Context: an optimization exercise on an open-source flow, tuned for small area and a short achievable clock period. The choices shown serve that exercise and are no tape-out recipe.
Where RTL was checked, it was by simulation tests only, not by an equivalence proof against the original.
Some runs may be left out. An edit can pass the tests and still lose a function that they never use.
No functional check of the RTL was part of runs 1, 2 and 9 to 11.

==> design.v <==
`timescale 1 ns / 1 ns
module DF_Fir_Tree (clk, clk_enable, reset, filter_in, filter_out);
  input clk;
  input clk_enable;
  input reset;
  input signed [15:0] filter_in;
  output signed [32:0] filter_out;
  reg signed [15:0] d0, d1, d2, d3, d4, d5, d6, d7;
  reg signed [16:0] pa, pb;
  reg signed [32:0] output_register;
  reg [32:0] Rs, Rc;
  wire signed [16:0] pa_n = (d0 + d4);
  wire signed [16:0] pb_n = (d1 + d3);
  wire t_1 = pa[0] ^ pb[1];
  wire t_2 = pa[0] | pb[1];
  wire t_3 = pa[1] ^ pa[0];
  wire t_4 = pa[1] | pa[0];
  wire t_5, t_6;
  fir_fa ut_5 (.a(pb[2]), .b(~pb[0]), .c(d3[1]), .s(t_5), .co(t_6));
  wire t_7, t_8;
  fir_fa ut_7 (.a(~d7[0]), .b(t_5), .c(t_2), .s(t_7), .co(t_8));
  wire t_9, t_10;
  fir_fa ut_9 (.a(pa[2]), .b(pa[1]), .c(pb[3]), .s(t_9), .co(t_10));
  wire t_11, t_12;
  fir_fa ut_11 (.a(pb[1]), .b(pb[0]), .c(d7[1]), .s(t_11), .co(t_12));
  wire t_13, t_14;
  fir_fa ut_13 (.a(d3[2]), .b(d6[0]), .c(~d0[0]), .s(t_13), .co(t_14));
  wire t_15, t_16;
  fir_fa ut_15 (.a(t_6), .b(t_9), .c(t_13), .s(t_15), .co(t_16));
  wire t_17, t_18;
  fir_fa ut_17 (.a(~t_11), .b(t_4), .c(t_8), .s(t_17), .co(t_18));
  wire t_19, t_20;
  fir_fa ut_19 (.a(d0[1]), .b(pa[3]), .c(pa[2]), .s(t_19), .co(t_20));
  wire t_21, t_22;
  fir_fa ut_21 (.a(pb[4]), .b(d3[3]), .c(d6[1]), .s(t_21), .co(t_22));
  wire t_23, t_24;
  fir_fa ut_23 (.a(pb[2]), .b(pb[1]), .c(d7[2]), .s(t_23), .co(t_24));
  wire t_25, t_26;
  fir_fa ut_25 (.a(d7[0]), .b(d0[0]), .c(t_10), .s(t_25), .co(t_26));
  wire t_27, t_28;
  fir_fa ut_27 (.a(t_14), .b(t_19), .c(t_21), .s(t_27), .co(t_28));
  wire t_29, t_30;
  fir_fa ut_29 (.a(t_25), .b(t_16), .c(t_27), .s(t_29), .co(t_30));
  wire t_31, t_32;
  fir_fa ut_31 (.a(~t_12), .b(t_18), .c(t_29), .s(t_31), .co(t_32));
  wire t_33 = pb[3] ^ pb[2];
  wire t_34 = pb[3] | pb[2];
  wire t_35, t_36;
  fir_fa ut_35 (.a(d0[2]), .b(pa[4]), .c(pa[3]), .s(t_35), .co(t_36));
  wire t_37, t_38;
  fir_fa ut_37 (.a(pa[0]), .b(pb[5]), .c(d3[4]), .s(t_37), .co(t_38));
  wire t_39, t_40;
  fir_fa ut_39 (.a(d3[0]), .b(d6[2]), .c(d7[1]), .s(t_39), .co(t_40));
  wire t_41, t_42;
  fir_fa ut_41 (.a(t_33), .b(t_20), .c(t_22), .s(t_41), .co(t_42));
  wire t_43, t_44;
  fir_fa ut_43 (.a(t_35), .b(t_37), .c(t_39), .s(t_43), .co(t_44));
  wire t_45, t_46;
  fir_fa ut_45 (.a(t_26), .b(t_28), .c(t_41), .s(t_45), .co(t_46));
  wire t_47, t_48;
  fir_fa ut_47 (.a(d7[3]), .b(t_24), .c(~t_43), .s(t_47), .co(t_48));
  wire t_49, t_50;
  fir_fa ut_49 (.a(t_30), .b(t_45), .c(~t_47), .s(t_49), .co(t_50));
  wire t_51, t_52;
  fir_fa ut_51 (.a(pa[5]), .b(pa[4]), .c(pa[1]), .s(t_51), .co(t_52));
  wire t_53, t_54;
  fir_fa ut_53 (.a(pb[6]), .b(d3[5]), .c(d3[1]), .s(t_53), .co(t_54));
  wire t_55, t_56;
  fir_fa ut_55 (.a(pb[4]), .b(pb[3]), .c(pb[0]), .s(t_55), .co(t_56));
  wire t_57, t_58;
  fir_fa ut_57 (.a(d6[3]), .b(~d7[4]), .c(d7[2]), .s(t_57), .co(t_58));
  wire t_59, t_60;
  fir_fa ut_59 (.a(t_36), .b(t_38), .c(t_40), .s(t_59), .co(t_60));
  wire t_61, t_62;
  fir_fa ut_61 (.a(d0[3]), .b(t_34), .c(t_55), .s(t_61), .co(t_62));
  wire t_63, t_64;
  fir_fa ut_63 (.a(t_51), .b(t_53), .c(t_57), .s(t_63), .co(t_64));
  wire t_65, t_66;
  fir_fa ut_65 (.a(t_42), .b(t_44), .c(t_59), .s(t_65), .co(t_66));
  wire t_67, t_68;
  fir_fa ut_67 (.a(~t_61), .b(t_63), .c(t_46), .s(t_67), .co(t_68));
  wire t_69, t_70;
  fir_fa ut_69 (.a(t_65), .b(~t_48), .c(t_67), .s(t_69), .co(t_70));
  wire t_71, t_72;
  fir_fa ut_71 (.a(d0[4]), .b(pa[6]), .c(pa[5]), .s(t_71), .co(t_72));
  wire t_73, t_74;
  fir_fa ut_73 (.a(pa[2]), .b(pb[7]), .c(d3[6]), .s(t_73), .co(t_74));
  wire t_75, t_76;
  fir_fa ut_75 (.a(pb[5]), .b(pb[4]), .c(pb[1]), .s(t_75), .co(t_76));
  wire t_77, t_78;
  fir_fa ut_77 (.a(d3[2]), .b(d6[4]), .c(d7[3]), .s(t_77), .co(t_78));
  wire t_79, t_80;
  fir_fa ut_79 (.a(d0[3]), .b(t_52), .c(t_54), .s(t_79), .co(t_80));
  wire t_81, t_82;
  fir_fa ut_81 (.a(d7[5]), .b(t_56), .c(t_75), .s(t_81), .co(t_82));
  wire t_83, t_84;
  fir_fa ut_83 (.a(t_58), .b(t_71), .c(t_73), .s(t_83), .co(t_84));
  wire t_85, t_86;
  fir_fa ut_85 (.a(t_77), .b(t_60), .c(t_79), .s(t_85), .co(t_86));
  wire t_87, t_88;
  fir_fa ut_87 (.a(~t_62), .b(t_64), .c(t_83), .s(t_87), .co(t_88));
  wire t_89, t_90;
  fir_fa ut_89 (.a(~t_81), .b(t_66), .c(t_85), .s(t_89), .co(t_90));
  wire t_91, t_92;
  fir_fa ut_91 (.a(t_87), .b(t_68), .c(t_89), .s(t_91), .co(t_92));
  wire t_93, t_94;
  fir_fa ut_93 (.a(d0[5]), .b(pa[7]), .c(pa[6]), .s(t_93), .co(t_94));
  wire t_95, t_96;
  fir_fa ut_95 (.a(pa[3]), .b(pa[0]), .c(pb[8]), .s(t_95), .co(t_96));
  wire t_97, t_98;
  fir_fa ut_97 (.a(pb[6]), .b(pb[5]), .c(pb[2]), .s(t_97), .co(t_98));
  wire t_99, t_100;
  fir_fa ut_99 (.a(d3[7]), .b(d3[3]), .c(d6[5]), .s(t_99), .co(t_100));
  wire t_101, t_102;
  fir_fa ut_101 (.a(~d7[6]), .b(d7[4]), .c(d7[0]), .s(t_101), .co(t_102));
  wire t_103, t_104;
  fir_fa ut_103 (.a(t_72), .b(t_74), .c(t_78), .s(t_103), .co(t_104));
  wire t_105, t_106;
  fir_fa ut_105 (.a(t_93), .b(t_95), .c(t_99), .s(t_105), .co(t_106));
  wire t_107, t_108;
  fir_fa ut_107 (.a(t_76), .b(t_97), .c(~t_101), .s(t_107), .co(t_108));
  wire t_109, t_110;
  fir_fa ut_109 (.a(t_80), .b(t_84), .c(t_103), .s(t_109), .co(t_110));
  wire t_111, t_112;
  fir_fa ut_111 (.a(t_82), .b(~t_105), .c(t_107), .s(t_111), .co(t_112));
  wire t_113, t_114;
  fir_fa ut_113 (.a(t_86), .b(t_88), .c(t_109), .s(t_113), .co(t_114));
  wire t_115, t_116;
  fir_fa ut_115 (.a(~t_111), .b(t_90), .c(t_113), .s(t_115), .co(t_116));
  wire t_117, t_118;
  fir_fa ut_117 (.a(d0[6]), .b(pa[8]), .c(pa[7]), .s(t_117), .co(t_118));
  wire t_119, t_120;
  fir_fa ut_119 (.a(d0[0]), .b(pb[7]), .c(pb[6]), .s(t_119), .co(t_120));
  wire t_121, t_122;
  fir_fa ut_121 (.a(pa[4]), .b(pa[1]), .c(pb[9]), .s(t_121), .co(t_122));
  wire t_123, t_124;
  fir_fa ut_123 (.a(pb[0]), .b(d3[8]), .c(d3[4]), .s(t_123), .co(t_124));
  wire t_125, t_126;
  fir_fa ut_125 (.a(pb[3]), .b(d6[0]), .c(d7[7]), .s(t_125), .co(t_126));
  wire t_127, t_128;
  fir_fa ut_127 (.a(d6[6]), .b(d7[5]), .c(d7[1]), .s(t_127), .co(t_128));
  wire t_129, t_130;
  fir_fa ut_129 (.a(t_94), .b(t_96), .c(t_100), .s(t_129), .co(t_130));
  wire t_131, t_132;
  fir_fa ut_131 (.a(t_102), .b(t_117), .c(t_121), .s(t_131), .co(t_132));
  wire t_133, t_134;
  fir_fa ut_133 (.a(t_98), .b(t_119), .c(t_125), .s(t_133), .co(t_134));
  wire t_135, t_136;
  fir_fa ut_135 (.a(t_123), .b(t_127), .c(t_104), .s(t_135), .co(t_136));
  wire t_137, t_138;
  fir_fa ut_137 (.a(t_106), .b(t_129), .c(t_131), .s(t_137), .co(t_138));
  wire t_139, t_140;
  fir_fa ut_139 (.a(~t_133), .b(t_110), .c(t_135), .s(t_139), .co(t_140));
  wire t_141, t_142;
  fir_fa ut_141 (.a(t_108), .b(~t_137), .c(t_112), .s(t_141), .co(t_142));
  wire t_143, t_144;
  fir_fa ut_143 (.a(t_114), .b(t_139), .c(~t_141), .s(t_143), .co(t_144));
  wire t_145 = d0[1] ^ pb[8];
  wire t_146 = d0[1] | pb[8];
  wire t_147, t_148;
  fir_fa ut_147 (.a(d0[7]), .b(pa[9]), .c(pa[8]), .s(t_147), .co(t_148));
  wire t_149, t_150;
  fir_fa ut_149 (.a(pa[5]), .b(pa[2]), .c(pb[10]), .s(t_149), .co(t_150));
  wire t_151, t_152;
  fir_fa ut_151 (.a(pb[7]), .b(pb[4]), .c(d3[0]), .s(t_151), .co(t_152));
  wire t_153, t_154;
  fir_fa ut_153 (.a(pb[1]), .b(d3[9]), .c(d3[5]), .s(t_153), .co(t_154));
  wire t_155, t_156;
  fir_fa ut_155 (.a(d6[7]), .b(d7[6]), .c(d7[2]), .s(t_155), .co(t_156));
  wire t_157, t_158;
  fir_fa ut_157 (.a(d6[1]), .b(d7[8]), .c(~t_145), .s(t_157), .co(t_158));
  wire t_159, t_160;
  fir_fa ut_159 (.a(t_118), .b(t_122), .c(t_124), .s(t_159), .co(t_160));
  wire t_161, t_162;
  fir_fa ut_161 (.a(t_120), .b(t_126), .c(t_151), .s(t_161), .co(t_162));
  wire t_163, t_164;
  fir_fa ut_163 (.a(t_128), .b(t_147), .c(t_149), .s(t_163), .co(t_164));
  wire t_165, t_166;
  fir_fa ut_165 (.a(t_153), .b(t_155), .c(t_130), .s(t_165), .co(t_166));
  wire t_167, t_168;
  fir_fa ut_167 (.a(~t_157), .b(t_132), .c(t_159), .s(t_167), .co(t_168));
  wire t_169, t_170;
  fir_fa ut_169 (.a(t_134), .b(t_161), .c(~t_163), .s(t_169), .co(t_170));
  wire t_171, t_172;
  fir_fa ut_171 (.a(t_136), .b(t_165), .c(t_138), .s(t_171), .co(t_172));
  wire t_173, t_174;
  fir_fa ut_173 (.a(t_167), .b(~t_169), .c(t_140), .s(t_173), .co(t_174));
  wire t_175, t_176;
  fir_fa ut_175 (.a(t_171), .b(~t_142), .c(t_173), .s(t_175), .co(t_176));
  wire t_177, t_178;
  fir_fa ut_177 (.a(d0[8]), .b(pa[10]), .c(pa[9]), .s(t_177), .co(t_178));
  wire t_179, t_180;
  fir_fa ut_179 (.a(d0[2]), .b(pa[0]), .c(pb[9]), .s(t_179), .co(t_180));
  wire t_181, t_182;
  fir_fa ut_181 (.a(pa[6]), .b(pa[3]), .c(pb[11]), .s(t_181), .co(t_182));
  wire t_183, t_184;
  fir_fa ut_183 (.a(pb[8]), .b(pb[5]), .c(d3[1]), .s(t_183), .co(t_184));
  wire t_185, t_186;
  fir_fa ut_185 (.a(pb[2]), .b(d3[10]), .c(d3[6]), .s(t_185), .co(t_186));
  wire t_187, t_188;
  fir_fa ut_187 (.a(d6[8]), .b(d7[7]), .c(d7[3]), .s(t_187), .co(t_188));
  wire t_189, t_190;
  fir_fa ut_189 (.a(d6[2]), .b(d7[9]), .c(t_146), .s(t_189), .co(t_190));
  wire t_191, t_192;
  fir_fa ut_191 (.a(t_148), .b(t_150), .c(t_154), .s(t_191), .co(t_192));
  wire t_193, t_194;
  fir_fa ut_193 (.a(t_152), .b(t_179), .c(t_183), .s(t_193), .co(t_194));
  wire t_195, t_196;
  fir_fa ut_195 (.a(t_156), .b(t_177), .c(t_181), .s(t_195), .co(t_196));
  wire t_197, t_198;
  fir_fa ut_197 (.a(~t_185), .b(t_189), .c(t_158), .s(t_197), .co(t_198));
  wire t_199, t_200;
  fir_fa ut_199 (.a(t_187), .b(t_160), .c(t_164), .s(t_199), .co(t_200));
  wire t_201, t_202;
  fir_fa ut_201 (.a(t_162), .b(~t_191), .c(t_193), .s(t_201), .co(t_202));
  wire t_203, t_204;
  fir_fa ut_203 (.a(t_195), .b(t_166), .c(t_168), .s(t_203), .co(t_204));
  wire t_205, t_206;
  fir_fa ut_205 (.a(t_197), .b(t_170), .c(t_201), .s(t_205), .co(t_206));
  wire t_207, t_208;
  fir_fa ut_207 (.a(t_199), .b(t_172), .c(t_203), .s(t_207), .co(t_208));
  wire t_209, t_210;
  fir_fa ut_209 (.a(~t_205), .b(t_174), .c(t_207), .s(t_209), .co(t_210));
  wire t_211 = d0[9] ^ pa[11];
  wire t_212 = d0[9] | pa[11];
  wire t_213, t_214;
  fir_fa ut_213 (.a(d0[3]), .b(pa[1]), .c(pa[0]), .s(t_213), .co(t_214));
  wire t_215, t_216;
  fir_fa ut_215 (.a(pa[10]), .b(pa[7]), .c(pa[4]), .s(t_215), .co(t_216));
  wire t_217, t_218;
  fir_fa ut_217 (.a(pb[12]), .b(pb[3]), .c(d3[11]), .s(t_217), .co(t_218));
  wire t_219, t_220;
  fir_fa ut_219 (.a(pb[10]), .b(pb[9]), .c(pb[6]), .s(t_219), .co(t_220));
  wire t_221, t_222;
  fir_fa ut_221 (.a(d3[2]), .b(d3[0]), .c(d6[3]), .s(t_221), .co(t_222));
  wire t_223, t_224;
  fir_fa ut_223 (.a(d3[7]), .b(d6[9]), .c(d7[8]), .s(t_223), .co(t_224));
  wire t_225, t_226;
  fir_fa ut_225 (.a(d7[10]), .b(t_180), .c(t_184), .s(t_225), .co(t_226));
  wire t_227, t_228;
  fir_fa ut_227 (.a(d7[4]), .b(t_178), .c(t_182), .s(t_227), .co(t_228));
  wire t_229, t_230;
  fir_fa ut_229 (.a(t_186), .b(t_188), .c(t_215), .s(t_229), .co(t_230));
  wire t_231, t_232;
  fir_fa ut_231 (.a(t_213), .b(t_219), .c(t_221), .s(t_231), .co(t_232));
  wire t_233, t_234;
  fir_fa ut_233 (.a(~t_217), .b(t_211), .c(t_190), .s(t_233), .co(t_234));
  wire t_235, t_236;
  fir_fa ut_235 (.a(t_223), .b(t_192), .c(t_196), .s(t_235), .co(t_236));
  wire t_237, t_238;
  fir_fa ut_237 (.a(t_194), .b(t_225), .c(t_231), .s(t_237), .co(t_238));
  wire t_239, t_240;
  fir_fa ut_239 (.a(~t_227), .b(t_233), .c(t_198), .s(t_239), .co(t_240));
  wire t_241, t_242;
  fir_fa ut_241 (.a(t_229), .b(t_200), .c(t_235), .s(t_241), .co(t_242));
  wire t_243, t_244;
  fir_fa ut_243 (.a(t_202), .b(t_237), .c(t_239), .s(t_243), .co(t_244));
  wire t_245, t_246;
  fir_fa ut_245 (.a(t_204), .b(~t_206), .c(t_241), .s(t_245), .co(t_246));
  wire t_247, t_248;
  fir_fa ut_247 (.a(~t_243), .b(t_208), .c(t_245), .s(t_247), .co(t_248));
  wire t_249 = d0[10] ^ pa[12];
  wire t_250 = d0[10] | pa[12];
  wire t_251, t_252;
  fir_fa ut_251 (.a(d0[4]), .b(pa[2]), .c(pa[1]), .s(t_251), .co(t_252));
  wire t_253, t_254;
  fir_fa ut_253 (.a(pa[11]), .b(pa[8]), .c(pa[5]), .s(t_253), .co(t_254));
  wire t_255, t_256;
  fir_fa ut_255 (.a(pb[13]), .b(pb[4]), .c(d3[12]), .s(t_255), .co(t_256));
  wire t_257, t_258;
  fir_fa ut_257 (.a(pb[11]), .b(pb[10]), .c(pb[7]), .s(t_257), .co(t_258));
  wire t_259, t_260;
  fir_fa ut_259 (.a(d3[3]), .b(d3[1]), .c(d6[4]), .s(t_259), .co(t_260));
  wire t_261, t_262;
  fir_fa ut_261 (.a(d3[8]), .b(d6[10]), .c(d7[9]), .s(t_261), .co(t_262));
  wire t_263, t_264;
  fir_fa ut_263 (.a(d7[11]), .b(t_214), .c(t_220), .s(t_263), .co(t_264));
  wire t_265, t_266;
  fir_fa ut_265 (.a(d7[5]), .b(t_216), .c(t_218), .s(t_265), .co(t_266));
  wire t_267, t_268;
  fir_fa ut_267 (.a(t_222), .b(t_251), .c(t_257), .s(t_267), .co(t_268));
  wire t_269, t_270;
  fir_fa ut_269 (.a(t_224), .b(t_253), .c(t_255), .s(t_269), .co(t_270));
  wire t_271, t_272;
  fir_fa ut_271 (.a(~t_259), .b(t_261), .c(t_212), .s(t_271), .co(t_272));
  wire t_273, t_274;
  fir_fa ut_273 (.a(t_249), .b(t_226), .c(t_232), .s(t_273), .co(t_274));
  wire t_275, t_276;
  fir_fa ut_275 (.a(t_228), .b(t_230), .c(t_265), .s(t_275), .co(t_276));
  wire t_277, t_278;
  fir_fa ut_277 (.a(t_263), .b(t_267), .c(~t_269), .s(t_277), .co(t_278));
  wire t_279, t_280;
  fir_fa ut_279 (.a(~t_234), .b(t_271), .c(t_236), .s(t_279), .co(t_280));
  wire t_281, t_282;
  fir_fa ut_281 (.a(t_238), .b(t_273), .c(~t_275), .s(t_281), .co(t_282));
  wire t_283, t_284;
  fir_fa ut_283 (.a(~t_277), .b(t_242), .c(t_279), .s(t_283), .co(t_284));
  wire t_285, t_286;
  fir_fa ut_285 (.a(t_240), .b(t_281), .c(t_244), .s(t_285), .co(t_286));
  wire t_287, t_288;
  fir_fa ut_287 (.a(t_283), .b(t_246), .c(~t_285), .s(t_287), .co(t_288));
  wire t_289, t_290;
  fir_fa ut_289 (.a(d0[11]), .b(pa[13]), .c(pa[12]), .s(t_289), .co(t_290));
  wire t_291, t_292;
  fir_fa ut_291 (.a(d0[5]), .b(pa[3]), .c(pa[2]), .s(t_291), .co(t_292));
  wire t_293, t_294;
  fir_fa ut_293 (.a(pa[9]), .b(pa[6]), .c(pb[14]), .s(t_293), .co(t_294));
  wire t_295, t_296;
  fir_fa ut_295 (.a(pb[12]), .b(pb[11]), .c(pb[8]), .s(t_295), .co(t_296));
  wire t_297, t_298;
  fir_fa ut_297 (.a(pb[5]), .b(d3[13]), .c(d3[9]), .s(t_297), .co(t_298));
  wire t_299, t_300;
  fir_fa ut_299 (.a(pb[0]), .b(d3[4]), .c(d3[2]), .s(t_299), .co(t_300));
  wire t_301, t_302;
  fir_fa ut_301 (.a(d3[0]), .b(d6[5]), .c(d7[12]), .s(t_301), .co(t_302));
  wire t_303, t_304;
  fir_fa ut_303 (.a(d6[11]), .b(d7[10]), .c(d7[6]), .s(t_303), .co(t_304));
  wire t_305, t_306;
  fir_fa ut_305 (.a(t_252), .b(t_258), .c(t_260), .s(t_305), .co(t_306));
  wire t_307, t_308;
  fir_fa ut_307 (.a(t_254), .b(t_256), .c(t_262), .s(t_307), .co(t_308));
  wire t_309, t_310;
  fir_fa ut_309 (.a(t_289), .b(t_293), .c(t_297), .s(t_309), .co(t_310));
  wire t_311, t_312;
  fir_fa ut_311 (.a(t_291), .b(t_295), .c(t_299), .s(t_311), .co(t_312));
  wire t_313, t_314;
  fir_fa ut_313 (.a(~t_301), .b(t_303), .c(t_250), .s(t_313), .co(t_314));
  wire t_315, t_316;
  fir_fa ut_315 (.a(t_264), .b(t_268), .c(t_305), .s(t_315), .co(t_316));
  wire t_317, t_318;
  fir_fa ut_317 (.a(t_266), .b(t_270), .c(t_307), .s(t_317), .co(t_318));
  wire t_319, t_320;
  fir_fa ut_319 (.a(t_309), .b(~t_311), .c(t_272), .s(t_319), .co(t_320));
  wire t_321, t_322;
  fir_fa ut_321 (.a(t_313), .b(t_276), .c(t_317), .s(t_321), .co(t_322));
  wire t_323, t_324;
  fir_fa ut_323 (.a(t_274), .b(t_315), .c(t_278), .s(t_323), .co(t_324));
  wire t_325, t_326;
  fir_fa ut_325 (.a(t_319), .b(t_280), .c(t_321), .s(t_325), .co(t_326));
  wire t_327, t_328;
  fir_fa ut_327 (.a(t_282), .b(t_323), .c(~t_284), .s(t_327), .co(t_328));
  wire t_329, t_330;
  fir_fa ut_329 (.a(~t_325), .b(t_286), .c(t_327), .s(t_329), .co(t_330));
  wire t_331 = d0[12] ^ pa[14];
  wire t_332 = d0[12] | pa[14];
  wire t_333, t_334;
  fir_fa ut_333 (.a(d0[6]), .b(pa[4]), .c(pa[3]), .s(t_333), .co(t_334));
  wire t_335, t_336;
  fir_fa ut_335 (.a(pa[13]), .b(pa[10]), .c(pa[7]), .s(t_335), .co(t_336));
  wire t_337, t_338;
  fir_fa ut_337 (.a(pb[13]), .b(pb[12]), .c(pb[9]), .s(t_337), .co(t_338));
  wire t_339, t_340;
  fir_fa ut_339 (.a(pb[15]), .b(pb[6]), .c(d3[14]), .s(t_339), .co(t_340));
  wire t_341, t_342;
  fir_fa ut_341 (.a(pb[1]), .b(d3[5]), .c(d3[3]), .s(t_341), .co(t_342));
  wire t_343, t_344;
  fir_fa ut_343 (.a(d3[10]), .b(d6[12]), .c(d7[11]), .s(t_343), .co(t_344));
  wire t_345, t_346;
  fir_fa ut_345 (.a(d3[1]), .b(d6[6]), .c(d7[13]), .s(t_345), .co(t_346));
  wire t_347, t_348;
  fir_fa ut_347 (.a(d7[7]), .b(t_290), .c(t_294), .s(t_347), .co(t_348));
  wire t_349, t_350;
  fir_fa ut_349 (.a(t_292), .b(t_296), .c(t_300), .s(t_349), .co(t_350));
  wire t_351, t_352;
  fir_fa ut_351 (.a(t_298), .b(t_304), .c(t_335), .s(t_351), .co(t_352));
  wire t_353, t_354;
  fir_fa ut_353 (.a(t_302), .b(t_333), .c(t_337), .s(t_353), .co(t_354));
  wire t_355, t_356;
  fir_fa ut_355 (.a(t_339), .b(~t_341), .c(t_343), .s(t_355), .co(t_356));
  wire t_357, t_358;
  fir_fa ut_357 (.a(t_345), .b(t_331), .c(t_306), .s(t_357), .co(t_358));
  wire t_359, t_360;
  fir_fa ut_359 (.a(t_308), .b(t_310), .c(t_347), .s(t_359), .co(t_360));
  wire t_361, t_362;
  fir_fa ut_361 (.a(t_312), .b(t_349), .c(t_353), .s(t_361), .co(t_362));
  wire t_363, t_364;
  fir_fa ut_363 (.a(t_351), .b(t_314), .c(t_355), .s(t_363), .co(t_364));
  wire t_365, t_366;
  fir_fa ut_365 (.a(t_316), .b(~t_318), .c(t_357), .s(t_365), .co(t_366));
  wire t_367, t_368;
  fir_fa ut_367 (.a(t_359), .b(t_320), .c(t_363), .s(t_367), .co(t_368));
  wire t_369, t_370;
  fir_fa ut_369 (.a(t_361), .b(t_324), .c(t_365), .s(t_369), .co(t_370));
  wire t_371, t_372;
  fir_fa ut_371 (.a(t_322), .b(t_367), .c(t_326), .s(t_371), .co(t_372));
  wire t_373, t_374;
  fir_fa ut_373 (.a(t_369), .b(t_328), .c(~t_371), .s(t_373), .co(t_374));
  wire t_375, t_376;
  fir_fa ut_375 (.a(d0[13]), .b(pa[15]), .c(pa[14]), .s(t_375), .co(t_376));
  wire t_377, t_378;
  fir_fa ut_377 (.a(d0[7]), .b(pa[5]), .c(pa[4]), .s(t_377), .co(t_378));
  wire t_379, t_380;
  fir_fa ut_379 (.a(pb[16]), .b(pb[14]), .c(pb[13]), .s(t_379), .co(t_380));
  wire t_381, t_382;
  fir_fa ut_381 (.a(pa[11]), .b(pa[8]), .c(pb[7]), .s(t_381), .co(t_382));
  wire t_383, t_384;
  fir_fa ut_383 (.a(pb[10]), .b(pb[2]), .c(d3[15]), .s(t_383), .co(t_384));
  wire t_385, t_386;
  fir_fa ut_385 (.a(d3[6]), .b(d3[4]), .c(d3[2]), .s(t_385), .co(t_386));
  wire t_387, t_388;
  fir_fa ut_387 (.a(d3[11]), .b(d6[13]), .c(d7[12]), .s(t_387), .co(t_388));
  wire t_389, t_390;
  fir_fa ut_389 (.a(d6[7]), .b(d7[14]), .c(~d7[8]), .s(t_389), .co(t_390));
  wire t_391, t_392;
  fir_fa ut_391 (.a(t_334), .b(t_338), .c(t_342), .s(t_391), .co(t_392));
  wire t_393, t_394;
  fir_fa ut_393 (.a(t_336), .b(t_340), .c(t_344), .s(t_393), .co(t_394));
  wire t_395, t_396;
  fir_fa ut_395 (.a(t_346), .b(t_377), .c(t_379), .s(t_395), .co(t_396));
  wire t_397, t_398;
  fir_fa ut_397 (.a(t_375), .b(t_381), .c(t_387), .s(t_397), .co(t_398));
  wire t_399, t_400;
  fir_fa ut_399 (.a(t_383), .b(t_385), .c(t_389), .s(t_399), .co(t_400));
  wire t_401, t_402;
  fir_fa ut_401 (.a(t_332), .b(t_348), .c(t_352), .s(t_401), .co(t_402));
  wire t_403, t_404;
  fir_fa ut_403 (.a(t_350), .b(t_354), .c(t_391), .s(t_403), .co(t_404));
  wire t_405, t_406;
  fir_fa ut_405 (.a(t_393), .b(t_356), .c(t_397), .s(t_405), .co(t_406));
  wire t_407, t_408;
  fir_fa ut_407 (.a(t_395), .b(t_399), .c(t_358), .s(t_407), .co(t_408));
  wire t_409, t_410;
  fir_fa ut_409 (.a(~t_360), .b(t_362), .c(t_403), .s(t_409), .co(t_410));
  wire t_411, t_412;
  fir_fa ut_411 (.a(t_401), .b(t_364), .c(t_405), .s(t_411), .co(t_412));
  wire t_413, t_414;
  fir_fa ut_413 (.a(t_407), .b(t_366), .c(t_409), .s(t_413), .co(t_414));
  wire t_415, t_416;
  fir_fa ut_415 (.a(t_368), .b(t_411), .c(~t_370), .s(t_415), .co(t_416));
  wire t_417, t_418;
  fir_fa ut_417 (.a(~t_413), .b(t_372), .c(t_415), .s(t_417), .co(t_418));
  wire t_419, t_420;
  fir_fa ut_419 (.a(d0[8]), .b(pa[16]), .c(pa[6]), .s(t_419), .co(t_420));
  wire t_421, t_422;
  fir_fa ut_421 (.a(pa[15]), .b(pa[12]), .c(pa[9]), .s(t_421), .co(t_422));
  wire t_423, t_424;
  fir_fa ut_423 (.a(pa[5]), .b(pb[15]), .c(pb[14]), .s(t_423), .co(t_424));
  wire t_425, t_426;
  fir_fa ut_425 (.a(pb[11]), .b(pb[3]), .c(d3[7]), .s(t_425), .co(t_426));
  wire t_427, t_428;
  fir_fa ut_427 (.a(pb[8]), .b(d3[12]), .c(d6[14]), .s(t_427), .co(t_428));
  wire t_429, t_430;
  fir_fa ut_429 (.a(d3[5]), .b(d3[3]), .c(d6[8]), .s(t_429), .co(t_430));
  wire t_431, t_432;
  fir_fa ut_431 (.a(d7[15]), .b(d7[13]), .c(d7[9]), .s(t_431), .co(t_432));
  wire t_433, t_434;
  fir_fa ut_433 (.a(d0[14]), .b(t_378), .c(t_380), .s(t_433), .co(t_434));
  wire t_435, t_436;
  fir_fa ut_435 (.a(t_376), .b(t_382), .c(t_388), .s(t_435), .co(t_436));
  wire t_437, t_438;
  fir_fa ut_437 (.a(t_384), .b(t_386), .c(t_390), .s(t_437), .co(t_438));
  wire t_439, t_440;
  fir_fa ut_439 (.a(t_419), .b(t_423), .c(t_425), .s(t_439), .co(t_440));
  wire t_441, t_442;
  fir_fa ut_441 (.a(t_421), .b(t_427), .c(t_431), .s(t_441), .co(t_442));
  wire t_443, t_444;
  fir_fa ut_443 (.a(t_429), .b(t_392), .c(t_396), .s(t_443), .co(t_444));
  wire t_445, t_446;
  fir_fa ut_445 (.a(t_394), .b(t_398), .c(t_435), .s(t_445), .co(t_446));
  wire t_447, t_448;
  fir_fa ut_447 (.a(t_433), .b(t_400), .c(t_437), .s(t_447), .co(t_448));
  wire t_449, t_450;
  fir_fa ut_449 (.a(~t_439), .b(t_441), .c(t_402), .s(t_449), .co(t_450));
  wire t_451, t_452;
  fir_fa ut_451 (.a(~t_404), .b(t_406), .c(t_445), .s(t_451), .co(t_452));
  wire t_453, t_454;
  fir_fa ut_453 (.a(t_443), .b(t_447), .c(t_408), .s(t_453), .co(t_454));
  wire t_455, t_456;
  fir_fa ut_455 (.a(t_449), .b(t_412), .c(t_451), .s(t_455), .co(t_456));
  wire t_457, t_458;
  fir_fa ut_457 (.a(t_410), .b(t_453), .c(t_414), .s(t_457), .co(t_458));
  wire t_459, t_460;
  fir_fa ut_459 (.a(t_455), .b(t_416), .c(~t_457), .s(t_459), .co(t_460));
  wire t_461, t_462;
  fir_fa ut_461 (.a(d0[15]), .b(d0[9]), .c(pa[16]), .s(t_461), .co(t_462));
  wire t_463, t_464;
  fir_fa ut_463 (.a(pa[13]), .b(pa[10]), .c(pb[16]), .s(t_463), .co(t_464));
  wire t_465, t_466;
  fir_fa ut_465 (.a(pa[7]), .b(pa[6]), .c(pb[15]), .s(t_465), .co(t_466));
  wire t_467, t_468;
  fir_fa ut_467 (.a(pb[12]), .b(pb[4]), .c(d3[8]), .s(t_467), .co(t_468));
  wire t_469, t_470;
  fir_fa ut_469 (.a(d3[6]), .b(d3[4]), .c(d6[15]), .s(t_469), .co(t_470));
  wire t_471, t_472;
  fir_fa ut_471 (.a(pb[9]), .b(d3[13]), .c(d7[14]), .s(t_471), .co(t_472));
  wire t_473, t_474;
  fir_fa ut_473 (.a(~d6[9]), .b(d7[10]), .c(d0[14]), .s(t_473), .co(t_474));
  wire t_475, t_476;
  fir_fa ut_475 (.a(t_420), .b(t_424), .c(t_426), .s(t_475), .co(t_476));
  wire t_477, t_478;
  fir_fa ut_477 (.a(t_422), .b(t_428), .c(t_432), .s(t_477), .co(t_478));
  wire t_479, t_480;
  fir_fa ut_479 (.a(t_430), .b(t_461), .c(t_465), .s(t_479), .co(t_480));
  wire t_481, t_482;
  fir_fa ut_481 (.a(t_463), .b(t_471), .c(t_473), .s(t_481), .co(t_482));
  wire t_483, t_484;
  fir_fa ut_483 (.a(t_467), .b(t_469), .c(t_434), .s(t_483), .co(t_484));
  wire t_485, t_486;
  fir_fa ut_485 (.a(t_436), .b(t_442), .c(t_477), .s(t_485), .co(t_486));
  wire t_487, t_488;
  fir_fa ut_487 (.a(t_438), .b(t_440), .c(t_475), .s(t_487), .co(t_488));
  wire t_489, t_490;
  fir_fa ut_489 (.a(t_479), .b(t_444), .c(t_483), .s(t_489), .co(t_490));
  wire t_491, t_492;
  fir_fa ut_491 (.a(t_481), .b(t_446), .c(t_485), .s(t_491), .co(t_492));
  wire t_493, t_494;
  fir_fa ut_493 (.a(t_448), .b(t_487), .c(t_489), .s(t_493), .co(t_494));
  wire t_495, t_496;
  fir_fa ut_495 (.a(t_450), .b(t_452), .c(t_491), .s(t_495), .co(t_496));
  wire t_497, t_498;
  fir_fa ut_497 (.a(t_454), .b(~t_456), .c(t_493), .s(t_497), .co(t_498));
  wire t_499, t_500;
  fir_fa ut_499 (.a(~t_495), .b(t_458), .c(t_497), .s(t_499), .co(t_500));
  wire t_501, t_502;
  fir_fa ut_501 (.a(pa[14]), .b(pa[11]), .c(pb[16]), .s(t_501), .co(t_502));
  wire t_503, t_504;
  fir_fa ut_503 (.a(pa[8]), .b(pa[7]), .c(pb[13]), .s(t_503), .co(t_504));
  wire t_505, t_506;
  fir_fa ut_505 (.a(pb[5]), .b(d3[9]), .c(d3[7]), .s(t_505), .co(t_506));
  wire t_507, t_508;
  fir_fa ut_507 (.a(pb[10]), .b(d3[14]), .c(d7[11]), .s(t_507), .co(t_508));
  wire t_509, t_510;
  fir_fa ut_509 (.a(d3[5]), .b(d6[10]), .c(d7[15]), .s(t_509), .co(t_510));
  wire t_511, t_512;
  fir_fa ut_511 (.a(t_462), .b(t_466), .c(t_468), .s(t_511), .co(t_512));
  wire t_513, t_514;
  fir_fa ut_513 (.a(d0[10]), .b(t_464), .c(t_472), .s(t_513), .co(t_514));
  wire t_515, t_516;
  fir_fa ut_515 (.a(t_470), .b(t_503), .c(t_505), .s(t_515), .co(t_516));
  wire t_517, t_518;
  fir_fa ut_517 (.a(t_474), .b(t_501), .c(t_507), .s(t_517), .co(t_518));
  wire t_519, t_520;
  fir_fa ut_519 (.a(t_509), .b(t_476), .c(t_480), .s(t_519), .co(t_520));
  wire t_521, t_522;
  fir_fa ut_521 (.a(t_478), .b(t_513), .c(t_482), .s(t_521), .co(t_522));
  wire t_523, t_524;
  fir_fa ut_523 (.a(t_511), .b(t_515), .c(~t_517), .s(t_523), .co(t_524));
  wire t_525, t_526;
  fir_fa ut_525 (.a(t_484), .b(t_488), .c(t_519), .s(t_525), .co(t_526));
  wire t_527, t_528;
  fir_fa ut_527 (.a(t_486), .b(t_521), .c(~t_523), .s(t_527), .co(t_528));
  wire t_529, t_530;
  fir_fa ut_529 (.a(t_490), .b(~t_492), .c(t_525), .s(t_529), .co(t_530));
  wire t_531, t_532;
  fir_fa ut_531 (.a(t_527), .b(~t_494), .c(t_496), .s(t_531), .co(t_532));
  wire t_533, t_534;
  fir_fa ut_533 (.a(t_529), .b(t_498), .c(~t_531), .s(t_533), .co(t_534));
  wire t_535, t_536;
  fir_fa ut_535 (.a(d0[11]), .b(pa[9]), .c(pa[8]), .s(t_535), .co(t_536));
  wire t_537, t_538;
  fir_fa ut_537 (.a(pa[15]), .b(pa[12]), .c(pb[11]), .s(t_537), .co(t_538));
  wire t_539, t_540;
  fir_fa ut_539 (.a(pb[14]), .b(pb[6]), .c(d3[15]), .s(t_539), .co(t_540));
  wire t_541, t_542;
  fir_fa ut_541 (.a(d3[10]), .b(d3[8]), .c(d3[6]), .s(t_541), .co(t_542));
  wire t_543, t_544;
  fir_fa ut_543 (.a(d6[11]), .b(~d7[12]), .c(d0[10]), .s(t_543), .co(t_544));
  wire t_545, t_546;
  fir_fa ut_545 (.a(t_504), .b(t_506), .c(t_510), .s(t_545), .co(t_546));
  wire t_547, t_548;
  fir_fa ut_547 (.a(t_502), .b(t_508), .c(t_537), .s(t_547), .co(t_548));
  wire t_549, t_550;
  fir_fa ut_549 (.a(t_535), .b(t_539), .c(t_541), .s(t_549), .co(t_550));
  wire t_551, t_552;
  fir_fa ut_551 (.a(t_543), .b(t_512), .c(t_516), .s(t_551), .co(t_552));
  wire t_553, t_554;
  fir_fa ut_553 (.a(t_514), .b(t_518), .c(t_547), .s(t_553), .co(t_554));
  wire t_555, t_556;
  fir_fa ut_555 (.a(t_545), .b(t_549), .c(t_520), .s(t_555), .co(t_556));
  wire t_557, t_558;
  fir_fa ut_557 (.a(~t_522), .b(t_551), .c(t_524), .s(t_557), .co(t_558));
  wire t_559, t_560;
  fir_fa ut_559 (.a(~t_553), .b(t_526), .c(t_555), .s(t_559), .co(t_560));
  wire t_561, t_562;
  fir_fa ut_561 (.a(t_557), .b(t_530), .c(t_559), .s(t_561), .co(t_562));
  wire t_563, t_564;
  fir_fa ut_563 (.a(t_528), .b(t_532), .c(~t_561), .s(t_563), .co(t_564));
  wire t_565, t_566;
  fir_fa ut_565 (.a(pa[16]), .b(pa[10]), .c(pa[9]), .s(t_565), .co(t_566));
  wire t_567, t_568;
  fir_fa ut_567 (.a(pb[15]), .b(pb[7]), .c(d3[11]), .s(t_567), .co(t_568));
  wire t_569, t_570;
  fir_fa ut_569 (.a(pa[13]), .b(pb[12]), .c(d7[13]), .s(t_569), .co(t_570));
  wire t_571, t_572;
  fir_fa ut_571 (.a(d3[9]), .b(d3[7]), .c(d6[12]), .s(t_571), .co(t_572));
  wire t_573, t_574;
  fir_fa ut_573 (.a(t_536), .b(t_540), .c(t_542), .s(t_573), .co(t_574));
  wire t_575, t_576;
  fir_fa ut_575 (.a(d0[12]), .b(t_538), .c(t_569), .s(t_575), .co(t_576));
  wire t_577, t_578;
  fir_fa ut_577 (.a(t_544), .b(t_565), .c(t_567), .s(t_577), .co(t_578));
  wire t_579, t_580;
  fir_fa ut_579 (.a(t_571), .b(t_546), .c(t_550), .s(t_579), .co(t_580));
  wire t_581, t_582;
  fir_fa ut_581 (.a(t_548), .b(~t_573), .c(t_575), .s(t_581), .co(t_582));
  wire t_583, t_584;
  fir_fa ut_583 (.a(t_577), .b(t_552), .c(t_579), .s(t_583), .co(t_584));
  wire t_585, t_586;
  fir_fa ut_585 (.a(t_554), .b(t_581), .c(~t_556), .s(t_585), .co(t_586));
  wire t_587, t_588;
  fir_fa ut_587 (.a(t_558), .b(t_583), .c(t_560), .s(t_587), .co(t_588));
  wire t_589, t_590;
  fir_fa ut_589 (.a(~t_585), .b(t_562), .c(t_587), .s(t_589), .co(t_590));
  wire t_591, t_592;
  fir_fa ut_591 (.a(pa[14]), .b(pb[16]), .c(pb[13]), .s(t_591), .co(t_592));
  wire t_593, t_594;
  fir_fa ut_593 (.a(pa[11]), .b(pa[10]), .c(pb[8]), .s(t_593), .co(t_594));
  wire t_595, t_596;
  fir_fa ut_595 (.a(d3[12]), .b(d3[10]), .c(d3[8]), .s(t_595), .co(t_596));
  wire t_597, t_598;
  fir_fa ut_597 (.a(d6[13]), .b(~d7[14]), .c(d0[12]), .s(t_597), .co(t_598));
  wire t_599, t_600;
  fir_fa ut_599 (.a(t_566), .b(t_568), .c(t_572), .s(t_599), .co(t_600));
  wire t_601, t_602;
  fir_fa ut_601 (.a(d0[13]), .b(t_570), .c(t_591), .s(t_601), .co(t_602));
  wire t_603, t_604;
  fir_fa ut_603 (.a(t_593), .b(t_595), .c(t_597), .s(t_603), .co(t_604));
  wire t_605, t_606;
  fir_fa ut_605 (.a(t_574), .b(t_578), .c(t_599), .s(t_605), .co(t_606));
  wire t_607, t_608;
  fir_fa ut_607 (.a(t_576), .b(t_601), .c(~t_603), .s(t_607), .co(t_608));
  wire t_609, t_610;
  fir_fa ut_609 (.a(t_580), .b(~t_582), .c(t_605), .s(t_609), .co(t_610));
  wire t_611, t_612;
  fir_fa ut_611 (.a(~t_607), .b(t_584), .c(t_609), .s(t_611), .co(t_612));
  wire t_613, t_614;
  fir_fa ut_613 (.a(~t_586), .b(t_611), .c(t_588), .s(t_613), .co(t_614));
  wire t_615, t_616;
  fir_fa ut_615 (.a(pa[12]), .b(pa[11]), .c(pb[9]), .s(t_615), .co(t_616));
  wire t_617, t_618;
  fir_fa ut_617 (.a(d3[13]), .b(d3[11]), .c(d3[9]), .s(t_617), .co(t_618));
  wire t_619, t_620;
  fir_fa ut_619 (.a(pa[15]), .b(pb[14]), .c(d0[14]), .s(t_619), .co(t_620));
  wire t_621, t_622;
  fir_fa ut_621 (.a(d6[14]), .b(d7[15]), .c(d0[13]), .s(t_621), .co(t_622));
  wire t_623, t_624;
  fir_fa ut_623 (.a(t_594), .b(t_596), .c(t_598), .s(t_623), .co(t_624));
  wire t_625, t_626;
  fir_fa ut_625 (.a(t_615), .b(t_617), .c(t_621), .s(t_625), .co(t_626));
  wire t_627, t_628;
  fir_fa ut_627 (.a(t_592), .b(t_619), .c(t_602), .s(t_627), .co(t_628));
  wire t_629, t_630;
  fir_fa ut_629 (.a(t_600), .b(t_604), .c(t_623), .s(t_629), .co(t_630));
  wire t_631, t_632;
  fir_fa ut_631 (.a(t_625), .b(t_606), .c(t_629), .s(t_631), .co(t_632));
  wire t_633, t_634;
  fir_fa ut_633 (.a(t_627), .b(t_608), .c(~t_610), .s(t_633), .co(t_634));
  wire t_635, t_636;
  fir_fa ut_635 (.a(t_631), .b(t_612), .c(~t_633), .s(t_635), .co(t_636));
  wire t_637, t_638;
  fir_fa ut_637 (.a(pa[16]), .b(pa[13]), .c(pa[12]), .s(t_637), .co(t_638));
  wire t_639, t_640;
  fir_fa ut_639 (.a(pb[10]), .b(d3[14]), .c(d3[12]), .s(t_639), .co(t_640));
  wire t_641, t_642;
  fir_fa ut_641 (.a(d3[10]), .b(d0[14]), .c(d0[15]), .s(t_641), .co(t_642));
  wire t_643, t_644;
  fir_fa ut_643 (.a(pb[15]), .b(d6[15]), .c(t_620), .s(t_643), .co(t_644));
  wire t_645, t_646;
  fir_fa ut_645 (.a(t_616), .b(t_618), .c(t_622), .s(t_645), .co(t_646));
  wire t_647, t_648;
  fir_fa ut_647 (.a(t_637), .b(t_639), .c(t_641), .s(t_647), .co(t_648));
  wire t_649, t_650;
  fir_fa ut_649 (.a(t_624), .b(t_626), .c(t_645), .s(t_649), .co(t_650));
  wire t_651, t_652;
  fir_fa ut_651 (.a(t_643), .b(~t_647), .c(t_628), .s(t_651), .co(t_652));
  wire t_653, t_654;
  fir_fa ut_653 (.a(t_630), .b(t_649), .c(t_632), .s(t_653), .co(t_654));
  wire t_655, t_656;
  fir_fa ut_655 (.a(t_651), .b(t_634), .c(~t_653), .s(t_655), .co(t_656));
  wire t_657, t_658;
  fir_fa ut_657 (.a(pa[13]), .b(pb[16]), .c(pb[11]), .s(t_657), .co(t_658));
  wire t_659, t_660;
  fir_fa ut_659 (.a(d3[15]), .b(d0[15]), .c(pa[14]), .s(t_659), .co(t_660));
  wire t_661, t_662;
  fir_fa ut_661 (.a(d3[13]), .b(d3[11]), .c(t_638), .s(t_661), .co(t_662));
  wire t_663, t_664;
  fir_fa ut_663 (.a(t_640), .b(t_642), .c(t_657), .s(t_663), .co(t_664));
  wire t_665, t_666;
  fir_fa ut_665 (.a(t_646), .b(t_648), .c(t_661), .s(t_665), .co(t_666));
  wire t_667, t_668;
  fir_fa ut_667 (.a(t_659), .b(t_644), .c(~t_663), .s(t_667), .co(t_668));
  wire t_669, t_670;
  fir_fa ut_669 (.a(t_650), .b(t_665), .c(~t_667), .s(t_669), .co(t_670));
  wire t_671, t_672;
  fir_fa ut_671 (.a(~t_652), .b(t_669), .c(t_654), .s(t_671), .co(t_672));
  wire t_673, t_674;
  fir_fa ut_673 (.a(pa[14]), .b(pb[12]), .c(d3[14]), .s(t_673), .co(t_674));
  wire t_675, t_676;
  fir_fa ut_675 (.a(d3[12]), .b(pa[14]), .c(~pa[15]), .s(t_675), .co(t_676));
  wire t_677, t_678;
  fir_fa ut_677 (.a(t_658), .b(~t_660), .c(t_673), .s(t_677), .co(t_678));
  wire t_679, t_680;
  fir_fa ut_679 (.a(t_675), .b(t_662), .c(t_664), .s(t_679), .co(t_680));
  wire t_681, t_682;
  fir_fa ut_681 (.a(t_677), .b(t_666), .c(t_679), .s(t_681), .co(t_682));
  wire t_683, t_684;
  fir_fa ut_683 (.a(~t_668), .b(t_681), .c(t_670), .s(t_683), .co(t_684));
  wire t_685, t_686;
  fir_fa ut_685 (.a(pa[15]), .b(pb[13]), .c(d3[13]), .s(t_685), .co(t_686));
  wire t_687, t_688;
  fir_fa ut_687 (.a(pa[16]), .b(d3[15]), .c(~pa[15]), .s(t_687), .co(t_688));
  wire t_689, t_690;
  fir_fa ut_689 (.a(t_674), .b(t_676), .c(t_685), .s(t_689), .co(t_690));
  wire t_691, t_692;
  fir_fa ut_691 (.a(~t_687), .b(t_678), .c(t_689), .s(t_691), .co(t_692));
  wire t_693, t_694;
  fir_fa ut_693 (.a(t_680), .b(t_691), .c(t_682), .s(t_693), .co(t_694));
  wire t_695, t_696;
  fir_fa ut_695 (.a(pb[14]), .b(d3[14]), .c(pa[16]), .s(t_695), .co(t_696));
  wire t_697, t_698;
  fir_fa ut_697 (.a(t_686), .b(~t_688), .c(t_695), .s(t_697), .co(t_698));
  wire t_699, t_700;
  fir_fa ut_699 (.a(t_690), .b(t_697), .c(t_692), .s(t_699), .co(t_700));
  wire t_701, t_702;
  fir_fa ut_701 (.a(d3[15]), .b(pa[16]), .c(pb[15]), .s(t_701), .co(t_702));
  wire t_703, t_704;
  fir_fa ut_703 (.a(t_696), .b(~t_701), .c(t_698), .s(t_703), .co(t_704));
  wire t_705, t_706;
  fir_fa ut_705 (.a(pb[15]), .b(pb[16]), .c(~t_702), .s(t_705), .co(t_706));
  wire [32:0] ns = {1'b1, pb[16], t_705, t_703, t_699, t_693, t_683, t_671, t_636, t_635, t_590, t_589, t_534, t_500, t_460, t_418, t_374, t_330, t_288, t_248, t_210, t_176, t_144, t_116, t_92, t_70, t_50, t_32, t_23, t_15, t_3, d3[0], 1'b1};
  wire [32:0] nc = {1'b0, t_706, t_704, t_700, t_694, t_684, t_672, t_656, t_655, t_614, t_613, t_564, t_563, t_533, t_499, t_459, t_417, t_373, t_329, t_287, t_247, t_209, t_175, t_143, t_115, t_91, t_69, t_49, t_31, t_17, t_7, t_1, pb[0]};
  wire tb_1 = d0[0] ^ Rc[2];
  wire tb_2 = d0[0] & Rc[2];
  wire tb_3 = d0[1] ^ d0[0];
  wire tb_4 = d0[1] & d0[0];
  wire tb_5, tb_6;
  fir_fa utb_5 (.a(Rs[3]), .b(Rc[3]), .c(tb_2), .s(tb_5), .co(tb_6));
  wire tb_7, tb_8;
  fir_fa utb_7 (.a(d0[2]), .b(d0[1]), .c(Rc[4]), .s(tb_7), .co(tb_8));
  wire tb_9, tb_10;
  fir_fa utb_9 (.a(~Rs[4]), .b(tb_4), .c(tb_7), .s(tb_9), .co(tb_10));
  wire tb_11, tb_12;
  fir_fa utb_11 (.a(d0[3]), .b(d0[2]), .c(Rs[5]), .s(tb_11), .co(tb_12));
  wire tb_13, tb_14;
  fir_fa utb_13 (.a(Rc[5]), .b(tb_8), .c(tb_11), .s(tb_13), .co(tb_14));
  wire tb_15, tb_16;
  fir_fa utb_15 (.a(d0[4]), .b(d0[3]), .c(Rs[6]), .s(tb_15), .co(tb_16));
  wire tb_17, tb_18;
  fir_fa utb_17 (.a(Rc[6]), .b(tb_12), .c(tb_15), .s(tb_17), .co(tb_18));
  wire tb_19, tb_20;
  fir_fa utb_19 (.a(d0[5]), .b(d0[4]), .c(Rs[7]), .s(tb_19), .co(tb_20));
  wire tb_21, tb_22;
  fir_fa utb_21 (.a(Rc[7]), .b(tb_16), .c(tb_19), .s(tb_21), .co(tb_22));
  wire tb_23 = d0[6] ^ d0[5];
  wire tb_24 = d0[6] & d0[5];
  wire tb_25, tb_26;
  fir_fa utb_25 (.a(d0[0]), .b(Rs[8]), .c(Rc[8]), .s(tb_25), .co(tb_26));
  wire tb_27, tb_28;
  fir_fa utb_27 (.a(tb_23), .b(tb_20), .c(tb_25), .s(tb_27), .co(tb_28));
  wire tb_29, tb_30;
  fir_fa utb_29 (.a(d0[7]), .b(d0[6]), .c(d0[1]), .s(tb_29), .co(tb_30));
  wire tb_31, tb_32;
  fir_fa utb_31 (.a(Rs[9]), .b(Rc[9]), .c(tb_24), .s(tb_31), .co(tb_32));
  wire tb_33, tb_34;
  fir_fa utb_33 (.a(tb_26), .b(tb_29), .c(tb_31), .s(tb_33), .co(tb_34));
  wire tb_35, tb_36;
  fir_fa utb_35 (.a(d0[8]), .b(d0[7]), .c(d0[2]), .s(tb_35), .co(tb_36));
  wire tb_37, tb_38;
  fir_fa utb_37 (.a(Rs[10]), .b(Rc[10]), .c(tb_30), .s(tb_37), .co(tb_38));
  wire tb_39, tb_40;
  fir_fa utb_39 (.a(tb_35), .b(tb_32), .c(tb_37), .s(tb_39), .co(tb_40));
  wire tb_41, tb_42;
  fir_fa utb_41 (.a(d0[9]), .b(d0[8]), .c(d0[3]), .s(tb_41), .co(tb_42));
  wire tb_43, tb_44;
  fir_fa utb_43 (.a(Rs[11]), .b(Rc[11]), .c(tb_36), .s(tb_43), .co(tb_44));
  wire tb_45, tb_46;
  fir_fa utb_45 (.a(tb_41), .b(tb_38), .c(tb_43), .s(tb_45), .co(tb_46));
  wire tb_47, tb_48;
  fir_fa utb_47 (.a(d0[10]), .b(d0[9]), .c(d0[4]), .s(tb_47), .co(tb_48));
  wire tb_49, tb_50;
  fir_fa utb_49 (.a(Rs[12]), .b(Rc[12]), .c(tb_42), .s(tb_49), .co(tb_50));
  wire tb_51, tb_52;
  fir_fa utb_51 (.a(tb_47), .b(tb_44), .c(tb_49), .s(tb_51), .co(tb_52));
  wire tb_53, tb_54;
  fir_fa utb_53 (.a(d0[11]), .b(d0[10]), .c(d0[5]), .s(tb_53), .co(tb_54));
  wire tb_55, tb_56;
  fir_fa utb_55 (.a(Rs[13]), .b(Rc[13]), .c(tb_48), .s(tb_55), .co(tb_56));
  wire tb_57, tb_58;
  fir_fa utb_57 (.a(tb_53), .b(tb_50), .c(tb_55), .s(tb_57), .co(tb_58));
  wire tb_59, tb_60;
  fir_fa utb_59 (.a(d0[12]), .b(d0[11]), .c(d0[6]), .s(tb_59), .co(tb_60));
  wire tb_61, tb_62;
  fir_fa utb_61 (.a(Rs[14]), .b(~Rc[14]), .c(tb_54), .s(tb_61), .co(tb_62));
  wire tb_63, tb_64;
  fir_fa utb_63 (.a(tb_59), .b(tb_56), .c(tb_61), .s(tb_63), .co(tb_64));
  wire tb_65, tb_66;
  fir_fa utb_65 (.a(d0[13]), .b(d0[12]), .c(d0[7]), .s(tb_65), .co(tb_66));
  wire tb_67, tb_68;
  fir_fa utb_67 (.a(Rs[15]), .b(Rc[15]), .c(~tb_60), .s(tb_67), .co(tb_68));
  wire tb_69, tb_70;
  fir_fa utb_69 (.a(tb_65), .b(tb_62), .c(~tb_67), .s(tb_69), .co(tb_70));
  wire tb_71, tb_72;
  fir_fa utb_71 (.a(d0[14]), .b(d0[13]), .c(d0[8]), .s(tb_71), .co(tb_72));
  wire tb_73, tb_74;
  fir_fa utb_73 (.a(~Rs[16]), .b(Rc[16]), .c(tb_66), .s(tb_73), .co(tb_74));
  wire tb_75, tb_76;
  fir_fa utb_75 (.a(tb_71), .b(~tb_68), .c(tb_73), .s(tb_75), .co(tb_76));
  wire tb_77, tb_78;
  fir_fa utb_77 (.a(d0[14]), .b(d0[9]), .c(Rs[17]), .s(tb_77), .co(tb_78));
  wire tb_79, tb_80;
  fir_fa utb_79 (.a(Rc[17]), .b(d0[15]), .c(tb_72), .s(tb_79), .co(tb_80));
  wire tb_81, tb_82;
  fir_fa utb_81 (.a(tb_77), .b(tb_74), .c(tb_79), .s(tb_81), .co(tb_82));
  wire tb_83, tb_84;
  fir_fa utb_83 (.a(d0[15]), .b(Rc[18]), .c(d0[15]), .s(tb_83), .co(tb_84));
  wire tb_85, tb_86;
  fir_fa utb_85 (.a(d0[10]), .b(Rs[18]), .c(tb_78), .s(tb_85), .co(tb_86));
  wire tb_87, tb_88;
  fir_fa utb_87 (.a(~tb_83), .b(tb_80), .c(tb_85), .s(tb_87), .co(tb_88));
  wire tb_89, tb_90;
  fir_fa utb_89 (.a(Rs[19]), .b(Rc[19]), .c(d0[11]), .s(tb_89), .co(tb_90));
  wire tb_91, tb_92;
  fir_fa utb_91 (.a(tb_84), .b(tb_89), .c(~tb_86), .s(tb_91), .co(tb_92));
  wire tb_93, tb_94;
  fir_fa utb_93 (.a(~Rs[20]), .b(Rc[20]), .c(d0[11]), .s(tb_93), .co(tb_94));
  wire tb_95, tb_96;
  fir_fa utb_95 (.a(d0[12]), .b(tb_90), .c(~tb_93), .s(tb_95), .co(tb_96));
  wire tb_97, tb_98;
  fir_fa utb_97 (.a(~Rs[21]), .b(Rc[21]), .c(d0[12]), .s(tb_97), .co(tb_98));
  wire tb_99, tb_100;
  fir_fa utb_99 (.a(~d0[13]), .b(tb_94), .c(tb_97), .s(tb_99), .co(tb_100));
  wire tb_101, tb_102;
  fir_fa utb_101 (.a(Rs[22]), .b(Rc[22]), .c(d0[14]), .s(tb_101), .co(tb_102));
  wire tb_103, tb_104;
  fir_fa utb_103 (.a(d0[13]), .b(tb_98), .c(~tb_101), .s(tb_103), .co(tb_104));
  wire tb_105, tb_106;
  fir_fa utb_105 (.a(d0[15]), .b(Rs[23]), .c(Rc[23]), .s(tb_105), .co(tb_106));
  wire tb_107, tb_108;
  fir_fa utb_107 (.a(~d0[14]), .b(tb_102), .c(tb_105), .s(tb_107), .co(tb_108));
  wire tb_109, tb_110;
  fir_fa utb_109 (.a(Rc[24]), .b(Rs[24]), .c(~tb_106), .s(tb_109), .co(tb_110));
  wire tb_111, tb_112;
  fir_fa utb_111 (.a(Rc[25]), .b(~Rs[24]), .c(Rs[25]), .s(tb_111), .co(tb_112));
  wire tb_113, tb_114;
  fir_fa utb_113 (.a(Rc[26]), .b(Rs[25]), .c(~Rs[26]), .s(tb_113), .co(tb_114));
  wire tb_115, tb_116;
  fir_fa utb_115 (.a(Rc[27]), .b(Rs[26]), .c(~Rs[27]), .s(tb_115), .co(tb_116));
  wire tb_117, tb_118;
  fir_fa utb_117 (.a(Rc[28]), .b(Rs[27]), .c(~Rs[28]), .s(tb_117), .co(tb_118));
  wire tb_119, tb_120;
  fir_fa utb_119 (.a(Rc[29]), .b(Rs[28]), .c(~Rs[29]), .s(tb_119), .co(tb_120));
  wire tb_121, tb_122;
  fir_fa utb_121 (.a(Rc[30]), .b(Rs[29]), .c(~Rs[30]), .s(tb_121), .co(tb_122));
  wire tb_123, tb_124;
  fir_fa utb_123 (.a(Rc[31]), .b(Rs[30]), .c(Rs[31]), .s(tb_123), .co(tb_124));
  wire [32:0] n0 = {Rs[31], ~tb_122, ~tb_120, ~tb_118, ~tb_116, ~tb_114, tb_112, tb_111, ~tb_108, tb_104, tb_100, ~tb_96, ~tb_95, tb_88, tb_82, tb_76, tb_70, tb_64, tb_58, tb_52, tb_46, tb_40, tb_34, tb_28, tb_22, tb_18, tb_14, tb_10, tb_6, tb_3, ~Rs[2], Rs[1], 1'b0};
  wire [32:0] n1 = {~tb_124, ~tb_123, ~tb_121, ~tb_119, ~tb_117, ~tb_115, ~tb_113, tb_110, tb_109, ~tb_107, tb_103, tb_99, ~tb_92, ~tb_91, tb_87, tb_81, tb_75, tb_69, tb_63, tb_57, tb_51, tb_45, tb_39, tb_33, tb_27, tb_21, tb_17, tb_13, tb_9, tb_5, tb_1, ~Rc[1], Rc[0]};
  wire [32:0] nsum = n0 + n1 + 33'd1;
  wire [32:0] sum = ~nsum;
  always @(posedge clk or posedge reset)
    if (reset) begin
      d0 <= 0; d1 <= 0; d2 <= 0; d3 <= 0; d4 <= 0; d5 <= 0; d6 <= 0; d7 <= 0;
      pa <= 0; pb <= 0;
      Rs <= 33'd6421709097;
      Rc <= 33'd34160320;
      output_register <= 0;
    end else if (clk_enable) begin
      d0 <= filter_in; d1 <= d0; d2 <= d1; d3 <= d2; d4 <= d3; d5 <= d4; d6 <= d5; d7 <= d6;
      pa <= pa_n; pb <= pb_n;
      Rs <= ns;
      Rc <= nc;
      output_register <= sum;
    end
  assign filter_out = output_register;
endmodule
module fir_fa (a, b, c, s, co);
  input a, b, c;
  output s, co;
  assign s = a ^ b ^ c;
  assign co = (a & b) | (a & c) | (b & c);
endmodule
module fir_ha (a, b, s, co);
  input a, b;
  output s, co;
  assign s = a ^ b;
  assign co = a & b;
endmodule
==> flow/run.sh <==
#!/bin/bash
# Standard ORFS layout with two changes to how it is optimised:
#  - port buffers use buf_2 instead of the resizer's default pick;
#  - repair_timing aims for extra setup slack on the worst endpoints.
# Everything else (synthesis, floorplan, CTS, routing) is standard.sh.
set -euo pipefail
bash standard.sh \
  "BUFFER_PORTS_ARGS=-buffer_cell sky130_fd_sc_hd__buf_2" \
  SETUP_SLACK_MARGIN=8.9 \
  TNS_END_PERCENT=10 \
  finish > standard_make.log 2>&1
==> standard.sh <==
#!/bin/bash
# synth_recipe.tcl (not shown) runs the flow's synth.tcl, then flattens the netlist and writes it again
# the make line also repeats each setting of config.mk as NAME=value (left out here)
make -C /OpenROAD-flow-scripts/flow DESIGN_CONFIG=/design/flow/config.mk WORK_HOME=/design/flow/orfs CLKGATE_MAP_FILE= SYNTH_SCRIPT=/design/flow/synth_recipe.tcl "${@:-finish}"
==> config.mk <==
export PLATFORM = sky130hd
export DESIGN_NAME = DF_Fir_Tree
export DESIGN_NICKNAME = DF_Fir_Tree
export VERILOG_FILES = /design/flow/design.v
export SDC_FILE = /design/flow/constraint.sdc
export NUM_CORES = 4
export LEC_CHECK = 0
export CAP_MARGIN = 20
export CORE_MARGIN = 2
export CORE_UTILIZATION = 40
export CTS_CLUSTER_DIAMETER = 100
export CTS_CLUSTER_SIZE = 20
export PLACE_DENSITY = 0.6
export SLEW_MARGIN = 20
export SYNTH_HIERARCHICAL = 1
export SYNTH_MINIMUM_KEEP_SIZE = 0
==> constraint.sdc <==
create_clock -name core_clock -period 13.0 [get_ports {clk}]
set_input_delay 2.6000 -clock core_clock [delete_from_list [all_inputs] [get_ports {clk}]]
set_output_delay 2.6000 -clock core_clock [all_outputs]
set_load 0.01 [all_outputs]
run_1/placement_by_type.png
Bar = 50 um. Fill, decap, tap and diode cells in gray.
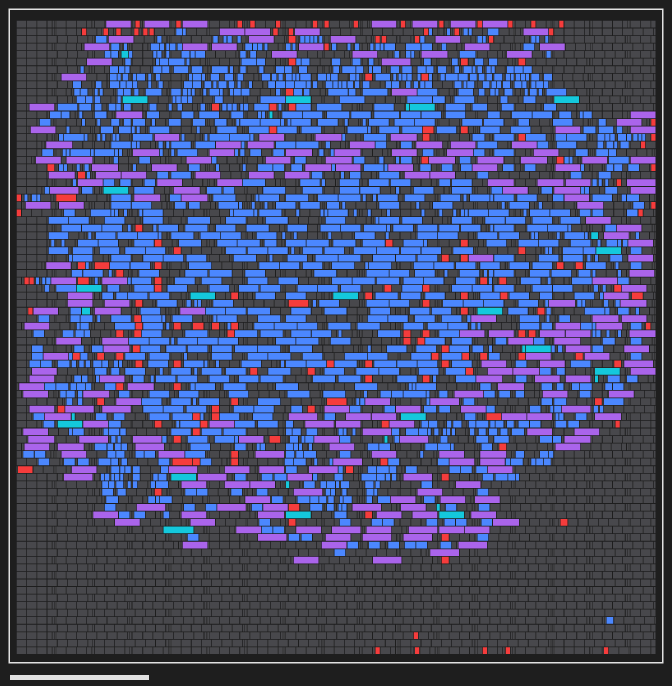
| class | color | cells | share of their area |
|---|---|---|---|
| clock drivers and dummy loads | cyan | 29 | 2.2% |
| flops | purple | 257 | 28% |
| other buffers and delay cells | red | 172 | 5.4% |
| combinational and other logic | blue | 1,310 | 64% |

run_1/io_placement.png
Pins as bars across the die edge, other pins in gray.
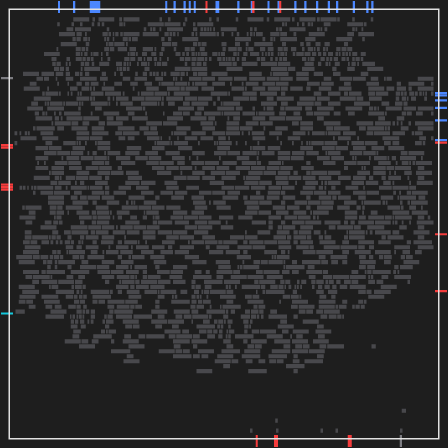
| port | color | pins | direction | edge |
|---|---|---|---|---|
| clk_enable | cyan | 1 | input | left |
| filter_out | blue | 33 | output | 27 top, 6 right |
| filter_in | red | 16 | input | 5 left, 5 bottom, 3 right, 3 top |

==> impl_metrics.yaml, run 1 <==
worst_setup_path:
  r2r_slack_ns: 8.81
  crit_path_top_delay_cell: "dfrtp_4"
  critPathLaunch: "d0[7]"
  cp_data_required_time_ns: 13.42
  cp-start-kind: "flip-flop"
  crit_top_cell: "fa_2"
  r2r_cells: 8
  critPathKind: "flip-flop to flip-flop"
  cp_max_fo: 8
floorplanning:
  die_w_um: 235
  die_area_sq_mm: 0.0552
  taps: 688
placement:
  place_ws_ns: 7.55
  placed_cells: 2319
sta:
  post-route-min-period_ns: 4.19
  finalWorstSetupSlack_ns: 8.81
  whs_ns: 0.489
  finalMaxSlewViolations: 0
  worst_slew_pin_slew_ns: 0.942
  setup_viol: 0
global_route:
  grt_usage_pct: 19.9
  antenna_found_initial: 0
  grt_pass1_vias: 14052
  grt_max_degree: 98
cells_and_area:
  nClkBuffers: 25
  buffer_area_share_pct: 5.19
  seq_cell_count: 257
  diodes: 0
  nFillCells: 4707
  syn_to_final_growth_pct: 13.9
  layout.non_clock_inverters: 164
  largest_class: "multi-input combinational cells"
  fin_area_sq_mm: 0.0243
  multiInputGateArea_sq_mm: 0.0144
synthesis:
  synth_area_per_cell_sq_um: 13.2
  synth.most_common_cell: "fa_1"
  synth_top_family_by_area: "adder cells"
  synthMuxAreaShare_pct: 9.70
  netlist.area_leader.share_pct: 38.3
  synth_area_leaders: "fa_1, dfrtp_1, mux2_2"
  async_flop_share_pct: 100
clocking:
  numCtsBuffers: 17
  clk_latency_ns: 0.53
  cts.sinks: 257
  cts_tree: "yes"
min_path:
  hold_end: "output_register[18]"
  min_path_cells: 2
routing:
  drtAntennaViolNets: 0
  drtIter0Drc: 902
  vias: 13002
  wl_mm: 53.6
status:
  status: "finished clean"
run_1/flops_by_reg.png
Bar = 50 um.
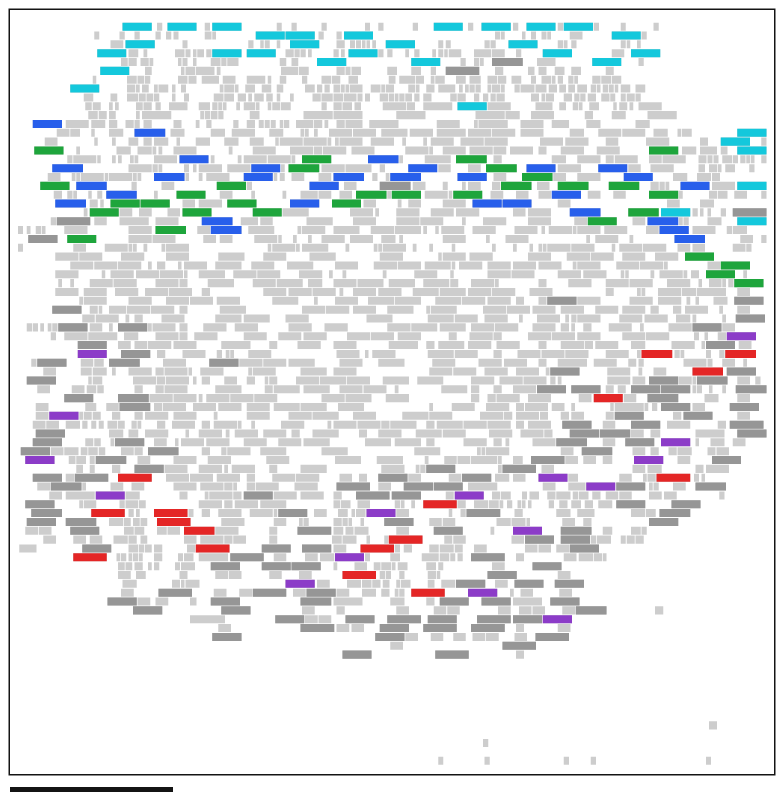
| signal | color | placed flops |
|---|---|---|
| pb | red | 17 |
| Rs | blue | 30 |
| Rc | green | 32 |
| output_register | cyan | 33 |
| d4 | purple | 16 |
not colored: 129

==> run 1: state kept, by name (all words and copies together) (netlist names) <==
name,count
d4,16
d2,16
d6,16
d5,16
d3,16
output_register,33
Rs,30
d7,16
d1,16
Rc,32
pb,17
pa,17
d0,16
==> run 1: routing by layer <==
metal	wire (um)	GRT usage, %
met5	0	0
met4	1020	3.09
met3	2680	3.75
met2	27200	34.4
met1	22700	26.4
==> run 1: worst max-delay path, delay by kind of cell (launching register included) <==
kind / cells / cell delay (ns)
multiplexers: 1 / 0.27
adder cells (fa/ha/maj): 7 / 3.22
flip-flops: 1 / 0.60
==> run 1: placed cells by master, fill, tap and decap left out, types with 6 or more instances in the layout <==
cell type    n
a21oi_1     63
and3_1       8
a31oi_1      9
ha_1        63
nand2b_1     6
a21o_1      28
o21a_1       8
buf_2       50
buf_4      109
clkbuf_1     8
nor3_1       7
inv_1      157
nand3_1     12
o21bai_1    10
clkbuf_16   17
a211oi_1     6
o21ai_0     54
a211o_1      6
inv_2        6
dfrtp_4     35
fa_2        68
xnor2_1     26
nand2_1     70
dfrtp_2     25
dfrtp_1    173
nor2_1      43
nand4_1     12
mux2_2     181
fa_1       340
buf_6        6
ha_4         6
dfstp_2     24
xor2_1      17
run_1/layer_met2.png
Bar = 50 um.
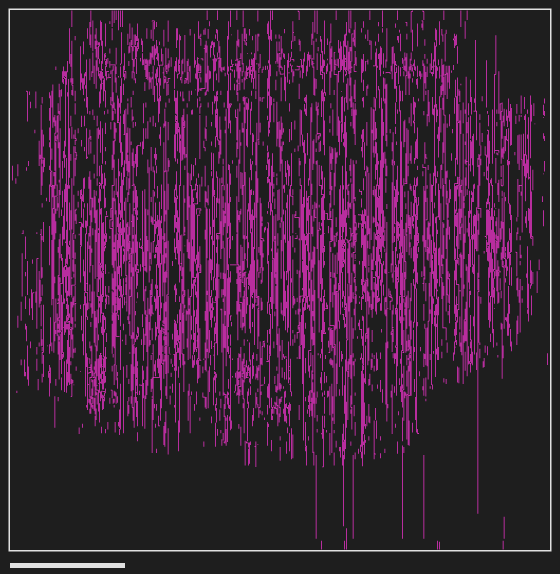

--- run 2 (changed files replaced; the others as in run 1) ---
==> design.v <==
`timescale 1 ns / 1 ns
module DF_Fir_Tree (clk, clk_enable, reset, filter_in, filter_out);
  input clk;
  input clk_enable;
  input reset;
  input signed [15:0] filter_in;
  output signed [32:0] filter_out;
  reg signed [15:0] d0, d1, d2, d3, d4, d5, d6, d7;
  reg signed [16:0] pa, pb;
  reg signed [32:0] output_register;
  reg [32:0] Rs, Rc;
  wire signed [16:0] pa_n = (d0 + d4);
  wire signed [16:0] pb_n = (d1 + d3);
  wire t_1, t_2;
  fir_fa ut_1 (.a(~pa[0]), .b(pb[1]), .c(pb[0]), .s(t_1), .co(t_2));
  wire t_3 = pb[2] ^ pb[1];
  wire t_4 = pb[2] | pb[1];
  wire t_5, t_6;
  fir_fa ut_5 (.a(pa[1]), .b(pa[0]), .c(d3[1]), .s(t_5), .co(t_6));
  wire t_7, t_8;
  fir_fa ut_7 (.a(d7[0]), .b(t_3), .c(t_5), .s(t_7), .co(t_8));
  wire t_9 = d0[0] ^ pa[2];
  wire t_10 = d0[0] | pa[2];
  wire t_11, t_12;
  fir_fa ut_11 (.a(pa[1]), .b(d3[2]), .c(d6[0]), .s(t_11), .co(t_12));
  wire t_13, t_14;
  fir_fa ut_13 (.a(pb[3]), .b(pb[2]), .c(pb[0]), .s(t_13), .co(t_14));
  wire t_15, t_16;
  fir_fa ut_15 (.a(d7[1]), .b(d7[0]), .c(~t_4), .s(t_15), .co(t_16));
  wire t_17, t_18;
  fir_fa ut_17 (.a(t_6), .b(t_11), .c(~t_13), .s(t_17), .co(t_18));
  wire t_19, t_20;
  fir_fa ut_19 (.a(~t_9), .b(t_15), .c(t_8), .s(t_19), .co(t_20));
  wire t_21, t_22;
  fir_fa ut_21 (.a(d0[1]), .b(pa[3]), .c(pa[2]), .s(t_21), .co(t_22));
  wire t_23, t_24;
  fir_fa ut_23 (.a(pb[4]), .b(pb[3]), .c(pb[1]), .s(t_23), .co(t_24));
  wire t_25, t_26;
  fir_fa ut_25 (.a(d3[3]), .b(d6[1]), .c(d7[2]), .s(t_25), .co(t_26));
  wire t_27, t_28;
  fir_fa ut_27 (.a(d7[1]), .b(t_12), .c(t_21), .s(t_27), .co(t_28));
  wire t_29, t_30;
  fir_fa ut_29 (.a(t_14), .b(t_23), .c(~t_25), .s(t_29), .co(t_30));
  wire t_31, t_32;
  fir_fa ut_31 (.a(t_10), .b(t_16), .c(t_18), .s(t_31), .co(t_32));
  wire t_33, t_34;
  fir_fa ut_33 (.a(t_27), .b(~t_29), .c(t_20), .s(t_33), .co(t_34));
  wire t_35 = pb[5] ^ pb[4];
  wire t_36 = pb[5] | pb[4];
  wire t_37, t_38;
  fir_fa ut_37 (.a(d0[2]), .b(pa[4]), .c(pa[3]), .s(t_37), .co(t_38));
  wire t_39, t_40;
  fir_fa ut_39 (.a(pa[0]), .b(d3[4]), .c(d3[0]), .s(t_39), .co(t_40));
  wire t_41, t_42;
  fir_fa ut_41 (.a(d6[2]), .b(d7[3]), .c(d7[2]), .s(t_41), .co(t_42));
  wire t_43, t_44;
  fir_fa ut_43 (.a(t_35), .b(t_22), .c(t_26), .s(t_43), .co(t_44));
  wire t_45, t_46;
  fir_fa ut_45 (.a(t_37), .b(t_39), .c(t_41), .s(t_45), .co(t_46));
  wire t_47, t_48;
  fir_fa ut_47 (.a(~pb[2]), .b(t_28), .c(t_43), .s(t_47), .co(t_48));
  wire t_49, t_50;
  fir_fa ut_49 (.a(t_24), .b(t_30), .c(~t_45), .s(t_49), .co(t_50));
  wire t_51, t_52;
  fir_fa ut_51 (.a(t_32), .b(t_47), .c(~t_49), .s(t_51), .co(t_52));
  wire t_53, t_54;
  fir_fa ut_53 (.a(pa[5]), .b(pa[4]), .c(pa[1]), .s(t_53), .co(t_54));
  wire t_55, t_56;
  fir_fa ut_55 (.a(pb[6]), .b(pb[5]), .c(pb[3]), .s(t_55), .co(t_56));
  wire t_57, t_58;
  fir_fa ut_57 (.a(d3[5]), .b(d3[1]), .c(d6[3]), .s(t_57), .co(t_58));
  wire t_59, t_60;
  fir_fa ut_59 (.a(~pb[0]), .b(d7[4]), .c(d7[3]), .s(t_59), .co(t_60));
  wire t_61, t_62;
  fir_fa ut_61 (.a(t_38), .b(t_40), .c(t_42), .s(t_61), .co(t_62));
  wire t_63, t_64;
  fir_fa ut_63 (.a(d0[3]), .b(t_36), .c(t_55), .s(t_63), .co(t_64));
  wire t_65, t_66;
  fir_fa ut_65 (.a(t_53), .b(t_57), .c(t_59), .s(t_65), .co(t_66));
  wire t_67, t_68;
  fir_fa ut_67 (.a(t_44), .b(t_46), .c(t_61), .s(t_67), .co(t_68));
  wire t_69, t_70;
  fir_fa ut_69 (.a(~t_63), .b(t_65), .c(t_48), .s(t_69), .co(t_70));
  wire t_71, t_72;
  fir_fa ut_71 (.a(t_67), .b(~t_50), .c(t_69), .s(t_71), .co(t_72));
  wire t_73, t_74;
  fir_fa ut_73 (.a(d0[4]), .b(pa[6]), .c(pa[5]), .s(t_73), .co(t_74));
  wire t_75, t_76;
  fir_fa ut_75 (.a(pb[7]), .b(pb[6]), .c(pb[4]), .s(t_75), .co(t_76));
  wire t_77, t_78;
  fir_fa ut_77 (.a(pa[2]), .b(d3[6]), .c(d3[2]), .s(t_77), .co(t_78));
  wire t_79, t_80;
  fir_fa ut_79 (.a(d6[4]), .b(d7[5]), .c(d7[4]), .s(t_79), .co(t_80));
  wire t_81, t_82;
  fir_fa ut_81 (.a(d0[3]), .b(t_54), .c(t_58), .s(t_81), .co(t_82));
  wire t_83, t_84;
  fir_fa ut_83 (.a(pb[1]), .b(t_56), .c(t_75), .s(t_83), .co(t_84));
  wire t_85, t_86;
  fir_fa ut_85 (.a(t_60), .b(t_73), .c(t_77), .s(t_85), .co(t_86));
  wire t_87, t_88;
  fir_fa ut_87 (.a(t_79), .b(t_62), .c(t_81), .s(t_87), .co(t_88));
  wire t_89, t_90;
  fir_fa ut_89 (.a(~t_64), .b(t_66), .c(t_85), .s(t_89), .co(t_90));
  wire t_91, t_92;
  fir_fa ut_91 (.a(~t_83), .b(t_68), .c(t_87), .s(t_91), .co(t_92));
  wire t_93, t_94;
  fir_fa ut_93 (.a(t_89), .b(t_70), .c(t_91), .s(t_93), .co(t_94));
  wire t_95, t_96;
  fir_fa ut_95 (.a(d0[5]), .b(pa[7]), .c(pa[6]), .s(t_95), .co(t_96));
  wire t_97, t_98;
  fir_fa ut_97 (.a(pb[8]), .b(pb[7]), .c(pb[5]), .s(t_97), .co(t_98));
  wire t_99, t_100;
  fir_fa ut_99 (.a(pa[3]), .b(pa[0]), .c(d3[7]), .s(t_99), .co(t_100));
  wire t_101, t_102;
  fir_fa ut_101 (.a(d3[3]), .b(d6[5]), .c(d7[6]), .s(t_101), .co(t_102));
  wire t_103, t_104;
  fir_fa ut_103 (.a(~pb[2]), .b(d7[5]), .c(d7[0]), .s(t_103), .co(t_104));
  wire t_105, t_106;
  fir_fa ut_105 (.a(t_74), .b(t_78), .c(t_80), .s(t_105), .co(t_106));
  wire t_107, t_108;
  fir_fa ut_107 (.a(t_95), .b(t_99), .c(t_101), .s(t_107), .co(t_108));
  wire t_109, t_110;
  fir_fa ut_109 (.a(t_76), .b(t_97), .c(~t_103), .s(t_109), .co(t_110));
  wire t_111, t_112;
  fir_fa ut_111 (.a(t_82), .b(t_86), .c(t_105), .s(t_111), .co(t_112));
  wire t_113, t_114;
  fir_fa ut_113 (.a(t_84), .b(~t_107), .c(t_109), .s(t_113), .co(t_114));
  wire t_115, t_116;
  fir_fa ut_115 (.a(t_88), .b(t_90), .c(t_111), .s(t_115), .co(t_116));
  wire t_117, t_118;
  fir_fa ut_117 (.a(~t_113), .b(t_92), .c(t_115), .s(t_117), .co(t_118));
  wire t_119, t_120;
  fir_fa ut_119 (.a(d0[6]), .b(pa[8]), .c(pa[7]), .s(t_119), .co(t_120));
  wire t_121, t_122;
  fir_fa ut_121 (.a(d0[0]), .b(pb[9]), .c(pb[8]), .s(t_121), .co(t_122));
  wire t_123, t_124;
  fir_fa ut_123 (.a(pa[4]), .b(pa[1]), .c(pb[0]), .s(t_123), .co(t_124));
  wire t_125, t_126;
  fir_fa ut_125 (.a(pb[6]), .b(pb[3]), .c(d6[0]), .s(t_125), .co(t_126));
  wire t_127, t_128;
  fir_fa ut_127 (.a(d3[8]), .b(d3[4]), .c(d6[6]), .s(t_127), .co(t_128));
  wire t_129, t_130;
  fir_fa ut_129 (.a(d7[7]), .b(d7[6]), .c(d7[1]), .s(t_129), .co(t_130));
  wire t_131, t_132;
  fir_fa ut_131 (.a(t_96), .b(t_100), .c(t_102), .s(t_131), .co(t_132));
  wire t_133, t_134;
  fir_fa ut_133 (.a(t_98), .b(t_121), .c(t_125), .s(t_133), .co(t_134));
  wire t_135, t_136;
  fir_fa ut_135 (.a(t_104), .b(t_119), .c(t_123), .s(t_135), .co(t_136));
  wire t_137, t_138;
  fir_fa ut_137 (.a(t_127), .b(t_129), .c(t_106), .s(t_137), .co(t_138));
  wire t_139, t_140;
  fir_fa ut_139 (.a(t_108), .b(t_131), .c(t_135), .s(t_139), .co(t_140));
  wire t_141, t_142;
  fir_fa ut_141 (.a(~t_133), .b(t_112), .c(t_137), .s(t_141), .co(t_142));
  wire t_143, t_144;
  fir_fa ut_143 (.a(t_110), .b(~t_139), .c(t_114), .s(t_143), .co(t_144));
  wire t_145, t_146;
  fir_fa ut_145 (.a(t_116), .b(t_141), .c(~t_143), .s(t_145), .co(t_146));
  wire t_147 = d0[1] ^ pb[10];
  wire t_148 = d0[1] | pb[10];
  wire t_149, t_150;
  fir_fa ut_149 (.a(d0[7]), .b(pa[9]), .c(pa[8]), .s(t_149), .co(t_150));
  wire t_151, t_152;
  fir_fa ut_151 (.a(pa[5]), .b(pa[2]), .c(pb[1]), .s(t_151), .co(t_152));
  wire t_153, t_154;
  fir_fa ut_153 (.a(pb[9]), .b(pb[7]), .c(pb[4]), .s(t_153), .co(t_154));
  wire t_155, t_156;
  fir_fa ut_155 (.a(d3[9]), .b(d3[5]), .c(d6[7]), .s(t_155), .co(t_156));
  wire t_157, t_158;
  fir_fa ut_157 (.a(d7[8]), .b(d7[7]), .c(d7[2]), .s(t_157), .co(t_158));
  wire t_159, t_160;
  fir_fa ut_159 (.a(d3[0]), .b(d6[1]), .c(~t_147), .s(t_159), .co(t_160));
  wire t_161, t_162;
  fir_fa ut_161 (.a(t_120), .b(t_124), .c(t_128), .s(t_161), .co(t_162));
  wire t_163, t_164;
  fir_fa ut_163 (.a(t_122), .b(t_126), .c(t_153), .s(t_163), .co(t_164));
  wire t_165, t_166;
  fir_fa ut_165 (.a(t_130), .b(t_149), .c(t_151), .s(t_165), .co(t_166));
  wire t_167, t_168;
  fir_fa ut_167 (.a(t_155), .b(t_157), .c(t_132), .s(t_167), .co(t_168));
  wire t_169, t_170;
  fir_fa ut_169 (.a(~t_159), .b(t_136), .c(t_161), .s(t_169), .co(t_170));
  wire t_171, t_172;
  fir_fa ut_171 (.a(t_134), .b(t_163), .c(~t_165), .s(t_171), .co(t_172));
  wire t_173, t_174;
  fir_fa ut_173 (.a(t_138), .b(t_167), .c(t_140), .s(t_173), .co(t_174));
  wire t_175, t_176;
  fir_fa ut_175 (.a(t_169), .b(~t_171), .c(t_142), .s(t_175), .co(t_176));
  wire t_177, t_178;
  fir_fa ut_177 (.a(t_173), .b(~t_144), .c(t_175), .s(t_177), .co(t_178));
  wire t_179, t_180;
  fir_fa ut_179 (.a(pa[10]), .b(pa[9]), .c(pa[6]), .s(t_179), .co(t_180));
  wire t_181, t_182;
  fir_fa ut_181 (.a(d0[2]), .b(pb[11]), .c(pb[10]), .s(t_181), .co(t_182));
  wire t_183, t_184;
  fir_fa ut_183 (.a(pa[3]), .b(pa[0]), .c(pb[2]), .s(t_183), .co(t_184));
  wire t_185, t_186;
  fir_fa ut_185 (.a(pb[8]), .b(pb[5]), .c(d3[1]), .s(t_185), .co(t_186));
  wire t_187, t_188;
  fir_fa ut_187 (.a(d3[10]), .b(d3[6]), .c(d6[8]), .s(t_187), .co(t_188));
  wire t_189, t_190;
  fir_fa ut_189 (.a(d7[9]), .b(d7[8]), .c(d7[3]), .s(t_189), .co(t_190));
  wire t_191, t_192;
  fir_fa ut_191 (.a(d6[2]), .b(d0[8]), .c(t_148), .s(t_191), .co(t_192));
  wire t_193, t_194;
  fir_fa ut_193 (.a(t_150), .b(t_152), .c(t_156), .s(t_193), .co(t_194));
  wire t_195, t_196;
  fir_fa ut_195 (.a(t_154), .b(t_181), .c(t_185), .s(t_195), .co(t_196));
  wire t_197, t_198;
  fir_fa ut_197 (.a(t_158), .b(t_179), .c(t_183), .s(t_197), .co(t_198));
  wire t_199, t_200;
  fir_fa ut_199 (.a(~t_187), .b(t_191), .c(t_160), .s(t_199), .co(t_200));
  wire t_201, t_202;
  fir_fa ut_201 (.a(t_189), .b(t_162), .c(t_166), .s(t_201), .co(t_202));
  wire t_203, t_204;
  fir_fa ut_203 (.a(t_164), .b(~t_193), .c(t_195), .s(t_203), .co(t_204));
  wire t_205, t_206;
  fir_fa ut_205 (.a(t_197), .b(t_168), .c(t_170), .s(t_205), .co(t_206));
  wire t_207, t_208;
  fir_fa ut_207 (.a(t_199), .b(t_172), .c(t_203), .s(t_207), .co(t_208));
  wire t_209, t_210;
  fir_fa ut_209 (.a(t_201), .b(t_174), .c(t_205), .s(t_209), .co(t_210));
  wire t_211, t_212;
  fir_fa ut_211 (.a(~t_207), .b(t_176), .c(t_209), .s(t_211), .co(t_212));
  wire t_213 = d0[9] ^ pa[11];
  wire t_214 = d0[9] | pa[11];
  wire t_215, t_216;
  fir_fa ut_215 (.a(pa[10]), .b(pa[7]), .c(pa[4]), .s(t_215), .co(t_216));
  wire t_217, t_218;
  fir_fa ut_217 (.a(d0[3]), .b(pb[12]), .c(pb[11]), .s(t_217), .co(t_218));
  wire t_219, t_220;
  fir_fa ut_219 (.a(pa[1]), .b(pb[3]), .c(d3[11]), .s(t_219), .co(t_220));
  wire t_221, t_222;
  fir_fa ut_221 (.a(pb[9]), .b(pb[6]), .c(d3[2]), .s(t_221), .co(t_222));
  wire t_223, t_224;
  fir_fa ut_223 (.a(d3[7]), .b(d6[9]), .c(d7[10]), .s(t_223), .co(t_224));
  wire t_225, t_226;
  fir_fa ut_225 (.a(d7[9]), .b(d7[4]), .c(d0[8]), .s(t_225), .co(t_226));
  wire t_227, t_228;
  fir_fa ut_227 (.a(d3[0]), .b(d6[3]), .c(t_182), .s(t_227), .co(t_228));
  wire t_229, t_230;
  fir_fa ut_229 (.a(t_180), .b(t_184), .c(t_188), .s(t_229), .co(t_230));
  wire t_231, t_232;
  fir_fa ut_231 (.a(t_186), .b(t_217), .c(t_221), .s(t_231), .co(t_232));
  wire t_233, t_234;
  fir_fa ut_233 (.a(t_190), .b(t_215), .c(t_219), .s(t_233), .co(t_234));
  wire t_235, t_236;
  fir_fa ut_235 (.a(~t_223), .b(t_213), .c(t_192), .s(t_235), .co(t_236));
  wire t_237, t_238;
  fir_fa ut_237 (.a(t_225), .b(t_194), .c(t_198), .s(t_237), .co(t_238));
  wire t_239, t_240;
  fir_fa ut_239 (.a(t_196), .b(t_227), .c(t_231), .s(t_239), .co(t_240));
  wire t_241, t_242;
  fir_fa ut_241 (.a(~t_229), .b(t_235), .c(t_200), .s(t_241), .co(t_242));
  wire t_243, t_244;
  fir_fa ut_243 (.a(t_233), .b(t_202), .c(t_237), .s(t_243), .co(t_244));
  wire t_245, t_246;
  fir_fa ut_245 (.a(t_204), .b(t_239), .c(t_241), .s(t_245), .co(t_246));
  wire t_247, t_248;
  fir_fa ut_247 (.a(t_206), .b(~t_208), .c(t_243), .s(t_247), .co(t_248));
  wire t_249, t_250;
  fir_fa ut_249 (.a(~t_245), .b(t_210), .c(t_247), .s(t_249), .co(t_250));
  wire t_251 = d0[10] ^ pa[12];
  wire t_252 = d0[10] | pa[12];
  wire t_253, t_254;
  fir_fa ut_253 (.a(pa[11]), .b(pa[8]), .c(pa[5]), .s(t_253), .co(t_254));
  wire t_255, t_256;
  fir_fa ut_255 (.a(d0[4]), .b(pa[0]), .c(pb[13]), .s(t_255), .co(t_256));
  wire t_257, t_258;
  fir_fa ut_257 (.a(pa[2]), .b(pb[4]), .c(d3[12]), .s(t_257), .co(t_258));
  wire t_259, t_260;
  fir_fa ut_259 (.a(pb[12]), .b(pb[10]), .c(pb[7]), .s(t_259), .co(t_260));
  wire t_261, t_262;
  fir_fa ut_261 (.a(d3[8]), .b(d6[10]), .c(d7[11]), .s(t_261), .co(t_262));
  wire t_263, t_264;
  fir_fa ut_263 (.a(d3[3]), .b(d3[1]), .c(d6[4]), .s(t_263), .co(t_264));
  wire t_265, t_266;
  fir_fa ut_265 (.a(d7[10]), .b(d7[5]), .c(t_216), .s(t_265), .co(t_266));
  wire t_267, t_268;
  fir_fa ut_267 (.a(t_220), .b(t_224), .c(t_226), .s(t_267), .co(t_268));
  wire t_269, t_270;
  fir_fa ut_269 (.a(t_218), .b(t_222), .c(t_255), .s(t_269), .co(t_270));
  wire t_271, t_272;
  fir_fa ut_271 (.a(t_253), .b(t_257), .c(t_261), .s(t_271), .co(t_272));
  wire t_273, t_274;
  fir_fa ut_273 (.a(t_259), .b(t_263), .c(t_251), .s(t_273), .co(t_274));
  wire t_275, t_276;
  fir_fa ut_275 (.a(t_214), .b(t_230), .c(t_234), .s(t_275), .co(t_276));
  wire t_277, t_278;
  fir_fa ut_277 (.a(~t_228), .b(t_265), .c(t_267), .s(t_277), .co(t_278));
  wire t_279, t_280;
  fir_fa ut_279 (.a(t_232), .b(t_269), .c(~t_271), .s(t_279), .co(t_280));
  wire t_281, t_282;
  fir_fa ut_281 (.a(t_236), .b(t_273), .c(t_240), .s(t_281), .co(t_282));
  wire t_283, t_284;
  fir_fa ut_283 (.a(t_238), .b(t_275), .c(t_277), .s(t_283), .co(t_284));
  wire t_285, t_286;
  fir_fa ut_285 (.a(t_279), .b(t_242), .c(t_281), .s(t_285), .co(t_286));
  wire t_287, t_288;
  fir_fa ut_287 (.a(t_244), .b(t_283), .c(~t_246), .s(t_287), .co(t_288));
  wire t_289, t_290;
  fir_fa ut_289 (.a(t_248), .b(~t_285), .c(t_287), .s(t_289), .co(t_290));
  wire t_291, t_292;
  fir_fa ut_291 (.a(d0[11]), .b(pa[13]), .c(pa[12]), .s(t_291), .co(t_292));
  wire t_293, t_294;
  fir_fa ut_293 (.a(d0[5]), .b(pa[1]), .c(pb[14]), .s(t_293), .co(t_294));
  wire t_295, t_296;
  fir_fa ut_295 (.a(pa[9]), .b(pa[6]), .c(pa[3]), .s(t_295), .co(t_296));
  wire t_297, t_298;
  fir_fa ut_297 (.a(pb[13]), .b(pb[11]), .c(pb[8]), .s(t_297), .co(t_298));
  wire t_299, t_300;
  fir_fa ut_299 (.a(pb[5]), .b(d3[13]), .c(d3[9]), .s(t_299), .co(t_300));
  wire t_301, t_302;
  fir_fa ut_301 (.a(pb[0]), .b(d3[4]), .c(d3[2]), .s(t_301), .co(t_302));
  wire t_303, t_304;
  fir_fa ut_303 (.a(d6[11]), .b(d7[12]), .c(d7[11]), .s(t_303), .co(t_304));
  wire t_305, t_306;
  fir_fa ut_305 (.a(d3[0]), .b(d6[5]), .c(~d7[6]), .s(t_305), .co(t_306));
  wire t_307, t_308;
  fir_fa ut_307 (.a(t_254), .b(t_258), .c(t_262), .s(t_307), .co(t_308));
  wire t_309, t_310;
  fir_fa ut_309 (.a(t_256), .b(t_260), .c(t_264), .s(t_309), .co(t_310));
  wire t_311, t_312;
  fir_fa ut_311 (.a(t_291), .b(t_295), .c(t_299), .s(t_311), .co(t_312));
  wire t_313, t_314;
  fir_fa ut_313 (.a(t_293), .b(t_297), .c(t_301), .s(t_313), .co(t_314));
  wire t_315, t_316;
  fir_fa ut_315 (.a(t_303), .b(~t_305), .c(t_252), .s(t_315), .co(t_316));
  wire t_317, t_318;
  fir_fa ut_317 (.a(t_266), .b(t_268), .c(t_272), .s(t_317), .co(t_318));
  wire t_319, t_320;
  fir_fa ut_319 (.a(t_270), .b(t_309), .c(t_313), .s(t_319), .co(t_320));
  wire t_321, t_322;
  fir_fa ut_321 (.a(t_307), .b(t_311), .c(~t_274), .s(t_321), .co(t_322));
  wire t_323, t_324;
  fir_fa ut_323 (.a(t_315), .b(t_276), .c(t_278), .s(t_323), .co(t_324));
  wire t_325, t_326;
  fir_fa ut_325 (.a(~t_317), .b(t_280), .c(t_319), .s(t_325), .co(t_326));
  wire t_327, t_328;
  fir_fa ut_327 (.a(t_321), .b(t_284), .c(t_323), .s(t_327), .co(t_328));
  wire t_329, t_330;
  fir_fa ut_329 (.a(t_282), .b(t_325), .c(t_286), .s(t_329), .co(t_330));
  wire t_331, t_332;
  fir_fa ut_331 (.a(t_327), .b(t_288), .c(~t_329), .s(t_331), .co(t_332));
  wire t_333 = d0[12] ^ pa[14];
  wire t_334 = d0[12] | pa[14];
  wire t_335, t_336;
  fir_fa ut_335 (.a(pa[13]), .b(pa[10]), .c(pa[7]), .s(t_335), .co(t_336));
  wire t_337, t_338;
  fir_fa ut_337 (.a(d0[6]), .b(pa[2]), .c(pb[15]), .s(t_337), .co(t_338));
  wire t_339, t_340;
  fir_fa ut_339 (.a(pb[14]), .b(pb[12]), .c(pb[9]), .s(t_339), .co(t_340));
  wire t_341, t_342;
  fir_fa ut_341 (.a(pa[4]), .b(pb[6]), .c(d3[14]), .s(t_341), .co(t_342));
  wire t_343, t_344;
  fir_fa ut_343 (.a(pb[1]), .b(d3[5]), .c(d3[3]), .s(t_343), .co(t_344));
  wire t_345, t_346;
  fir_fa ut_345 (.a(d3[10]), .b(d6[12]), .c(d7[13]), .s(t_345), .co(t_346));
  wire t_347, t_348;
  fir_fa ut_347 (.a(d3[1]), .b(d6[6]), .c(~d7[12]), .s(t_347), .co(t_348));
  wire t_349, t_350;
  fir_fa ut_349 (.a(d7[7]), .b(t_292), .c(t_296), .s(t_349), .co(t_350));
  wire t_351, t_352;
  fir_fa ut_351 (.a(t_294), .b(t_298), .c(t_302), .s(t_351), .co(t_352));
  wire t_353, t_354;
  fir_fa ut_353 (.a(t_300), .b(t_304), .c(t_335), .s(t_353), .co(t_354));
  wire t_355, t_356;
  fir_fa ut_355 (.a(t_306), .b(t_337), .c(t_339), .s(t_355), .co(t_356));
  wire t_357, t_358;
  fir_fa ut_357 (.a(t_341), .b(~t_343), .c(t_345), .s(t_357), .co(t_358));
  wire t_359, t_360;
  fir_fa ut_359 (.a(t_347), .b(t_333), .c(t_310), .s(t_359), .co(t_360));
  wire t_361, t_362;
  fir_fa ut_361 (.a(t_308), .b(t_312), .c(t_349), .s(t_361), .co(t_362));
  wire t_363, t_364;
  fir_fa ut_363 (.a(t_314), .b(t_351), .c(t_355), .s(t_363), .co(t_364));
  wire t_365, t_366;
  fir_fa ut_365 (.a(t_353), .b(t_316), .c(t_357), .s(t_365), .co(t_366));
  wire t_367, t_368;
  fir_fa ut_367 (.a(~t_318), .b(t_359), .c(t_320), .s(t_367), .co(t_368));
  wire t_369, t_370;
  fir_fa ut_369 (.a(t_361), .b(t_322), .c(t_365), .s(t_369), .co(t_370));
  wire t_371, t_372;
  fir_fa ut_371 (.a(t_363), .b(t_326), .c(t_367), .s(t_371), .co(t_372));
  wire t_373, t_374;
  fir_fa ut_373 (.a(t_324), .b(t_369), .c(t_328), .s(t_373), .co(t_374));
  wire t_375, t_376;
  fir_fa ut_375 (.a(t_371), .b(t_330), .c(~t_373), .s(t_375), .co(t_376));
  wire t_377, t_378;
  fir_fa ut_377 (.a(d0[13]), .b(pa[15]), .c(pa[14]), .s(t_377), .co(t_378));
  wire t_379, t_380;
  fir_fa ut_379 (.a(pa[11]), .b(pa[8]), .c(pa[5]), .s(t_379), .co(t_380));
  wire t_381, t_382;
  fir_fa ut_381 (.a(d0[7]), .b(pa[3]), .c(pb[15]), .s(t_381), .co(t_382));
  wire t_383, t_384;
  fir_fa ut_383 (.a(pb[13]), .b(pb[10]), .c(pb[2]), .s(t_383), .co(t_384));
  wire t_385, t_386;
  fir_fa ut_385 (.a(pb[16]), .b(pb[7]), .c(d3[11]), .s(t_385), .co(t_386));
  wire t_387, t_388;
  fir_fa ut_387 (.a(d3[15]), .b(d3[6]), .c(d3[4]), .s(t_387), .co(t_388));
  wire t_389, t_390;
  fir_fa ut_389 (.a(d6[13]), .b(d7[14]), .c(d7[13]), .s(t_389), .co(t_390));
  wire t_391, t_392;
  fir_fa ut_391 (.a(d3[2]), .b(d6[7]), .c(~d7[8]), .s(t_391), .co(t_392));
  wire t_393, t_394;
  fir_fa ut_393 (.a(t_336), .b(t_342), .c(t_346), .s(t_393), .co(t_394));
  wire t_395, t_396;
  fir_fa ut_395 (.a(t_338), .b(t_340), .c(t_344), .s(t_395), .co(t_396));
  wire t_397, t_398;
  fir_fa ut_397 (.a(t_348), .b(t_381), .c(t_383), .s(t_397), .co(t_398));
  wire t_399, t_400;
  fir_fa ut_399 (.a(t_377), .b(t_379), .c(t_385), .s(t_399), .co(t_400));
  wire t_401, t_402;
  fir_fa ut_401 (.a(t_387), .b(~t_389), .c(t_391), .s(t_401), .co(t_402));
  wire t_403, t_404;
  fir_fa ut_403 (.a(t_334), .b(t_350), .c(t_354), .s(t_403), .co(t_404));
  wire t_405, t_406;
  fir_fa ut_405 (.a(t_352), .b(t_356), .c(t_395), .s(t_405), .co(t_406));
  wire t_407, t_408;
  fir_fa ut_407 (.a(t_393), .b(t_358), .c(t_399), .s(t_407), .co(t_408));
  wire t_409, t_410;
  fir_fa ut_409 (.a(t_397), .b(t_401), .c(t_360), .s(t_409), .co(t_410));
  wire t_411, t_412;
  fir_fa ut_411 (.a(~t_362), .b(t_364), .c(t_405), .s(t_411), .co(t_412));
  wire t_413, t_414;
  fir_fa ut_413 (.a(t_403), .b(t_366), .c(t_407), .s(t_413), .co(t_414));
  wire t_415, t_416;
  fir_fa ut_415 (.a(t_409), .b(t_368), .c(t_411), .s(t_415), .co(t_416));
  wire t_417, t_418;
  fir_fa ut_417 (.a(t_370), .b(t_413), .c(~t_372), .s(t_417), .co(t_418));
  wire t_419, t_420;
  fir_fa ut_419 (.a(~t_415), .b(t_374), .c(t_417), .s(t_419), .co(t_420));
  wire t_421, t_422;
  fir_fa ut_421 (.a(d0[14]), .b(pa[15]), .c(pa[12]), .s(t_421), .co(t_422));
  wire t_423, t_424;
  fir_fa ut_423 (.a(d0[8]), .b(pa[16]), .c(pa[4]), .s(t_423), .co(t_424));
  wire t_425, t_426;
  fir_fa ut_425 (.a(pa[9]), .b(pa[6]), .c(pb[16]), .s(t_425), .co(t_426));
  wire t_427, t_428;
  fir_fa ut_427 (.a(pb[14]), .b(pb[11]), .c(pb[3]), .s(t_427), .co(t_428));
  wire t_429, t_430;
  fir_fa ut_429 (.a(pb[8]), .b(d3[12]), .c(d6[14]), .s(t_429), .co(t_430));
  wire t_431, t_432;
  fir_fa ut_431 (.a(d3[7]), .b(d3[5]), .c(d3[3]), .s(t_431), .co(t_432));
  wire t_433, t_434;
  fir_fa ut_433 (.a(d6[8]), .b(d7[15]), .c(~d7[14]), .s(t_433), .co(t_434));
  wire t_435, t_436;
  fir_fa ut_435 (.a(d7[9]), .b(t_378), .c(t_380), .s(t_435), .co(t_436));
  wire t_437, t_438;
  fir_fa ut_437 (.a(t_382), .b(t_384), .c(t_388), .s(t_437), .co(t_438));
  wire t_439, t_440;
  fir_fa ut_439 (.a(t_386), .b(t_390), .c(t_421), .s(t_439), .co(t_440));
  wire t_441, t_442;
  fir_fa ut_441 (.a(t_392), .b(t_423), .c(t_427), .s(t_441), .co(t_442));
  wire t_443, t_444;
  fir_fa ut_443 (.a(t_425), .b(t_429), .c(~t_431), .s(t_443), .co(t_444));
  wire t_445, t_446;
  fir_fa ut_445 (.a(t_433), .b(t_396), .c(t_398), .s(t_445), .co(t_446));
  wire t_447, t_448;
  fir_fa ut_447 (.a(t_394), .b(t_400), .c(t_435), .s(t_447), .co(t_448));
  wire t_449, t_450;
  fir_fa ut_449 (.a(t_437), .b(t_402), .c(t_441), .s(t_449), .co(t_450));
  wire t_451, t_452;
  fir_fa ut_451 (.a(t_439), .b(t_443), .c(t_404), .s(t_451), .co(t_452));
  wire t_453, t_454;
  fir_fa ut_453 (.a(~t_406), .b(t_408), .c(t_447), .s(t_453), .co(t_454));
  wire t_455, t_456;
  fir_fa ut_455 (.a(t_445), .b(t_449), .c(t_410), .s(t_455), .co(t_456));
  wire t_457, t_458;
  fir_fa ut_457 (.a(t_451), .b(t_414), .c(t_453), .s(t_457), .co(t_458));
  wire t_459, t_460;
  fir_fa ut_459 (.a(t_412), .b(t_455), .c(t_416), .s(t_459), .co(t_460));
  wire t_461, t_462;
  fir_fa ut_461 (.a(t_457), .b(t_418), .c(~t_459), .s(t_461), .co(t_462));
  wire t_463, t_464;
  fir_fa ut_463 (.a(d0[15]), .b(d0[9]), .c(pa[16]), .s(t_463), .co(t_464));
  wire t_465, t_466;
  fir_fa ut_465 (.a(pa[13]), .b(pa[10]), .c(pa[7]), .s(t_465), .co(t_466));
  wire t_467, t_468;
  fir_fa ut_467 (.a(pa[5]), .b(pb[15]), .c(pb[12]), .s(t_467), .co(t_468));
  wire t_469, t_470;
  fir_fa ut_469 (.a(pb[4]), .b(d3[8]), .c(d3[6]), .s(t_469), .co(t_470));
  wire t_471, t_472;
  fir_fa ut_471 (.a(d3[4]), .b(d6[15]), .c(d6[9]), .s(t_471), .co(t_472));
  wire t_473, t_474;
  fir_fa ut_473 (.a(pb[9]), .b(d3[13]), .c(d7[10]), .s(t_473), .co(t_474));
  wire t_475, t_476;
  fir_fa ut_475 (.a(d7[15]), .b(t_424), .c(t_428), .s(t_475), .co(t_476));
  wire t_477, t_478;
  fir_fa ut_477 (.a(t_422), .b(t_426), .c(t_430), .s(t_477), .co(t_478));
  wire t_479, t_480;
  fir_fa ut_479 (.a(t_432), .b(t_434), .c(t_463), .s(t_479), .co(t_480));
  wire t_481, t_482;
  fir_fa ut_481 (.a(t_467), .b(t_469), .c(t_471), .s(t_481), .co(t_482));
  wire t_483, t_484;
  fir_fa ut_483 (.a(t_465), .b(t_473), .c(t_436), .s(t_483), .co(t_484));
  wire t_485, t_486;
  fir_fa ut_485 (.a(t_438), .b(t_442), .c(t_475), .s(t_485), .co(t_486));
  wire t_487, t_488;
  fir_fa ut_487 (.a(t_440), .b(t_477), .c(t_444), .s(t_487), .co(t_488));
  wire t_489, t_490;
  fir_fa ut_489 (.a(t_479), .b(t_481), .c(t_446), .s(t_489), .co(t_490));
  wire t_491, t_492;
  fir_fa ut_491 (.a(~t_448), .b(t_450), .c(t_485), .s(t_491), .co(t_492));
  wire t_493, t_494;
  fir_fa ut_493 (.a(t_483), .b(t_487), .c(t_452), .s(t_493), .co(t_494));
  wire t_495, t_496;
  fir_fa ut_495 (.a(~t_454), .b(t_489), .c(t_491), .s(t_495), .co(t_496));
  wire t_497, t_498;
  fir_fa ut_497 (.a(~t_456), .b(t_493), .c(t_458), .s(t_497), .co(t_498));
  wire t_499, t_500;
  fir_fa ut_499 (.a(t_495), .b(t_460), .c(~t_497), .s(t_499), .co(t_500));
  wire t_501, t_502;
  fir_fa ut_501 (.a(pa[14]), .b(pa[11]), .c(pa[8]), .s(t_501), .co(t_502));
  wire t_503, t_504;
  fir_fa ut_503 (.a(d0[10]), .b(pa[6]), .c(pb[13]), .s(t_503), .co(t_504));
  wire t_505, t_506;
  fir_fa ut_505 (.a(pb[16]), .b(pb[10]), .c(d3[14]), .s(t_505), .co(t_506));
  wire t_507, t_508;
  fir_fa ut_507 (.a(pb[5]), .b(d3[9]), .c(d3[7]), .s(t_507), .co(t_508));
  wire t_509, t_510;
  fir_fa ut_509 (.a(d3[5]), .b(d6[10]), .c(~d7[11]), .s(t_509), .co(t_510));
  wire t_511, t_512;
  fir_fa ut_511 (.a(t_464), .b(t_468), .c(t_470), .s(t_511), .co(t_512));
  wire t_513, t_514;
  fir_fa ut_513 (.a(t_466), .b(t_474), .c(t_501), .s(t_513), .co(t_514));
  wire t_515, t_516;
  fir_fa ut_515 (.a(t_472), .b(t_503), .c(t_507), .s(t_515), .co(t_516));
  wire t_517, t_518;
  fir_fa ut_517 (.a(~t_505), .b(t_509), .c(t_476), .s(t_517), .co(t_518));
  wire t_519, t_520;
  fir_fa ut_519 (.a(t_480), .b(t_482), .c(t_511), .s(t_519), .co(t_520));
  wire t_521, t_522;
  fir_fa ut_521 (.a(t_478), .b(t_513), .c(~t_515), .s(t_521), .co(t_522));
  wire t_523, t_524;
  fir_fa ut_523 (.a(~t_484), .b(t_486), .c(t_517), .s(t_523), .co(t_524));
  wire t_525, t_526;
  fir_fa ut_525 (.a(t_488), .b(~t_519), .c(t_521), .s(t_525), .co(t_526));
  wire t_527, t_528;
  fir_fa ut_527 (.a(t_490), .b(t_492), .c(t_523), .s(t_527), .co(t_528));
  wire t_529, t_530;
  fir_fa ut_529 (.a(~t_525), .b(t_496), .c(t_527), .s(t_529), .co(t_530));
  wire t_531, t_532;
  fir_fa ut_531 (.a(t_494), .b(t_498), .c(~t_529), .s(t_531), .co(t_532));
  wire t_533, t_534;
  fir_fa ut_533 (.a(pa[15]), .b(pa[12]), .c(pa[9]), .s(t_533), .co(t_534));
  wire t_535, t_536;
  fir_fa ut_535 (.a(pa[7]), .b(pb[14]), .c(pb[6]), .s(t_535), .co(t_536));
  wire t_537, t_538;
  fir_fa ut_537 (.a(d3[15]), .b(d3[10]), .c(d3[8]), .s(t_537), .co(t_538));
  wire t_539, t_540;
  fir_fa ut_539 (.a(pb[11]), .b(d7[12]), .c(d0[11]), .s(t_539), .co(t_540));
  wire t_541, t_542;
  fir_fa ut_541 (.a(d3[6]), .b(d6[11]), .c(t_504), .s(t_541), .co(t_542));
  wire t_543, t_544;
  fir_fa ut_543 (.a(t_502), .b(t_506), .c(t_533), .s(t_543), .co(t_544));
  wire t_545, t_546;
  fir_fa ut_545 (.a(t_508), .b(t_510), .c(t_535), .s(t_545), .co(t_546));
  wire t_547, t_548;
  fir_fa ut_547 (.a(t_537), .b(~t_539), .c(t_512), .s(t_547), .co(t_548));
  wire t_549, t_550;
  fir_fa ut_549 (.a(t_516), .b(t_541), .c(t_545), .s(t_549), .co(t_550));
  wire t_551, t_552;
  fir_fa ut_551 (.a(t_518), .b(t_520), .c(t_547), .s(t_551), .co(t_552));
  wire t_553, t_554;
  fir_fa ut_553 (.a(t_514), .b(t_543), .c(t_522), .s(t_553), .co(t_554));
  wire t_555, t_556;
  fir_fa ut_555 (.a(t_549), .b(t_524), .c(t_551), .s(t_555), .co(t_556));
  wire t_557, t_558;
  fir_fa ut_557 (.a(t_526), .b(t_553), .c(~t_528), .s(t_557), .co(t_558));
  wire t_559, t_560;
  fir_fa ut_559 (.a(t_555), .b(t_530), .c(~t_557), .s(t_559), .co(t_560));
  wire t_561, t_562;
  fir_fa ut_561 (.a(pa[16]), .b(pa[8]), .c(pb[15]), .s(t_561), .co(t_562));
  wire t_563, t_564;
  fir_fa ut_563 (.a(pa[13]), .b(pa[10]), .c(pb[12]), .s(t_563), .co(t_564));
  wire t_565, t_566;
  fir_fa ut_565 (.a(pb[7]), .b(d3[11]), .c(d3[9]), .s(t_565), .co(t_566));
  wire t_567, t_568;
  fir_fa ut_567 (.a(d3[7]), .b(d6[12]), .c(d0[11]), .s(t_567), .co(t_568));
  wire t_569, t_570;
  fir_fa ut_569 (.a(d7[13]), .b(d0[12]), .c(t_534), .s(t_569), .co(t_570));
  wire t_571, t_572;
  fir_fa ut_571 (.a(t_536), .b(t_538), .c(t_561), .s(t_571), .co(t_572));
  wire t_573, t_574;
  fir_fa ut_573 (.a(~t_540), .b(t_565), .c(t_567), .s(t_573), .co(t_574));
  wire t_575, t_576;
  fir_fa ut_575 (.a(t_563), .b(t_544), .c(t_569), .s(t_575), .co(t_576));
  wire t_577, t_578;
  fir_fa ut_577 (.a(t_542), .b(t_546), .c(t_571), .s(t_577), .co(t_578));
  wire t_579, t_580;
  fir_fa ut_579 (.a(t_573), .b(t_548), .c(t_550), .s(t_579), .co(t_580));
  wire t_581, t_582;
  fir_fa ut_581 (.a(~t_575), .b(t_577), .c(t_552), .s(t_581), .co(t_582));
  wire t_583, t_584;
  fir_fa ut_583 (.a(t_579), .b(t_556), .c(t_581), .s(t_583), .co(t_584));
  wire t_585, t_586;
  fir_fa ut_585 (.a(t_554), .b(~t_583), .c(t_558), .s(t_585), .co(t_586));
  wire t_587, t_588;
  fir_fa ut_587 (.a(pa[14]), .b(pa[11]), .c(pb[16]), .s(t_587), .co(t_588));
  wire t_589, t_590;
  fir_fa ut_589 (.a(pa[9]), .b(pb[8]), .c(d3[12]), .s(t_589), .co(t_590));
  wire t_591, t_592;
  fir_fa ut_591 (.a(d3[10]), .b(d3[8]), .c(d6[13]), .s(t_591), .co(t_592));
  wire t_593, t_594;
  fir_fa ut_593 (.a(pb[13]), .b(d7[14]), .c(d0[13]), .s(t_593), .co(t_594));
  wire t_595, t_596;
  fir_fa ut_595 (.a(d0[12]), .b(t_562), .c(t_566), .s(t_595), .co(t_596));
  wire t_597, t_598;
  fir_fa ut_597 (.a(t_564), .b(t_587), .c(t_593), .s(t_597), .co(t_598));
  wire t_599, t_600;
  fir_fa ut_599 (.a(t_568), .b(t_589), .c(t_591), .s(t_599), .co(t_600));
  wire t_601, t_602;
  fir_fa ut_601 (.a(t_572), .b(t_574), .c(t_595), .s(t_601), .co(t_602));
  wire t_603, t_604;
  fir_fa ut_603 (.a(t_570), .b(t_597), .c(~t_599), .s(t_603), .co(t_604));
  wire t_605, t_606;
  fir_fa ut_605 (.a(~t_576), .b(t_578), .c(t_601), .s(t_605), .co(t_606));
  wire t_607, t_608;
  fir_fa ut_607 (.a(~t_603), .b(t_580), .c(t_605), .s(t_607), .co(t_608));
  wire t_609, t_610;
  fir_fa ut_609 (.a(t_582), .b(t_607), .c(t_584), .s(t_609), .co(t_610));
  wire t_611, t_612;
  fir_fa ut_611 (.a(pa[15]), .b(pa[12]), .c(pb[14]), .s(t_611), .co(t_612));
  wire t_613, t_614;
  fir_fa ut_613 (.a(pa[10]), .b(pb[9]), .c(d3[13]), .s(t_613), .co(t_614));
  wire t_615, t_616;
  fir_fa ut_615 (.a(d3[11]), .b(d3[9]), .c(d6[14]), .s(t_615), .co(t_616));
  wire t_617, t_618;
  fir_fa ut_617 (.a(d7[15]), .b(d0[13]), .c(~d0[14]), .s(t_617), .co(t_618));
  wire t_619, t_620;
  fir_fa ut_619 (.a(t_588), .b(t_594), .c(t_611), .s(t_619), .co(t_620));
  wire t_621, t_622;
  fir_fa ut_621 (.a(t_590), .b(t_592), .c(t_613), .s(t_621), .co(t_622));
  wire t_623, t_624;
  fir_fa ut_623 (.a(t_615), .b(t_617), .c(t_596), .s(t_623), .co(t_624));
  wire t_625, t_626;
  fir_fa ut_625 (.a(t_598), .b(~t_600), .c(t_619), .s(t_625), .co(t_626));
  wire t_627, t_628;
  fir_fa ut_627 (.a(t_621), .b(t_602), .c(t_623), .s(t_627), .co(t_628));
  wire t_629, t_630;
  fir_fa ut_629 (.a(~t_604), .b(t_606), .c(t_627), .s(t_629), .co(t_630));
  wire t_631, t_632;
  fir_fa ut_631 (.a(~t_625), .b(t_608), .c(t_629), .s(t_631), .co(t_632));
  wire t_633, t_634;
  fir_fa ut_633 (.a(pa[16]), .b(pa[11]), .c(pb[10]), .s(t_633), .co(t_634));
  wire t_635, t_636;
  fir_fa ut_635 (.a(pa[13]), .b(pb[15]), .c(d6[15]), .s(t_635), .co(t_636));
  wire t_637, t_638;
  fir_fa ut_637 (.a(d3[14]), .b(d3[12]), .c(d3[10]), .s(t_637), .co(t_638));
  wire t_639, t_640;
  fir_fa ut_639 (.a(d0[14]), .b(d0[15]), .c(t_614), .s(t_639), .co(t_640));
  wire t_641, t_642;
  fir_fa ut_641 (.a(t_616), .b(t_618), .c(t_633), .s(t_641), .co(t_642));
  wire t_643, t_644;
  fir_fa ut_643 (.a(t_612), .b(t_635), .c(~t_637), .s(t_643), .co(t_644));
  wire t_645, t_646;
  fir_fa ut_645 (.a(t_622), .b(t_639), .c(t_641), .s(t_645), .co(t_646));
  wire t_647, t_648;
  fir_fa ut_647 (.a(t_620), .b(t_643), .c(~t_624), .s(t_647), .co(t_648));
  wire t_649, t_650;
  fir_fa ut_649 (.a(~t_626), .b(t_645), .c(t_628), .s(t_649), .co(t_650));
  wire t_651, t_652;
  fir_fa ut_651 (.a(~t_647), .b(t_630), .c(t_649), .s(t_651), .co(t_652));
  wire t_653, t_654;
  fir_fa ut_653 (.a(pa[12]), .b(pb[16]), .c(pb[11]), .s(t_653), .co(t_654));
  wire t_655, t_656;
  fir_fa ut_655 (.a(d3[13]), .b(d3[11]), .c(pa[14]), .s(t_655), .co(t_656));
  wire t_657, t_658;
  fir_fa ut_657 (.a(d3[15]), .b(d0[15]), .c(t_636), .s(t_657), .co(t_658));
  wire t_659, t_660;
  fir_fa ut_659 (.a(t_634), .b(t_638), .c(t_653), .s(t_659), .co(t_660));
  wire t_661, t_662;
  fir_fa ut_661 (.a(t_655), .b(t_640), .c(t_642), .s(t_661), .co(t_662));
  wire t_663, t_664;
  fir_fa ut_663 (.a(t_657), .b(t_644), .c(~t_659), .s(t_663), .co(t_664));
  wire t_665, t_666;
  fir_fa ut_665 (.a(t_646), .b(t_661), .c(~t_663), .s(t_665), .co(t_666));
  wire t_667, t_668;
  fir_fa ut_667 (.a(~t_648), .b(t_665), .c(t_650), .s(t_667), .co(t_668));
  wire t_669, t_670;
  fir_fa ut_669 (.a(pa[13]), .b(pb[12]), .c(d3[14]), .s(t_669), .co(t_670));
  wire t_671, t_672;
  fir_fa ut_671 (.a(d3[12]), .b(~pa[14]), .c(pa[15]), .s(t_671), .co(t_672));
  wire t_673, t_674;
  fir_fa ut_673 (.a(t_654), .b(t_656), .c(t_669), .s(t_673), .co(t_674));
  wire t_675, t_676;
  fir_fa ut_675 (.a(t_671), .b(~t_658), .c(t_660), .s(t_675), .co(t_676));
  wire t_677, t_678;
  fir_fa ut_677 (.a(t_673), .b(t_662), .c(t_675), .s(t_677), .co(t_678));
  wire t_679, t_680;
  fir_fa ut_679 (.a(~t_664), .b(t_677), .c(t_666), .s(t_679), .co(t_680));
  wire t_681, t_682;
  fir_fa ut_681 (.a(pa[16]), .b(pa[14]), .c(pb[13]), .s(t_681), .co(t_682));
  wire t_683, t_684;
  fir_fa ut_683 (.a(d3[15]), .b(~d3[13]), .c(pa[15]), .s(t_683), .co(t_684));
  wire t_685, t_686;
  fir_fa ut_685 (.a(t_670), .b(t_672), .c(t_681), .s(t_685), .co(t_686));
  wire t_687, t_688;
  fir_fa ut_687 (.a(~t_683), .b(t_674), .c(t_685), .s(t_687), .co(t_688));
  wire t_689, t_690;
  fir_fa ut_689 (.a(t_676), .b(t_687), .c(t_678), .s(t_689), .co(t_690));
  wire t_691, t_692;
  fir_fa ut_691 (.a(pa[15]), .b(pb[14]), .c(d3[14]), .s(t_691), .co(t_692));
  wire t_693, t_694;
  fir_fa ut_693 (.a(t_682), .b(~t_684), .c(t_691), .s(t_693), .co(t_694));
  wire t_695, t_696;
  fir_fa ut_695 (.a(t_686), .b(t_693), .c(t_688), .s(t_695), .co(t_696));
  wire t_697, t_698;
  fir_fa ut_697 (.a(pb[15]), .b(~d3[15]), .c(pa[16]), .s(t_697), .co(t_698));
  wire t_699, t_700;
  fir_fa ut_699 (.a(t_692), .b(t_697), .c(t_694), .s(t_699), .co(t_700));
  wire t_701, t_702;
  fir_fa ut_701 (.a(~pa[16]), .b(pb[16]), .c(t_698), .s(t_701), .co(t_702));
  wire [32:0] ns = {1'b1, pb[16], t_701, t_699, t_695, t_689, t_679, t_652, t_632, t_631, t_609, t_585, t_532, t_500, t_462, t_420, t_376, t_332, t_290, t_250, t_212, t_178, t_146, t_118, t_94, t_72, t_52, t_34, t_31, t_17, t_2, d3[0], pb[0]};
  wire [32:0] nc = {1'b0, t_702, t_700, t_696, t_690, t_680, t_668, t_667, t_651, t_610, t_586, t_560, t_559, t_531, t_499, t_461, t_419, t_375, t_331, t_289, t_249, t_211, t_177, t_145, t_117, t_93, t_71, t_51, t_33, t_19, t_7, t_1, 1'b0};
  wire tb_1 = d0[0] ^ Rc[2];
  wire tb_2 = d0[0] & Rc[2];
  wire tb_3 = d0[1] ^ d0[0];
  wire tb_4 = d0[1] & d0[0];
  wire tb_5, tb_6;
  fir_fa utb_5 (.a(Rs[3]), .b(Rc[3]), .c(tb_2), .s(tb_5), .co(tb_6));
  wire tb_7, tb_8;
  fir_fa utb_7 (.a(d0[2]), .b(d0[1]), .c(Rs[4]), .s(tb_7), .co(tb_8));
  wire tb_9, tb_10;
  fir_fa utb_9 (.a(Rc[4]), .b(tb_4), .c(tb_7), .s(tb_9), .co(tb_10));
  wire tb_11, tb_12;
  fir_fa utb_11 (.a(d0[3]), .b(d0[2]), .c(Rs[5]), .s(tb_11), .co(tb_12));
  wire tb_13, tb_14;
  fir_fa utb_13 (.a(Rc[5]), .b(tb_8), .c(tb_11), .s(tb_13), .co(tb_14));
  wire tb_15, tb_16;
  fir_fa utb_15 (.a(d0[4]), .b(d0[3]), .c(Rs[6]), .s(tb_15), .co(tb_16));
  wire tb_17, tb_18;
  fir_fa utb_17 (.a(Rc[6]), .b(tb_12), .c(tb_15), .s(tb_17), .co(tb_18));
  wire tb_19, tb_20;
  fir_fa utb_19 (.a(d0[5]), .b(d0[4]), .c(Rs[7]), .s(tb_19), .co(tb_20));
  wire tb_21, tb_22;
  fir_fa utb_21 (.a(Rc[7]), .b(tb_16), .c(tb_19), .s(tb_21), .co(tb_22));
  wire tb_23 = d0[6] ^ d0[5];
  wire tb_24 = d0[6] & d0[5];
  wire tb_25, tb_26;
  fir_fa utb_25 (.a(d0[0]), .b(Rs[8]), .c(Rc[8]), .s(tb_25), .co(tb_26));
  wire tb_27, tb_28;
  fir_fa utb_27 (.a(tb_23), .b(tb_20), .c(tb_25), .s(tb_27), .co(tb_28));
  wire tb_29, tb_30;
  fir_fa utb_29 (.a(d0[7]), .b(d0[6]), .c(d0[1]), .s(tb_29), .co(tb_30));
  wire tb_31, tb_32;
  fir_fa utb_31 (.a(Rs[9]), .b(Rc[9]), .c(tb_24), .s(tb_31), .co(tb_32));
  wire tb_33, tb_34;
  fir_fa utb_33 (.a(tb_26), .b(tb_29), .c(tb_31), .s(tb_33), .co(tb_34));
  wire tb_35, tb_36;
  fir_fa utb_35 (.a(d0[8]), .b(d0[7]), .c(d0[2]), .s(tb_35), .co(tb_36));
  wire tb_37, tb_38;
  fir_fa utb_37 (.a(Rs[10]), .b(Rc[10]), .c(tb_30), .s(tb_37), .co(tb_38));
  wire tb_39, tb_40;
  fir_fa utb_39 (.a(tb_35), .b(tb_32), .c(tb_37), .s(tb_39), .co(tb_40));
  wire tb_41, tb_42;
  fir_fa utb_41 (.a(d0[9]), .b(d0[8]), .c(d0[3]), .s(tb_41), .co(tb_42));
  wire tb_43, tb_44;
  fir_fa utb_43 (.a(Rs[11]), .b(Rc[11]), .c(tb_36), .s(tb_43), .co(tb_44));
  wire tb_45, tb_46;
  fir_fa utb_45 (.a(tb_41), .b(tb_38), .c(tb_43), .s(tb_45), .co(tb_46));
  wire tb_47, tb_48;
  fir_fa utb_47 (.a(d0[10]), .b(d0[9]), .c(d0[4]), .s(tb_47), .co(tb_48));
  wire tb_49, tb_50;
  fir_fa utb_49 (.a(Rs[12]), .b(Rc[12]), .c(tb_42), .s(tb_49), .co(tb_50));
  wire tb_51, tb_52;
  fir_fa utb_51 (.a(tb_47), .b(tb_44), .c(tb_49), .s(tb_51), .co(tb_52));
  wire tb_53, tb_54;
  fir_fa utb_53 (.a(d0[11]), .b(d0[10]), .c(d0[5]), .s(tb_53), .co(tb_54));
  wire tb_55, tb_56;
  fir_fa utb_55 (.a(Rs[13]), .b(Rc[13]), .c(tb_48), .s(tb_55), .co(tb_56));
  wire tb_57, tb_58;
  fir_fa utb_57 (.a(tb_53), .b(tb_50), .c(tb_55), .s(tb_57), .co(tb_58));
  wire tb_59, tb_60;
  fir_fa utb_59 (.a(d0[12]), .b(d0[11]), .c(d0[6]), .s(tb_59), .co(tb_60));
  wire tb_61, tb_62;
  fir_fa utb_61 (.a(Rs[14]), .b(Rc[14]), .c(tb_54), .s(tb_61), .co(tb_62));
  wire tb_63, tb_64;
  fir_fa utb_63 (.a(tb_59), .b(tb_56), .c(tb_61), .s(tb_63), .co(tb_64));
  wire tb_65, tb_66;
  fir_fa utb_65 (.a(d0[13]), .b(d0[12]), .c(d0[7]), .s(tb_65), .co(tb_66));
  wire tb_67, tb_68;
  fir_fa utb_67 (.a(Rs[15]), .b(~Rc[15]), .c(tb_60), .s(tb_67), .co(tb_68));
  wire tb_69, tb_70;
  fir_fa utb_69 (.a(tb_65), .b(tb_62), .c(tb_67), .s(tb_69), .co(tb_70));
  wire tb_71, tb_72;
  fir_fa utb_71 (.a(d0[14]), .b(d0[13]), .c(d0[8]), .s(tb_71), .co(tb_72));
  wire tb_73, tb_74;
  fir_fa utb_73 (.a(~Rs[16]), .b(Rc[16]), .c(tb_66), .s(tb_73), .co(tb_74));
  wire tb_75, tb_76;
  fir_fa utb_75 (.a(tb_71), .b(tb_68), .c(tb_73), .s(tb_75), .co(tb_76));
  wire tb_77, tb_78;
  fir_fa utb_77 (.a(d0[14]), .b(d0[9]), .c(Rs[17]), .s(tb_77), .co(tb_78));
  wire tb_79, tb_80;
  fir_fa utb_79 (.a(Rc[17]), .b(d0[15]), .c(tb_72), .s(tb_79), .co(tb_80));
  wire tb_81, tb_82;
  fir_fa utb_81 (.a(tb_77), .b(tb_74), .c(tb_79), .s(tb_81), .co(tb_82));
  wire tb_83, tb_84;
  fir_fa utb_83 (.a(d0[15]), .b(Rc[18]), .c(d0[15]), .s(tb_83), .co(tb_84));
  wire tb_85, tb_86;
  fir_fa utb_85 (.a(d0[10]), .b(Rs[18]), .c(tb_78), .s(tb_85), .co(tb_86));
  wire tb_87, tb_88;
  fir_fa utb_87 (.a(~tb_83), .b(tb_80), .c(tb_85), .s(tb_87), .co(tb_88));
  wire tb_89, tb_90;
  fir_fa utb_89 (.a(Rs[19]), .b(~Rc[19]), .c(d0[11]), .s(tb_89), .co(tb_90));
  wire tb_91, tb_92;
  fir_fa utb_91 (.a(tb_84), .b(tb_89), .c(~tb_86), .s(tb_91), .co(tb_92));
  wire tb_93, tb_94;
  fir_fa utb_93 (.a(Rs[20]), .b(~Rc[20]), .c(d0[11]), .s(tb_93), .co(tb_94));
  wire tb_95, tb_96;
  fir_fa utb_95 (.a(d0[12]), .b(tb_90), .c(~tb_93), .s(tb_95), .co(tb_96));
  wire tb_97, tb_98;
  fir_fa utb_97 (.a(Rs[21]), .b(~Rc[21]), .c(d0[12]), .s(tb_97), .co(tb_98));
  wire tb_99, tb_100;
  fir_fa utb_99 (.a(~d0[13]), .b(tb_94), .c(tb_97), .s(tb_99), .co(tb_100));
  wire tb_101, tb_102;
  fir_fa utb_101 (.a(~Rs[22]), .b(Rc[22]), .c(d0[13]), .s(tb_101), .co(tb_102));
  wire tb_103, tb_104;
  fir_fa utb_103 (.a(~d0[14]), .b(tb_98), .c(tb_101), .s(tb_103), .co(tb_104));
  wire tb_105, tb_106;
  fir_fa utb_105 (.a(d0[15]), .b(Rs[23]), .c(Rc[23]), .s(tb_105), .co(tb_106));
  wire tb_107, tb_108;
  fir_fa utb_107 (.a(d0[14]), .b(tb_102), .c(~tb_105), .s(tb_107), .co(tb_108));
  wire tb_109, tb_110;
  fir_fa utb_109 (.a(Rc[24]), .b(~Rs[24]), .c(tb_106), .s(tb_109), .co(tb_110));
  wire tb_111, tb_112;
  fir_fa utb_111 (.a(Rc[25]), .b(Rs[24]), .c(~Rs[25]), .s(tb_111), .co(tb_112));
  wire tb_113, tb_114;
  fir_fa utb_113 (.a(Rc[26]), .b(Rs[25]), .c(~Rs[26]), .s(tb_113), .co(tb_114));
  wire tb_115, tb_116;
  fir_fa utb_115 (.a(Rc[27]), .b(Rs[26]), .c(~Rs[27]), .s(tb_115), .co(tb_116));
  wire tb_117, tb_118;
  fir_fa utb_117 (.a(Rc[28]), .b(Rs[27]), .c(~Rs[28]), .s(tb_117), .co(tb_118));
  wire tb_119, tb_120;
  fir_fa utb_119 (.a(Rc[29]), .b(Rs[28]), .c(~Rs[29]), .s(tb_119), .co(tb_120));
  wire tb_121, tb_122;
  fir_fa utb_121 (.a(Rc[30]), .b(Rs[29]), .c(~Rs[30]), .s(tb_121), .co(tb_122));
  wire tb_123, tb_124;
  fir_fa utb_123 (.a(Rc[31]), .b(Rs[30]), .c(Rs[31]), .s(tb_123), .co(tb_124));
  wire [32:0] n0 = {Rs[31], ~tb_122, ~tb_120, ~tb_118, ~tb_116, ~tb_114, ~tb_112, ~tb_111, ~tb_109, tb_104, tb_100, ~tb_96, ~tb_95, tb_88, tb_82, tb_76, tb_70, tb_64, tb_58, tb_52, tb_46, tb_40, tb_34, tb_28, tb_22, tb_18, tb_14, tb_10, tb_6, tb_3, ~Rs[2], Rs[1], ~Rs[0]};
  wire [32:0] n1 = {~tb_124, ~tb_123, ~tb_121, ~tb_119, ~tb_117, ~tb_115, ~tb_113, ~tb_110, tb_108, tb_107, tb_103, tb_99, ~tb_92, ~tb_91, tb_87, tb_81, tb_75, tb_69, tb_63, tb_57, tb_51, tb_45, tb_39, tb_33, tb_27, tb_21, tb_17, tb_13, tb_9, tb_5, tb_1, ~Rc[1], 1'b1};
  wire [32:0] nsum = n0 + n1 + 33'd1;
  wire [32:0] sum = ~nsum;
  always @(posedge clk or posedge reset)
    if (reset) begin
      d0 <= 0; d1 <= 0; d2 <= 0; d3 <= 0; d4 <= 0; d5 <= 0; d6 <= 0; d7 <= 0;
      pa <= 0; pb <= 0;
      Rs <= 33'd6411157768;
      Rc <= 33'd27328242;
      output_register <= 0;
    end else if (clk_enable) begin
      d0 <= filter_in; d1 <= d0; d2 <= d1; d3 <= d2; d4 <= d3; d5 <= d4; d6 <= d5; d7 <= d6;
      pa <= pa_n; pb <= pb_n;
      Rs <= ns;
      Rc <= nc;
      output_register <= sum;
    end
  assign filter_out = output_register;
endmodule
module fir_fa (a, b, c, s, co);
  input a, b, c;
  output s, co;
  assign s = a ^ b ^ c;
  assign co = (a & b) | (a & c) | (b & c);
endmodule
module fir_ha (a, b, s, co);
  input a, b;
  output s, co;
  assign s = a ^ b;
  assign co = a & b;
endmodule
run_2/layer_met2.png
Bar = 50 um.
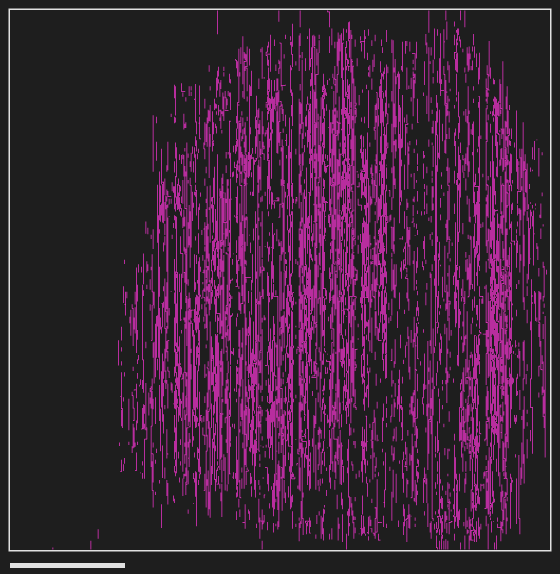
longest straight run: 97.9 um
share of all routed wire: 48%
main direction: vertical
wire length on this layer: 26.1 mm

run_2/io_placement.png
Pins as bars across the die edge, other pins in gray.
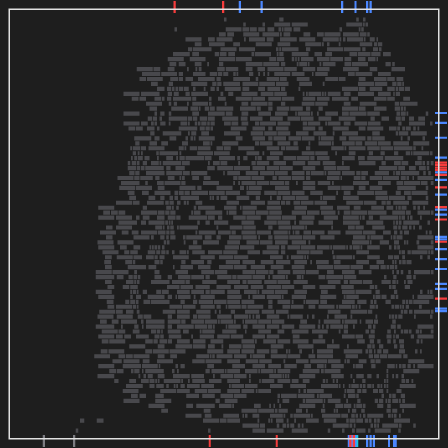
| port | color | pins | direction | edge |
|---|---|---|---|---|
| filter_out | blue | 33 | output | 18 right, 9 bottom, 6 top |
| clk_enable | cyan | 1 | input | bottom |
| filter_in | red | 16 | input | 10 right, 4 bottom, 2 top |

==> impl_metrics.yaml, run 2 <==
routing:
  drtAntennaViolNets: 0
  drtIter0Drc: 873
  drc: 0
  vias: 13190
  wl_mm: 54.2
global_route:
  antenna_found_initial: 0
  grt_usage_pct: 19.7
  grt_pass1_vias: 14234
  grt_max_degree: 99
cells_and_area:
  diodes: 0
  nClkBuffers: 27
  top_regs: "output_register x33, Rc x31, Rs x31"
  layout.non_clock_inverters: 165
  syn_to_final_growth_pct: 13.9
  largest_class: "multi-input combinational cells"
  fin_area_sq_mm: 0.0243
  seq_cell_count: 257
  largest-register: "output_register"
  buffer_area_share_pct: 5.38
  largest_reg_flops: 33
  multiInputGateArea_sq_mm: 0.0144
worst_setup_path:
  crit_path_top_delay_cell: "dfrtp_4"
  crit_top_cell: "fa_1"
  cp_data_required_time_ns: 13.42
  cp_max_fo: 9
  r2r_cells: 12
  critPathTopFamily: "adder cells"
  cp.depth: 12
  critPathLaunch: "d0[8]"
  endpoint_kind: "flip-flop"
sta:
  setup_viol: 0
  whs_ns: 0.494
  finalWorstSetupSlack_ns: 8.75
  post-route-min-period_ns: 4.25
  skew_ns: 0.0231
synthesis:
  synth_area_leaders: "fa_1, dfrtp_1, mux2_2"
  synth.most_common_cell: "fa_1"
  synth_area_per_cell_sq_um: 13.1
  async_flop_share_pct: 100
  netlist.area_leader.share_pct: 38.1
clocking:
  cts.sinks: 257
  numCtsBuffers: 17
  clk_latency_ns: 0.54
  clkTransAtPathRegs_ns: 0.08
  cts_tree: "yes"
floorplanning:
  die_w_um: 235
  taps: 688
status:
  status: "finished clean"
placement:
  placed_cells: 2337
  place_ws_ns: 7.61
min_path:
  min_path_cells: 2
  hold_end: "output_register[2]"
-- run 2: cells by family (layout without fill, tap and decap cells) --
kind of cell | after synthesis | count (layout) | share of synthesized area, %
fa+ha+maj | 479 | 479 | 42.3
compound gates | 275 | 275 | 8.15
flops | 257 | 257 | 30.3
buf+inv | 212 | 370 | 3.77
simple gates | 192 | 192 | 4.31
mux | 181 | 181 | 9.53
xor+xnor | 40 | 40 | 1.64
-- run 2: what timing repair did --
item                                    in CTS  in global routing
endpoints found under the setup margin     189                169
gates resized for setup                     86                125
buffers inserted                            33                 82
pin swaps                                    0                 44
-- run 2: metal layers --
layer | track usage [%] | up-vias | share of wire [%]
li1 | - | 5778 | -
met3 | 3.59 | 89 | 5.7
met5 | 0 | - | 0
met4 | 6.50 | 0 | 3.3
met2 | 32.3 | 380 | 48
met1 | 26.6 | 6943 | 43
run_2/flops_by_reg.png
Bar = 50 um.
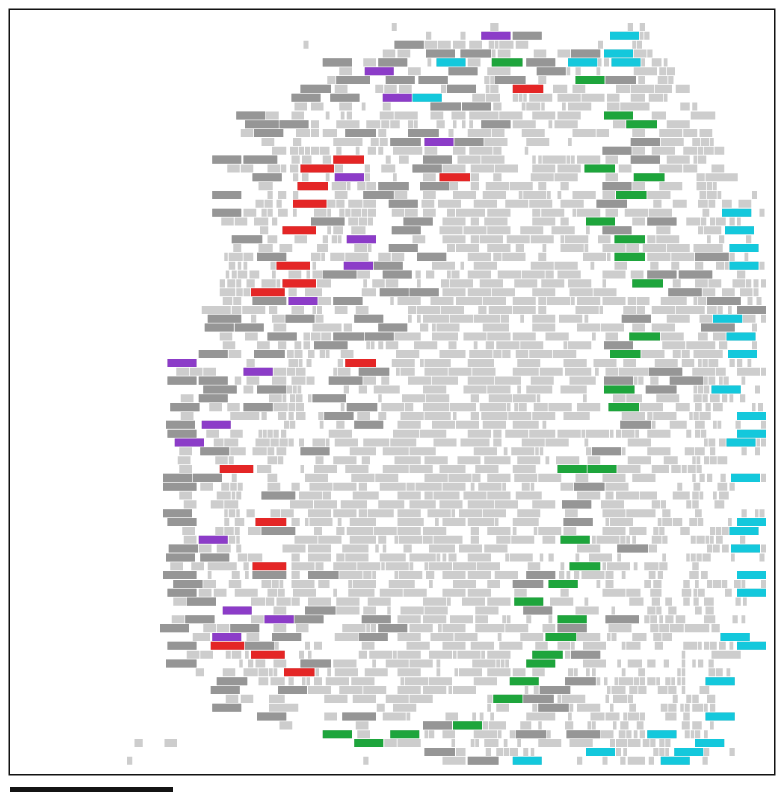

==> run 3: a larger rewrite; changed files in full <==
removed: flow/run.sh
removed: standard.sh
==> design.v <==
`timescale 1 ns / 1 ns
module DF_Fir_Tree (clk, clk_enable, reset, filter_in, filter_out);
  input clk;
  input clk_enable;
  input reset;
  input signed [15:0] filter_in;
  output signed [32:0] filter_out;
  reg signed [15:0] d0, d1, d2, d3, d4, d5, d6, d7;
  reg signed [16:0] pa, pb;
  reg signed [32:0] output_register;
  reg [32:0] Rs, Rc;
  wire signed [16:0] pa_n = d0 + d4;
  wire signed [16:0] pb_n = d1 + d3;
  wire t_1 = d0[2] ^ pa[10];
  wire t_2 = d0[2] | pa[10];
  wire t_3 = d0[8] ^ pa[8];
  wire t_4 = d0[8] | pa[8];
  wire t_5, t_6;
  fir_fa ut_5 (.a(d0[9]), .b(pa[9]), .c(pa[7]), .s(t_5), .co(t_6));
  wire t_7, t_8;
  fir_fa ut_7 (.a(d0[3]), .b(pa[11]), .c(pb[8]), .s(t_7), .co(t_8));
  wire t_9, t_10;
  fir_fa ut_9 (.a(d0[10]), .b(pa[10]), .c(pa[8]), .s(t_9), .co(t_10));
  wire t_11, t_12;
  fir_fa ut_11 (.a(d0[4]), .b(pa[12]), .c(pa[0]), .s(t_11), .co(t_12));
  wire t_13 = pa[5] ^ pa[2];
  wire t_14 = pa[5] | pa[2];
  wire t_15, t_16;
  fir_fa ut_15 (.a(d0[11]), .b(pa[11]), .c(pa[9]), .s(t_15), .co(t_16));
  wire t_17, t_18;
  fir_fa ut_17 (.a(d0[5]), .b(pa[13]), .c(pa[1]), .s(t_17), .co(t_18));
  wire t_19, t_20;
  fir_fa ut_19 (.a(pa[6]), .b(pa[3]), .c(pb[14]), .s(t_19), .co(t_20));
  wire t_21, t_22;
  fir_fa ut_21 (.a(pb[12]), .b(pb[5]), .c(d3[13]), .s(t_21), .co(t_22));
  wire t_23, t_24;
  fir_fa ut_23 (.a(d0[12]), .b(pa[12]), .c(pa[10]), .s(t_23), .co(t_24));
  wire t_25, t_26;
  fir_fa ut_25 (.a(d0[6]), .b(pa[14]), .c(pa[2]), .s(t_25), .co(t_26));
  wire t_27, t_28;
  fir_fa ut_27 (.a(pa[7]), .b(pa[4]), .c(pb[15]), .s(t_27), .co(t_28));
  wire t_29, t_30;
  fir_fa ut_29 (.a(pb[13]), .b(pb[6]), .c(d3[14]), .s(t_29), .co(t_30));
  wire t_31, t_32;
  fir_ha ut_31 (.a(pb[11]), .b(pb[9]), .s(t_31), .co(t_32));
  wire t_33, t_34;
  fir_fa ut_33 (.a(d0[13]), .b(pa[13]), .c(pa[11]), .s(t_33), .co(t_34));
  wire t_35, t_36;
  fir_fa ut_35 (.a(d0[7]), .b(pa[15]), .c(pa[3]), .s(t_35), .co(t_36));
  wire t_37, t_38;
  fir_fa ut_37 (.a(pa[8]), .b(pa[5]), .c(pb[14]), .s(t_37), .co(t_38));
  wire t_39, t_40;
  fir_fa ut_39 (.a(pb[16]), .b(pb[12]), .c(pb[10]), .s(t_39), .co(t_40));
  wire t_41, t_42;
  fir_fa ut_41 (.a(pb[7]), .b(d3[11]), .c(d6[13]), .s(t_41), .co(t_42));
  wire t_43 = d0[8] ^ pa[4];
  wire t_44 = d0[8] | pa[4];
  wire t_45, t_46;
  fir_fa ut_45 (.a(d0[14]), .b(pa[16]), .c(pa[14]), .s(t_45), .co(t_46));
  wire t_47, t_48;
  fir_fa ut_47 (.a(pa[12]), .b(pa[9]), .c(pa[6]), .s(t_47), .co(t_48));
  wire t_49, t_50;
  fir_fa ut_49 (.a(pb[15]), .b(pb[8]), .c(d3[12]), .s(t_49), .co(t_50));
  wire t_51, t_52;
  fir_ha ut_51 (.a(pb[13]), .b(pb[11]), .s(t_51), .co(t_52));
  wire t_53 = d0[15] ^ d0[9];
  wire t_54 = d0[15] | d0[9];
  wire t_55, t_56;
  fir_fa ut_55 (.a(pa[15]), .b(pa[13]), .c(pa[10]), .s(t_55), .co(t_56));
  wire t_57, t_58;
  fir_fa ut_57 (.a(pa[7]), .b(pb[9]), .c(d3[13]), .s(t_57), .co(t_58));
  wire t_59, t_60;
  fir_ha ut_59 (.a(pa[5]), .b(pb[16]), .s(t_59), .co(t_60));
  wire t_61 = d0[10] ^ pa[16];
  wire t_62 = d0[10] | pa[16];
  wire t_63 = pa[14] ^ pa[11];
  wire t_64 = pa[14] | pa[11];
  wire t_65 = d0[4] ^ pa[4];
  wire t_66 = d0[4] | pa[4];
  wire t_67, t_68;
  fir_fa ut_67 (.a(d0[5]), .b(pa[5]), .c(pa[3]), .s(t_67), .co(t_68));
  wire t_69, t_70;
  fir_ha ut_69 (.a(pa[7]), .b(pb[4]), .s(t_69), .co(t_70));
  wire t_71, t_72;
  fir_fa ut_71 (.a(d0[6]), .b(pa[6]), .c(pa[4]), .s(t_71), .co(t_72));
  wire t_73, t_74;
  fir_fa ut_73 (.a(d0[0]), .b(pa[8]), .c(pb[5]), .s(t_73), .co(t_74));
  wire t_75, t_76;
  fir_fa ut_75 (.a(pa[1]), .b(pb[9]), .c(pb[7]), .s(t_75), .co(t_76));
  wire t_77, t_78;
  fir_ha ut_77 (.a(pb[3]), .b(d6[0]), .s(t_77), .co(t_78));
  wire t_79, t_80;
  fir_fa ut_79 (.a(d0[1]), .b(d0[7]), .c(pa[7]), .s(t_79), .co(t_80));
  wire t_81, t_82;
  fir_fa ut_81 (.a(pa[9]), .b(pb[6]), .c(pb[4]), .s(t_81), .co(t_82));
  wire t_83, t_84;
  fir_fa ut_83 (.a(pa[5]), .b(pa[2]), .c(pb[10]), .s(t_83), .co(t_84));
  wire t_85, t_86;
  fir_fa ut_85 (.a(pb[8]), .b(pb[1]), .c(d3[9]), .s(t_85), .co(t_86));
  wire t_87, t_88;
  fir_fa ut_87 (.a(d3[5]), .b(d6[7]), .c(d7[6]), .s(t_87), .co(t_88));
  wire t_89, t_90;
  fir_fa ut_89 (.a(d0[1]), .b(pb[7]), .c(pb[5]), .s(t_89), .co(t_90));
  wire t_91, t_92;
  fir_fa ut_91 (.a(pa[6]), .b(pa[3]), .c(pa[0]), .s(t_91), .co(t_92));
  wire t_93, t_94;
  fir_fa ut_93 (.a(pb[11]), .b(pb[9]), .c(pb[2]), .s(t_93), .co(t_94));
  wire t_95, t_96;
  fir_fa ut_95 (.a(d3[10]), .b(d3[6]), .c(d6[8]), .s(t_95), .co(t_96));
  wire t_97, t_98;
  fir_fa ut_97 (.a(d3[1]), .b(d6[2]), .c(d7[9]), .s(t_97), .co(t_98));
  wire t_99 = d7[7] ^ d7[3];
  wire t_100 = d7[7] | d7[3];
  wire t_101, t_102;
  fir_fa ut_101 (.a(pa[4]), .b(pa[1]), .c(pb[12]), .s(t_101), .co(t_102));
  wire t_103, t_104;
  fir_fa ut_103 (.a(pb[10]), .b(pb[3]), .c(d3[11]), .s(t_103), .co(t_104));
  wire t_105, t_106;
  fir_fa ut_105 (.a(pb[6]), .b(d3[2]), .c(d3[0]), .s(t_105), .co(t_106));
  wire t_107, t_108;
  fir_fa ut_107 (.a(d3[7]), .b(d6[9]), .c(d7[8]), .s(t_107), .co(t_108));
  wire t_109, t_110;
  fir_fa ut_109 (.a(d6[3]), .b(d7[10]), .c(t_2), .s(t_109), .co(t_110));
  wire t_111, t_112;
  fir_fa ut_111 (.a(d7[4]), .b(t_4), .c(t_5), .s(t_111), .co(t_112));
  wire t_113, t_114;
  fir_fa ut_113 (.a(pb[13]), .b(pb[11]), .c(pb[4]), .s(t_113), .co(t_114));
  wire t_115, t_116;
  fir_fa ut_115 (.a(pb[9]), .b(pb[7]), .c(d3[3]), .s(t_115), .co(t_116));
  wire t_117, t_118;
  fir_fa ut_117 (.a(d3[12]), .b(d3[8]), .c(d6[10]), .s(t_117), .co(t_118));
  wire t_119, t_120;
  fir_fa ut_119 (.a(d3[1]), .b(d6[4]), .c(d7[11]), .s(t_119), .co(t_120));
  wire t_121, t_122;
  fir_fa ut_121 (.a(d7[9]), .b(d7[5]), .c(t_6), .s(t_121), .co(t_122));
  wire t_123, t_124;
  fir_fa ut_123 (.a(t_13), .b(t_8), .c(t_11), .s(t_123), .co(t_124));
  wire t_125, t_126;
  fir_fa ut_125 (.a(pb[10]), .b(pb[8]), .c(pb[0]), .s(t_125), .co(t_126));
  wire t_127, t_128;
  fir_fa ut_127 (.a(d3[9]), .b(d6[11]), .c(d7[10]), .s(t_127), .co(t_128));
  wire t_129, t_130;
  fir_fa ut_129 (.a(d3[4]), .b(d3[2]), .c(d3[0]), .s(t_129), .co(t_130));
  wire t_131, t_132;
  fir_fa ut_131 (.a(d6[5]), .b(d7[12]), .c(t_12), .s(t_131), .co(t_132));
  wire t_133, t_134;
  fir_fa ut_133 (.a(d7[6]), .b(t_14), .c(t_10), .s(t_133), .co(t_134));
  wire t_135, t_136;
  fir_fa ut_135 (.a(t_15), .b(t_19), .c(t_21), .s(t_135), .co(t_136));
  wire t_137, t_138;
  fir_fa ut_137 (.a(pb[1]), .b(d3[5]), .c(d3[3]), .s(t_137), .co(t_138));
  wire t_139, t_140;
  fir_fa ut_139 (.a(d3[10]), .b(d6[12]), .c(d7[11]), .s(t_139), .co(t_140));
  wire t_141, t_142;
  fir_fa ut_141 (.a(d3[1]), .b(d6[6]), .c(d7[13]), .s(t_141), .co(t_142));
  wire t_143, t_144;
  fir_fa ut_143 (.a(d7[7]), .b(t_16), .c(t_20), .s(t_143), .co(t_144));
  wire t_145, t_146;
  fir_fa ut_145 (.a(t_31), .b(t_18), .c(t_25), .s(t_145), .co(t_146));
  wire t_147, t_148;
  fir_fa ut_147 (.a(t_22), .b(t_23), .c(t_27), .s(t_147), .co(t_148));
  wire t_149, t_150;
  fir_fa ut_149 (.a(pb[2]), .b(d3[15]), .c(d3[6]), .s(t_149), .co(t_150));
  wire t_151, t_152;
  fir_fa ut_151 (.a(d3[4]), .b(d3[2]), .c(d6[7]), .s(t_151), .co(t_152));
  wire t_153, t_154;
  fir_fa ut_153 (.a(d7[14]), .b(t_32), .c(t_26), .s(t_153), .co(t_154));
  wire t_155, t_156;
  fir_fa ut_155 (.a(d7[12]), .b(d7[8]), .c(t_24), .s(t_155), .co(t_156));
  wire t_157, t_158;
  fir_fa ut_157 (.a(t_28), .b(t_30), .c(t_33), .s(t_157), .co(t_158));
  wire t_159, t_160;
  fir_fa ut_159 (.a(t_35), .b(~t_37), .c(t_39), .s(t_159), .co(t_160));
  wire t_161, t_162;
  fir_fa ut_161 (.a(pb[3]), .b(d3[7]), .c(d3[5]), .s(t_161), .co(t_162));
  wire t_163, t_164;
  fir_fa ut_163 (.a(d3[3]), .b(d6[8]), .c(t_51), .s(t_163), .co(t_164));
  wire t_165, t_166;
  fir_fa ut_165 (.a(d6[14]), .b(d7[15]), .c(d7[13]), .s(t_165), .co(t_166));
  wire t_167, t_168;
  fir_fa ut_167 (.a(d7[9]), .b(t_43), .c(t_34), .s(t_167), .co(t_168));
  wire t_169, t_170;
  fir_fa ut_169 (.a(t_36), .b(~t_38), .c(t_40), .s(t_169), .co(t_170));
  wire t_171, t_172;
  fir_fa ut_171 (.a(t_42), .b(t_45), .c(t_47), .s(t_171), .co(t_172));
  wire t_173, t_174;
  fir_fa ut_173 (.a(pb[14]), .b(pb[12]), .c(pb[4]), .s(t_173), .co(t_174));
  wire t_175, t_176;
  fir_fa ut_175 (.a(d3[8]), .b(d3[6]), .c(d3[4]), .s(t_175), .co(t_176));
  wire t_177, t_178;
  fir_fa ut_177 (.a(d6[15]), .b(d6[9]), .c(t_44), .s(t_177), .co(t_178));
  wire t_179, t_180;
  fir_fa ut_179 (.a(d7[14]), .b(d7[10]), .c(t_53), .s(t_179), .co(t_180));
  wire t_181, t_182;
  fir_fa ut_181 (.a(t_52), .b(t_59), .c(~t_46), .s(t_181), .co(t_182));
  wire t_183, t_184;
  fir_fa ut_183 (.a(t_48), .b(t_50), .c(t_55), .s(t_183), .co(t_184));
  wire t_185, t_186;
  fir_fa ut_185 (.a(pa[8]), .b(pb[10]), .c(d3[14]), .s(t_185), .co(t_186));
  wire t_187, t_188;
  fir_fa ut_187 (.a(pa[6]), .b(pb[15]), .c(pb[13]), .s(t_187), .co(t_188));
  wire t_189, t_190;
  fir_fa ut_189 (.a(pb[5]), .b(d3[9]), .c(d3[7]), .s(t_189), .co(t_190));
  wire t_191, t_192;
  fir_fa ut_191 (.a(d3[5]), .b(d6[10]), .c(d7[15]), .s(t_191), .co(t_192));
  wire t_193, t_194;
  fir_fa ut_193 (.a(d7[11]), .b(t_61), .c(t_56), .s(t_193), .co(t_194));
  wire t_195, t_196;
  fir_fa ut_195 (.a(t_54), .b(t_60), .c(t_63), .s(t_195), .co(t_196));
  wire t_197 = d0[11] ^ pa[7];
  wire t_198 = d0[11] | pa[7];
  wire t_199, t_200;
  fir_fa ut_199 (.a(pa[15]), .b(pa[12]), .c(pa[9]), .s(t_199), .co(t_200));
  wire t_201, t_202;
  fir_fa ut_201 (.a(pb[16]), .b(pb[11]), .c(d7[12]), .s(t_201), .co(t_202));
  wire t_203, t_204;
  fir_fa ut_203 (.a(pb[14]), .b(pb[6]), .c(d3[15]), .s(t_203), .co(t_204));
  wire t_205, t_206;
  fir_fa ut_205 (.a(d3[10]), .b(d3[8]), .c(d3[6]), .s(t_205), .co(t_206));
  wire t_207, t_208;
  fir_ha ut_207 (.a(d6[11]), .b(t_62), .s(t_207), .co(t_208));
  wire t_209, t_210;
  fir_fa ut_209 (.a(d0[12]), .b(pa[16]), .c(pa[8]), .s(t_209), .co(t_210));
  wire t_211, t_212;
  fir_fa ut_211 (.a(pa[13]), .b(pa[10]), .c(pb[12]), .s(t_211), .co(t_212));
  wire t_213, t_214;
  fir_fa ut_213 (.a(pb[15]), .b(pb[7]), .c(d3[11]), .s(t_213), .co(t_214));
  wire t_215 = d0[13] ^ pa[9];
  wire t_216 = d0[13] | pa[9];
  wire t_217 = pa[14] ^ pa[11];
  wire t_218 = pa[14] | pa[11];
  wire t_219 = d0[1] ^ pa[1];
  wire t_220 = d0[1] | pa[1];
  wire t_221 = pa[4] ^ pb[1];
  wire t_222 = pa[4] | pb[1];
  wire t_223, t_224;
  fir_fa ut_223 (.a(d0[2]), .b(pa[2]), .c(pa[0]), .s(t_223), .co(t_224));
  wire t_225 = pb[5] ^ pb[3];
  wire t_226 = pb[5] | pb[3];
  wire t_227, t_228;
  fir_fa ut_227 (.a(pa[5]), .b(d0[3]), .c(pa[3]), .s(t_227), .co(t_228));
  wire t_229, t_230;
  fir_fa ut_229 (.a(pa[1]), .b(pb[6]), .c(pb[4]), .s(t_229), .co(t_230));
  wire t_231, t_232;
  fir_fa ut_231 (.a(pb[2]), .b(pb[0]), .c(d7[4]), .s(t_231), .co(t_232));
  wire t_233 = d3[5] ^ d3[1];
  wire t_234 = d3[5] | d3[1];
  wire t_235, t_236;
  fir_fa ut_235 (.a(pa[5]), .b(pa[6]), .c(pb[3]), .s(t_235), .co(t_236));
  wire t_237, t_238;
  fir_fa ut_237 (.a(pa[2]), .b(pb[7]), .c(pb[5]), .s(t_237), .co(t_238));
  wire t_239, t_240;
  fir_fa ut_239 (.a(pb[1]), .b(d7[5]), .c(t_65), .s(t_239), .co(t_240));
  wire t_241, t_242;
  fir_fa ut_241 (.a(d3[6]), .b(d3[2]), .c(d6[4]), .s(t_241), .co(t_242));
  wire t_243, t_244;
  fir_fa ut_243 (.a(pa[0]), .b(pb[8]), .c(pb[6]), .s(t_243), .co(t_244));
  wire t_245, t_246;
  fir_fa ut_245 (.a(pb[2]), .b(d7[6]), .c(t_69), .s(t_245), .co(t_246));
  wire t_247, t_248;
  fir_fa ut_247 (.a(d3[7]), .b(d3[3]), .c(d6[5]), .s(t_247), .co(t_248));
  wire t_249, t_250;
  fir_fa ut_249 (.a(d7[4]), .b(d7[0]), .c(t_66), .s(t_249), .co(t_250));
  wire t_251, t_252;
  fir_fa ut_251 (.a(pb[0]), .b(d3[8]), .c(d3[4]), .s(t_251), .co(t_252));
  wire t_253, t_254;
  fir_fa ut_253 (.a(d6[6]), .b(d7[5]), .c(d7[1]), .s(t_253), .co(t_254));
  wire t_255, t_256;
  fir_fa ut_255 (.a(d7[7]), .b(t_70), .c(t_77), .s(t_255), .co(t_256));
  wire t_257, t_258;
  fir_fa ut_257 (.a(t_68), .b(t_71), .c(t_75), .s(t_257), .co(t_258));
  wire t_259, t_260;
  fir_fa ut_259 (.a(d3[0]), .b(d6[1]), .c(d7[8]), .s(t_259), .co(t_260));
  wire t_261, t_262;
  fir_fa ut_261 (.a(d7[2]), .b(t_72), .c(t_76), .s(t_261), .co(t_262));
  wire t_263, t_264;
  fir_fa ut_263 (.a(t_78), .b(t_74), .c(t_81), .s(t_263), .co(t_264));
  wire t_265, t_266;
  fir_fa ut_265 (.a(t_79), .b(t_83), .c(t_85), .s(t_265), .co(t_266));
  wire t_267, t_268;
  fir_fa ut_267 (.a(t_99), .b(t_3), .c(t_82), .s(t_267), .co(t_268));
  wire t_269, t_270;
  fir_fa ut_269 (.a(t_1), .b(t_80), .c(t_84), .s(t_269), .co(t_270));
  wire t_271, t_272;
  fir_fa ut_271 (.a(t_86), .b(t_88), .c(t_91), .s(t_271), .co(t_272));
  wire t_273, t_274;
  fir_fa ut_273 (.a(~t_89), .b(t_93), .c(t_95), .s(t_273), .co(t_274));
  wire t_275, t_276;
  fir_fa ut_275 (.a(t_100), .b(t_92), .c(t_94), .s(t_275), .co(t_276));
  wire t_277, t_278;
  fir_fa ut_277 (.a(t_90), .b(t_98), .c(t_105), .s(t_277), .co(t_278));
  wire t_279, t_280;
  fir_fa ut_279 (.a(t_96), .b(t_101), .c(t_103), .s(t_279), .co(t_280));
  wire t_281, t_282;
  fir_fa ut_281 (.a(~t_107), .b(t_7), .c(t_109), .s(t_281), .co(t_282));
  wire t_283, t_284;
  fir_fa ut_283 (.a(t_102), .b(t_104), .c(t_108), .s(t_283), .co(t_284));
  wire t_285, t_286;
  fir_fa ut_285 (.a(t_106), .b(t_115), .c(t_119), .s(t_285), .co(t_286));
  wire t_287, t_288;
  fir_fa ut_287 (.a(t_113), .b(t_117), .c(t_9), .s(t_287), .co(t_288));
  wire t_289, t_290;
  fir_fa ut_289 (.a(~t_110), .b(t_112), .c(t_121), .s(t_289), .co(t_290));
  wire t_291, t_292;
  fir_fa ut_291 (.a(t_114), .b(t_118), .c(t_127), .s(t_291), .co(t_292));
  wire t_293, t_294;
  fir_fa ut_293 (.a(t_116), .b(t_120), .c(t_125), .s(t_293), .co(t_294));
  wire t_295, t_296;
  fir_fa ut_295 (.a(t_129), .b(t_17), .c(t_124), .s(t_295), .co(t_296));
  wire t_297, t_298;
  fir_fa ut_297 (.a(t_122), .b(t_133), .c(t_135), .s(t_297), .co(t_298));
  wire t_299, t_300;
  fir_fa ut_299 (.a(t_126), .b(t_130), .c(t_137), .s(t_299), .co(t_300));
  wire t_301, t_302;
  fir_fa ut_301 (.a(t_128), .b(t_139), .c(t_29), .s(t_301), .co(t_302));
  wire t_303, t_304;
  fir_fa ut_303 (.a(t_141), .b(t_132), .c(t_145), .s(t_303), .co(t_304));
  wire t_305, t_306;
  fir_fa ut_305 (.a(t_134), .b(t_136), .c(t_143), .s(t_305), .co(t_306));
  wire t_307, t_308;
  fir_fa ut_307 (.a(t_138), .b(t_142), .c(t_149), .s(t_307), .co(t_308));
  wire t_309, t_310;
  fir_fa ut_309 (.a(t_140), .b(t_41), .c(t_144), .s(t_309), .co(t_310));
  wire t_311, t_312;
  fir_fa ut_311 (.a(t_151), .b(t_146), .c(t_153), .s(t_311), .co(t_312));
  wire t_313, t_314;
  fir_fa ut_313 (.a(t_148), .b(t_155), .c(t_157), .s(t_313), .co(t_314));
  wire t_315, t_316;
  fir_fa ut_315 (.a(t_150), .b(t_152), .c(t_161), .s(t_315), .co(t_316));
  wire t_317, t_318;
  fir_fa ut_317 (.a(t_165), .b(t_49), .c(t_156), .s(t_317), .co(t_318));
  wire t_319, t_320;
  fir_fa ut_319 (.a(t_163), .b(t_154), .c(t_160), .s(t_319), .co(t_320));
  wire t_321, t_322;
  fir_fa ut_321 (.a(t_158), .b(t_167), .c(t_171), .s(t_321), .co(t_322));
  wire t_323, t_324;
  fir_fa ut_323 (.a(t_162), .b(t_173), .c(t_175), .s(t_323), .co(t_324));
  wire t_325, t_326;
  fir_fa ut_325 (.a(t_166), .b(t_57), .c(t_179), .s(t_325), .co(t_326));
  wire t_327, t_328;
  fir_fa ut_327 (.a(t_164), .b(t_177), .c(t_170), .s(t_327), .co(t_328));
  wire t_329, t_330;
  fir_fa ut_329 (.a(t_168), .b(t_172), .c(t_183), .s(t_329), .co(t_330));
  wire t_331, t_332;
  fir_fa ut_331 (.a(t_174), .b(t_176), .c(t_187), .s(t_331), .co(t_332));
  wire t_333, t_334;
  fir_fa ut_333 (.a(t_185), .b(t_58), .c(t_180), .s(t_333), .co(t_334));
  wire t_335, t_336;
  fir_fa ut_335 (.a(t_189), .b(t_191), .c(t_178), .s(t_335), .co(t_336));
  wire t_337, t_338;
  fir_fa ut_337 (.a(t_195), .b(t_182), .c(~t_184), .s(t_337), .co(t_338));
  wire t_339, t_340;
  fir_fa ut_339 (.a(t_197), .b(t_64), .c(t_186), .s(t_339), .co(t_340));
  wire t_341, t_342;
  fir_fa ut_341 (.a(t_188), .b(t_190), .c(t_192), .s(t_341), .co(t_342));
  wire t_343, t_344;
  fir_fa ut_343 (.a(t_199), .b(t_201), .c(t_194), .s(t_343), .co(t_344));
  wire t_345, t_346;
  fir_fa ut_345 (.a(t_203), .b(t_205), .c(t_207), .s(t_345), .co(t_346));
  wire t_347, t_348;
  fir_fa ut_347 (.a(d3[9]), .b(d3[7]), .c(d6[12]), .s(t_347), .co(t_348));
  wire t_349, t_350;
  fir_fa ut_349 (.a(d7[13]), .b(t_200), .c(t_202), .s(t_349), .co(t_350));
  wire t_351, t_352;
  fir_fa ut_351 (.a(t_198), .b(t_204), .c(t_206), .s(t_351), .co(t_352));
  wire t_353, t_354;
  fir_fa ut_353 (.a(t_209), .b(t_213), .c(t_208), .s(t_353), .co(t_354));
  wire t_355, t_356;
  fir_fa ut_355 (.a(pb[16]), .b(pb[13]), .c(d7[14]), .s(t_355), .co(t_356));
  wire t_357, t_358;
  fir_fa ut_357 (.a(pb[8]), .b(d3[12]), .c(d3[10]), .s(t_357), .co(t_358));
  wire t_359, t_360;
  fir_fa ut_359 (.a(d3[8]), .b(d6[13]), .c(t_217), .s(t_359), .co(t_360));
  wire t_361, t_362;
  fir_fa ut_361 (.a(t_215), .b(~t_210), .c(t_212), .s(t_361), .co(t_362));
  wire t_363, t_364;
  fir_fa ut_363 (.a(d0[14]), .b(pa[15]), .c(pa[12]), .s(t_363), .co(t_364));
  wire t_365, t_366;
  fir_fa ut_365 (.a(pa[10]), .b(pb[9]), .c(d3[13]), .s(t_365), .co(t_366));
  wire t_367, t_368;
  fir_fa ut_367 (.a(~pb[14]), .b(d3[11]), .c(d3[9]), .s(t_367), .co(t_368));
  wire t_369, t_370;
  fir_fa ut_369 (.a(d6[14]), .b(d7[15]), .c(t_216), .s(t_369), .co(t_370));
  wire t_371 = d0[14] ^ pa[16];
  wire t_372 = d0[14] | pa[16];
  wire t_373, t_374;
  fir_fa ut_373 (.a(d0[15]), .b(pa[13]), .c(pb[15]), .s(t_373), .co(t_374));
  wire t_375, t_376;
  fir_fa ut_375 (.a(pa[11]), .b(pb[10]), .c(d3[14]), .s(t_375), .co(t_376));
  wire t_377, t_378;
  fir_ha ut_377 (.a(d3[12]), .b(d3[10]), .s(t_377), .co(t_378));
  wire t_379 = pa[12] ^ pb[16];
  wire t_380 = pa[12] | pb[16];
  wire t_381 = pa[14] ^ d3[15];
  wire t_382 = pa[14] | d3[15];
  wire t_383 = pa[2] ^ d7[1];
  wire t_384 = pa[2] | d7[1];
  wire t_385 = d0[0] ^ pa[0];
  wire t_386 = d0[0] | pa[0];
  wire t_387, t_388;
  fir_fa ut_387 (.a(pa[3]), .b(pb[0]), .c(d7[2]), .s(t_387), .co(t_388));
  wire t_389, t_390;
  fir_fa ut_389 (.a(pb[4]), .b(pb[2]), .c(d3[3]), .s(t_389), .co(t_390));
  wire t_391 = d6[1] ^ d7[0];
  wire t_392 = d6[1] | d7[0];
  wire t_393, t_394;
  fir_fa ut_393 (.a(d3[4]), .b(d3[0]), .c(d6[2]), .s(t_393), .co(t_394));
  wire t_395, t_396;
  fir_fa ut_395 (.a(~d7[3]), .b(d7[1]), .c(t_220), .s(t_395), .co(t_396));
  wire t_397, t_398;
  fir_fa ut_397 (.a(t_221), .b(~t_225), .c(t_223), .s(t_397), .co(t_398));
  wire t_399, t_400;
  fir_fa ut_399 (.a(d6[3]), .b(d7[2]), .c(t_226), .s(t_399), .co(t_400));
  wire t_401, t_402;
  fir_fa ut_401 (.a(t_222), .b(t_233), .c(t_231), .s(t_401), .co(t_402));
  wire t_403, t_404;
  fir_fa ut_403 (.a(t_224), .b(t_227), .c(t_229), .s(t_403), .co(t_404));
  wire t_405, t_406;
  fir_fa ut_405 (.a(d7[3]), .b(t_234), .c(t_228), .s(t_405), .co(t_406));
  wire t_407, t_408;
  fir_fa ut_407 (.a(t_230), .b(t_237), .c(t_241), .s(t_407), .co(t_408));
  wire t_409, t_410;
  fir_fa ut_409 (.a(t_232), .b(t_235), .c(t_239), .s(t_409), .co(t_410));
  wire t_411, t_412;
  fir_fa ut_411 (.a(t_236), .b(t_240), .c(t_245), .s(t_411), .co(t_412));
  wire t_413, t_414;
  fir_fa ut_413 (.a(t_238), .b(t_242), .c(t_243), .s(t_413), .co(t_414));
  wire t_415, t_416;
  fir_fa ut_415 (.a(t_247), .b(t_67), .c(t_249), .s(t_415), .co(t_416));
  wire t_417, t_418;
  fir_fa ut_417 (.a(t_244), .b(t_248), .c(t_251), .s(t_417), .co(t_418));
  wire t_419, t_420;
  fir_fa ut_419 (.a(t_253), .b(t_250), .c(t_257), .s(t_419), .co(t_420));
  wire t_421, t_422;
  fir_fa ut_421 (.a(t_73), .b(t_246), .c(t_255), .s(t_421), .co(t_422));
  wire t_423, t_424;
  fir_fa ut_423 (.a(t_252), .b(t_254), .c(t_87), .s(t_423), .co(t_424));
  wire t_425, t_426;
  fir_fa ut_425 (.a(t_259), .b(t_256), .c(t_263), .s(t_425), .co(t_426));
  wire t_427, t_428;
  fir_fa ut_427 (.a(t_258), .b(t_261), .c(t_265), .s(t_427), .co(t_428));
  wire t_429, t_430;
  fir_fa ut_429 (.a(t_260), .b(t_97), .c(t_264), .s(t_429), .co(t_430));
  wire t_431, t_432;
  fir_fa ut_431 (.a(t_262), .b(t_266), .c(t_269), .s(t_431), .co(t_432));
  wire t_433, t_434;
  fir_fa ut_433 (.a(~t_267), .b(t_271), .c(t_273), .s(t_433), .co(t_434));
  wire t_435, t_436;
  fir_fa ut_435 (.a(t_268), .b(t_277), .c(t_281), .s(t_435), .co(t_436));
  wire t_437, t_438;
  fir_fa ut_437 (.a(t_270), .b(t_272), .c(t_274), .s(t_437), .co(t_438));
  wire t_439, t_440;
  fir_fa ut_439 (.a(t_275), .b(t_279), .c(t_111), .s(t_439), .co(t_440));
  wire t_441, t_442;
  fir_fa ut_441 (.a(t_276), .b(t_280), .c(t_283), .s(t_441), .co(t_442));
  wire t_443, t_444;
  fir_fa ut_443 (.a(t_278), .b(t_285), .c(t_123), .s(t_443), .co(t_444));
  wire t_445, t_446;
  fir_fa ut_445 (.a(t_287), .b(~t_282), .c(t_289), .s(t_445), .co(t_446));
  wire t_447, t_448;
  fir_fa ut_447 (.a(t_284), .b(t_288), .c(t_291), .s(t_447), .co(t_448));
  wire t_449, t_450;
  fir_fa ut_449 (.a(t_286), .b(t_293), .c(t_131), .s(t_449), .co(t_450));
  wire t_451, t_452;
  fir_fa ut_451 (.a(t_290), .b(~t_295), .c(t_297), .s(t_451), .co(t_452));
  wire t_453, t_454;
  fir_fa ut_453 (.a(t_292), .b(t_301), .c(t_147), .s(t_453), .co(t_454));
  wire t_455, t_456;
  fir_fa ut_455 (.a(t_294), .b(t_299), .c(t_296), .s(t_455), .co(t_456));
  wire t_457, t_458;
  fir_fa ut_457 (.a(t_298), .b(~t_303), .c(t_305), .s(t_457), .co(t_458));
  wire t_459, t_460;
  fir_fa ut_459 (.a(t_300), .b(t_307), .c(t_159), .s(t_459), .co(t_460));
  wire t_461, t_462;
  fir_fa ut_461 (.a(t_302), .b(t_306), .c(t_309), .s(t_461), .co(t_462));
  wire t_463, t_464;
  fir_fa ut_463 (.a(t_304), .b(t_311), .c(~t_313), .s(t_463), .co(t_464));
  wire t_465, t_466;
  fir_fa ut_465 (.a(t_308), .b(t_315), .c(t_169), .s(t_465), .co(t_466));
  wire t_467, t_468;
  fir_fa ut_467 (.a(t_310), .b(t_314), .c(t_317), .s(t_467), .co(t_468));
  wire t_469, t_470;
  fir_fa ut_469 (.a(t_312), .b(t_319), .c(~t_321), .s(t_469), .co(t_470));
  wire t_471, t_472;
  fir_fa ut_471 (.a(t_316), .b(t_323), .c(t_181), .s(t_471), .co(t_472));
  wire t_473, t_474;
  fir_fa ut_473 (.a(t_325), .b(t_318), .c(t_322), .s(t_473), .co(t_474));
  wire t_475, t_476;
  fir_fa ut_475 (.a(t_320), .b(t_327), .c(~t_329), .s(t_475), .co(t_476));
  wire t_477, t_478;
  fir_fa ut_477 (.a(t_324), .b(t_331), .c(t_335), .s(t_477), .co(t_478));
  wire t_479, t_480;
  fir_fa ut_479 (.a(t_193), .b(t_326), .c(t_333), .s(t_479), .co(t_480));
  wire t_481, t_482;
  fir_fa ut_481 (.a(t_328), .b(~t_330), .c(t_337), .s(t_481), .co(t_482));
  wire t_483, t_484;
  fir_fa ut_483 (.a(t_196), .b(t_332), .c(t_341), .s(t_483), .co(t_484));
  wire t_485, t_486;
  fir_fa ut_485 (.a(t_339), .b(t_334), .c(t_343), .s(t_485), .co(t_486));
  wire t_487, t_488;
  fir_fa ut_487 (.a(t_345), .b(t_336), .c(t_338), .s(t_487), .co(t_488));
  wire t_489, t_490;
  fir_fa ut_489 (.a(t_347), .b(t_342), .c(t_351), .s(t_489), .co(t_490));
  wire t_491, t_492;
  fir_fa ut_491 (.a(t_211), .b(t_340), .c(t_349), .s(t_491), .co(t_492));
  wire t_493, t_494;
  fir_fa ut_493 (.a(t_346), .b(t_353), .c(~t_344), .s(t_493), .co(t_494));
  wire t_495, t_496;
  fir_fa ut_495 (.a(t_348), .b(t_357), .c(t_214), .s(t_495), .co(t_496));
  wire t_497, t_498;
  fir_fa ut_497 (.a(t_355), .b(t_350), .c(t_361), .s(t_497), .co(t_498));
  wire t_499, t_500;
  fir_fa ut_499 (.a(t_359), .b(t_352), .c(t_354), .s(t_499), .co(t_500));
  wire t_501, t_502;
  fir_fa ut_501 (.a(t_218), .b(t_356), .c(t_363), .s(t_501), .co(t_502));
  wire t_503, t_504;
  fir_fa ut_503 (.a(t_358), .b(t_365), .c(t_367), .s(t_503), .co(t_504));
  wire t_505, t_506;
  fir_fa ut_505 (.a(t_360), .b(t_369), .c(~t_362), .s(t_505), .co(t_506));
  wire t_507, t_508;
  fir_fa ut_507 (.a(d6[15]), .b(t_371), .c(t_364), .s(t_507), .co(t_508));
  wire t_509, t_510;
  fir_fa ut_509 (.a(t_377), .b(t_366), .c(t_368), .s(t_509), .co(t_510));
  wire t_511, t_512;
  fir_fa ut_511 (.a(~t_373), .b(t_375), .c(t_370), .s(t_511), .co(t_512));
  wire t_513, t_514;
  fir_fa ut_513 (.a(pb[11]), .b(d3[13]), .c(d3[11]), .s(t_513), .co(t_514));
  wire t_515, t_516;
  fir_fa ut_515 (.a(t_372), .b(t_378), .c(t_381), .s(t_515), .co(t_516));
  wire t_517, t_518;
  fir_fa ut_517 (.a(t_379), .b(t_374), .c(~t_376), .s(t_517), .co(t_518));
  wire t_519 = pa[13] ^ pb[12];
  wire t_520 = pa[13] | pb[12];
  wire t_521, t_522;
  fir_fa ut_521 (.a(~pa[15]), .b(d3[14]), .c(d3[12]), .s(t_521), .co(t_522));
  wire t_523 = t_380 ^ t_382;
  wire t_524 = t_380 & ~t_382;
  wire t_525, t_526;
  fir_fa ut_525 (.a(pa[16]), .b(pa[14]), .c(pb[13]), .s(t_525), .co(t_526));
  wire t_527 = pa[1] ^ d7[0];
  wire t_528 = pa[1] | d7[0];
  wire t_529, t_530;
  fir_fa ut_529 (.a(pb[3]), .b(pb[1]), .c(d3[2]), .s(t_529), .co(t_530));
  wire t_531 = d6[0] ^ t_383;
  wire t_532 = d6[0] | t_383;
  wire t_533, t_534;
  fir_fa ut_533 (.a(t_384), .b(t_391), .c(t_219), .s(t_533), .co(t_534));
  wire t_535, t_536;
  fir_fa ut_535 (.a(t_386), .b(~t_387), .c(t_389), .s(t_535), .co(t_536));
  wire t_537, t_538;
  fir_fa ut_537 (.a(t_392), .b(t_390), .c(t_393), .s(t_537), .co(t_538));
  wire t_539, t_540;
  fir_fa ut_539 (.a(~t_388), .b(t_395), .c(t_397), .s(t_539), .co(t_540));
  wire t_541, t_542;
  fir_fa ut_541 (.a(t_394), .b(t_396), .c(t_399), .s(t_541), .co(t_542));
  wire t_543, t_544;
  fir_fa ut_543 (.a(t_398), .b(~t_401), .c(t_403), .s(t_543), .co(t_544));
  wire t_545, t_546;
  fir_fa ut_545 (.a(t_400), .b(t_404), .c(t_405), .s(t_545), .co(t_546));
  wire t_547, t_548;
  fir_fa ut_547 (.a(t_402), .b(~t_407), .c(t_409), .s(t_547), .co(t_548));
  wire t_549, t_550;
  fir_fa ut_549 (.a(t_406), .b(t_408), .c(t_413), .s(t_549), .co(t_550));
  wire t_551, t_552;
  fir_fa ut_551 (.a(t_410), .b(t_411), .c(~t_415), .s(t_551), .co(t_552));
  wire t_553, t_554;
  fir_fa ut_553 (.a(t_414), .b(t_417), .c(t_416), .s(t_553), .co(t_554));
  wire t_555, t_556;
  fir_fa ut_555 (.a(t_412), .b(t_421), .c(~t_419), .s(t_555), .co(t_556));
  wire t_557, t_558;
  fir_fa ut_557 (.a(t_418), .b(t_423), .c(t_420), .s(t_557), .co(t_558));
  wire t_559, t_560;
  fir_fa ut_559 (.a(t_422), .b(t_425), .c(~t_427), .s(t_559), .co(t_560));
  wire t_561, t_562;
  fir_fa ut_561 (.a(t_424), .b(t_428), .c(t_431), .s(t_561), .co(t_562));
  wire t_563, t_564;
  fir_fa ut_563 (.a(t_426), .b(t_429), .c(~t_433), .s(t_563), .co(t_564));
  wire t_565, t_566;
  fir_fa ut_565 (.a(~t_430), .b(t_432), .c(t_434), .s(t_565), .co(t_566));
  wire t_567, t_568;
  fir_fa ut_567 (.a(t_437), .b(t_439), .c(~t_435), .s(t_567), .co(t_568));
  wire t_569, t_570;
  fir_fa ut_569 (.a(t_438), .b(t_440), .c(t_441), .s(t_569), .co(t_570));
  wire t_571, t_572;
  fir_fa ut_571 (.a(t_443), .b(t_436), .c(~t_445), .s(t_571), .co(t_572));
  wire t_573, t_574;
  fir_fa ut_573 (.a(t_442), .b(t_447), .c(t_446), .s(t_573), .co(t_574));
  wire t_575, t_576;
  fir_fa ut_575 (.a(t_444), .b(t_449), .c(~t_451), .s(t_575), .co(t_576));
  wire t_577, t_578;
  fir_fa ut_577 (.a(t_448), .b(t_453), .c(t_452), .s(t_577), .co(t_578));
  wire t_579, t_580;
  fir_fa ut_579 (.a(t_450), .b(t_455), .c(~t_457), .s(t_579), .co(t_580));
  wire t_581, t_582;
  fir_fa ut_581 (.a(t_454), .b(t_458), .c(t_461), .s(t_581), .co(t_582));
  wire t_583, t_584;
  fir_fa ut_583 (.a(t_459), .b(t_456), .c(t_463), .s(t_583), .co(t_584));
  wire t_585, t_586;
  fir_fa ut_585 (.a(t_460), .b(t_465), .c(t_464), .s(t_585), .co(t_586));
  wire t_587, t_588;
  fir_fa ut_587 (.a(t_462), .b(t_467), .c(~t_469), .s(t_587), .co(t_588));
  wire t_589, t_590;
  fir_fa ut_589 (.a(t_466), .b(t_471), .c(t_470), .s(t_589), .co(t_590));
  wire t_591, t_592;
  fir_fa ut_591 (.a(t_468), .b(t_473), .c(~t_475), .s(t_591), .co(t_592));
  wire t_593, t_594;
  fir_fa ut_593 (.a(t_472), .b(t_477), .c(t_476), .s(t_593), .co(t_594));
  wire t_595, t_596;
  fir_fa ut_595 (.a(t_479), .b(t_474), .c(~t_481), .s(t_595), .co(t_596));
  wire t_597, t_598;
  fir_fa ut_597 (.a(t_483), .b(t_478), .c(t_482), .s(t_597), .co(t_598));
  wire t_599, t_600;
  fir_fa ut_599 (.a(t_480), .b(t_485), .c(~t_487), .s(t_599), .co(t_600));
  wire t_601, t_602;
  fir_fa ut_601 (.a(t_484), .b(t_489), .c(t_488), .s(t_601), .co(t_602));
  wire t_603, t_604;
  fir_fa ut_603 (.a(t_491), .b(t_486), .c(~t_493), .s(t_603), .co(t_604));
  wire t_605, t_606;
  fir_fa ut_605 (.a(t_495), .b(t_490), .c(t_499), .s(t_605), .co(t_606));
  wire t_607, t_608;
  fir_fa ut_607 (.a(t_492), .b(t_497), .c(~t_494), .s(t_607), .co(t_608));
  wire t_609, t_610;
  fir_fa ut_609 (.a(t_496), .b(t_503), .c(t_505), .s(t_609), .co(t_610));
  wire t_611, t_612;
  fir_fa ut_611 (.a(t_501), .b(t_498), .c(~t_500), .s(t_611), .co(t_612));
  wire t_613, t_614;
  fir_fa ut_613 (.a(t_502), .b(~t_504), .c(t_507), .s(t_613), .co(t_614));
  wire t_615, t_616;
  fir_fa ut_615 (.a(t_509), .b(t_511), .c(t_506), .s(t_615), .co(t_616));
  wire t_617, t_618;
  fir_fa ut_617 (.a(t_513), .b(t_515), .c(t_510), .s(t_617), .co(t_618));
  wire t_619, t_620;
  fir_fa ut_619 (.a(t_508), .b(t_517), .c(~t_512), .s(t_619), .co(t_620));
  wire t_621, t_622;
  fir_fa ut_621 (.a(t_519), .b(t_523), .c(t_518), .s(t_621), .co(t_622));
  wire t_623, t_624;
  fir_fa ut_623 (.a(t_514), .b(t_521), .c(t_516), .s(t_623), .co(t_624));
  wire t_625, t_626;
  fir_fa ut_625 (.a(~d3[15]), .b(d3[13]), .c(t_520), .s(t_625), .co(t_626));
  wire t_627, t_628;
  fir_fa ut_627 (.a(t_522), .b(t_525), .c(t_524), .s(t_627), .co(t_628));
  wire t_629, t_630;
  fir_fa ut_629 (.a(pa[15]), .b(pb[14]), .c(d3[14]), .s(t_629), .co(t_630));
  wire t_631, t_632;
  fir_fa ut_631 (.a(pb[2]), .b(pb[0]), .c(d3[1]), .s(t_631), .co(t_632));
  wire t_633, t_634;
  fir_fa ut_633 (.a(t_528), .b(t_385), .c(t_531), .s(t_633), .co(t_634));
  wire t_635, t_636;
  fir_fa ut_635 (.a(t_530), .b(t_532), .c(t_535), .s(t_635), .co(t_636));
  wire t_637, t_638;
  fir_fa ut_637 (.a(~t_534), .b(t_536), .c(t_537), .s(t_637), .co(t_638));
  wire t_639, t_640;
  fir_fa ut_639 (.a(t_538), .b(t_541), .c(t_540), .s(t_639), .co(t_640));
  wire t_641, t_642;
  fir_fa ut_641 (.a(t_542), .b(t_544), .c(t_545), .s(t_641), .co(t_642));
  wire t_643, t_644;
  fir_fa ut_643 (.a(t_546), .b(t_549), .c(~t_548), .s(t_643), .co(t_644));
  wire t_645, t_646;
  fir_fa ut_645 (.a(t_550), .b(~t_552), .c(t_553), .s(t_645), .co(t_646));
  wire t_647, t_648;
  fir_fa ut_647 (.a(t_554), .b(~t_556), .c(t_557), .s(t_647), .co(t_648));
  wire t_649, t_650;
  fir_fa ut_649 (.a(t_558), .b(~t_560), .c(t_561), .s(t_649), .co(t_650));
  wire t_651, t_652;
  fir_fa ut_651 (.a(t_562), .b(t_565), .c(t_567), .s(t_651), .co(t_652));
  wire t_653, t_654;
  fir_fa ut_653 (.a(t_566), .b(t_569), .c(t_568), .s(t_653), .co(t_654));
  wire t_655, t_656;
  fir_fa ut_655 (.a(t_570), .b(~t_572), .c(t_573), .s(t_655), .co(t_656));
  wire t_657, t_658;
  fir_fa ut_657 (.a(t_574), .b(~t_576), .c(t_577), .s(t_657), .co(t_658));
  wire t_659, t_660;
  fir_fa ut_659 (.a(t_578), .b(~t_580), .c(t_581), .s(t_659), .co(t_660));
  wire t_661, t_662;
  fir_fa ut_661 (.a(~t_582), .b(t_584), .c(t_585), .s(t_661), .co(t_662));
  wire t_663, t_664;
  fir_fa ut_663 (.a(t_586), .b(~t_588), .c(t_589), .s(t_663), .co(t_664));
  wire t_665, t_666;
  fir_fa ut_665 (.a(t_590), .b(~t_592), .c(t_593), .s(t_665), .co(t_666));
  wire t_667, t_668;
  fir_fa ut_667 (.a(t_594), .b(~t_596), .c(t_597), .s(t_667), .co(t_668));
  wire t_669, t_670;
  fir_fa ut_669 (.a(t_598), .b(~t_600), .c(t_601), .s(t_669), .co(t_670));
  wire t_671, t_672;
  fir_fa ut_671 (.a(t_605), .b(t_602), .c(~t_604), .s(t_671), .co(t_672));
  wire t_673, t_674;
  fir_fa ut_673 (.a(t_609), .b(t_606), .c(~t_611), .s(t_673), .co(t_674));
  wire t_675, t_676;
  fir_fa ut_675 (.a(~t_613), .b(t_610), .c(t_615), .s(t_675), .co(t_676));
  wire t_677, t_678;
  fir_fa ut_677 (.a(t_614), .b(~t_617), .c(t_619), .s(t_677), .co(t_678));
  wire t_679, t_680;
  fir_fa ut_679 (.a(t_623), .b(t_618), .c(~t_621), .s(t_679), .co(t_680));
  wire t_681, t_682;
  fir_fa ut_681 (.a(t_625), .b(t_627), .c(t_624), .s(t_681), .co(t_682));
  wire t_683, t_684;
  fir_fa ut_683 (.a(t_629), .b(t_526), .c(t_626), .s(t_683), .co(t_684));
  wire t_685, t_686;
  fir_fa ut_685 (.a(pb[15]), .b(pa[16]), .c(d3[15]), .s(t_685), .co(t_686));
  wire t_687 = pa[0] ^ pb[1];
  wire t_688 = pa[0] | pb[1];
  wire t_689, t_690;
  fir_fa ut_689 (.a(~pa[0]), .b(t_527), .c(t_631), .s(t_689), .co(t_690));
  wire t_691, t_692;
  fir_fa ut_691 (.a(t_632), .b(t_529), .c(~t_633), .s(t_691), .co(t_692));
  wire t_693, t_694;
  fir_fa ut_693 (.a(t_533), .b(t_634), .c(~t_635), .s(t_693), .co(t_694));
  wire t_695, t_696;
  fir_fa ut_695 (.a(t_636), .b(t_637), .c(t_539), .s(t_695), .co(t_696));
  wire t_697, t_698;
  fir_fa ut_697 (.a(t_638), .b(t_543), .c(t_639), .s(t_697), .co(t_698));
  wire t_699, t_700;
  fir_fa ut_699 (.a(~t_547), .b(t_640), .c(t_641), .s(t_699), .co(t_700));
  wire t_701, t_702;
  fir_fa ut_701 (.a(~t_551), .b(t_642), .c(t_643), .s(t_701), .co(t_702));
  wire t_703, t_704;
  fir_fa ut_703 (.a(~t_555), .b(t_644), .c(t_645), .s(t_703), .co(t_704));
  wire t_705, t_706;
  fir_fa ut_705 (.a(~t_559), .b(t_646), .c(t_647), .s(t_705), .co(t_706));
  wire t_707, t_708;
  fir_fa ut_707 (.a(~t_563), .b(t_648), .c(t_649), .s(t_707), .co(t_708));
  wire t_709, t_710;
  fir_fa ut_709 (.a(~t_564), .b(t_650), .c(t_651), .s(t_709), .co(t_710));
  wire t_711, t_712;
  fir_fa ut_711 (.a(~t_571), .b(t_652), .c(t_653), .s(t_711), .co(t_712));
  wire t_713, t_714;
  fir_fa ut_713 (.a(~t_575), .b(t_654), .c(t_655), .s(t_713), .co(t_714));
  wire t_715, t_716;
  fir_fa ut_715 (.a(~t_579), .b(t_656), .c(t_657), .s(t_715), .co(t_716));
  wire t_717, t_718;
  fir_fa ut_717 (.a(~t_583), .b(t_658), .c(t_659), .s(t_717), .co(t_718));
  wire t_719, t_720;
  fir_fa ut_719 (.a(t_587), .b(t_660), .c(~t_661), .s(t_719), .co(t_720));
  wire t_721, t_722;
  fir_fa ut_721 (.a(~t_591), .b(t_662), .c(t_663), .s(t_721), .co(t_722));
  wire t_723, t_724;
  fir_fa ut_723 (.a(~t_595), .b(t_664), .c(t_665), .s(t_723), .co(t_724));
  wire t_725, t_726;
  fir_fa ut_725 (.a(~t_599), .b(t_666), .c(t_667), .s(t_725), .co(t_726));
  wire t_727, t_728;
  fir_fa ut_727 (.a(~t_603), .b(t_668), .c(t_669), .s(t_727), .co(t_728));
  wire t_729, t_730;
  fir_fa ut_729 (.a(~t_607), .b(t_670), .c(t_671), .s(t_729), .co(t_730));
  wire t_731, t_732;
  fir_fa ut_731 (.a(~t_608), .b(t_673), .c(t_672), .s(t_731), .co(t_732));
  wire t_733, t_734;
  fir_fa ut_733 (.a(~t_612), .b(t_675), .c(t_674), .s(t_733), .co(t_734));
  wire t_735, t_736;
  fir_fa ut_735 (.a(t_616), .b(~t_677), .c(t_676), .s(t_735), .co(t_736));
  wire t_737, t_738;
  fir_fa ut_737 (.a(t_620), .b(~t_679), .c(t_678), .s(t_737), .co(t_738));
  wire t_739, t_740;
  fir_fa ut_739 (.a(~t_622), .b(t_681), .c(t_680), .s(t_739), .co(t_740));
  wire t_741, t_742;
  fir_fa ut_741 (.a(t_628), .b(t_683), .c(t_682), .s(t_741), .co(t_742));
  wire t_743, t_744;
  fir_fa ut_743 (.a(~t_685), .b(t_630), .c(t_684), .s(t_743), .co(t_744));
  wire t_745, t_746;
  fir_fa ut_745 (.a(pb[15]), .b(pb[16]), .c(t_686), .s(t_745), .co(t_746));
  wire [32:0] ns = {1'b1, pb[15], ~t_745, t_743, t_741, t_739, ~t_737, t_735, t_733, t_730, t_728, t_726, t_724, t_722, ~t_720, ~t_718, ~t_716, ~t_714, ~t_712, ~t_710, ~t_708, ~t_706, ~t_704, ~t_702, ~t_700, ~t_698, ~t_696, t_694, ~t_692, ~t_690, ~t_688, ~d3[0], 1'b1};
  wire [32:0] nc = {1'b0, ~t_746, t_744, t_742, t_740, ~t_738, t_736, t_734, t_732, t_731, t_729, t_727, t_725, t_723, t_721, ~t_719, ~t_717, ~t_715, ~t_713, ~t_711, ~t_709, ~t_707, ~t_705, ~t_703, ~t_701, ~t_699, ~t_697, ~t_695, t_693, ~t_691, ~t_689, t_687, ~pb[0]};
  wire tb_1, tb_2;
  fir_ha utb_1 (.a(d0[3]), .b(Rs[5]), .s(tb_1), .co(tb_2));
  wire tb_3, tb_4;
  fir_ha utb_3 (.a(d0[4]), .b(Rs[6]), .s(tb_3), .co(tb_4));
  wire tb_5, tb_6;
  fir_ha utb_5 (.a(d0[5]), .b(Rs[7]), .s(tb_5), .co(tb_6));
  wire tb_7 = d0[6] ^ Rs[8];
  wire tb_8 = d0[6] | Rs[8];
  wire tb_9 = d0[4] ^ d0[0];
  wire tb_10 = d0[4] | d0[0];
  wire tb_11, tb_12;
  fir_fa utb_11 (.a(d0[7]), .b(Rs[9]), .c(Rc[9]), .s(tb_11), .co(tb_12));
  wire tb_13 = d0[5] ^ d0[1];
  wire tb_14 = d0[5] | d0[1];
  wire tb_15, tb_16;
  fir_fa utb_15 (.a(d0[8]), .b(Rs[10]), .c(Rc[10]), .s(tb_15), .co(tb_16));
  wire tb_17 = d0[6] ^ d0[2];
  wire tb_18 = d0[6] | d0[2];
  wire tb_19, tb_20;
  fir_fa utb_19 (.a(d0[9]), .b(Rs[11]), .c(Rc[11]), .s(tb_19), .co(tb_20));
  wire tb_21 = d0[7] ^ d0[3];
  wire tb_22 = d0[7] | d0[3];
  wire tb_23, tb_24;
  fir_fa utb_23 (.a(d0[10]), .b(Rs[12]), .c(Rc[12]), .s(tb_23), .co(tb_24));
  wire tb_25 = d0[8] ^ d0[4];
  wire tb_26 = d0[8] | d0[4];
  wire tb_27, tb_28;
  fir_fa utb_27 (.a(d0[11]), .b(Rs[13]), .c(Rc[13]), .s(tb_27), .co(tb_28));
  wire tb_29 = d0[9] ^ d0[5];
  wire tb_30 = d0[9] | d0[5];
  wire tb_31, tb_32;
  fir_fa utb_31 (.a(d0[12]), .b(Rs[14]), .c(Rc[14]), .s(tb_31), .co(tb_32));
  wire tb_33 = d0[10] ^ d0[6];
  wire tb_34 = d0[10] | d0[6];
  wire tb_35, tb_36;
  fir_fa utb_35 (.a(d0[13]), .b(Rs[15]), .c(Rc[15]), .s(tb_35), .co(tb_36));
  wire tb_37 = d0[11] ^ d0[7];
  wire tb_38 = d0[11] | d0[7];
  wire tb_39, tb_40;
  fir_fa utb_39 (.a(d0[14]), .b(Rs[16]), .c(Rc[16]), .s(tb_39), .co(tb_40));
  wire tb_41 = d0[12] ^ d0[8];
  wire tb_42 = d0[12] | d0[8];
  wire tb_43 = Rs[17] ^ Rc[17];
  wire tb_44 = Rs[17] | Rc[17];
  wire tb_45, tb_46;
  fir_fa utb_45 (.a(d0[15]), .b(d0[13]), .c(d0[9]), .s(tb_45), .co(tb_46));
  wire tb_47 = Rs[18] ^ Rc[18];
  wire tb_48 = Rs[18] | Rc[18];
  wire tb_49 = d0[14] ^ d0[10];
  wire tb_50 = d0[14] | d0[10];
  wire tb_51, tb_52;
  fir_fa utb_51 (.a(d0[15]), .b(Rs[19]), .c(Rc[19]), .s(tb_51), .co(tb_52));
  wire tb_53 = d0[2] ^ d0[0];
  wire tb_54 = d0[2] | d0[0];
  wire tb_55, tb_56;
  fir_fa utb_55 (.a(d0[2]), .b(Rc[5]), .c(tb_1), .s(tb_55), .co(tb_56));
  wire tb_57, tb_58;
  fir_fa utb_57 (.a(~d0[2]), .b(Rc[6]), .c(tb_2), .s(tb_57), .co(tb_58));
  wire tb_59, tb_60;
  fir_fa utb_59 (.a(~d0[3]), .b(Rc[7]), .c(tb_4), .s(tb_59), .co(tb_60));
  wire tb_61, tb_62;
  fir_fa utb_61 (.a(Rc[8]), .b(tb_6), .c(tb_9), .s(tb_61), .co(tb_62));
  wire tb_63, tb_64;
  fir_fa utb_63 (.a(tb_8), .b(tb_13), .c(tb_11), .s(tb_63), .co(tb_64));
  wire tb_65, tb_66;
  fir_fa utb_65 (.a(~tb_14), .b(tb_17), .c(tb_12), .s(tb_65), .co(tb_66));
  wire tb_67, tb_68;
  fir_fa utb_67 (.a(~tb_18), .b(tb_21), .c(tb_16), .s(tb_67), .co(tb_68));
  wire tb_69, tb_70;
  fir_fa utb_69 (.a(~tb_22), .b(tb_25), .c(tb_20), .s(tb_69), .co(tb_70));
  wire tb_71, tb_72;
  fir_fa utb_71 (.a(~tb_26), .b(tb_29), .c(tb_24), .s(tb_71), .co(tb_72));
  wire tb_73, tb_74;
  fir_fa utb_73 (.a(~tb_30), .b(tb_33), .c(tb_28), .s(tb_73), .co(tb_74));
  wire tb_75, tb_76;
  fir_fa utb_75 (.a(~tb_34), .b(tb_37), .c(tb_32), .s(tb_75), .co(tb_76));
  wire tb_77, tb_78;
  fir_fa utb_77 (.a(~tb_38), .b(tb_41), .c(tb_36), .s(tb_77), .co(tb_78));
  wire tb_79, tb_80;
  fir_fa utb_79 (.a(tb_42), .b(tb_43), .c(tb_45), .s(tb_79), .co(tb_80));
  wire tb_81, tb_82;
  fir_fa utb_81 (.a(tb_44), .b(~tb_47), .c(tb_49), .s(tb_81), .co(tb_82));
  wire tb_83, tb_84;
  fir_fa utb_83 (.a(d0[11]), .b(~tb_48), .c(tb_50), .s(tb_83), .co(tb_84));
  wire tb_85, tb_86;
  fir_fa utb_85 (.a(Rs[20]), .b(d0[12]), .c(~Rc[20]), .s(tb_85), .co(tb_86));
  wire tb_87, tb_88;
  fir_fa utb_87 (.a(~Rs[20]), .b(Rs[21]), .c(d0[13]), .s(tb_87), .co(tb_88));
  wire tb_89, tb_90;
  fir_fa utb_89 (.a(~Rs[21]), .b(Rs[22]), .c(d0[14]), .s(tb_89), .co(tb_90));
  wire tb_91, tb_92;
  fir_fa utb_91 (.a(Rs[22]), .b(d0[15]), .c(Rs[23]), .s(tb_91), .co(tb_92));
  wire tb_93, tb_94;
  fir_ha utb_93 (.a(d0[0]), .b(Rs[2]), .s(tb_93), .co(tb_94));
  wire tb_95, tb_96;
  fir_fa utb_95 (.a(d0[1]), .b(Rs[3]), .c(Rc[3]), .s(tb_95), .co(tb_96));
  wire tb_97, tb_98;
  fir_fa utb_97 (.a(Rs[4]), .b(Rc[4]), .c(tb_53), .s(tb_97), .co(tb_98));
  wire tb_99, tb_100;
  fir_fa utb_99 (.a(d0[1]), .b(tb_54), .c(~tb_55), .s(tb_99), .co(tb_100));
  wire tb_101, tb_102;
  fir_fa utb_101 (.a(tb_3), .b(tb_56), .c(tb_57), .s(tb_101), .co(tb_102));
  wire tb_103, tb_104;
  fir_fa utb_103 (.a(tb_5), .b(tb_58), .c(tb_59), .s(tb_103), .co(tb_104));
  wire tb_105, tb_106;
  fir_fa utb_105 (.a(~tb_7), .b(tb_60), .c(tb_61), .s(tb_105), .co(tb_106));
  wire tb_107, tb_108;
  fir_fa utb_107 (.a(~tb_10), .b(tb_62), .c(tb_63), .s(tb_107), .co(tb_108));
  wire tb_109, tb_110;
  fir_fa utb_109 (.a(tb_15), .b(tb_64), .c(tb_65), .s(tb_109), .co(tb_110));
  wire tb_111, tb_112;
  fir_fa utb_111 (.a(tb_19), .b(tb_66), .c(tb_67), .s(tb_111), .co(tb_112));
  wire tb_113, tb_114;
  fir_fa utb_113 (.a(tb_23), .b(tb_68), .c(tb_69), .s(tb_113), .co(tb_114));
  wire tb_115, tb_116;
  fir_fa utb_115 (.a(tb_27), .b(tb_70), .c(tb_71), .s(tb_115), .co(tb_116));
  wire tb_117, tb_118;
  fir_fa utb_117 (.a(tb_31), .b(tb_72), .c(tb_73), .s(tb_117), .co(tb_118));
  wire tb_119, tb_120;
  fir_fa utb_119 (.a(tb_35), .b(tb_74), .c(tb_75), .s(tb_119), .co(tb_120));
  wire tb_121, tb_122;
  fir_fa utb_121 (.a(tb_39), .b(tb_76), .c(tb_77), .s(tb_121), .co(tb_122));
  wire tb_123, tb_124;
  fir_fa utb_123 (.a(tb_40), .b(tb_78), .c(~tb_79), .s(tb_123), .co(tb_124));
  wire tb_125, tb_126;
  fir_fa utb_125 (.a(tb_46), .b(~tb_81), .c(tb_80), .s(tb_125), .co(tb_126));
  wire tb_127, tb_128;
  fir_fa utb_127 (.a(tb_51), .b(tb_82), .c(~tb_83), .s(tb_127), .co(tb_128));
  wire tb_129, tb_130;
  fir_fa utb_129 (.a(tb_85), .b(~tb_52), .c(tb_84), .s(tb_129), .co(tb_130));
  wire tb_131, tb_132;
  fir_fa utb_131 (.a(~Rc[21]), .b(tb_86), .c(tb_87), .s(tb_131), .co(tb_132));
  wire tb_133, tb_134;
  fir_fa utb_133 (.a(~Rc[22]), .b(tb_88), .c(tb_89), .s(tb_133), .co(tb_134));
  wire tb_135, tb_136;
  fir_fa utb_135 (.a(Rc[23]), .b(~tb_90), .c(tb_91), .s(tb_135), .co(tb_136));
  wire tb_137, tb_138;
  fir_fa utb_137 (.a(~Rs[24]), .b(Rc[24]), .c(tb_92), .s(tb_137), .co(tb_138));
  wire tb_139, tb_140;
  fir_fa utb_139 (.a(Rs[24]), .b(~Rs[25]), .c(Rc[25]), .s(tb_139), .co(tb_140));
  wire tb_141, tb_142;
  fir_fa utb_141 (.a(Rs[25]), .b(~Rs[26]), .c(Rc[26]), .s(tb_141), .co(tb_142));
  wire tb_143, tb_144;
  fir_fa utb_143 (.a(Rs[26]), .b(~Rs[27]), .c(Rc[27]), .s(tb_143), .co(tb_144));
  wire tb_145, tb_146;
  fir_fa utb_145 (.a(Rs[27]), .b(~Rs[28]), .c(Rc[28]), .s(tb_145), .co(tb_146));
  wire tb_147, tb_148;
  fir_fa utb_147 (.a(Rs[28]), .b(~Rs[29]), .c(Rc[29]), .s(tb_147), .co(tb_148));
  wire tb_149, tb_150;
  fir_fa utb_149 (.a(Rs[29]), .b(~Rs[30]), .c(Rc[30]), .s(tb_149), .co(tb_150));
  wire tb_151, tb_152;
  fir_fa utb_151 (.a(Rs[30]), .b(~Rs[31]), .c(Rc[31]), .s(tb_151), .co(tb_152));
  wire tb_153, tb_154;
  fir_fa utb_153 (.a(Rs[31]), .b(~Rs[32]), .c(Rc[32]), .s(tb_153), .co(tb_154));
  wire [32:0] r0 = {tb_152, tb_150, tb_148, tb_146, tb_144, tb_142, tb_140, tb_139, tb_136, ~tb_134, ~tb_132, ~tb_131, tb_128, tb_127, tb_124, tb_122, tb_120, tb_118, tb_116, tb_114, tb_112, tb_110, tb_108, tb_106, tb_104, tb_102, ~tb_100, tb_98, tb_96, tb_94, Rc[2], Rs[1], Rs[0]};
  wire [32:0] r1 = {tb_153, tb_151, tb_149, tb_147, tb_145, tb_143, tb_141, tb_138, tb_137, tb_135, ~tb_133, ~tb_130, ~tb_129, ~tb_126, ~tb_125, tb_123, tb_121, tb_119, tb_117, tb_115, tb_113, tb_111, tb_109, tb_107, tb_105, tb_103, tb_101, ~tb_99, tb_97, tb_95, tb_93, Rc[1], Rc[0]};
  wire [32:0] sum = r0 + r1;
  always @(posedge clk or posedge reset)
    if (reset) begin
      d0 <= 0; d1 <= 0; d2 <= 0; d3 <= 0; d4 <= 0; d5 <= 0; d6 <= 0; d7 <= 0;
      pa <= 0; pb <= 0;
      Rs <= 33'd6171721503;
      Rc <= 33'd2418213089;
      output_register <= 0;
    end else if (clk_enable) begin
      d0 <= filter_in; d1 <= d0; d2 <= d1; d3 <= d2; d4 <= d3; d5 <= d4; d6 <= d5; d7 <= d6;
      pa <= pa_n; pb <= pb_n;
      Rs <= ns;
      Rc <= nc;
      output_register <= sum;
    end
  assign filter_out = output_register;
endmodule
module fir_fa (a, b, c, s, co);
  input a, b, c;
  output s, co;
  assign s = a ^ b ^ c;
  assign co = (a & b) | (a & c) | (b & c);
endmodule
module fir_ha (a, b, s, co);
  input a, b;
  output s, co;
  assign s = a ^ b;
  assign co = a & b;
endmodule
==> run.sh <==
#!/bin/bash
# synth_recipe.tcl (not shown) runs the flow's synth.tcl, then flattens the netlist and writes it again
# the make line also repeats each setting of config.mk as NAME=value (left out here)
make -C /OpenROAD-flow-scripts/flow DESIGN_CONFIG=/design/flow/config.mk WORK_HOME=/design/flow/orfs CLKGATE_MAP_FILE= SYNTH_SCRIPT=/design/flow/synth_recipe.tcl finish
==> config.mk <==
export PLATFORM = sky130hd
export DESIGN_NAME = DF_Fir_Tree
export DESIGN_NICKNAME = DF_Fir_Tree
export VERILOG_FILES = /design/flow/design.v
export SDC_FILE = /design/flow/constraint.sdc
export NUM_CORES = 4
export LEC_CHECK = 0
export CAP_MARGIN = 20
export CORE_MARGIN = 2
export CORE_UTILIZATION = 40
export PLACE_DENSITY = 0.6
export SLEW_MARGIN = 20
export SYNTH_HIERARCHICAL = 1
export SYNTH_MINIMUM_KEEP_SIZE = 0
run_3/flops_by_reg.png
Bar = 50 um.
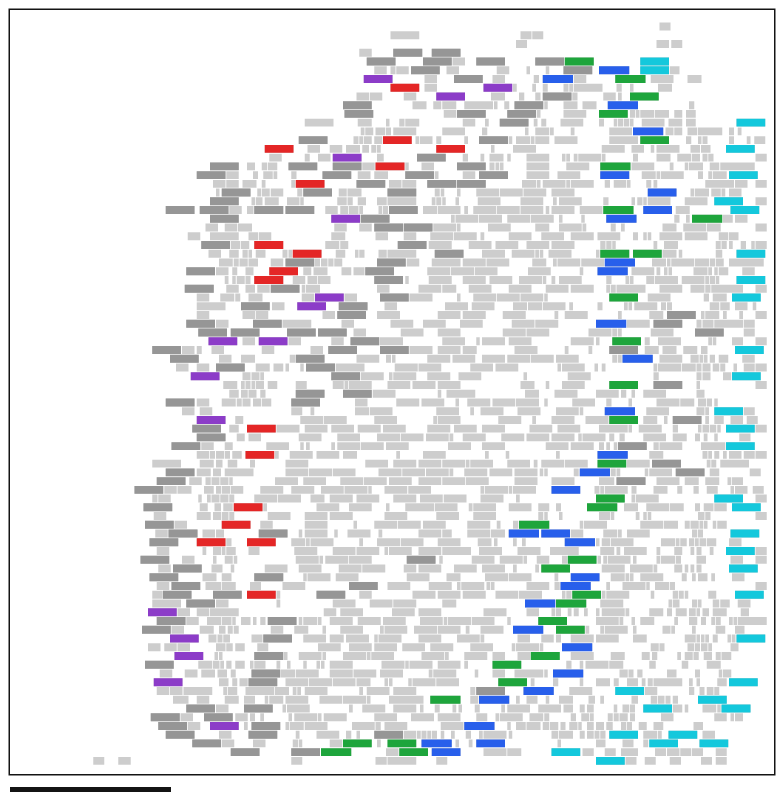
| signal | color | placed flops |
|---|---|---|
| Rs | blue | 31 |
| output_register | cyan | 33 |
| pb | red | 17 |
| Rc | green | 32 |
| d4 | purple | 16 |
not colored: 129

==> impl_metrics.yaml, run 3 <==
status:
  status: "finished clean"
worst_setup_path:
  crit_path_top_delay_cell: "buf_4"
  cp_data_required_time_ns: 13.52
  r2r_cells: 10
  endpoint_kind: "flip-flop"
  crit_top_cell: "buf_4"
  critPathTopFamily: "buffers and inverters"
  cp.depth: 6
  critPathLaunch: "clk_enable"
  cp_max_fo: 115
routing:
  drtPass1Iterations: 4
  drtIter0Drc: 877
  vias: 12994
  wl_mm: 54.6
  drc: 0
  drtAntennaViolNets: 0
clocking:
  clk_latency_ns: 0.58
  numCtsBuffers: 31
  cts_setup_buffers: 0
  cts.sinks: 258
  cts_tree: "yes"
  clkTransAtPathRegs_ns: 0.06
  h-tree-depth: 1
  cts_resized: 0
synthesis:
  ys_warn_count: 7
  synth.most_common_cell: "fa_1"
  synth_area_per_cell_sq_um: 12.7
  synth-seq-cells: 258
  ys_seq_area_share_pct: 29.7
  netlist.area_leader.share_pct: 36.8
  async_flop_share_pct: 100
  synth_area_leaders: "fa_1, dfrtp_1, mux2_2"
global_route:
  grt_usage_pct: 19.9
  grt_pass1_vias: 14101
  antenna_found_initial: 0
  grt_max_degree: 128
sta:
  relSlewSlack_pct: 33.2
  whs_ns: 0.481
  setup_viol: 0
  period_share_pct: 38.4
  post-route-min-period_ns: 4.99
  hold_violations: 0
  fmaxAchievable_mhz: 201
  skew_ns: 0.0170
  finalWorstSetupSlack_ns: 8.01
floorplanning:
  taps: 696
  die_w_um: 238
  die_area_sq_mm: 0.0565
  die_h_um: 238
cells_and_area:
  syn_to_final_growth_pct: 10.4
  clockNetworkAreaShare_pct: 4.17
  layout.non_clock_inverters: 215
  multi_input_area_share_pct: 59.6
  top_regs: "output_register x33, Rc x32, Rs x31"
  largest_class: "multi-input combinational cells"
  num-nonclk-buffers: 56
  buffer_area_share_pct: 2.29
  layout-drive-gt1-share_pct: 14.5
  nClkBuffers: 38
  diodes: 0
  seq_cell_count: 258
  multiInputGateArea_sq_mm: 0.0144
  fin_area_sq_mm: 0.0241
  largest-register: "output_register"
placement:
  placed_cells: 2434
  place_ws_ns: 7.36
min_path:
  min_path_cells: 2
  hold_end: "d3[5]"
job:
  maxCapViolCount: 0
run_3/placement_by_type.png
Bar = 50 um. Fill, decap, tap and diode cells in gray.
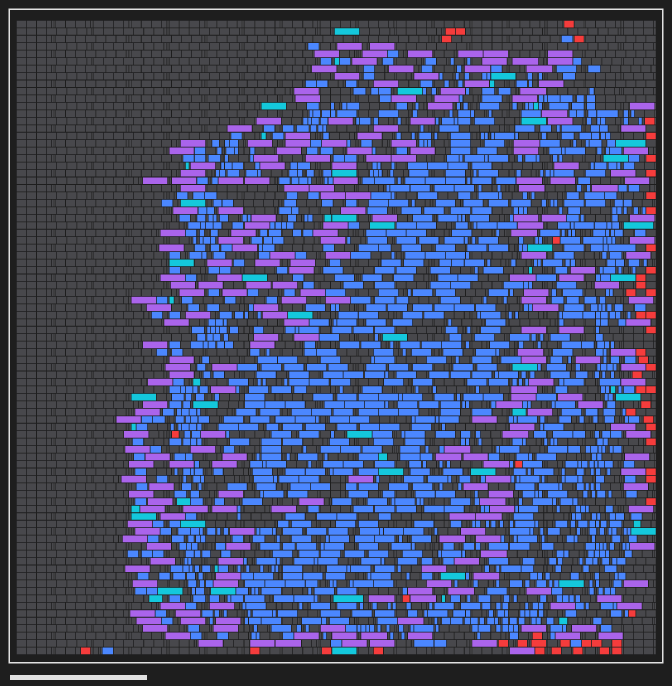
| class | color | cells | share of their area |
|---|---|---|---|
| clock drivers and dummy loads | cyan | 54 | 4.3% |
| other buffers and delay cells | red | 56 | 2.4% |
| combinational and other logic | blue | 1,424 | 65% |
| flops | purple | 258 | 28% |

==> run 3: changes by cell type after synthesis, moves of 11 or more <==
cell and change:
a211oi_1 -12, a21oi_1 -18, ha_1 +41, inv_1 +50
mux2_2 -31, mux2i_1 +12, nand2_1 +43, nor2_1 -11
o21ai_0 +20
==> run 3: cell families (layout without fill, tap and decap cells) <==
group | Yosys count | after routing | synth area share [%]
AOI/OAI and AO/OA | 265 | 265 | 7.78
xor gates and xnor gates | 46 | 46 | 1.84
adders and majority gates | 515 | 515 | 43.3
buffers and inverters | 260 | 325 | 4.50
DFF | 258 | 258 | 29.7
muxes | 162 | 162 | 8.27
other | 1 | 2 | 0.0172
and+or+nand+nor | 219 | 219 | 4.57
==> run 3: modules after synthesis, one instance, submodules excluded <==
module       times used  flops+latches
fir_ha               11              0
fir_fa              398              0
DF_Fir_Tree           1            258
==> run 3: routing by layer <==
metal / routed length, um / up-vias / GRT usage, %
met3: 2900 / 101 / 3.88
li1: - / 5771 / -
met5: 0 / - / 0
met1: 24400 / 6823 / 27.4
met4: 1760 / 0 / 6.38
met2: 25500 / 299 / 32.0
run_3/congestion.png
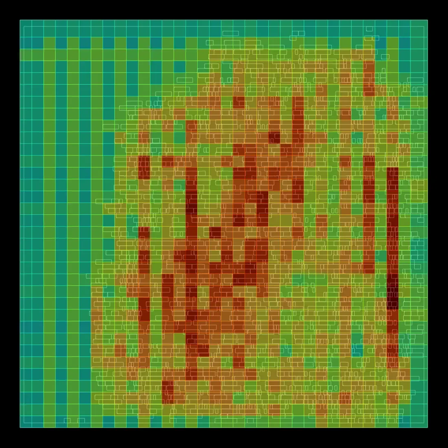

==> run 4: changes to the inputs <==
--- a/config.mk
+++ b/config.mk
@@ -5,10 +5,10 @@
 export SDC_FILE = /design/flow/constraint.sdc
 export NUM_CORES = 4
 export LEC_CHECK = 0
-export CAP_MARGIN = 20
+export CAP_MARGIN = 50
 export CORE_MARGIN = 2
 export CORE_UTILIZATION = 40
 export PLACE_DENSITY = 0.6
-export SLEW_MARGIN = 20
+export SLEW_MARGIN = 80
 export SYNTH_HIERARCHICAL = 1
 export SYNTH_MINIMUM_KEEP_SIZE = 0
run_4/congestion.png
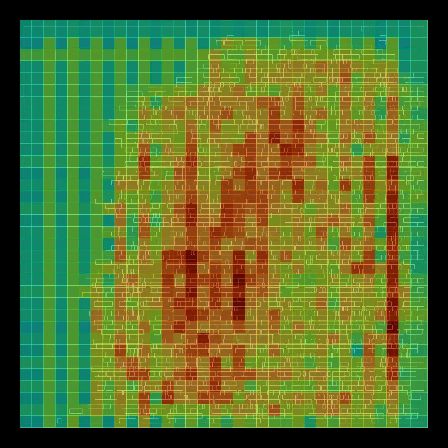
routed len/inst: 22.0 um
Final Util: 47.0%
GR met2 Demand/Resource: 33.6%
grt peak-use layer: met2
GR Util met1: 28.6%

run_4/io_placement.png
Pins as bars across the die edge, other pins in gray.
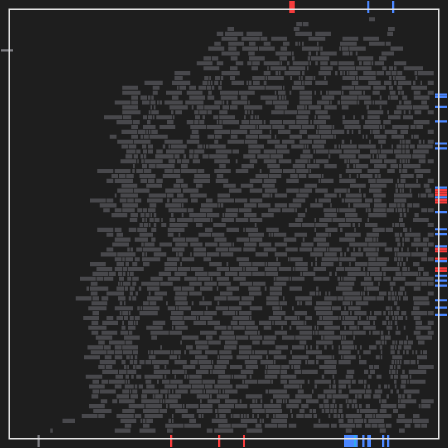
| port | color | pins | direction | edge |
|---|---|---|---|---|
| filter_out | blue | 33 | output | 19 right, 12 bottom, 2 top |
| clk_enable | cyan | 1 | input | bottom |
| filter_in | red | 16 | input | 10 right, 3 top, 3 bottom |

==> impl_metrics.yaml, run 4 <==
status:
  status: "finished clean"
synthesis:
  ys_seq_area_share_pct: 29.7
  async_flop_share_pct: 100
  ys_types: 70
  yosysTopAreaCell: "fa_1"
  synth_cells: 1726
  synth_area_leaders: "fa_1, dfrtp_1, mux2_2"
  synth_compound_area_share_pct: 7.78
  yosys.area_share.adder_pct: 43.3
  ys_warn_count: 7
  yosys_most_used_dff: "dfrtp_1"
  synthXorXnorAreaFrac_pct: 1.84
  synth-seq-cells: 258
  synth_edf_count: 0
  synth_area_per_cell_sq_um: 12.7
  synth_top_family_by_area: "adder cells"
  yosys.area_share.simple_pct: 4.57
  synth.most_common_cell: "fa_1"
  synthMuxAreaShare_pct: 8.27
  netlist.area_leader.share_pct: 36.8
  syn_area_sq_mm: 0.0218
  synth_common_cells: "fa_1, dfrtp_1, inv_1"
global_route:
  grt_max_degree: 41
  grt_pass1_wl_mm: 87.1
  use_met3_pct: 2.79
  gr-total-overflow: 0
  antenna_found_initial: 0
  grt_usage_pct: 20.4
  grt_pass1_vias: 14476
cells_and_area:
  layout_common_cells: "fa_1, inv_1, mux2_2"
  fin_area_sq_mm: 0.0253
  multiInputGateArea_sq_mm: 0.0147
  largest-register: "output_register"
  nFillCells: 4752
  diodes: 0
  largest_reg_flops: 33
  ff_latch_area_sq_mm: 0.00673
  final_cells: 2528
  nets: 2342
  layout-drive-gt1-share_pct: 22.5
  layout_commonest_cell: "fa_1"
  top_regs: "output_register x33, Rc x32, Rs x31"
  syn_to_final_growth_pct: 16.0
routing:
  met1_length_mm: 24.4
  drtIter0Drc: 920
  routed-wl-met3_mm: 3.03
  drtAntennaViolNets: 0
  vias: 13266
  drc: 0
  drtPass1Iterations: 4
  viasPerCell: 5.25
  maxUsedRoutingLayer: "met4"
  routed-wl-met2_mm: 26.8
  wl_mm: 55.6
floorplanning:
  ioPinCount: 52
  die_h_um: 238
  die_w_um: 238
  start_util_pct: 40.5
  die_area_sq_mm: 0.0565
  num_rows: 85
sta:
  whs_ns: 0.474
  tns_ns: 0
  period_share_pct: 34.2
  rsz0062_at_grt: "false"
  finalWorstSetupSlack_ns: 8.55
  hold_violations: 0
  skew_ns: 0.0127
  setup_viol: 0
  post-route-min-period_ns: 4.45
  finalMaxSlewViolations: 0
  fmaxAchievable_mhz: 225
placement:
  place_ws_ns: 8.38
  port_buffers: 51
  placed_cells: 2466
  dpl_cell_area_sq_mm: 0.0242
job:
  maxCapViolCount: 0
worst_setup_path:
  crit_chain: "fa_1, fa_1, fa_1, inv_1, fa_1, inv_1, fa_1, inv_1, fa_1, fa_1, mux2_2"
  critPathTopFamily: "adder cells"
  cpPeakStageDelay_ns: 0.61
  critPathArrivalTime_ns: 4.91
  endpoint_kind: "flip-flop"
  crit_top_cell: "fa_1"
  cp_num_buf_inv: 3
  cp_max_fo: 6
  crit_path_top_delay_cell: "fa_1"
  r2r_slack_ns: 8.55
  cp_data_required_time_ns: 13.46
  cp-start-kind: "flip-flop"
clocking:
  clk_latency_ns: 0.59
  h-tree-depth: 1
  cts-root-buf: "clkbuf_16"
  cts_resized: 0
  numCtsBuffers: 31
  cts_tree: "yes"
  clkTransAtPathRegs_ns: 0.06
  cts_hold_buffers: 0
  clockBufferDepth: 3
  cts_setup_buffers: 0
  cts.sinks: 258
min_path:
  hold_class: "flip-flop to flip-flop"
-- run 4: cell counts after synthesis --
Identical to the previous run, type by type.
-- run 4: worst paths after layout --
check | start | endpoint | cells after the start
worst min-delay path | d2[5] | d3[5] | 2
worst max register to register | pa[15] | Rc[19] | 11
worst max-delay path | pa[15] | Rc[19] | 11
worst min register to register | d2[5] | d3[5] | 2
min in group asynchronous | reset | d2[14] | 2
max in group asynchronous | reset | Rc[5] | 5
-- run 4: final cells by class --
| cell class | instances | area share (%) |
|---|---|---|
| inverter | 215 | 3.25 |
| tap | 696 | 3.44 |
| clock inverter | 10 | 0.430 |
| timing repair buffer | 93 | 4.83 |
| clock buffer | 47 | 3.65 |
| multi-input combinational | 1209 | 57.9 |
| sequential | 258 | 26.5 |
-- run 4: modules after synthesis, one instance, submodules excluded --
| module | flops+latches | cell area, sq um |
|---|---|---|
| DF_Fir_Tree | 258 | 13700 |
| fir_fa | 0 | 20.0 |
| fir_ha | 0 | 12.5 |
run_4/layer_met2.png
Bar = 50 um.
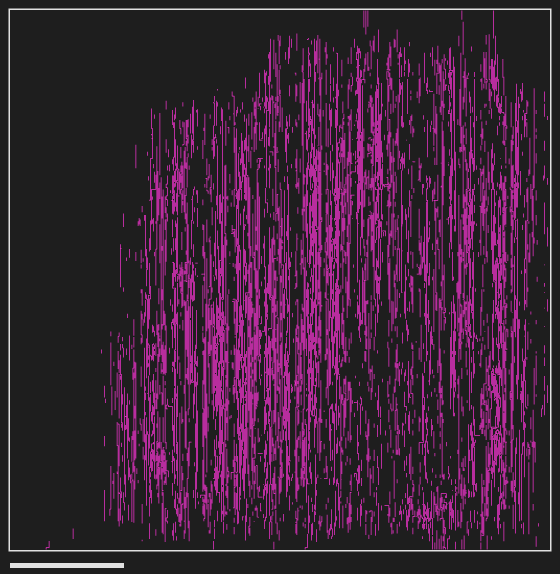

==> run 5: changes to the inputs <==
--- a/config.mk
+++ b/config.mk
@@ -5,10 +5,11 @@
 export SDC_FILE = /design/flow/constraint.sdc
 export NUM_CORES = 4
 export LEC_CHECK = 0
-export CAP_MARGIN = 50
+export CAP_MARGIN = 20
 export CORE_MARGIN = 2
 export CORE_UTILIZATION = 40
+export CTS_BUF_LIST = sky130_fd_sc_hd__clkbuf_8
 export PLACE_DENSITY = 0.6
-export SLEW_MARGIN = 80
+export SLEW_MARGIN = 60
 export SYNTH_HIERARCHICAL = 1
 export SYNTH_MINIMUM_KEEP_SIZE = 0
run_5/layer_met2.png
Bar = 50 um.
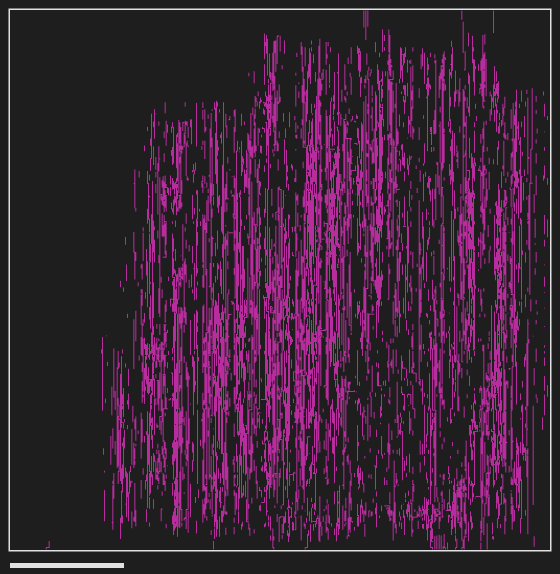
share of all routed wire: 47%
nets with wire on the layer: 1,997

==> impl_metrics.yaml, run 5 <==
synthesis:
  synthXorXnorAreaFrac_pct: 1.84
  yosys.area_share.simple_pct: 4.57
  synth_common_cells: "fa_1, dfrtp_1, inv_1"
  ys_types: 70
  synth_area_leaders: "fa_1, dfrtp_1, mux2_2"
  synth.most_common_cell: "fa_1"
  yosysTopAreaCell: "fa_1"
  synth-seq-cells: 258
  synth_cells: 1726
worst_setup_path:
  critPathTopFamily: "adder cells"
  cpPeakStageDelay_ns: 0.56
  critPathLaunch: "d0[8]"
  endpoint_kind: "flip-flop"
  r2r_end: "Rc[19]"
  cp_data_required_time_ns: 13.50
  cp_num_buf_inv: 4
  cp.depth: 12
  crit_chain: "inv_1, ha_1, fa_1, fa_1, inv_1, fa_1, inv_1, fa_1, inv_1, fa_1, fa_1, mux2_2"
cells_and_area:
  largest-register: "output_register"
  syn_to_final_growth_pct: 11.6
  nets: 2330
  diodes: 0
  largest_reg_flops: 33
  layout-drive-gt1-share_pct: 17.8
  final_cells: 2529
  layout_common_cells: "fa_1, inv_1, dfrtp_1"
global_route:
  grt_max_degree: 91
  grt_pass1_vias: 14488
floorplanning:
  start_util_pct: 40.5
  num_rows: 85
  die_w_um: 238
  die_area_sq_mm: 0.0565
  ioPinCount: 52
placement:
  place_ws_ns: 8.34
routing:
  maxUsedRoutingLayer: "met4"
  drc: 0
  wl_mm: 55.3
clocking:
  cts_tree: "yes"
  clk_latency_ns: 0.63
  cts.sinks: 258
  cts-root-buf: "clkbuf_8"
  cts_hold_buffers: 0
  numCtsBuffers: 48
sta:
  finalWorstSetupSlack_ns: 8.46
job:
  maxCapViolCount: 0
status:
  status: "finished clean"
min_path:
  min_path_cells: 2
run_5/congestion.png
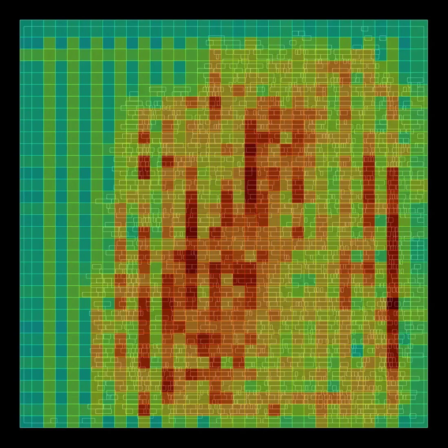
total track usage: 20.3%
met3 Use GR: 5.20%
GR Util met1: 27.1%
Final Util: 45.2%

[run 5: kinds of logic (layout without fill, tap and decap cells)]
family | Yosys count | in the layout
adder cells (fa/ha/maj) | 515 | 515
multiplexers | 162 | 162
flip-flops | 258 | 258
XOR/XNOR | 46 | 46
AO/OA/AOI/OAI | 265 | 265
AND/OR/NAND/NOR | 219 | 219
buffers and inverters | 260 | 366
other | 1 | 2
[run 5: per-module statistics from Yosys (local to each module, per instance)]
module	flip-flops and latches	copies in the design	cell area [sq um]	cells inside
DF_Fir_Tree	258	1	13700	1317
fir_ha	0	11	12.5	1
fir_fa	0	398	20.0	1
[run 5: layout make-up]
class	count	area, sq um	area share [%]
tap	696	871	3.57
sequential	258	6540	26.8
multi-input combinational	1209	14400	58.9
inverter	215	823	3.38
clock buffer	61	840	3.44
clock inverter	26	141	0.580
timing repair buffer	64	795	3.26
run_5/io_placement.png
Pins as bars across the die edge, other pins in gray.
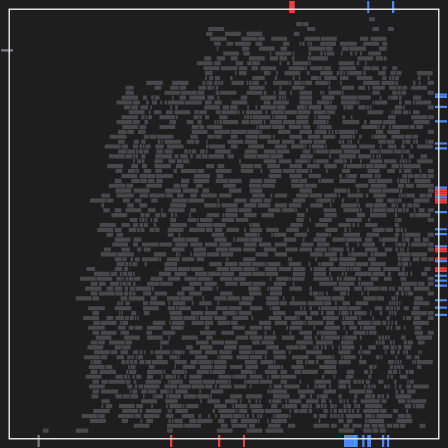

==> run 6: changes to the inputs <==
--- a/config.mk
+++ b/config.mk
@@ -8,7 +8,6 @@
 export CAP_MARGIN = 20
 export CORE_MARGIN = 2
 export CORE_UTILIZATION = 40
-export CTS_BUF_LIST = sky130_fd_sc_hd__clkbuf_8
 export PLACE_DENSITY = 0.6
 export SLEW_MARGIN = 60
 export SYNTH_HIERARCHICAL = 1
run_6/io_placement.png
Pins as bars across the die edge, other pins in gray.
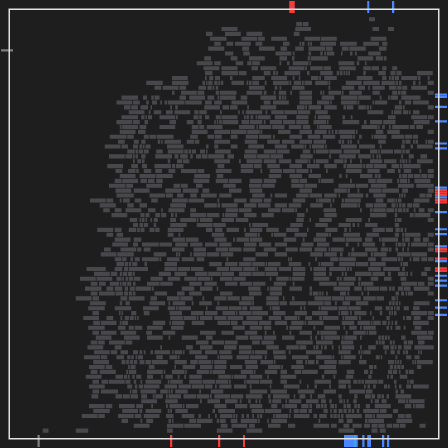
| port | color | pins | direction | edge |
|---|---|---|---|---|
| filter_in | red | 16 | input | 10 right, 3 top, 3 bottom |
| clk_enable | cyan | 1 | input | bottom |
| filter_out | blue | 33 | output | 19 right, 12 bottom, 2 top |
all pins by edge: 29 right, 17 bottom, 5 top, 1 left

run_6/congestion.png
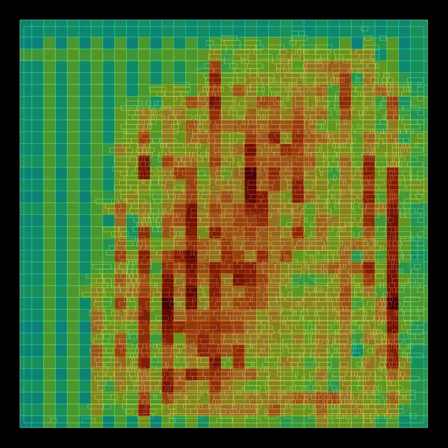
GR Util met1: 27.2%
Final Util: 45.3%
GR met2 Demand/Resource: 32.0%
total track usage: 20.1%

==> impl_metrics.yaml, run 6 <==
status:
  status: "finished clean"
cells_and_area:
  final_cells: 2498
  layout_common_cells: "fa_1, inv_1, dfrtp_1"
  diodes: 0
  layout-drive-gt1-share_pct: 16.8
  syn_to_final_growth_pct: 11.8
  largest_reg_flops: 33
  nets: 2312
clocking:
  cts.sinks: 258
  clk_latency_ns: 0.59
  numCtsBuffers: 30
  cts_tree: "yes"
  cts_hold_buffers: 0
  clockBufferDepth: 3
synthesis:
  ys_types: 70
  yosys.area_share.simple_pct: 4.57
  synthXorXnorAreaFrac_pct: 1.84
  synth-seq-cells: 258
  synth_common_cells: "fa_1, dfrtp_1, inv_1"
  synth_area_leaders: "fa_1, dfrtp_1, mux2_2"
routing:
  met1_length_mm: 23.7
  wl_mm: 54.7
  drc: 0
  maxUsedRoutingLayer: "met4"
worst_setup_path:
  cpPeakStageDelay_ns: 0.55
  crit_chain: "inv_1, ha_1, fa_1, fa_1, inv_1, fa_1, inv_1, fa_1, inv_1, fa_1, fa_1, mux2_2"
  cp.depth: 12
  cp_data_required_time_ns: 13.47
  critPathTopFamily: "adder cells"
  critPathLaunch: "d0[8]"
  r2r_end: "Rc[19]"
  cp_num_buf_inv: 4
global_route:
  grt_max_degree: 91
  use_met3_pct: 4.44
  grt_pass1_vias: 14300
min_path:
  min_path_cells: 2
job:
  maxCapViolCount: 0
floorplanning:
  num_rows: 85
  die_area_sq_mm: 0.0565
  start_util_pct: 40.5
run 6: cell counts after synthesis:
Identical to the previous run, type by type.
run 6: layout make-up:
class / count / area [sq um] / share of cell area (%)
multi-input cells: 1209 / 14400 / 58.9
clock buffers: 43 / 851 / 3.48
clock inverters: 13 / 174 / 0.712
repair buffers: 64 / 779 / 3.19
inverters: 215 / 823 / 3.37
well taps: 696 / 871 / 3.57
flip-flops and latches: 258 / 6540 / 26.8
run 6: metrics by stage:
stage,util (%),cell area [sq um],setup WS (ns),hold slack (ns)
global placement,42.8,23100,7.44,0.459
global route,45.3,24400,8.29,0.498
finish,45.3,24400,8.50,0.478
detailed placement,43.1,23300,8.34,0.470
CTS,45.0,24300,8.38,0.483
floorplan,-,21800,3.35,0.449
run_6/layer_met2.png
Bar = 50 um.
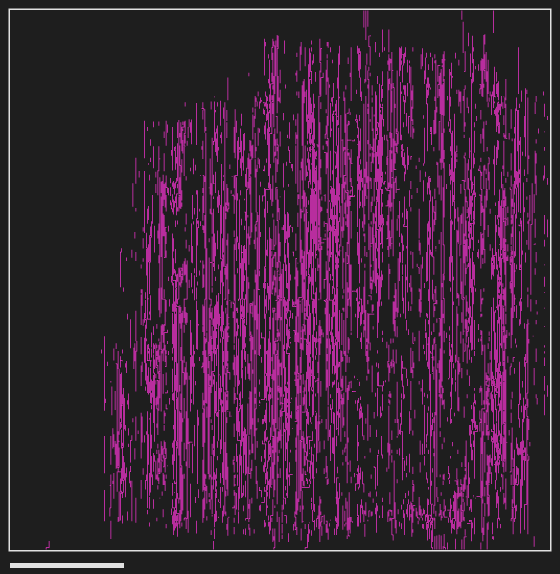

==> run 7: changes to the inputs <==
--- a/config.mk
+++ b/config.mk
@@ -8,6 +8,7 @@
 export CAP_MARGIN = 20
 export CORE_MARGIN = 2
 export CORE_UTILIZATION = 40
+export CTS_BUF_LIST = sky130_fd_sc_hd__clkbuf_4
 export PLACE_DENSITY = 0.6
 export SLEW_MARGIN = 60
 export SYNTH_HIERARCHICAL = 1
run_7/layer_met2.png
Bar = 50 um.
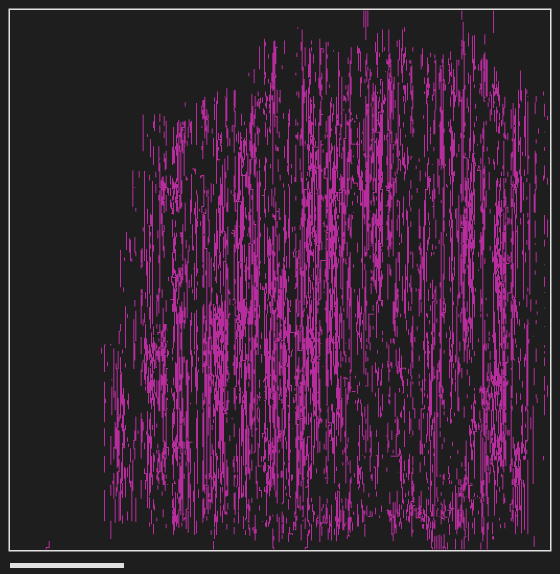
main direction: vertical
longest straight run: 83.6 um

==> impl_metrics.yaml, run 7 <==
status:
  status: "finished clean"
sta:
  finalMaxSlewViolations: 0
  period_share_pct: 35.7
  skew_ns: 0.0498
  finalWorstSetupSlack_ns: 8.36
  setup_viol: 0
  hold_violations: 0
  worst_slew_pin_slew_ns: 0.573
  whs_ns: 0.481
  relSlewSlack_pct: 61.8
  tns_ns: 0
  fmaxAchievable_mhz: 216
routing:
  wl_mm: 55.3
  viasPerCell: 5.25
  drtIter0Drc: 962
  vias: 13516
  drc: 0
  drtPass1Iterations: 4
global_route:
  grt_usage_pct: 20.6
  grt_pass1_vias: 14725
  grt_max_degree: 91
  grt_pass1_wl_mm: 86.8
  gr-total-overflow: 0
  antenna_found_initial: 1
clocking:
  clk_latency_ns: 0.83
  numCtsBuffers: 74
  cts-root-buf: "clkbuf_4"
  cts.sinks: 258
  cts_setup_buffers: 0
  clockBufferDepth: 3
  cts_hold_buffers: 0
  cts_tree: "yes"
  cts_resized: 0
cells_and_area:
  largest_reg_flops: 33
  nClkBuffers: 114
  layout-drive-gt1-share_pct: 20.2
  fin_area_sq_mm: 0.0244
  multi_input_area_share_pct: 59.0
  layout_common_cells: "fa_1, inv_1, dfrtp_1"
  layout_commonest_cell: "fa_1"
  seq_cell_count: 258
  seqAreaFraction_pct: 26.8
  layout.non_clock_inverters: 215
  diodes: 1
  nFillCells: 4899
  nets: 2356
  multi_input_cells: 1209
  buffer_area_share_pct: 3.23
  top_regs: "output_register x33, Rc x32, Rs x31"
  syn_to_final_growth_pct: 11.6
  final_cells: 2576
  num-nonclk-buffers: 64
  clockNetworkAreaShare_pct: 4.04
  multiInputGateArea_sq_mm: 0.0144
  largest-register: "output_register"
  largest_class: "multi-input combinational cells"
  ff_latch_area_sq_mm: 0.00654
placement:
  port_buffers: 51
  routabilityCongestion: 0.921
  placed_cells: 2437
  place_ws_ns: 8.34
  dpl_cell_area_sq_mm: 0.0233
synthesis:
  synthXorXnorAreaFrac_pct: 1.84
  yosys.area_share.adder_pct: 43.3
  synth_compound_area_share_pct: 7.78
  synth-seq-cells: 258
  synth.most_common_cell: "fa_1"
  ys_types: 70
  yosys_most_used_dff: "dfrtp_1"
  syn_area_sq_mm: 0.0218
  synth_area_per_cell_sq_um: 12.7
  yosysTopAreaCell: "fa_1"
  ys_seq_area_share_pct: 29.7
  synth_area_leaders: "fa_1, dfrtp_1, mux2_2"
  ys_warn_count: 7
  synth_cells: 1726
  yosys.area_share.simple_pct: 4.57
  synth_common_cells: "fa_1, dfrtp_1, inv_1"
floorplanning:
  start_util_pct: 40.5
  ioPinCount: 52
  die_h_um: 238
  num_rows: 85
  die_area_sq_mm: 0.0565
  taps: 696
  die_w_um: 238
worst_setup_path:
  critPathTopFamily: "adder cells"
  critPathArrivalTime_ns: 5.33
  cp_num_buf_inv: 2
  crit_top_cell: "fa_1"
  crit_chain: "inv_1, ha_1, fa_1, fa_1, fa_1, fa_1, inv_1, fa_1, fa_1, mux2_2"
  cpPeakStageDelay_ns: 0.70
  cp_data_required_time_ns: 13.69
  cp_max_fo: 6
min_path:
  hold_class: "flip-flop to flip-flop"
job:
  maxCapViolCount: 0
run_7/congestion.png
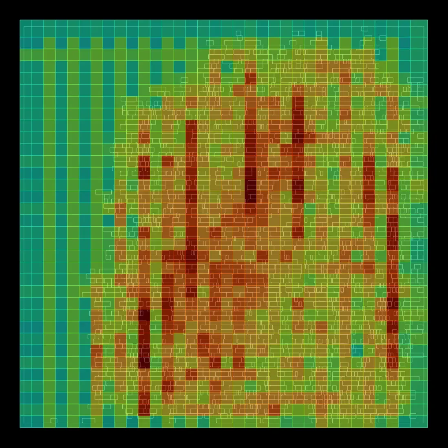
routed len/inst: 21.5 um
GR Util met1: 28.1%
GR met2 Demand/Resource: 32.7%
Final Util: 45.2%
met3 Use GR: 3.75%

-- run 7: final timing paths --
path,startpoint,to,slack (ns),cells after the start
worst max-delay path,d0[9],Rc[19],8.36,10
worst min-delay path,d2[5],d3[5],0.48,2
worst max register to register,d0[9],Rc[19],8.36,10
worst min register to register,d2[5],d3[5],0.48,2
max in group asynchronous,reset,Rc[7],9.83,4
min in group asynchronous,reset,output_register[15],2.31,2
-- run 7: layer usage --
| metal | up-vias | track usage (%) | routed length, um |
|---|---|---|---|
| met3 | 109 | 3.75 | 3010 |
| met4 | 0 | 8.00 | 1620 |
| met2 | 384 | 32.7 | 26100 |
| met5 | - | 0 | 0 |
| met1 | 7086 | 28.1 | 24600 |
| li1 | 5937 | - | - |
-- run 7: modules after synthesis (local to each module, per instance) --
module       cells  area (sq um)
DF_Fir_Tree   1317         13700
fir_fa           1          20.0
fir_ha           1          12.5
-- run 7: tightest hold or removal path: cells and delay by family (launching register included) --
| kind | cells | cell delay [ns] |
|---|---|---|
| compound gates | 1 | 0.06 |
| flops | 1 | 0.34 |
| simple gates | 1 | 0.05 |
run_7/placement_by_type.png
Bar = 50 um. Fill, decap, tap and diode cells in gray.
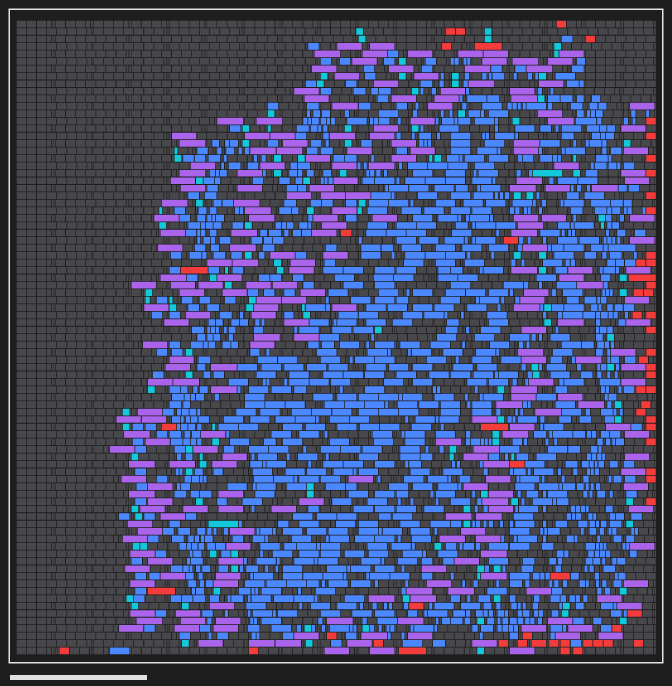

==> run 8: changes to the inputs <==
--- a/config.mk
+++ b/config.mk
@@ -7,9 +7,8 @@
 export LEC_CHECK = 0
 export CAP_MARGIN = 20
 export CORE_MARGIN = 2
-export CORE_UTILIZATION = 40
-export CTS_BUF_LIST = sky130_fd_sc_hd__clkbuf_4
-export PLACE_DENSITY = 0.6
+export CORE_UTILIZATION = 65
+export PLACE_DENSITY = 0.75
 export SLEW_MARGIN = 60
 export SYNTH_HIERARCHICAL = 1
 export SYNTH_MINIMUM_KEEP_SIZE = 0
run_8/placement_by_type.png
Bar = 50 um. Fill, decap, tap and diode cells in gray.
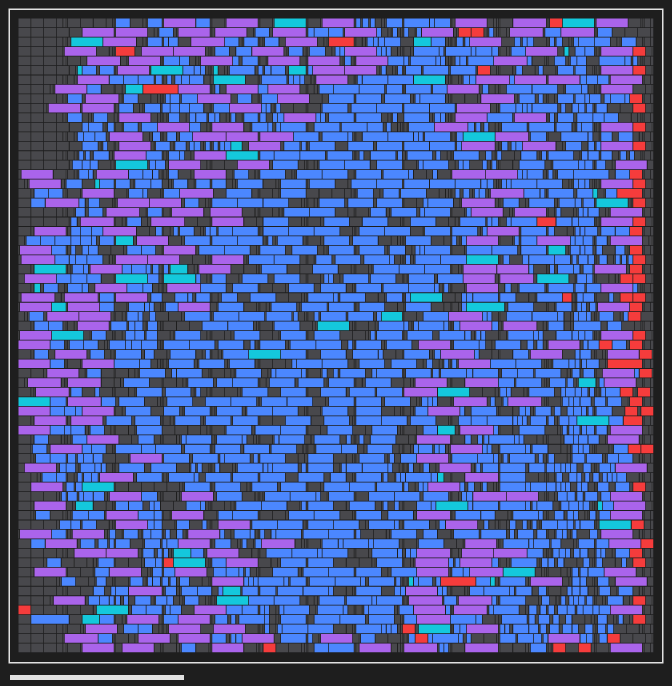
| class | color | cells | share of their area |
|---|---|---|---|
| clock drivers and dummy loads | cyan | 56 | 4.4% |
| flops | purple | 258 | 28% |
| combinational and other logic | blue | 1,424 | 65% |
| other buffers and delay cells | red | 60 | 2.9% |

==> impl_metrics.yaml, run 8 <==
floorplanning:
  taps: 448
  ioPinCount: 52
  die_w_um: 187
  start_util_pct: 65.6
  die_area_sq_mm: 0.0351
  num_rows: 67
global_route:
  grt_pass1_vias: 14639
  antenna_found_initial: 1
  grt_max_degree: 127
placement:
  placed_cells: 2189
  dpl_cell_area_sq_mm: 0.0229
clocking:
  cts_setup_buffers: 0
  cts_tree: "yes"
  clk_latency_ns: 0.58
  numCtsBuffers: 30
  clockBufferDepth: 3
  cts-root-buf: "clkbuf_16"
  cts.sinks: 258
sta:
  tns_ns: 0
  finalWorstSetupSlack_ns: 8.47
  fmaxAchievable_mhz: 221
  hold_violations: 0
  worst_slew_pin_slew_ns: 0.566
  finalMaxSlewViolations: 0
  whs_ns: 0.486
  setup_viol: 0
worst_setup_path:
  cp_max_fo: 5
  crit_chain: "inv_1, ha_1, fa_1, fa_1, inv_1, fa_1, inv_1, fa_1, inv_1, fa_1, fa_1, mux2_2"
  crit_top_cell: "fa_1"
  cp_num_buf_inv: 4
  critPathTopFamily: "adder cells"
cells_and_area:
  multi_input_cells: 1209
  clockNetworkAreaShare_pct: 4.26
  syn_to_final_growth_pct: 9.93
  layout-drive-gt1-share_pct: 16.5
  layout_common_cells: "fa_1, inv_1, dfrtp_1"
  fin_area_sq_mm: 0.0240
  seq_cell_count: 258
  seqAreaFraction_pct: 27.2
  nClkBuffers: 50
  nFillCells: 2312
  nets: 2308
  post-route-util_pct: 72.2
  largest_reg_flops: 33
  largest_class: "multi-input combinational cells"
  buffer_area_share_pct: 2.84
  largest-register: "output_register"
  num-nonclk-buffers: 60
  layout_commonest_cell: "fa_1"
synthesis:
  synth.most_common_cell: "fa_1"
  synth-seq-cells: 258
  synthXorXnorAreaFrac_pct: 1.84
  yosys.area_share.adder_pct: 43.3
  synth_common_cells: "fa_1, dfrtp_1, inv_1"
  yosys.area_share.simple_pct: 4.57
  yosysTopAreaCell: "fa_1"
  ys_warn_count: 7
  synth_area_leaders: "fa_1, dfrtp_1, mux2_2"
  synth_area_per_cell_sq_um: 12.7
  ys_seq_area_share_pct: 29.7
routing:
  routed-wl-met2_mm: 24.9
  viasPerCell: 5.97
  maxUsedRoutingLayer: "met4"
  vias: 13400
  drtPass1Iterations: 5
  drtIter0Drc: 925
  met1_length_mm: 22.4
  wl_mm: 53.3
status:
  status: "finished clean"
job:
  maxCapViolCount: 0
min_path:
  hold_class: "flip-flop to flip-flop"
run_8/flops_by_reg.png
Bar = 50 um.
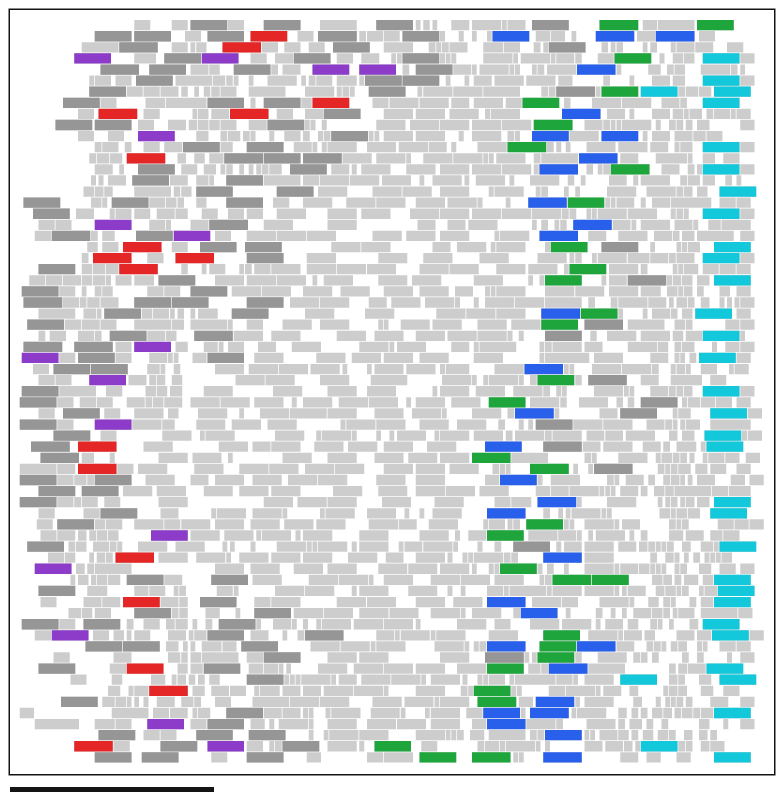
| signal | color | placed flops |
|---|---|---|
| pb | red | 17 |
| Rs | blue | 31 |
| Rc | green | 32 |
| output_register | cyan | 33 |
| d4 | purple | 16 |
not colored: 129

-- run 8: cell count changes in the layout (fill, tap and decap cells not counted), sizes merged --
| cell | change |
|---|---|
| buf | -4 |
| bufinv | -1 |
| clkbuf | -64 |
| clkinv | -8 |
| diode | -1 |
| inv | -4 |
-- run 8: path summary, 6_finish.rpt --
check / slack (ns) / cells after the start / end / start
setup / recovery: 8.47 / 12 / Rc[19] / d0[8]
hold / removal: 0.49 / 2 / d3[15] / d2[15]
setup reg to reg: 8.47 / 12 / Rc[19] / d0[8]
hold reg to reg: 0.49 / 2 / d3[15] / d2[15]
max in group asynchronous: 9.54 / 3 / Rc[21] / reset
min in group asynchronous: 2.57 / 2 / d4[12] / reset
-- run 8: metal layers --
layer | global-route usage (%) | vias to the layer above
li1 | - | 5802
met1 | 44.8 | 7004
met2 | 50.6 | 493
met3 | 8.86 | 101
met4 | 8.85 | 0
met5 | 0 | -
run_8/congestion.png
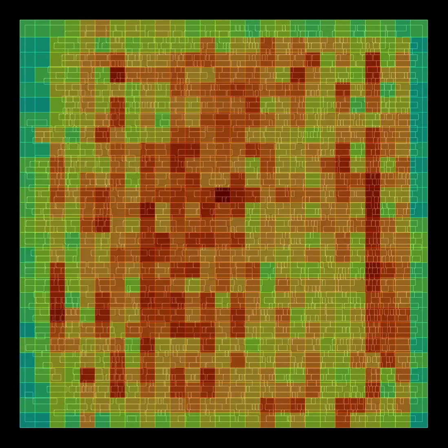

--- run 9: outline of the changes from run 8 ---
design.v: 946 -> 944 lines; modules unchanged: 2
  DF_Fir_Tree: edited, 933 -> 931 lines
--- a/config.mk
+++ b/config.mk
@@ -8,6 +8,6 @@
 export CAP_MARGIN = 20
 export CORE_MARGIN = 2
-export CORE_UTILIZATION = 65
-export PLACE_DENSITY = 0.75
+export CORE_UTILIZATION = 40
+export PLACE_DENSITY = 0.6
 export SLEW_MARGIN = 60
 export SYNTH_HIERARCHICAL = 1
run_9/congestion.png
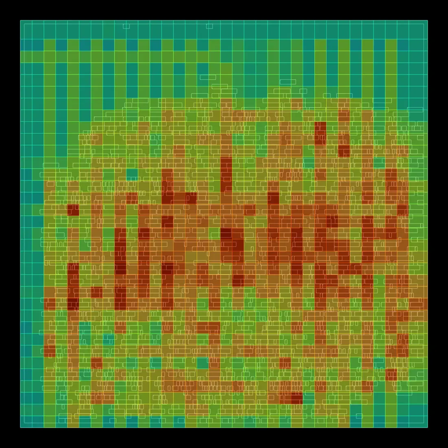
Final Util: 45.0%
total track usage: 21.2%
routed len/inst: 22.5 um
met3 Use GR: 2.54%
GR Util met1: 29.7%

==> impl_metrics.yaml, run 9 <==
routing:
  drc: 0
  viasPerCell: 5.31
  drtIter0Drc: 927
  wl_mm: 57.9
  vias: 13632
  drtPass1Iterations: 5
cells_and_area:
  syn_to_final_growth_pct: 11.9
  largest_class: "multi-input combinational cells"
  clockNetworkAreaShare_pct: 4.41
  largest-register: "output_register"
  multi_input_cells: 1201
  layout_common_cells: "fa_1, inv_1, dfrtp_1"
  fin_area_sq_mm: 0.0247
  num-nonclk-buffers: 65
  nFillCells: 4983
  seq_cell_count: 257
  nClkBuffers: 40
  multi_input_area_share_pct: 58.2
  largest_reg_flops: 33
  buffer_area_share_pct: 3.01
  layout_commonest_cell: "fa_1"
  layout-drive-gt1-share_pct: 16.8
  seqAreaFraction_pct: 26.4
  nets: 2373
worst_setup_path:
  cp_num_buf_inv: 2
  cp_max_fo: 6
  cp_data_required_time_ns: 13.52
  critPathKind: "flip-flop to flip-flop"
  crit_top_cell: "fa_1"
  crit_chain: "inv_1, fa_1, fa_1, fa_1, inv_1, ha_1, nand2_1, o21ai_1, a31oi_1, o21ai_1, a31oi_1, a211o_1, a41o_1, a21oi_1"
  r2r_slack_ns: 8.16
  critPathTopFamily: "adder cells"
  critPathArrivalTime_ns: 5.36
synthesis:
  ys_warn_count: 7
  synth_cells: 1790
  yosys.area_share.adder_pct: 42.9
  async_flop_share_pct: 100
  netlist.area_leader.share_pct: 36.3
  synth-seq-cells: 257
  synth_edf_count: 0
  synth_area_per_cell_sq_um: 12.3
  synthXorXnorAreaFrac_pct: 1.71
  yosys.area_share.simple_pct: 4.53
  ys_seq_area_share_pct: 29.3
  synth.most_common_cell: "fa_1"
  syn_area_sq_mm: 0.0220
  yosysTopAreaCell: "fa_1"
  synth_common_cells: "fa_1, inv_1, dfrtp_1"
  synth_area_leaders: "fa_1, dfrtp_1, mux2_2"
floorplanning:
  ioPinCount: 52
  num_rows: 86
  taps: 704
  start_util_pct: 40.2
  die_w_um: 239
  die_area_sq_mm: 0.0570
job:
  maxCapViolCount: 0
clocking:
  cts_setup_buffers: 0
  numCtsBuffers: 30
  cts_tree: "yes"
  cts.sinks: 257
  cts_hold_buffers: 0
  clockBufferDepth: 3
  cts-root-buf: "clkbuf_16"
  clk_latency_ns: 0.59
global_route:
  grt_max_degree: 89
  grt_pass1_vias: 14761
  antenna_found_initial: 0
sta:
  worst_slew_pin_slew_ns: 0.657
  finalWorstSetupSlack_ns: 8.16
  fmaxAchievable_mhz: 207
  finalMaxSlewViolations: 0
  hold_violations: 0
  whs_ns: 0.481
  setup_viol: 0
  tns_ns: 0
status:
  status: "finished clean"
placement:
  placed_cells: 2508
  port_buffers: 51
  dpl_cell_area_sq_mm: 0.0235
  dpl.hpwl_mm: 45.6
min_path:
  hold_class: "flip-flop to flip-flop"
run_9/io_placement.png
Pins as bars across the die edge, other pins in gray.
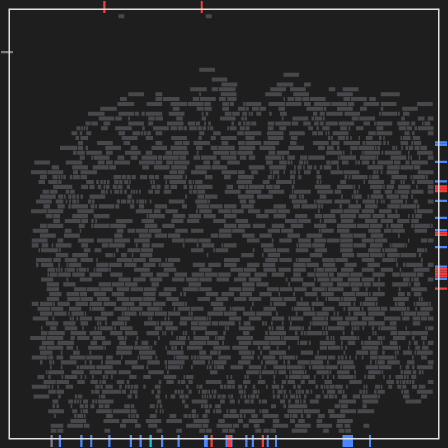
| port | color | pins | direction | edge |
|---|---|---|---|---|
| filter_out | blue | 33 | output | 23 bottom, 10 right |
| clk_enable | cyan | 1 | input | bottom |
| filter_in | red | 16 | input | 10 right, 4 bottom, 2 top |

run 9: per-module statistics from Yosys (local to each module, per instance):
module	times used	cells
fir_fa	397	1
DF_Fir_Tree	1	1385
fir_ha	8	1
run 9: cells by family (layout without fill, tap and decap cells):
logic type               count (synthesis)  count (layout)
adder cells (fa/ha/maj)                515             515
AND/OR/NAND/NOR                        221             221
buffers and inverters                  332             405
multiplexers                           169             169
XOR/XNOR                                43              43
flip-flops                             257             257
AO/OA/AOI/OAI                          253             253
run 9: layer usage:
metal  vias to the layer above  routed length (um)  part of all wire (%)  track usage, %
met5                         -                   0                     0               0
met4                         0                1430                   2.5            5.21
met3                        80                2430                   4.2            2.54
met2                       310               28500                    49            35.4
met1                      7326               25500                    44            29.7
li1                       5916                   -                     -               -
run 9: worst paths after layout:
| check | cells past startpoint | startpoint | endpoint |
|---|---|---|---|
| hold reg to reg | 1 | output_register[14] | output_register[14] |
| max in group asynchronous | 5 | reset | d3[4] |
| min in group asynchronous | 2 | reset | output_register[32] |
| hold / removal | 1 | output_register[14] | output_register[14] |
| setup reg to reg | 14 | d0[9] | output_register[32] |
| setup / recovery | 14 | d0[9] | output_register[32] |
run_9/placement_by_type.png
Bar = 50 um. Fill, decap, tap and diode cells in gray.
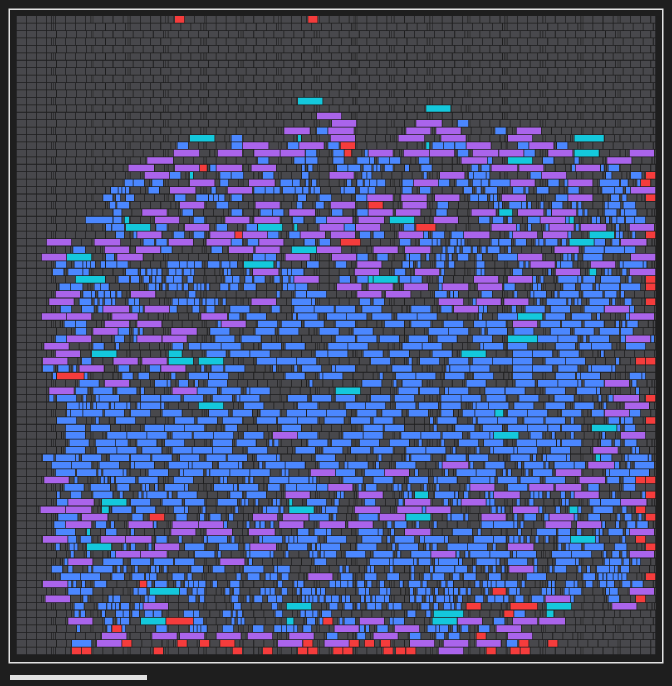

--- run 10: outline of the changes from run 9 ---
design.v: 944 -> 882 lines; modules unchanged: 2
  DF_Fir_Tree: edited, 931 -> 869 lines
run_10/placement_by_type.png
Bar = 50 um. Fill, decap, tap and diode cells in gray.
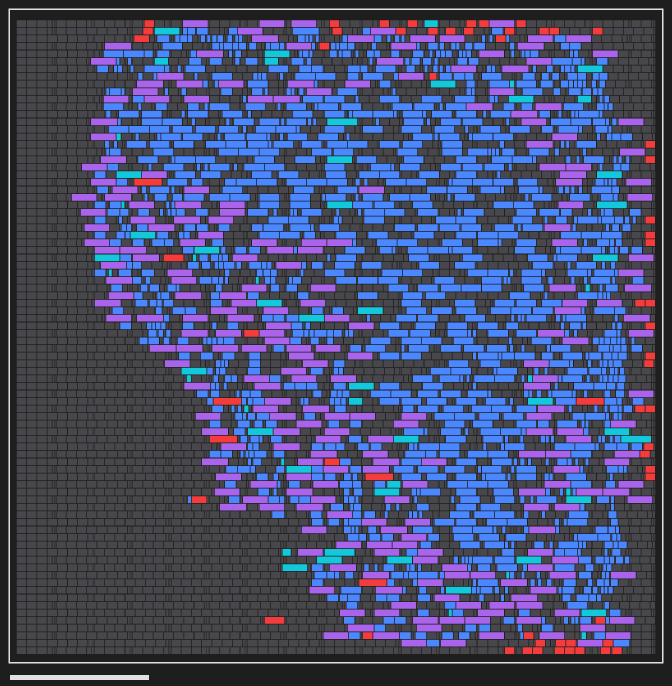
| class | color | cells | share of their area |
|---|---|---|---|
| other buffers and delay cells | red | 63 | 3.4% |
| flops | purple | 258 | 28% |
| combinational and other logic | blue | 1,354 | 64% |
| clock drivers and dummy loads | cyan | 57 | 4.6% |

==> impl_metrics.yaml, run 10 <==
placement:
  dpl_cell_area_sq_mm: 0.0228
  placed_cells: 2360
  dpl.hpwl_mm: 41.7
  port_buffers: 51
floorplanning:
  die_h_um: 235
  num_rows: 84
  die_area_sq_mm: 0.0551
  start_util_pct: 40.5
  ioPinCount: 52
  taps: 688
  die_w_um: 235
worst_setup_path:
  critPathTopFamily: "adder cells"
  crit_top_cell: "fa_1"
  cp_num_buf_inv: 2
  endpoint_kind: "flip-flop"
  cp.depth: 14
  cp_max_fo: 8
  critPathArrivalTime_ns: 5.19
  critPathLaunch: "d0[7]"
  r2r_cells: 14
  worstSetupEndpoint: "output_register[30]"
  crit_chain: "fa_1, inv_1, fa_1, fa_1, inv_1, ha_1, and3_1, nand4_1, or3_4, a211oi_4, o21ai_2, a311oi_4, nor4_1, or3b_1"
  cp_data_required_time_ns: 13.45
  r2r-start: "d0[7]"
  r2r_end: "output_register[30]"
  critPathKind: "flip-flop to flip-flop"
  r2r_slack_ns: 8.27
min_path:
  min-delay-start: "Rs[4]"
  min_path_cells: 2
  hold_end: "Rs[4]"
  hold_class: "flip-flop to flip-flop"
routing:
  wl_mm: 54.8
  vias: 12857
  drc: 0
  drtIter0Drc: 737
  met1_length_mm: 23.7
  maxUsedRoutingLayer: "met4"
  viasPerCell: 5.31
  drtPass1Iterations: 5
  routed-wl-met3_mm: 2.73
cells_and_area:
  post-route-util_pct: 45.5
  nets: 2211
  num-nonclk-buffers: 63
  buffer_area_share_pct: 3.23
  multi_input_cells: 1144
  clockNetworkAreaShare_pct: 4.41
  seqAreaFraction_pct: 27.5
  multi_input_area_share_pct: 58.0
  layout_commonest_cell: "fa_1"
  layout-drive-gt1-share_pct: 18.9
  largest-register: "output_register"
  syn_to_final_growth_pct: 12.3
  fin_area_sq_mm: 0.0239
  layout_common_cells: "fa_1, inv_1, dfrtp_1"
  seq_cell_count: 258
  largest_class: "multi-input combinational cells"
  nFillCells: 4747
  ff_latch_area_sq_mm: 0.00656
  nClkBuffers: 44
  largest_reg_flops: 33
sta:
  finalWorstSetupSlack_ns: 8.27
  fmaxAchievable_mhz: 211
  setup_viol: 0
  period_share_pct: 36.4
  whs_ns: 0.486
  hold_violations: 0
  finalMaxSlewViolations: 0
  worst_slew_pin_slew_ns: 0.630
  tns_ns: 0
global_route:
  gr-total-overflow: 0
  grt_max_degree: 87
  grt_pass1_vias: 14433
  antenna_found_initial: 0
clocking:
  numCtsBuffers: 31
  clockBufferDepth: 3
  cts.sinks: 258
  cts-root-buf: "clkbuf_16"
  cts_tree: "yes"
  cts_hold_buffers: 0
  cts_setup_buffers: 0
  clk_latency_ns: 0.58
synthesis:
  ys_warn_count: 7
  synth-seq-cells: 258
  yosys_most_used_dff: "dfrtp_1"
  synth.most_common_cell: "fa_1"
  synth_cells: 1654
  synth_common_cells: "fa_1, dfrtp_1, inv_1"
  syn_area_sq_mm: 0.0213
  ys_seq_area_share_pct: 30.5
  async_flop_share_pct: 100
  synth_area_leaders: "fa_1, dfrtp_1, mux2_2"
  synth_edf_count: 0
  yosysTopAreaCell: "fa_1"
  ys_types: 66
  synth_area_per_cell_sq_um: 12.9
job:
  maxCapViolCount: 0
status:
  status: "finished clean"
run_10/congestion.png
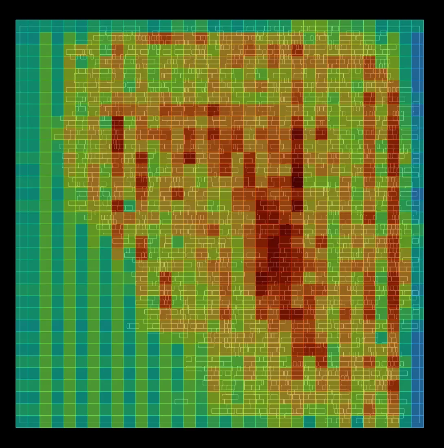
routed len/inst: 22.6 um
met3 Use GR: 2.73%
total track usage: 20.4%
GR met2 Demand/Resource: 34.2%
GR Util met1: 27.9%

[run 10: cell count changes after synthesis, sizes merged, moves of 4 or more]
cell and delta:
inv -74, ha -41, nand2 -12, fa +10
clkbuf -8, o21a -8, dfstp +7, a21boi -6
dfrtp -6, o21ai +6, a211oi -5, a211o -4
a21o +4, o31ai -4
[run 10: modules after synthesis (local to each module, per instance)]
module	flops+latches	cells inside	copies in the design	cell area (sq um)
fir_fa	0	1	407	20.0
DF_Fir_Tree	258	1246	1	13100
fir_ha	0	1	1	12.5
[run 10: metal layers]
layer,global-route usage (%),vias up
met5,0,-
met4,5.79,0
met3,2.73,94
met2,34.2,316
met1,27.9,6909
li1,-,5538
[run 10: cell families after synthesis]
family	Yosys count	synth area share [%]
adder cells (fa/ha/maj)	484	42.9
flip-flops	258	30.5
buffers and inverters	253	4.47
AO/OA/AOI/OAI	241	6.96
AND/OR/NAND/NOR	201	4.28
multiplexers	171	9.01
XOR/XNOR	45	1.85
other	1	0.0176
run_10/io_placement.png
Pins as bars across the die edge, other pins in gray.
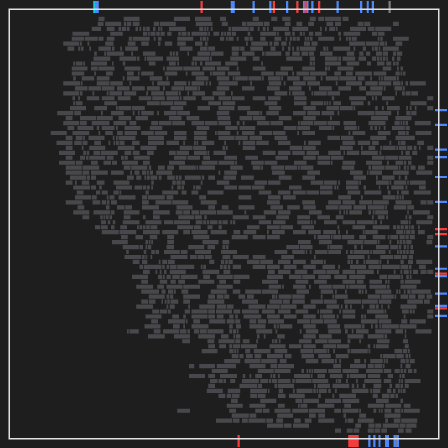

==> run 11: too many edits to list; what changed since run 10 <==
design.v: 882 -> 880 lines; modules unchanged: 2
  DF_Fir_Tree: edited, 869 -> 867 lines
run_11/io_placement.png
Pins as bars across the die edge, other pins in gray.
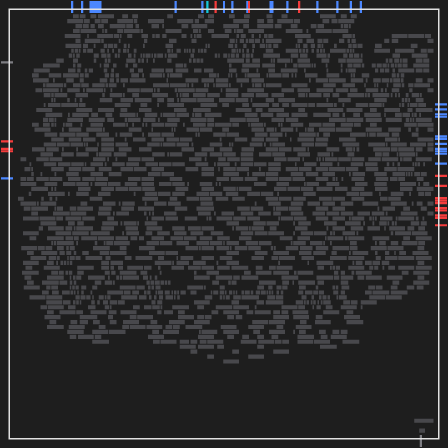
| port | color | pins | direction | edge |
|---|---|---|---|---|
| filter_out | blue | 33 | output | 21 top, 11 right, 1 left |
| clk_enable | cyan | 1 | input | top |
| filter_in | red | 16 | input | 10 right, 3 left, 3 top |
all pins by edge: 25 top, 21 right, 5 left, 1 bottom

run_11/flops_by_reg.png
Bar = 50 um.
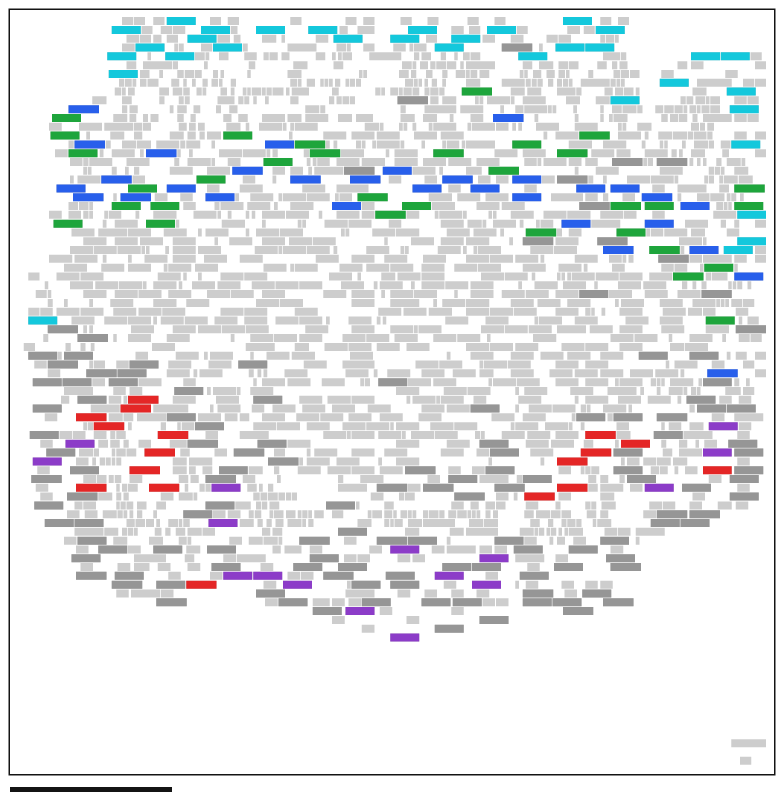
| signal | color | placed flops |
|---|---|---|
| output_register | cyan | 33 |
| Rs | blue | 31 |
| Rc | green | 32 |
| pb | red | 17 |
| d4 | purple | 16 |
not colored: 129

==> impl_metrics.yaml, run 11 <==
cells_and_area:
  clockNetworkAreaShare_pct: 4.14
  nClkBuffers: 46
  num-nonclk-buffers: 62
  layout_commonest_cell: "fa_1"
  largest-register: "output_register"
  nFillCells: 4871
  largest_class: "multi-input combinational cells"
  seqAreaFraction_pct: 27.2
  multi_input_cells: 1136
  nets: 2196
  ff_latch_area_sq_mm: 0.00656
  syn_to_final_growth_pct: 11.9
  seq_cell_count: 258
  layout_common_cells: "fa_1, inv_1, mux2_2"
  buffer_area_share_pct: 3.08
  largest_reg_flops: 33
  layout-drive-gt1-share_pct: 20.9
routing:
  drc: 0
  drtPass1Iterations: 4
  drtIter0Drc: 829
  wl_mm: 53.7
  viasPerCell: 5.35
clocking:
  cts_setup_buffers: 0
  cts.sinks: 258
  cts_hold_buffers: 0
  cts-root-buf: "clkbuf_16"
  numCtsBuffers: 31
  clk_latency_ns: 0.58
  clockBufferDepth: 3
  cts_tree: "yes"
worst_setup_path:
  cp.depth: 9
  critPathTopFamily: "adder cells"
  cp_num_buf_inv: 1
  crit_top_cell: "fa_1"
  r2r_end: "Rc[19]"
  cp_data_required_time_ns: 13.50
  critPathKind: "flip-flop to flip-flop"
  endpoint_kind: "flip-flop"
  cp_max_fo: 6
  worstSetupEndpoint: "Rc[19]"
  r2r_slack_ns: 8.61
  r2r-start: "pa[12]"
  critPathArrivalTime_ns: 4.89
  critPathLaunch: "pa[12]"
synthesis:
  synthMuxAreaShare_pct: 10.5
  synth_area_leaders: "fa_1, dfrtp_1, mux2_2"
  ys_seq_area_share_pct: 30.2
  synth-seq-cells: 258
  syn_area_sq_mm: 0.0215
  yosys_most_used_dff: "dfrtp_1"
  synth_edf_count: 0
  ys_warn_count: 7
  synth.most_common_cell: "fa_1"
  synth_compound_area_share_pct: 6.89
  yosys.area_share.simple_pct: 3.71
  yosys.area_share.adder_pct: 42.4
  synthXorXnorAreaFrac_pct: 2.03
  synth_area_per_cell_sq_um: 13.1
  ys_types: 65
  async_flop_share_pct: 100
floorplanning:
  die_h_um: 236
  start_util_pct: 40.2
  taps: 696
  die_area_sq_mm: 0.0557
  die_w_um: 236
sta:
  finalMaxSlewViolations: 0
  hold_violations: 0
  fmaxAchievable_mhz: 228
  whs_ns: 0.477
  setup_viol: 0
  worst_slew_pin_slew_ns: 0.553
min_path:
  hold_end: "d3[13]"
  min-delay-start: "d2[13]"
  min_path_cells: 2
  hold_class: "flip-flop to flip-flop"
placement:
  port_buffers: 51
  dpl.hpwl_mm: 41.4
global_route:
  gr-total-overflow: 0
  grt_usage_pct: 20.5
status:
  status: "finished clean"
job:
  maxCapViolCount: 0
[run 11: cell types whose count changed after synthesis, moves of 6 or more]
cell	delta
nand2_1	-23
mux2_2	+28
a31oi_1	-8
o21ai_1	+6
buf_1	-6
nand4_1	+7
nor2_1	+6
o21ai_0	-30
inv_1	-7
xor2_1	+9
[run 11: per-stage QoR]
step	setup WS, ns	instances	area (sq um)
after floorplan	3.35	1640	21500
after global placement	7.61	2349	22800
after detailed placement	8.42	2353	23000
after CTS	8.56	2410	24000
after global routing	8.44	2413	24100
final	8.61	2413	24100
[run 11: cells by family after synthesis]
kind of cell	count (synthesis)
simple gates	178
fa+ha+maj	484
buf+inv	246
flops	258
xor+xnor	50
compound gates	223
mux	201
[run 11: modules after synthesis (local to each module, per instance)]
module       cell area (sq um)  times used  cells inside
DF_Fir_Tree              13400           1          1234
fir_fa                    20.0         406             1
[run 11: per-layer routing]
layer	vias up	global-route usage [%]	routed length, um
met2	328	35.3	27000
met5	-	0	0
li1	5498	-	-
met4	0	5.98	1790
met3	97	3.09	2590
met1	6991	26.8	22400

==> gallery <==
Metal 2.
Bar = 50 um.
picture 1
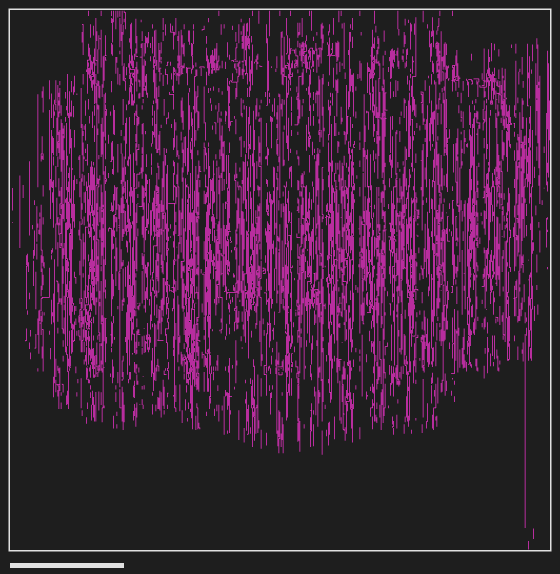
picture 2
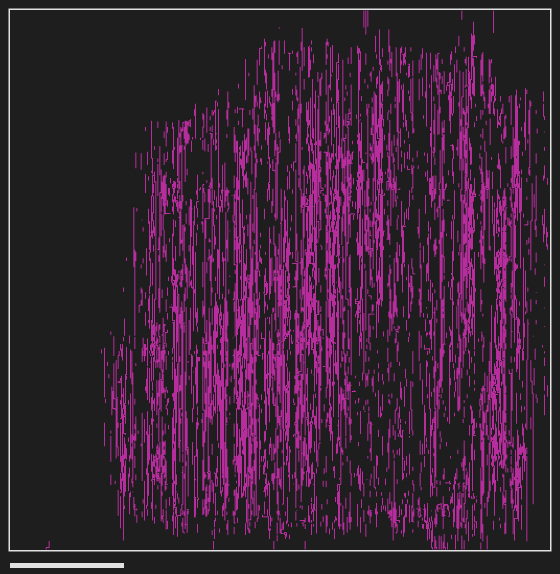
picture 3
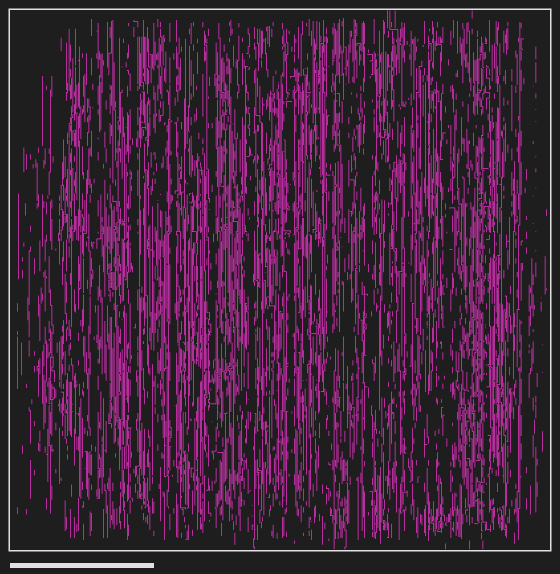
picture 4
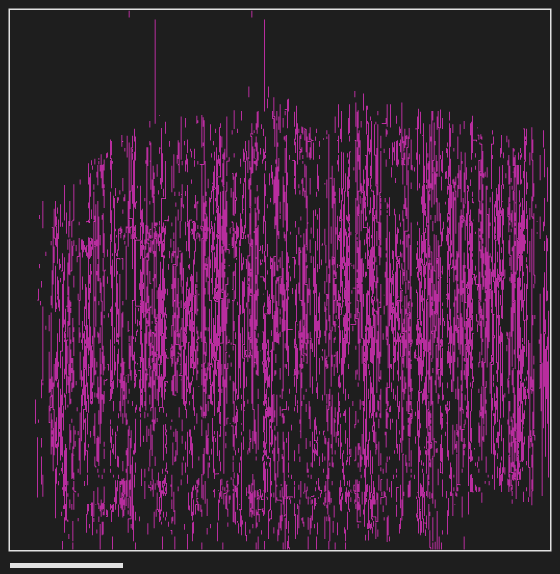
picture 5
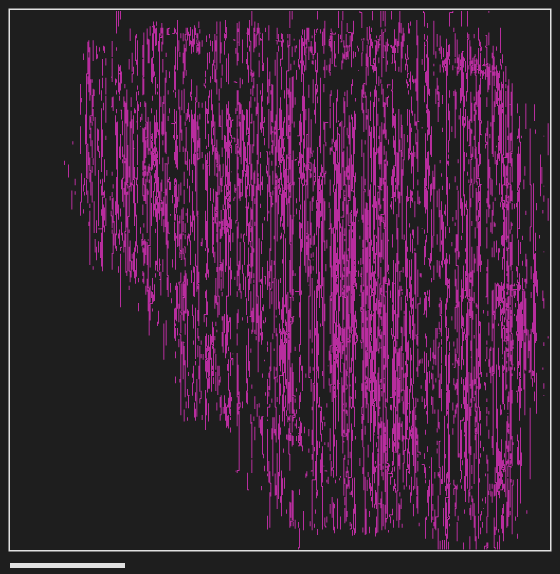
- run 8 = picture 3
- run 3 = picture 2
- run 11 = picture 1
- run 9 = picture 4
- run 10 = picture 5
The one with the smallest die is picture 3.

Key to picture 5:
share of all routed wire: 49%
wire length on this layer: 26.9 mm

## separate check: timing with driven ports
How much do the figures lean on ideal ports? The routed layouts below were timed once more, with nothing changed but the port constraints.
Step 1 assumes that a clkbuf_16 drives the clock port and a buf_2 every other input.
Step 2 adds t to the input delays and takes it off the output delays; t is the mean of the earliest and latest rising clock arrival at the registers after step 1. Input paths then give back, and output paths get back, about the clock's delay inside the block.
Three values: no drivers, after step 1, after step 2; two values: the first two.
run | t, ns | slack for setup (ns) | worst setup path after step 2 | pins driven straight from the clock port
run 1 | 0.572 | 8.807 / 8.807 / 8.320 | input to register | 1
run 2 | 0.583 | 8.746 / 8.746 / 8.364 | input to register | 1
run 3 | 0.632 | 8.014 / 8.023 / 7.391 | input to register | 1
run 4 | 0.639 | 8.549 / 8.549 / 8.338 | input to register | 1
run 5 | 0.664 | 8.459 / 8.459 / 8.349 | input to register | 1
run 6 | 0.633 | 8.500 / 8.500 / 8.331 | input to register | 1
run 7 | 0.851 | 8.363 / 8.363 / 8.330 | input to register | 1
run 8 | 0.622 | 8.468 / 8.468 / 8.468 | register to register | 1
run 9 | 0.643 | 8.160 / 8.160 / 8.130 | input to register | 1
run 10 | 0.627 | 8.266 / 8.266 / 8.265 | input to register | 1
run 11 | 0.627 | 8.612 / 8.612 / 8.406 | input to register | 1
After both steps setup and hold are still met in every run listed. For run 3, which loses most, drivers alone change the setup slack by +0.009 ns; drivers and shift together by -0.623 ns.
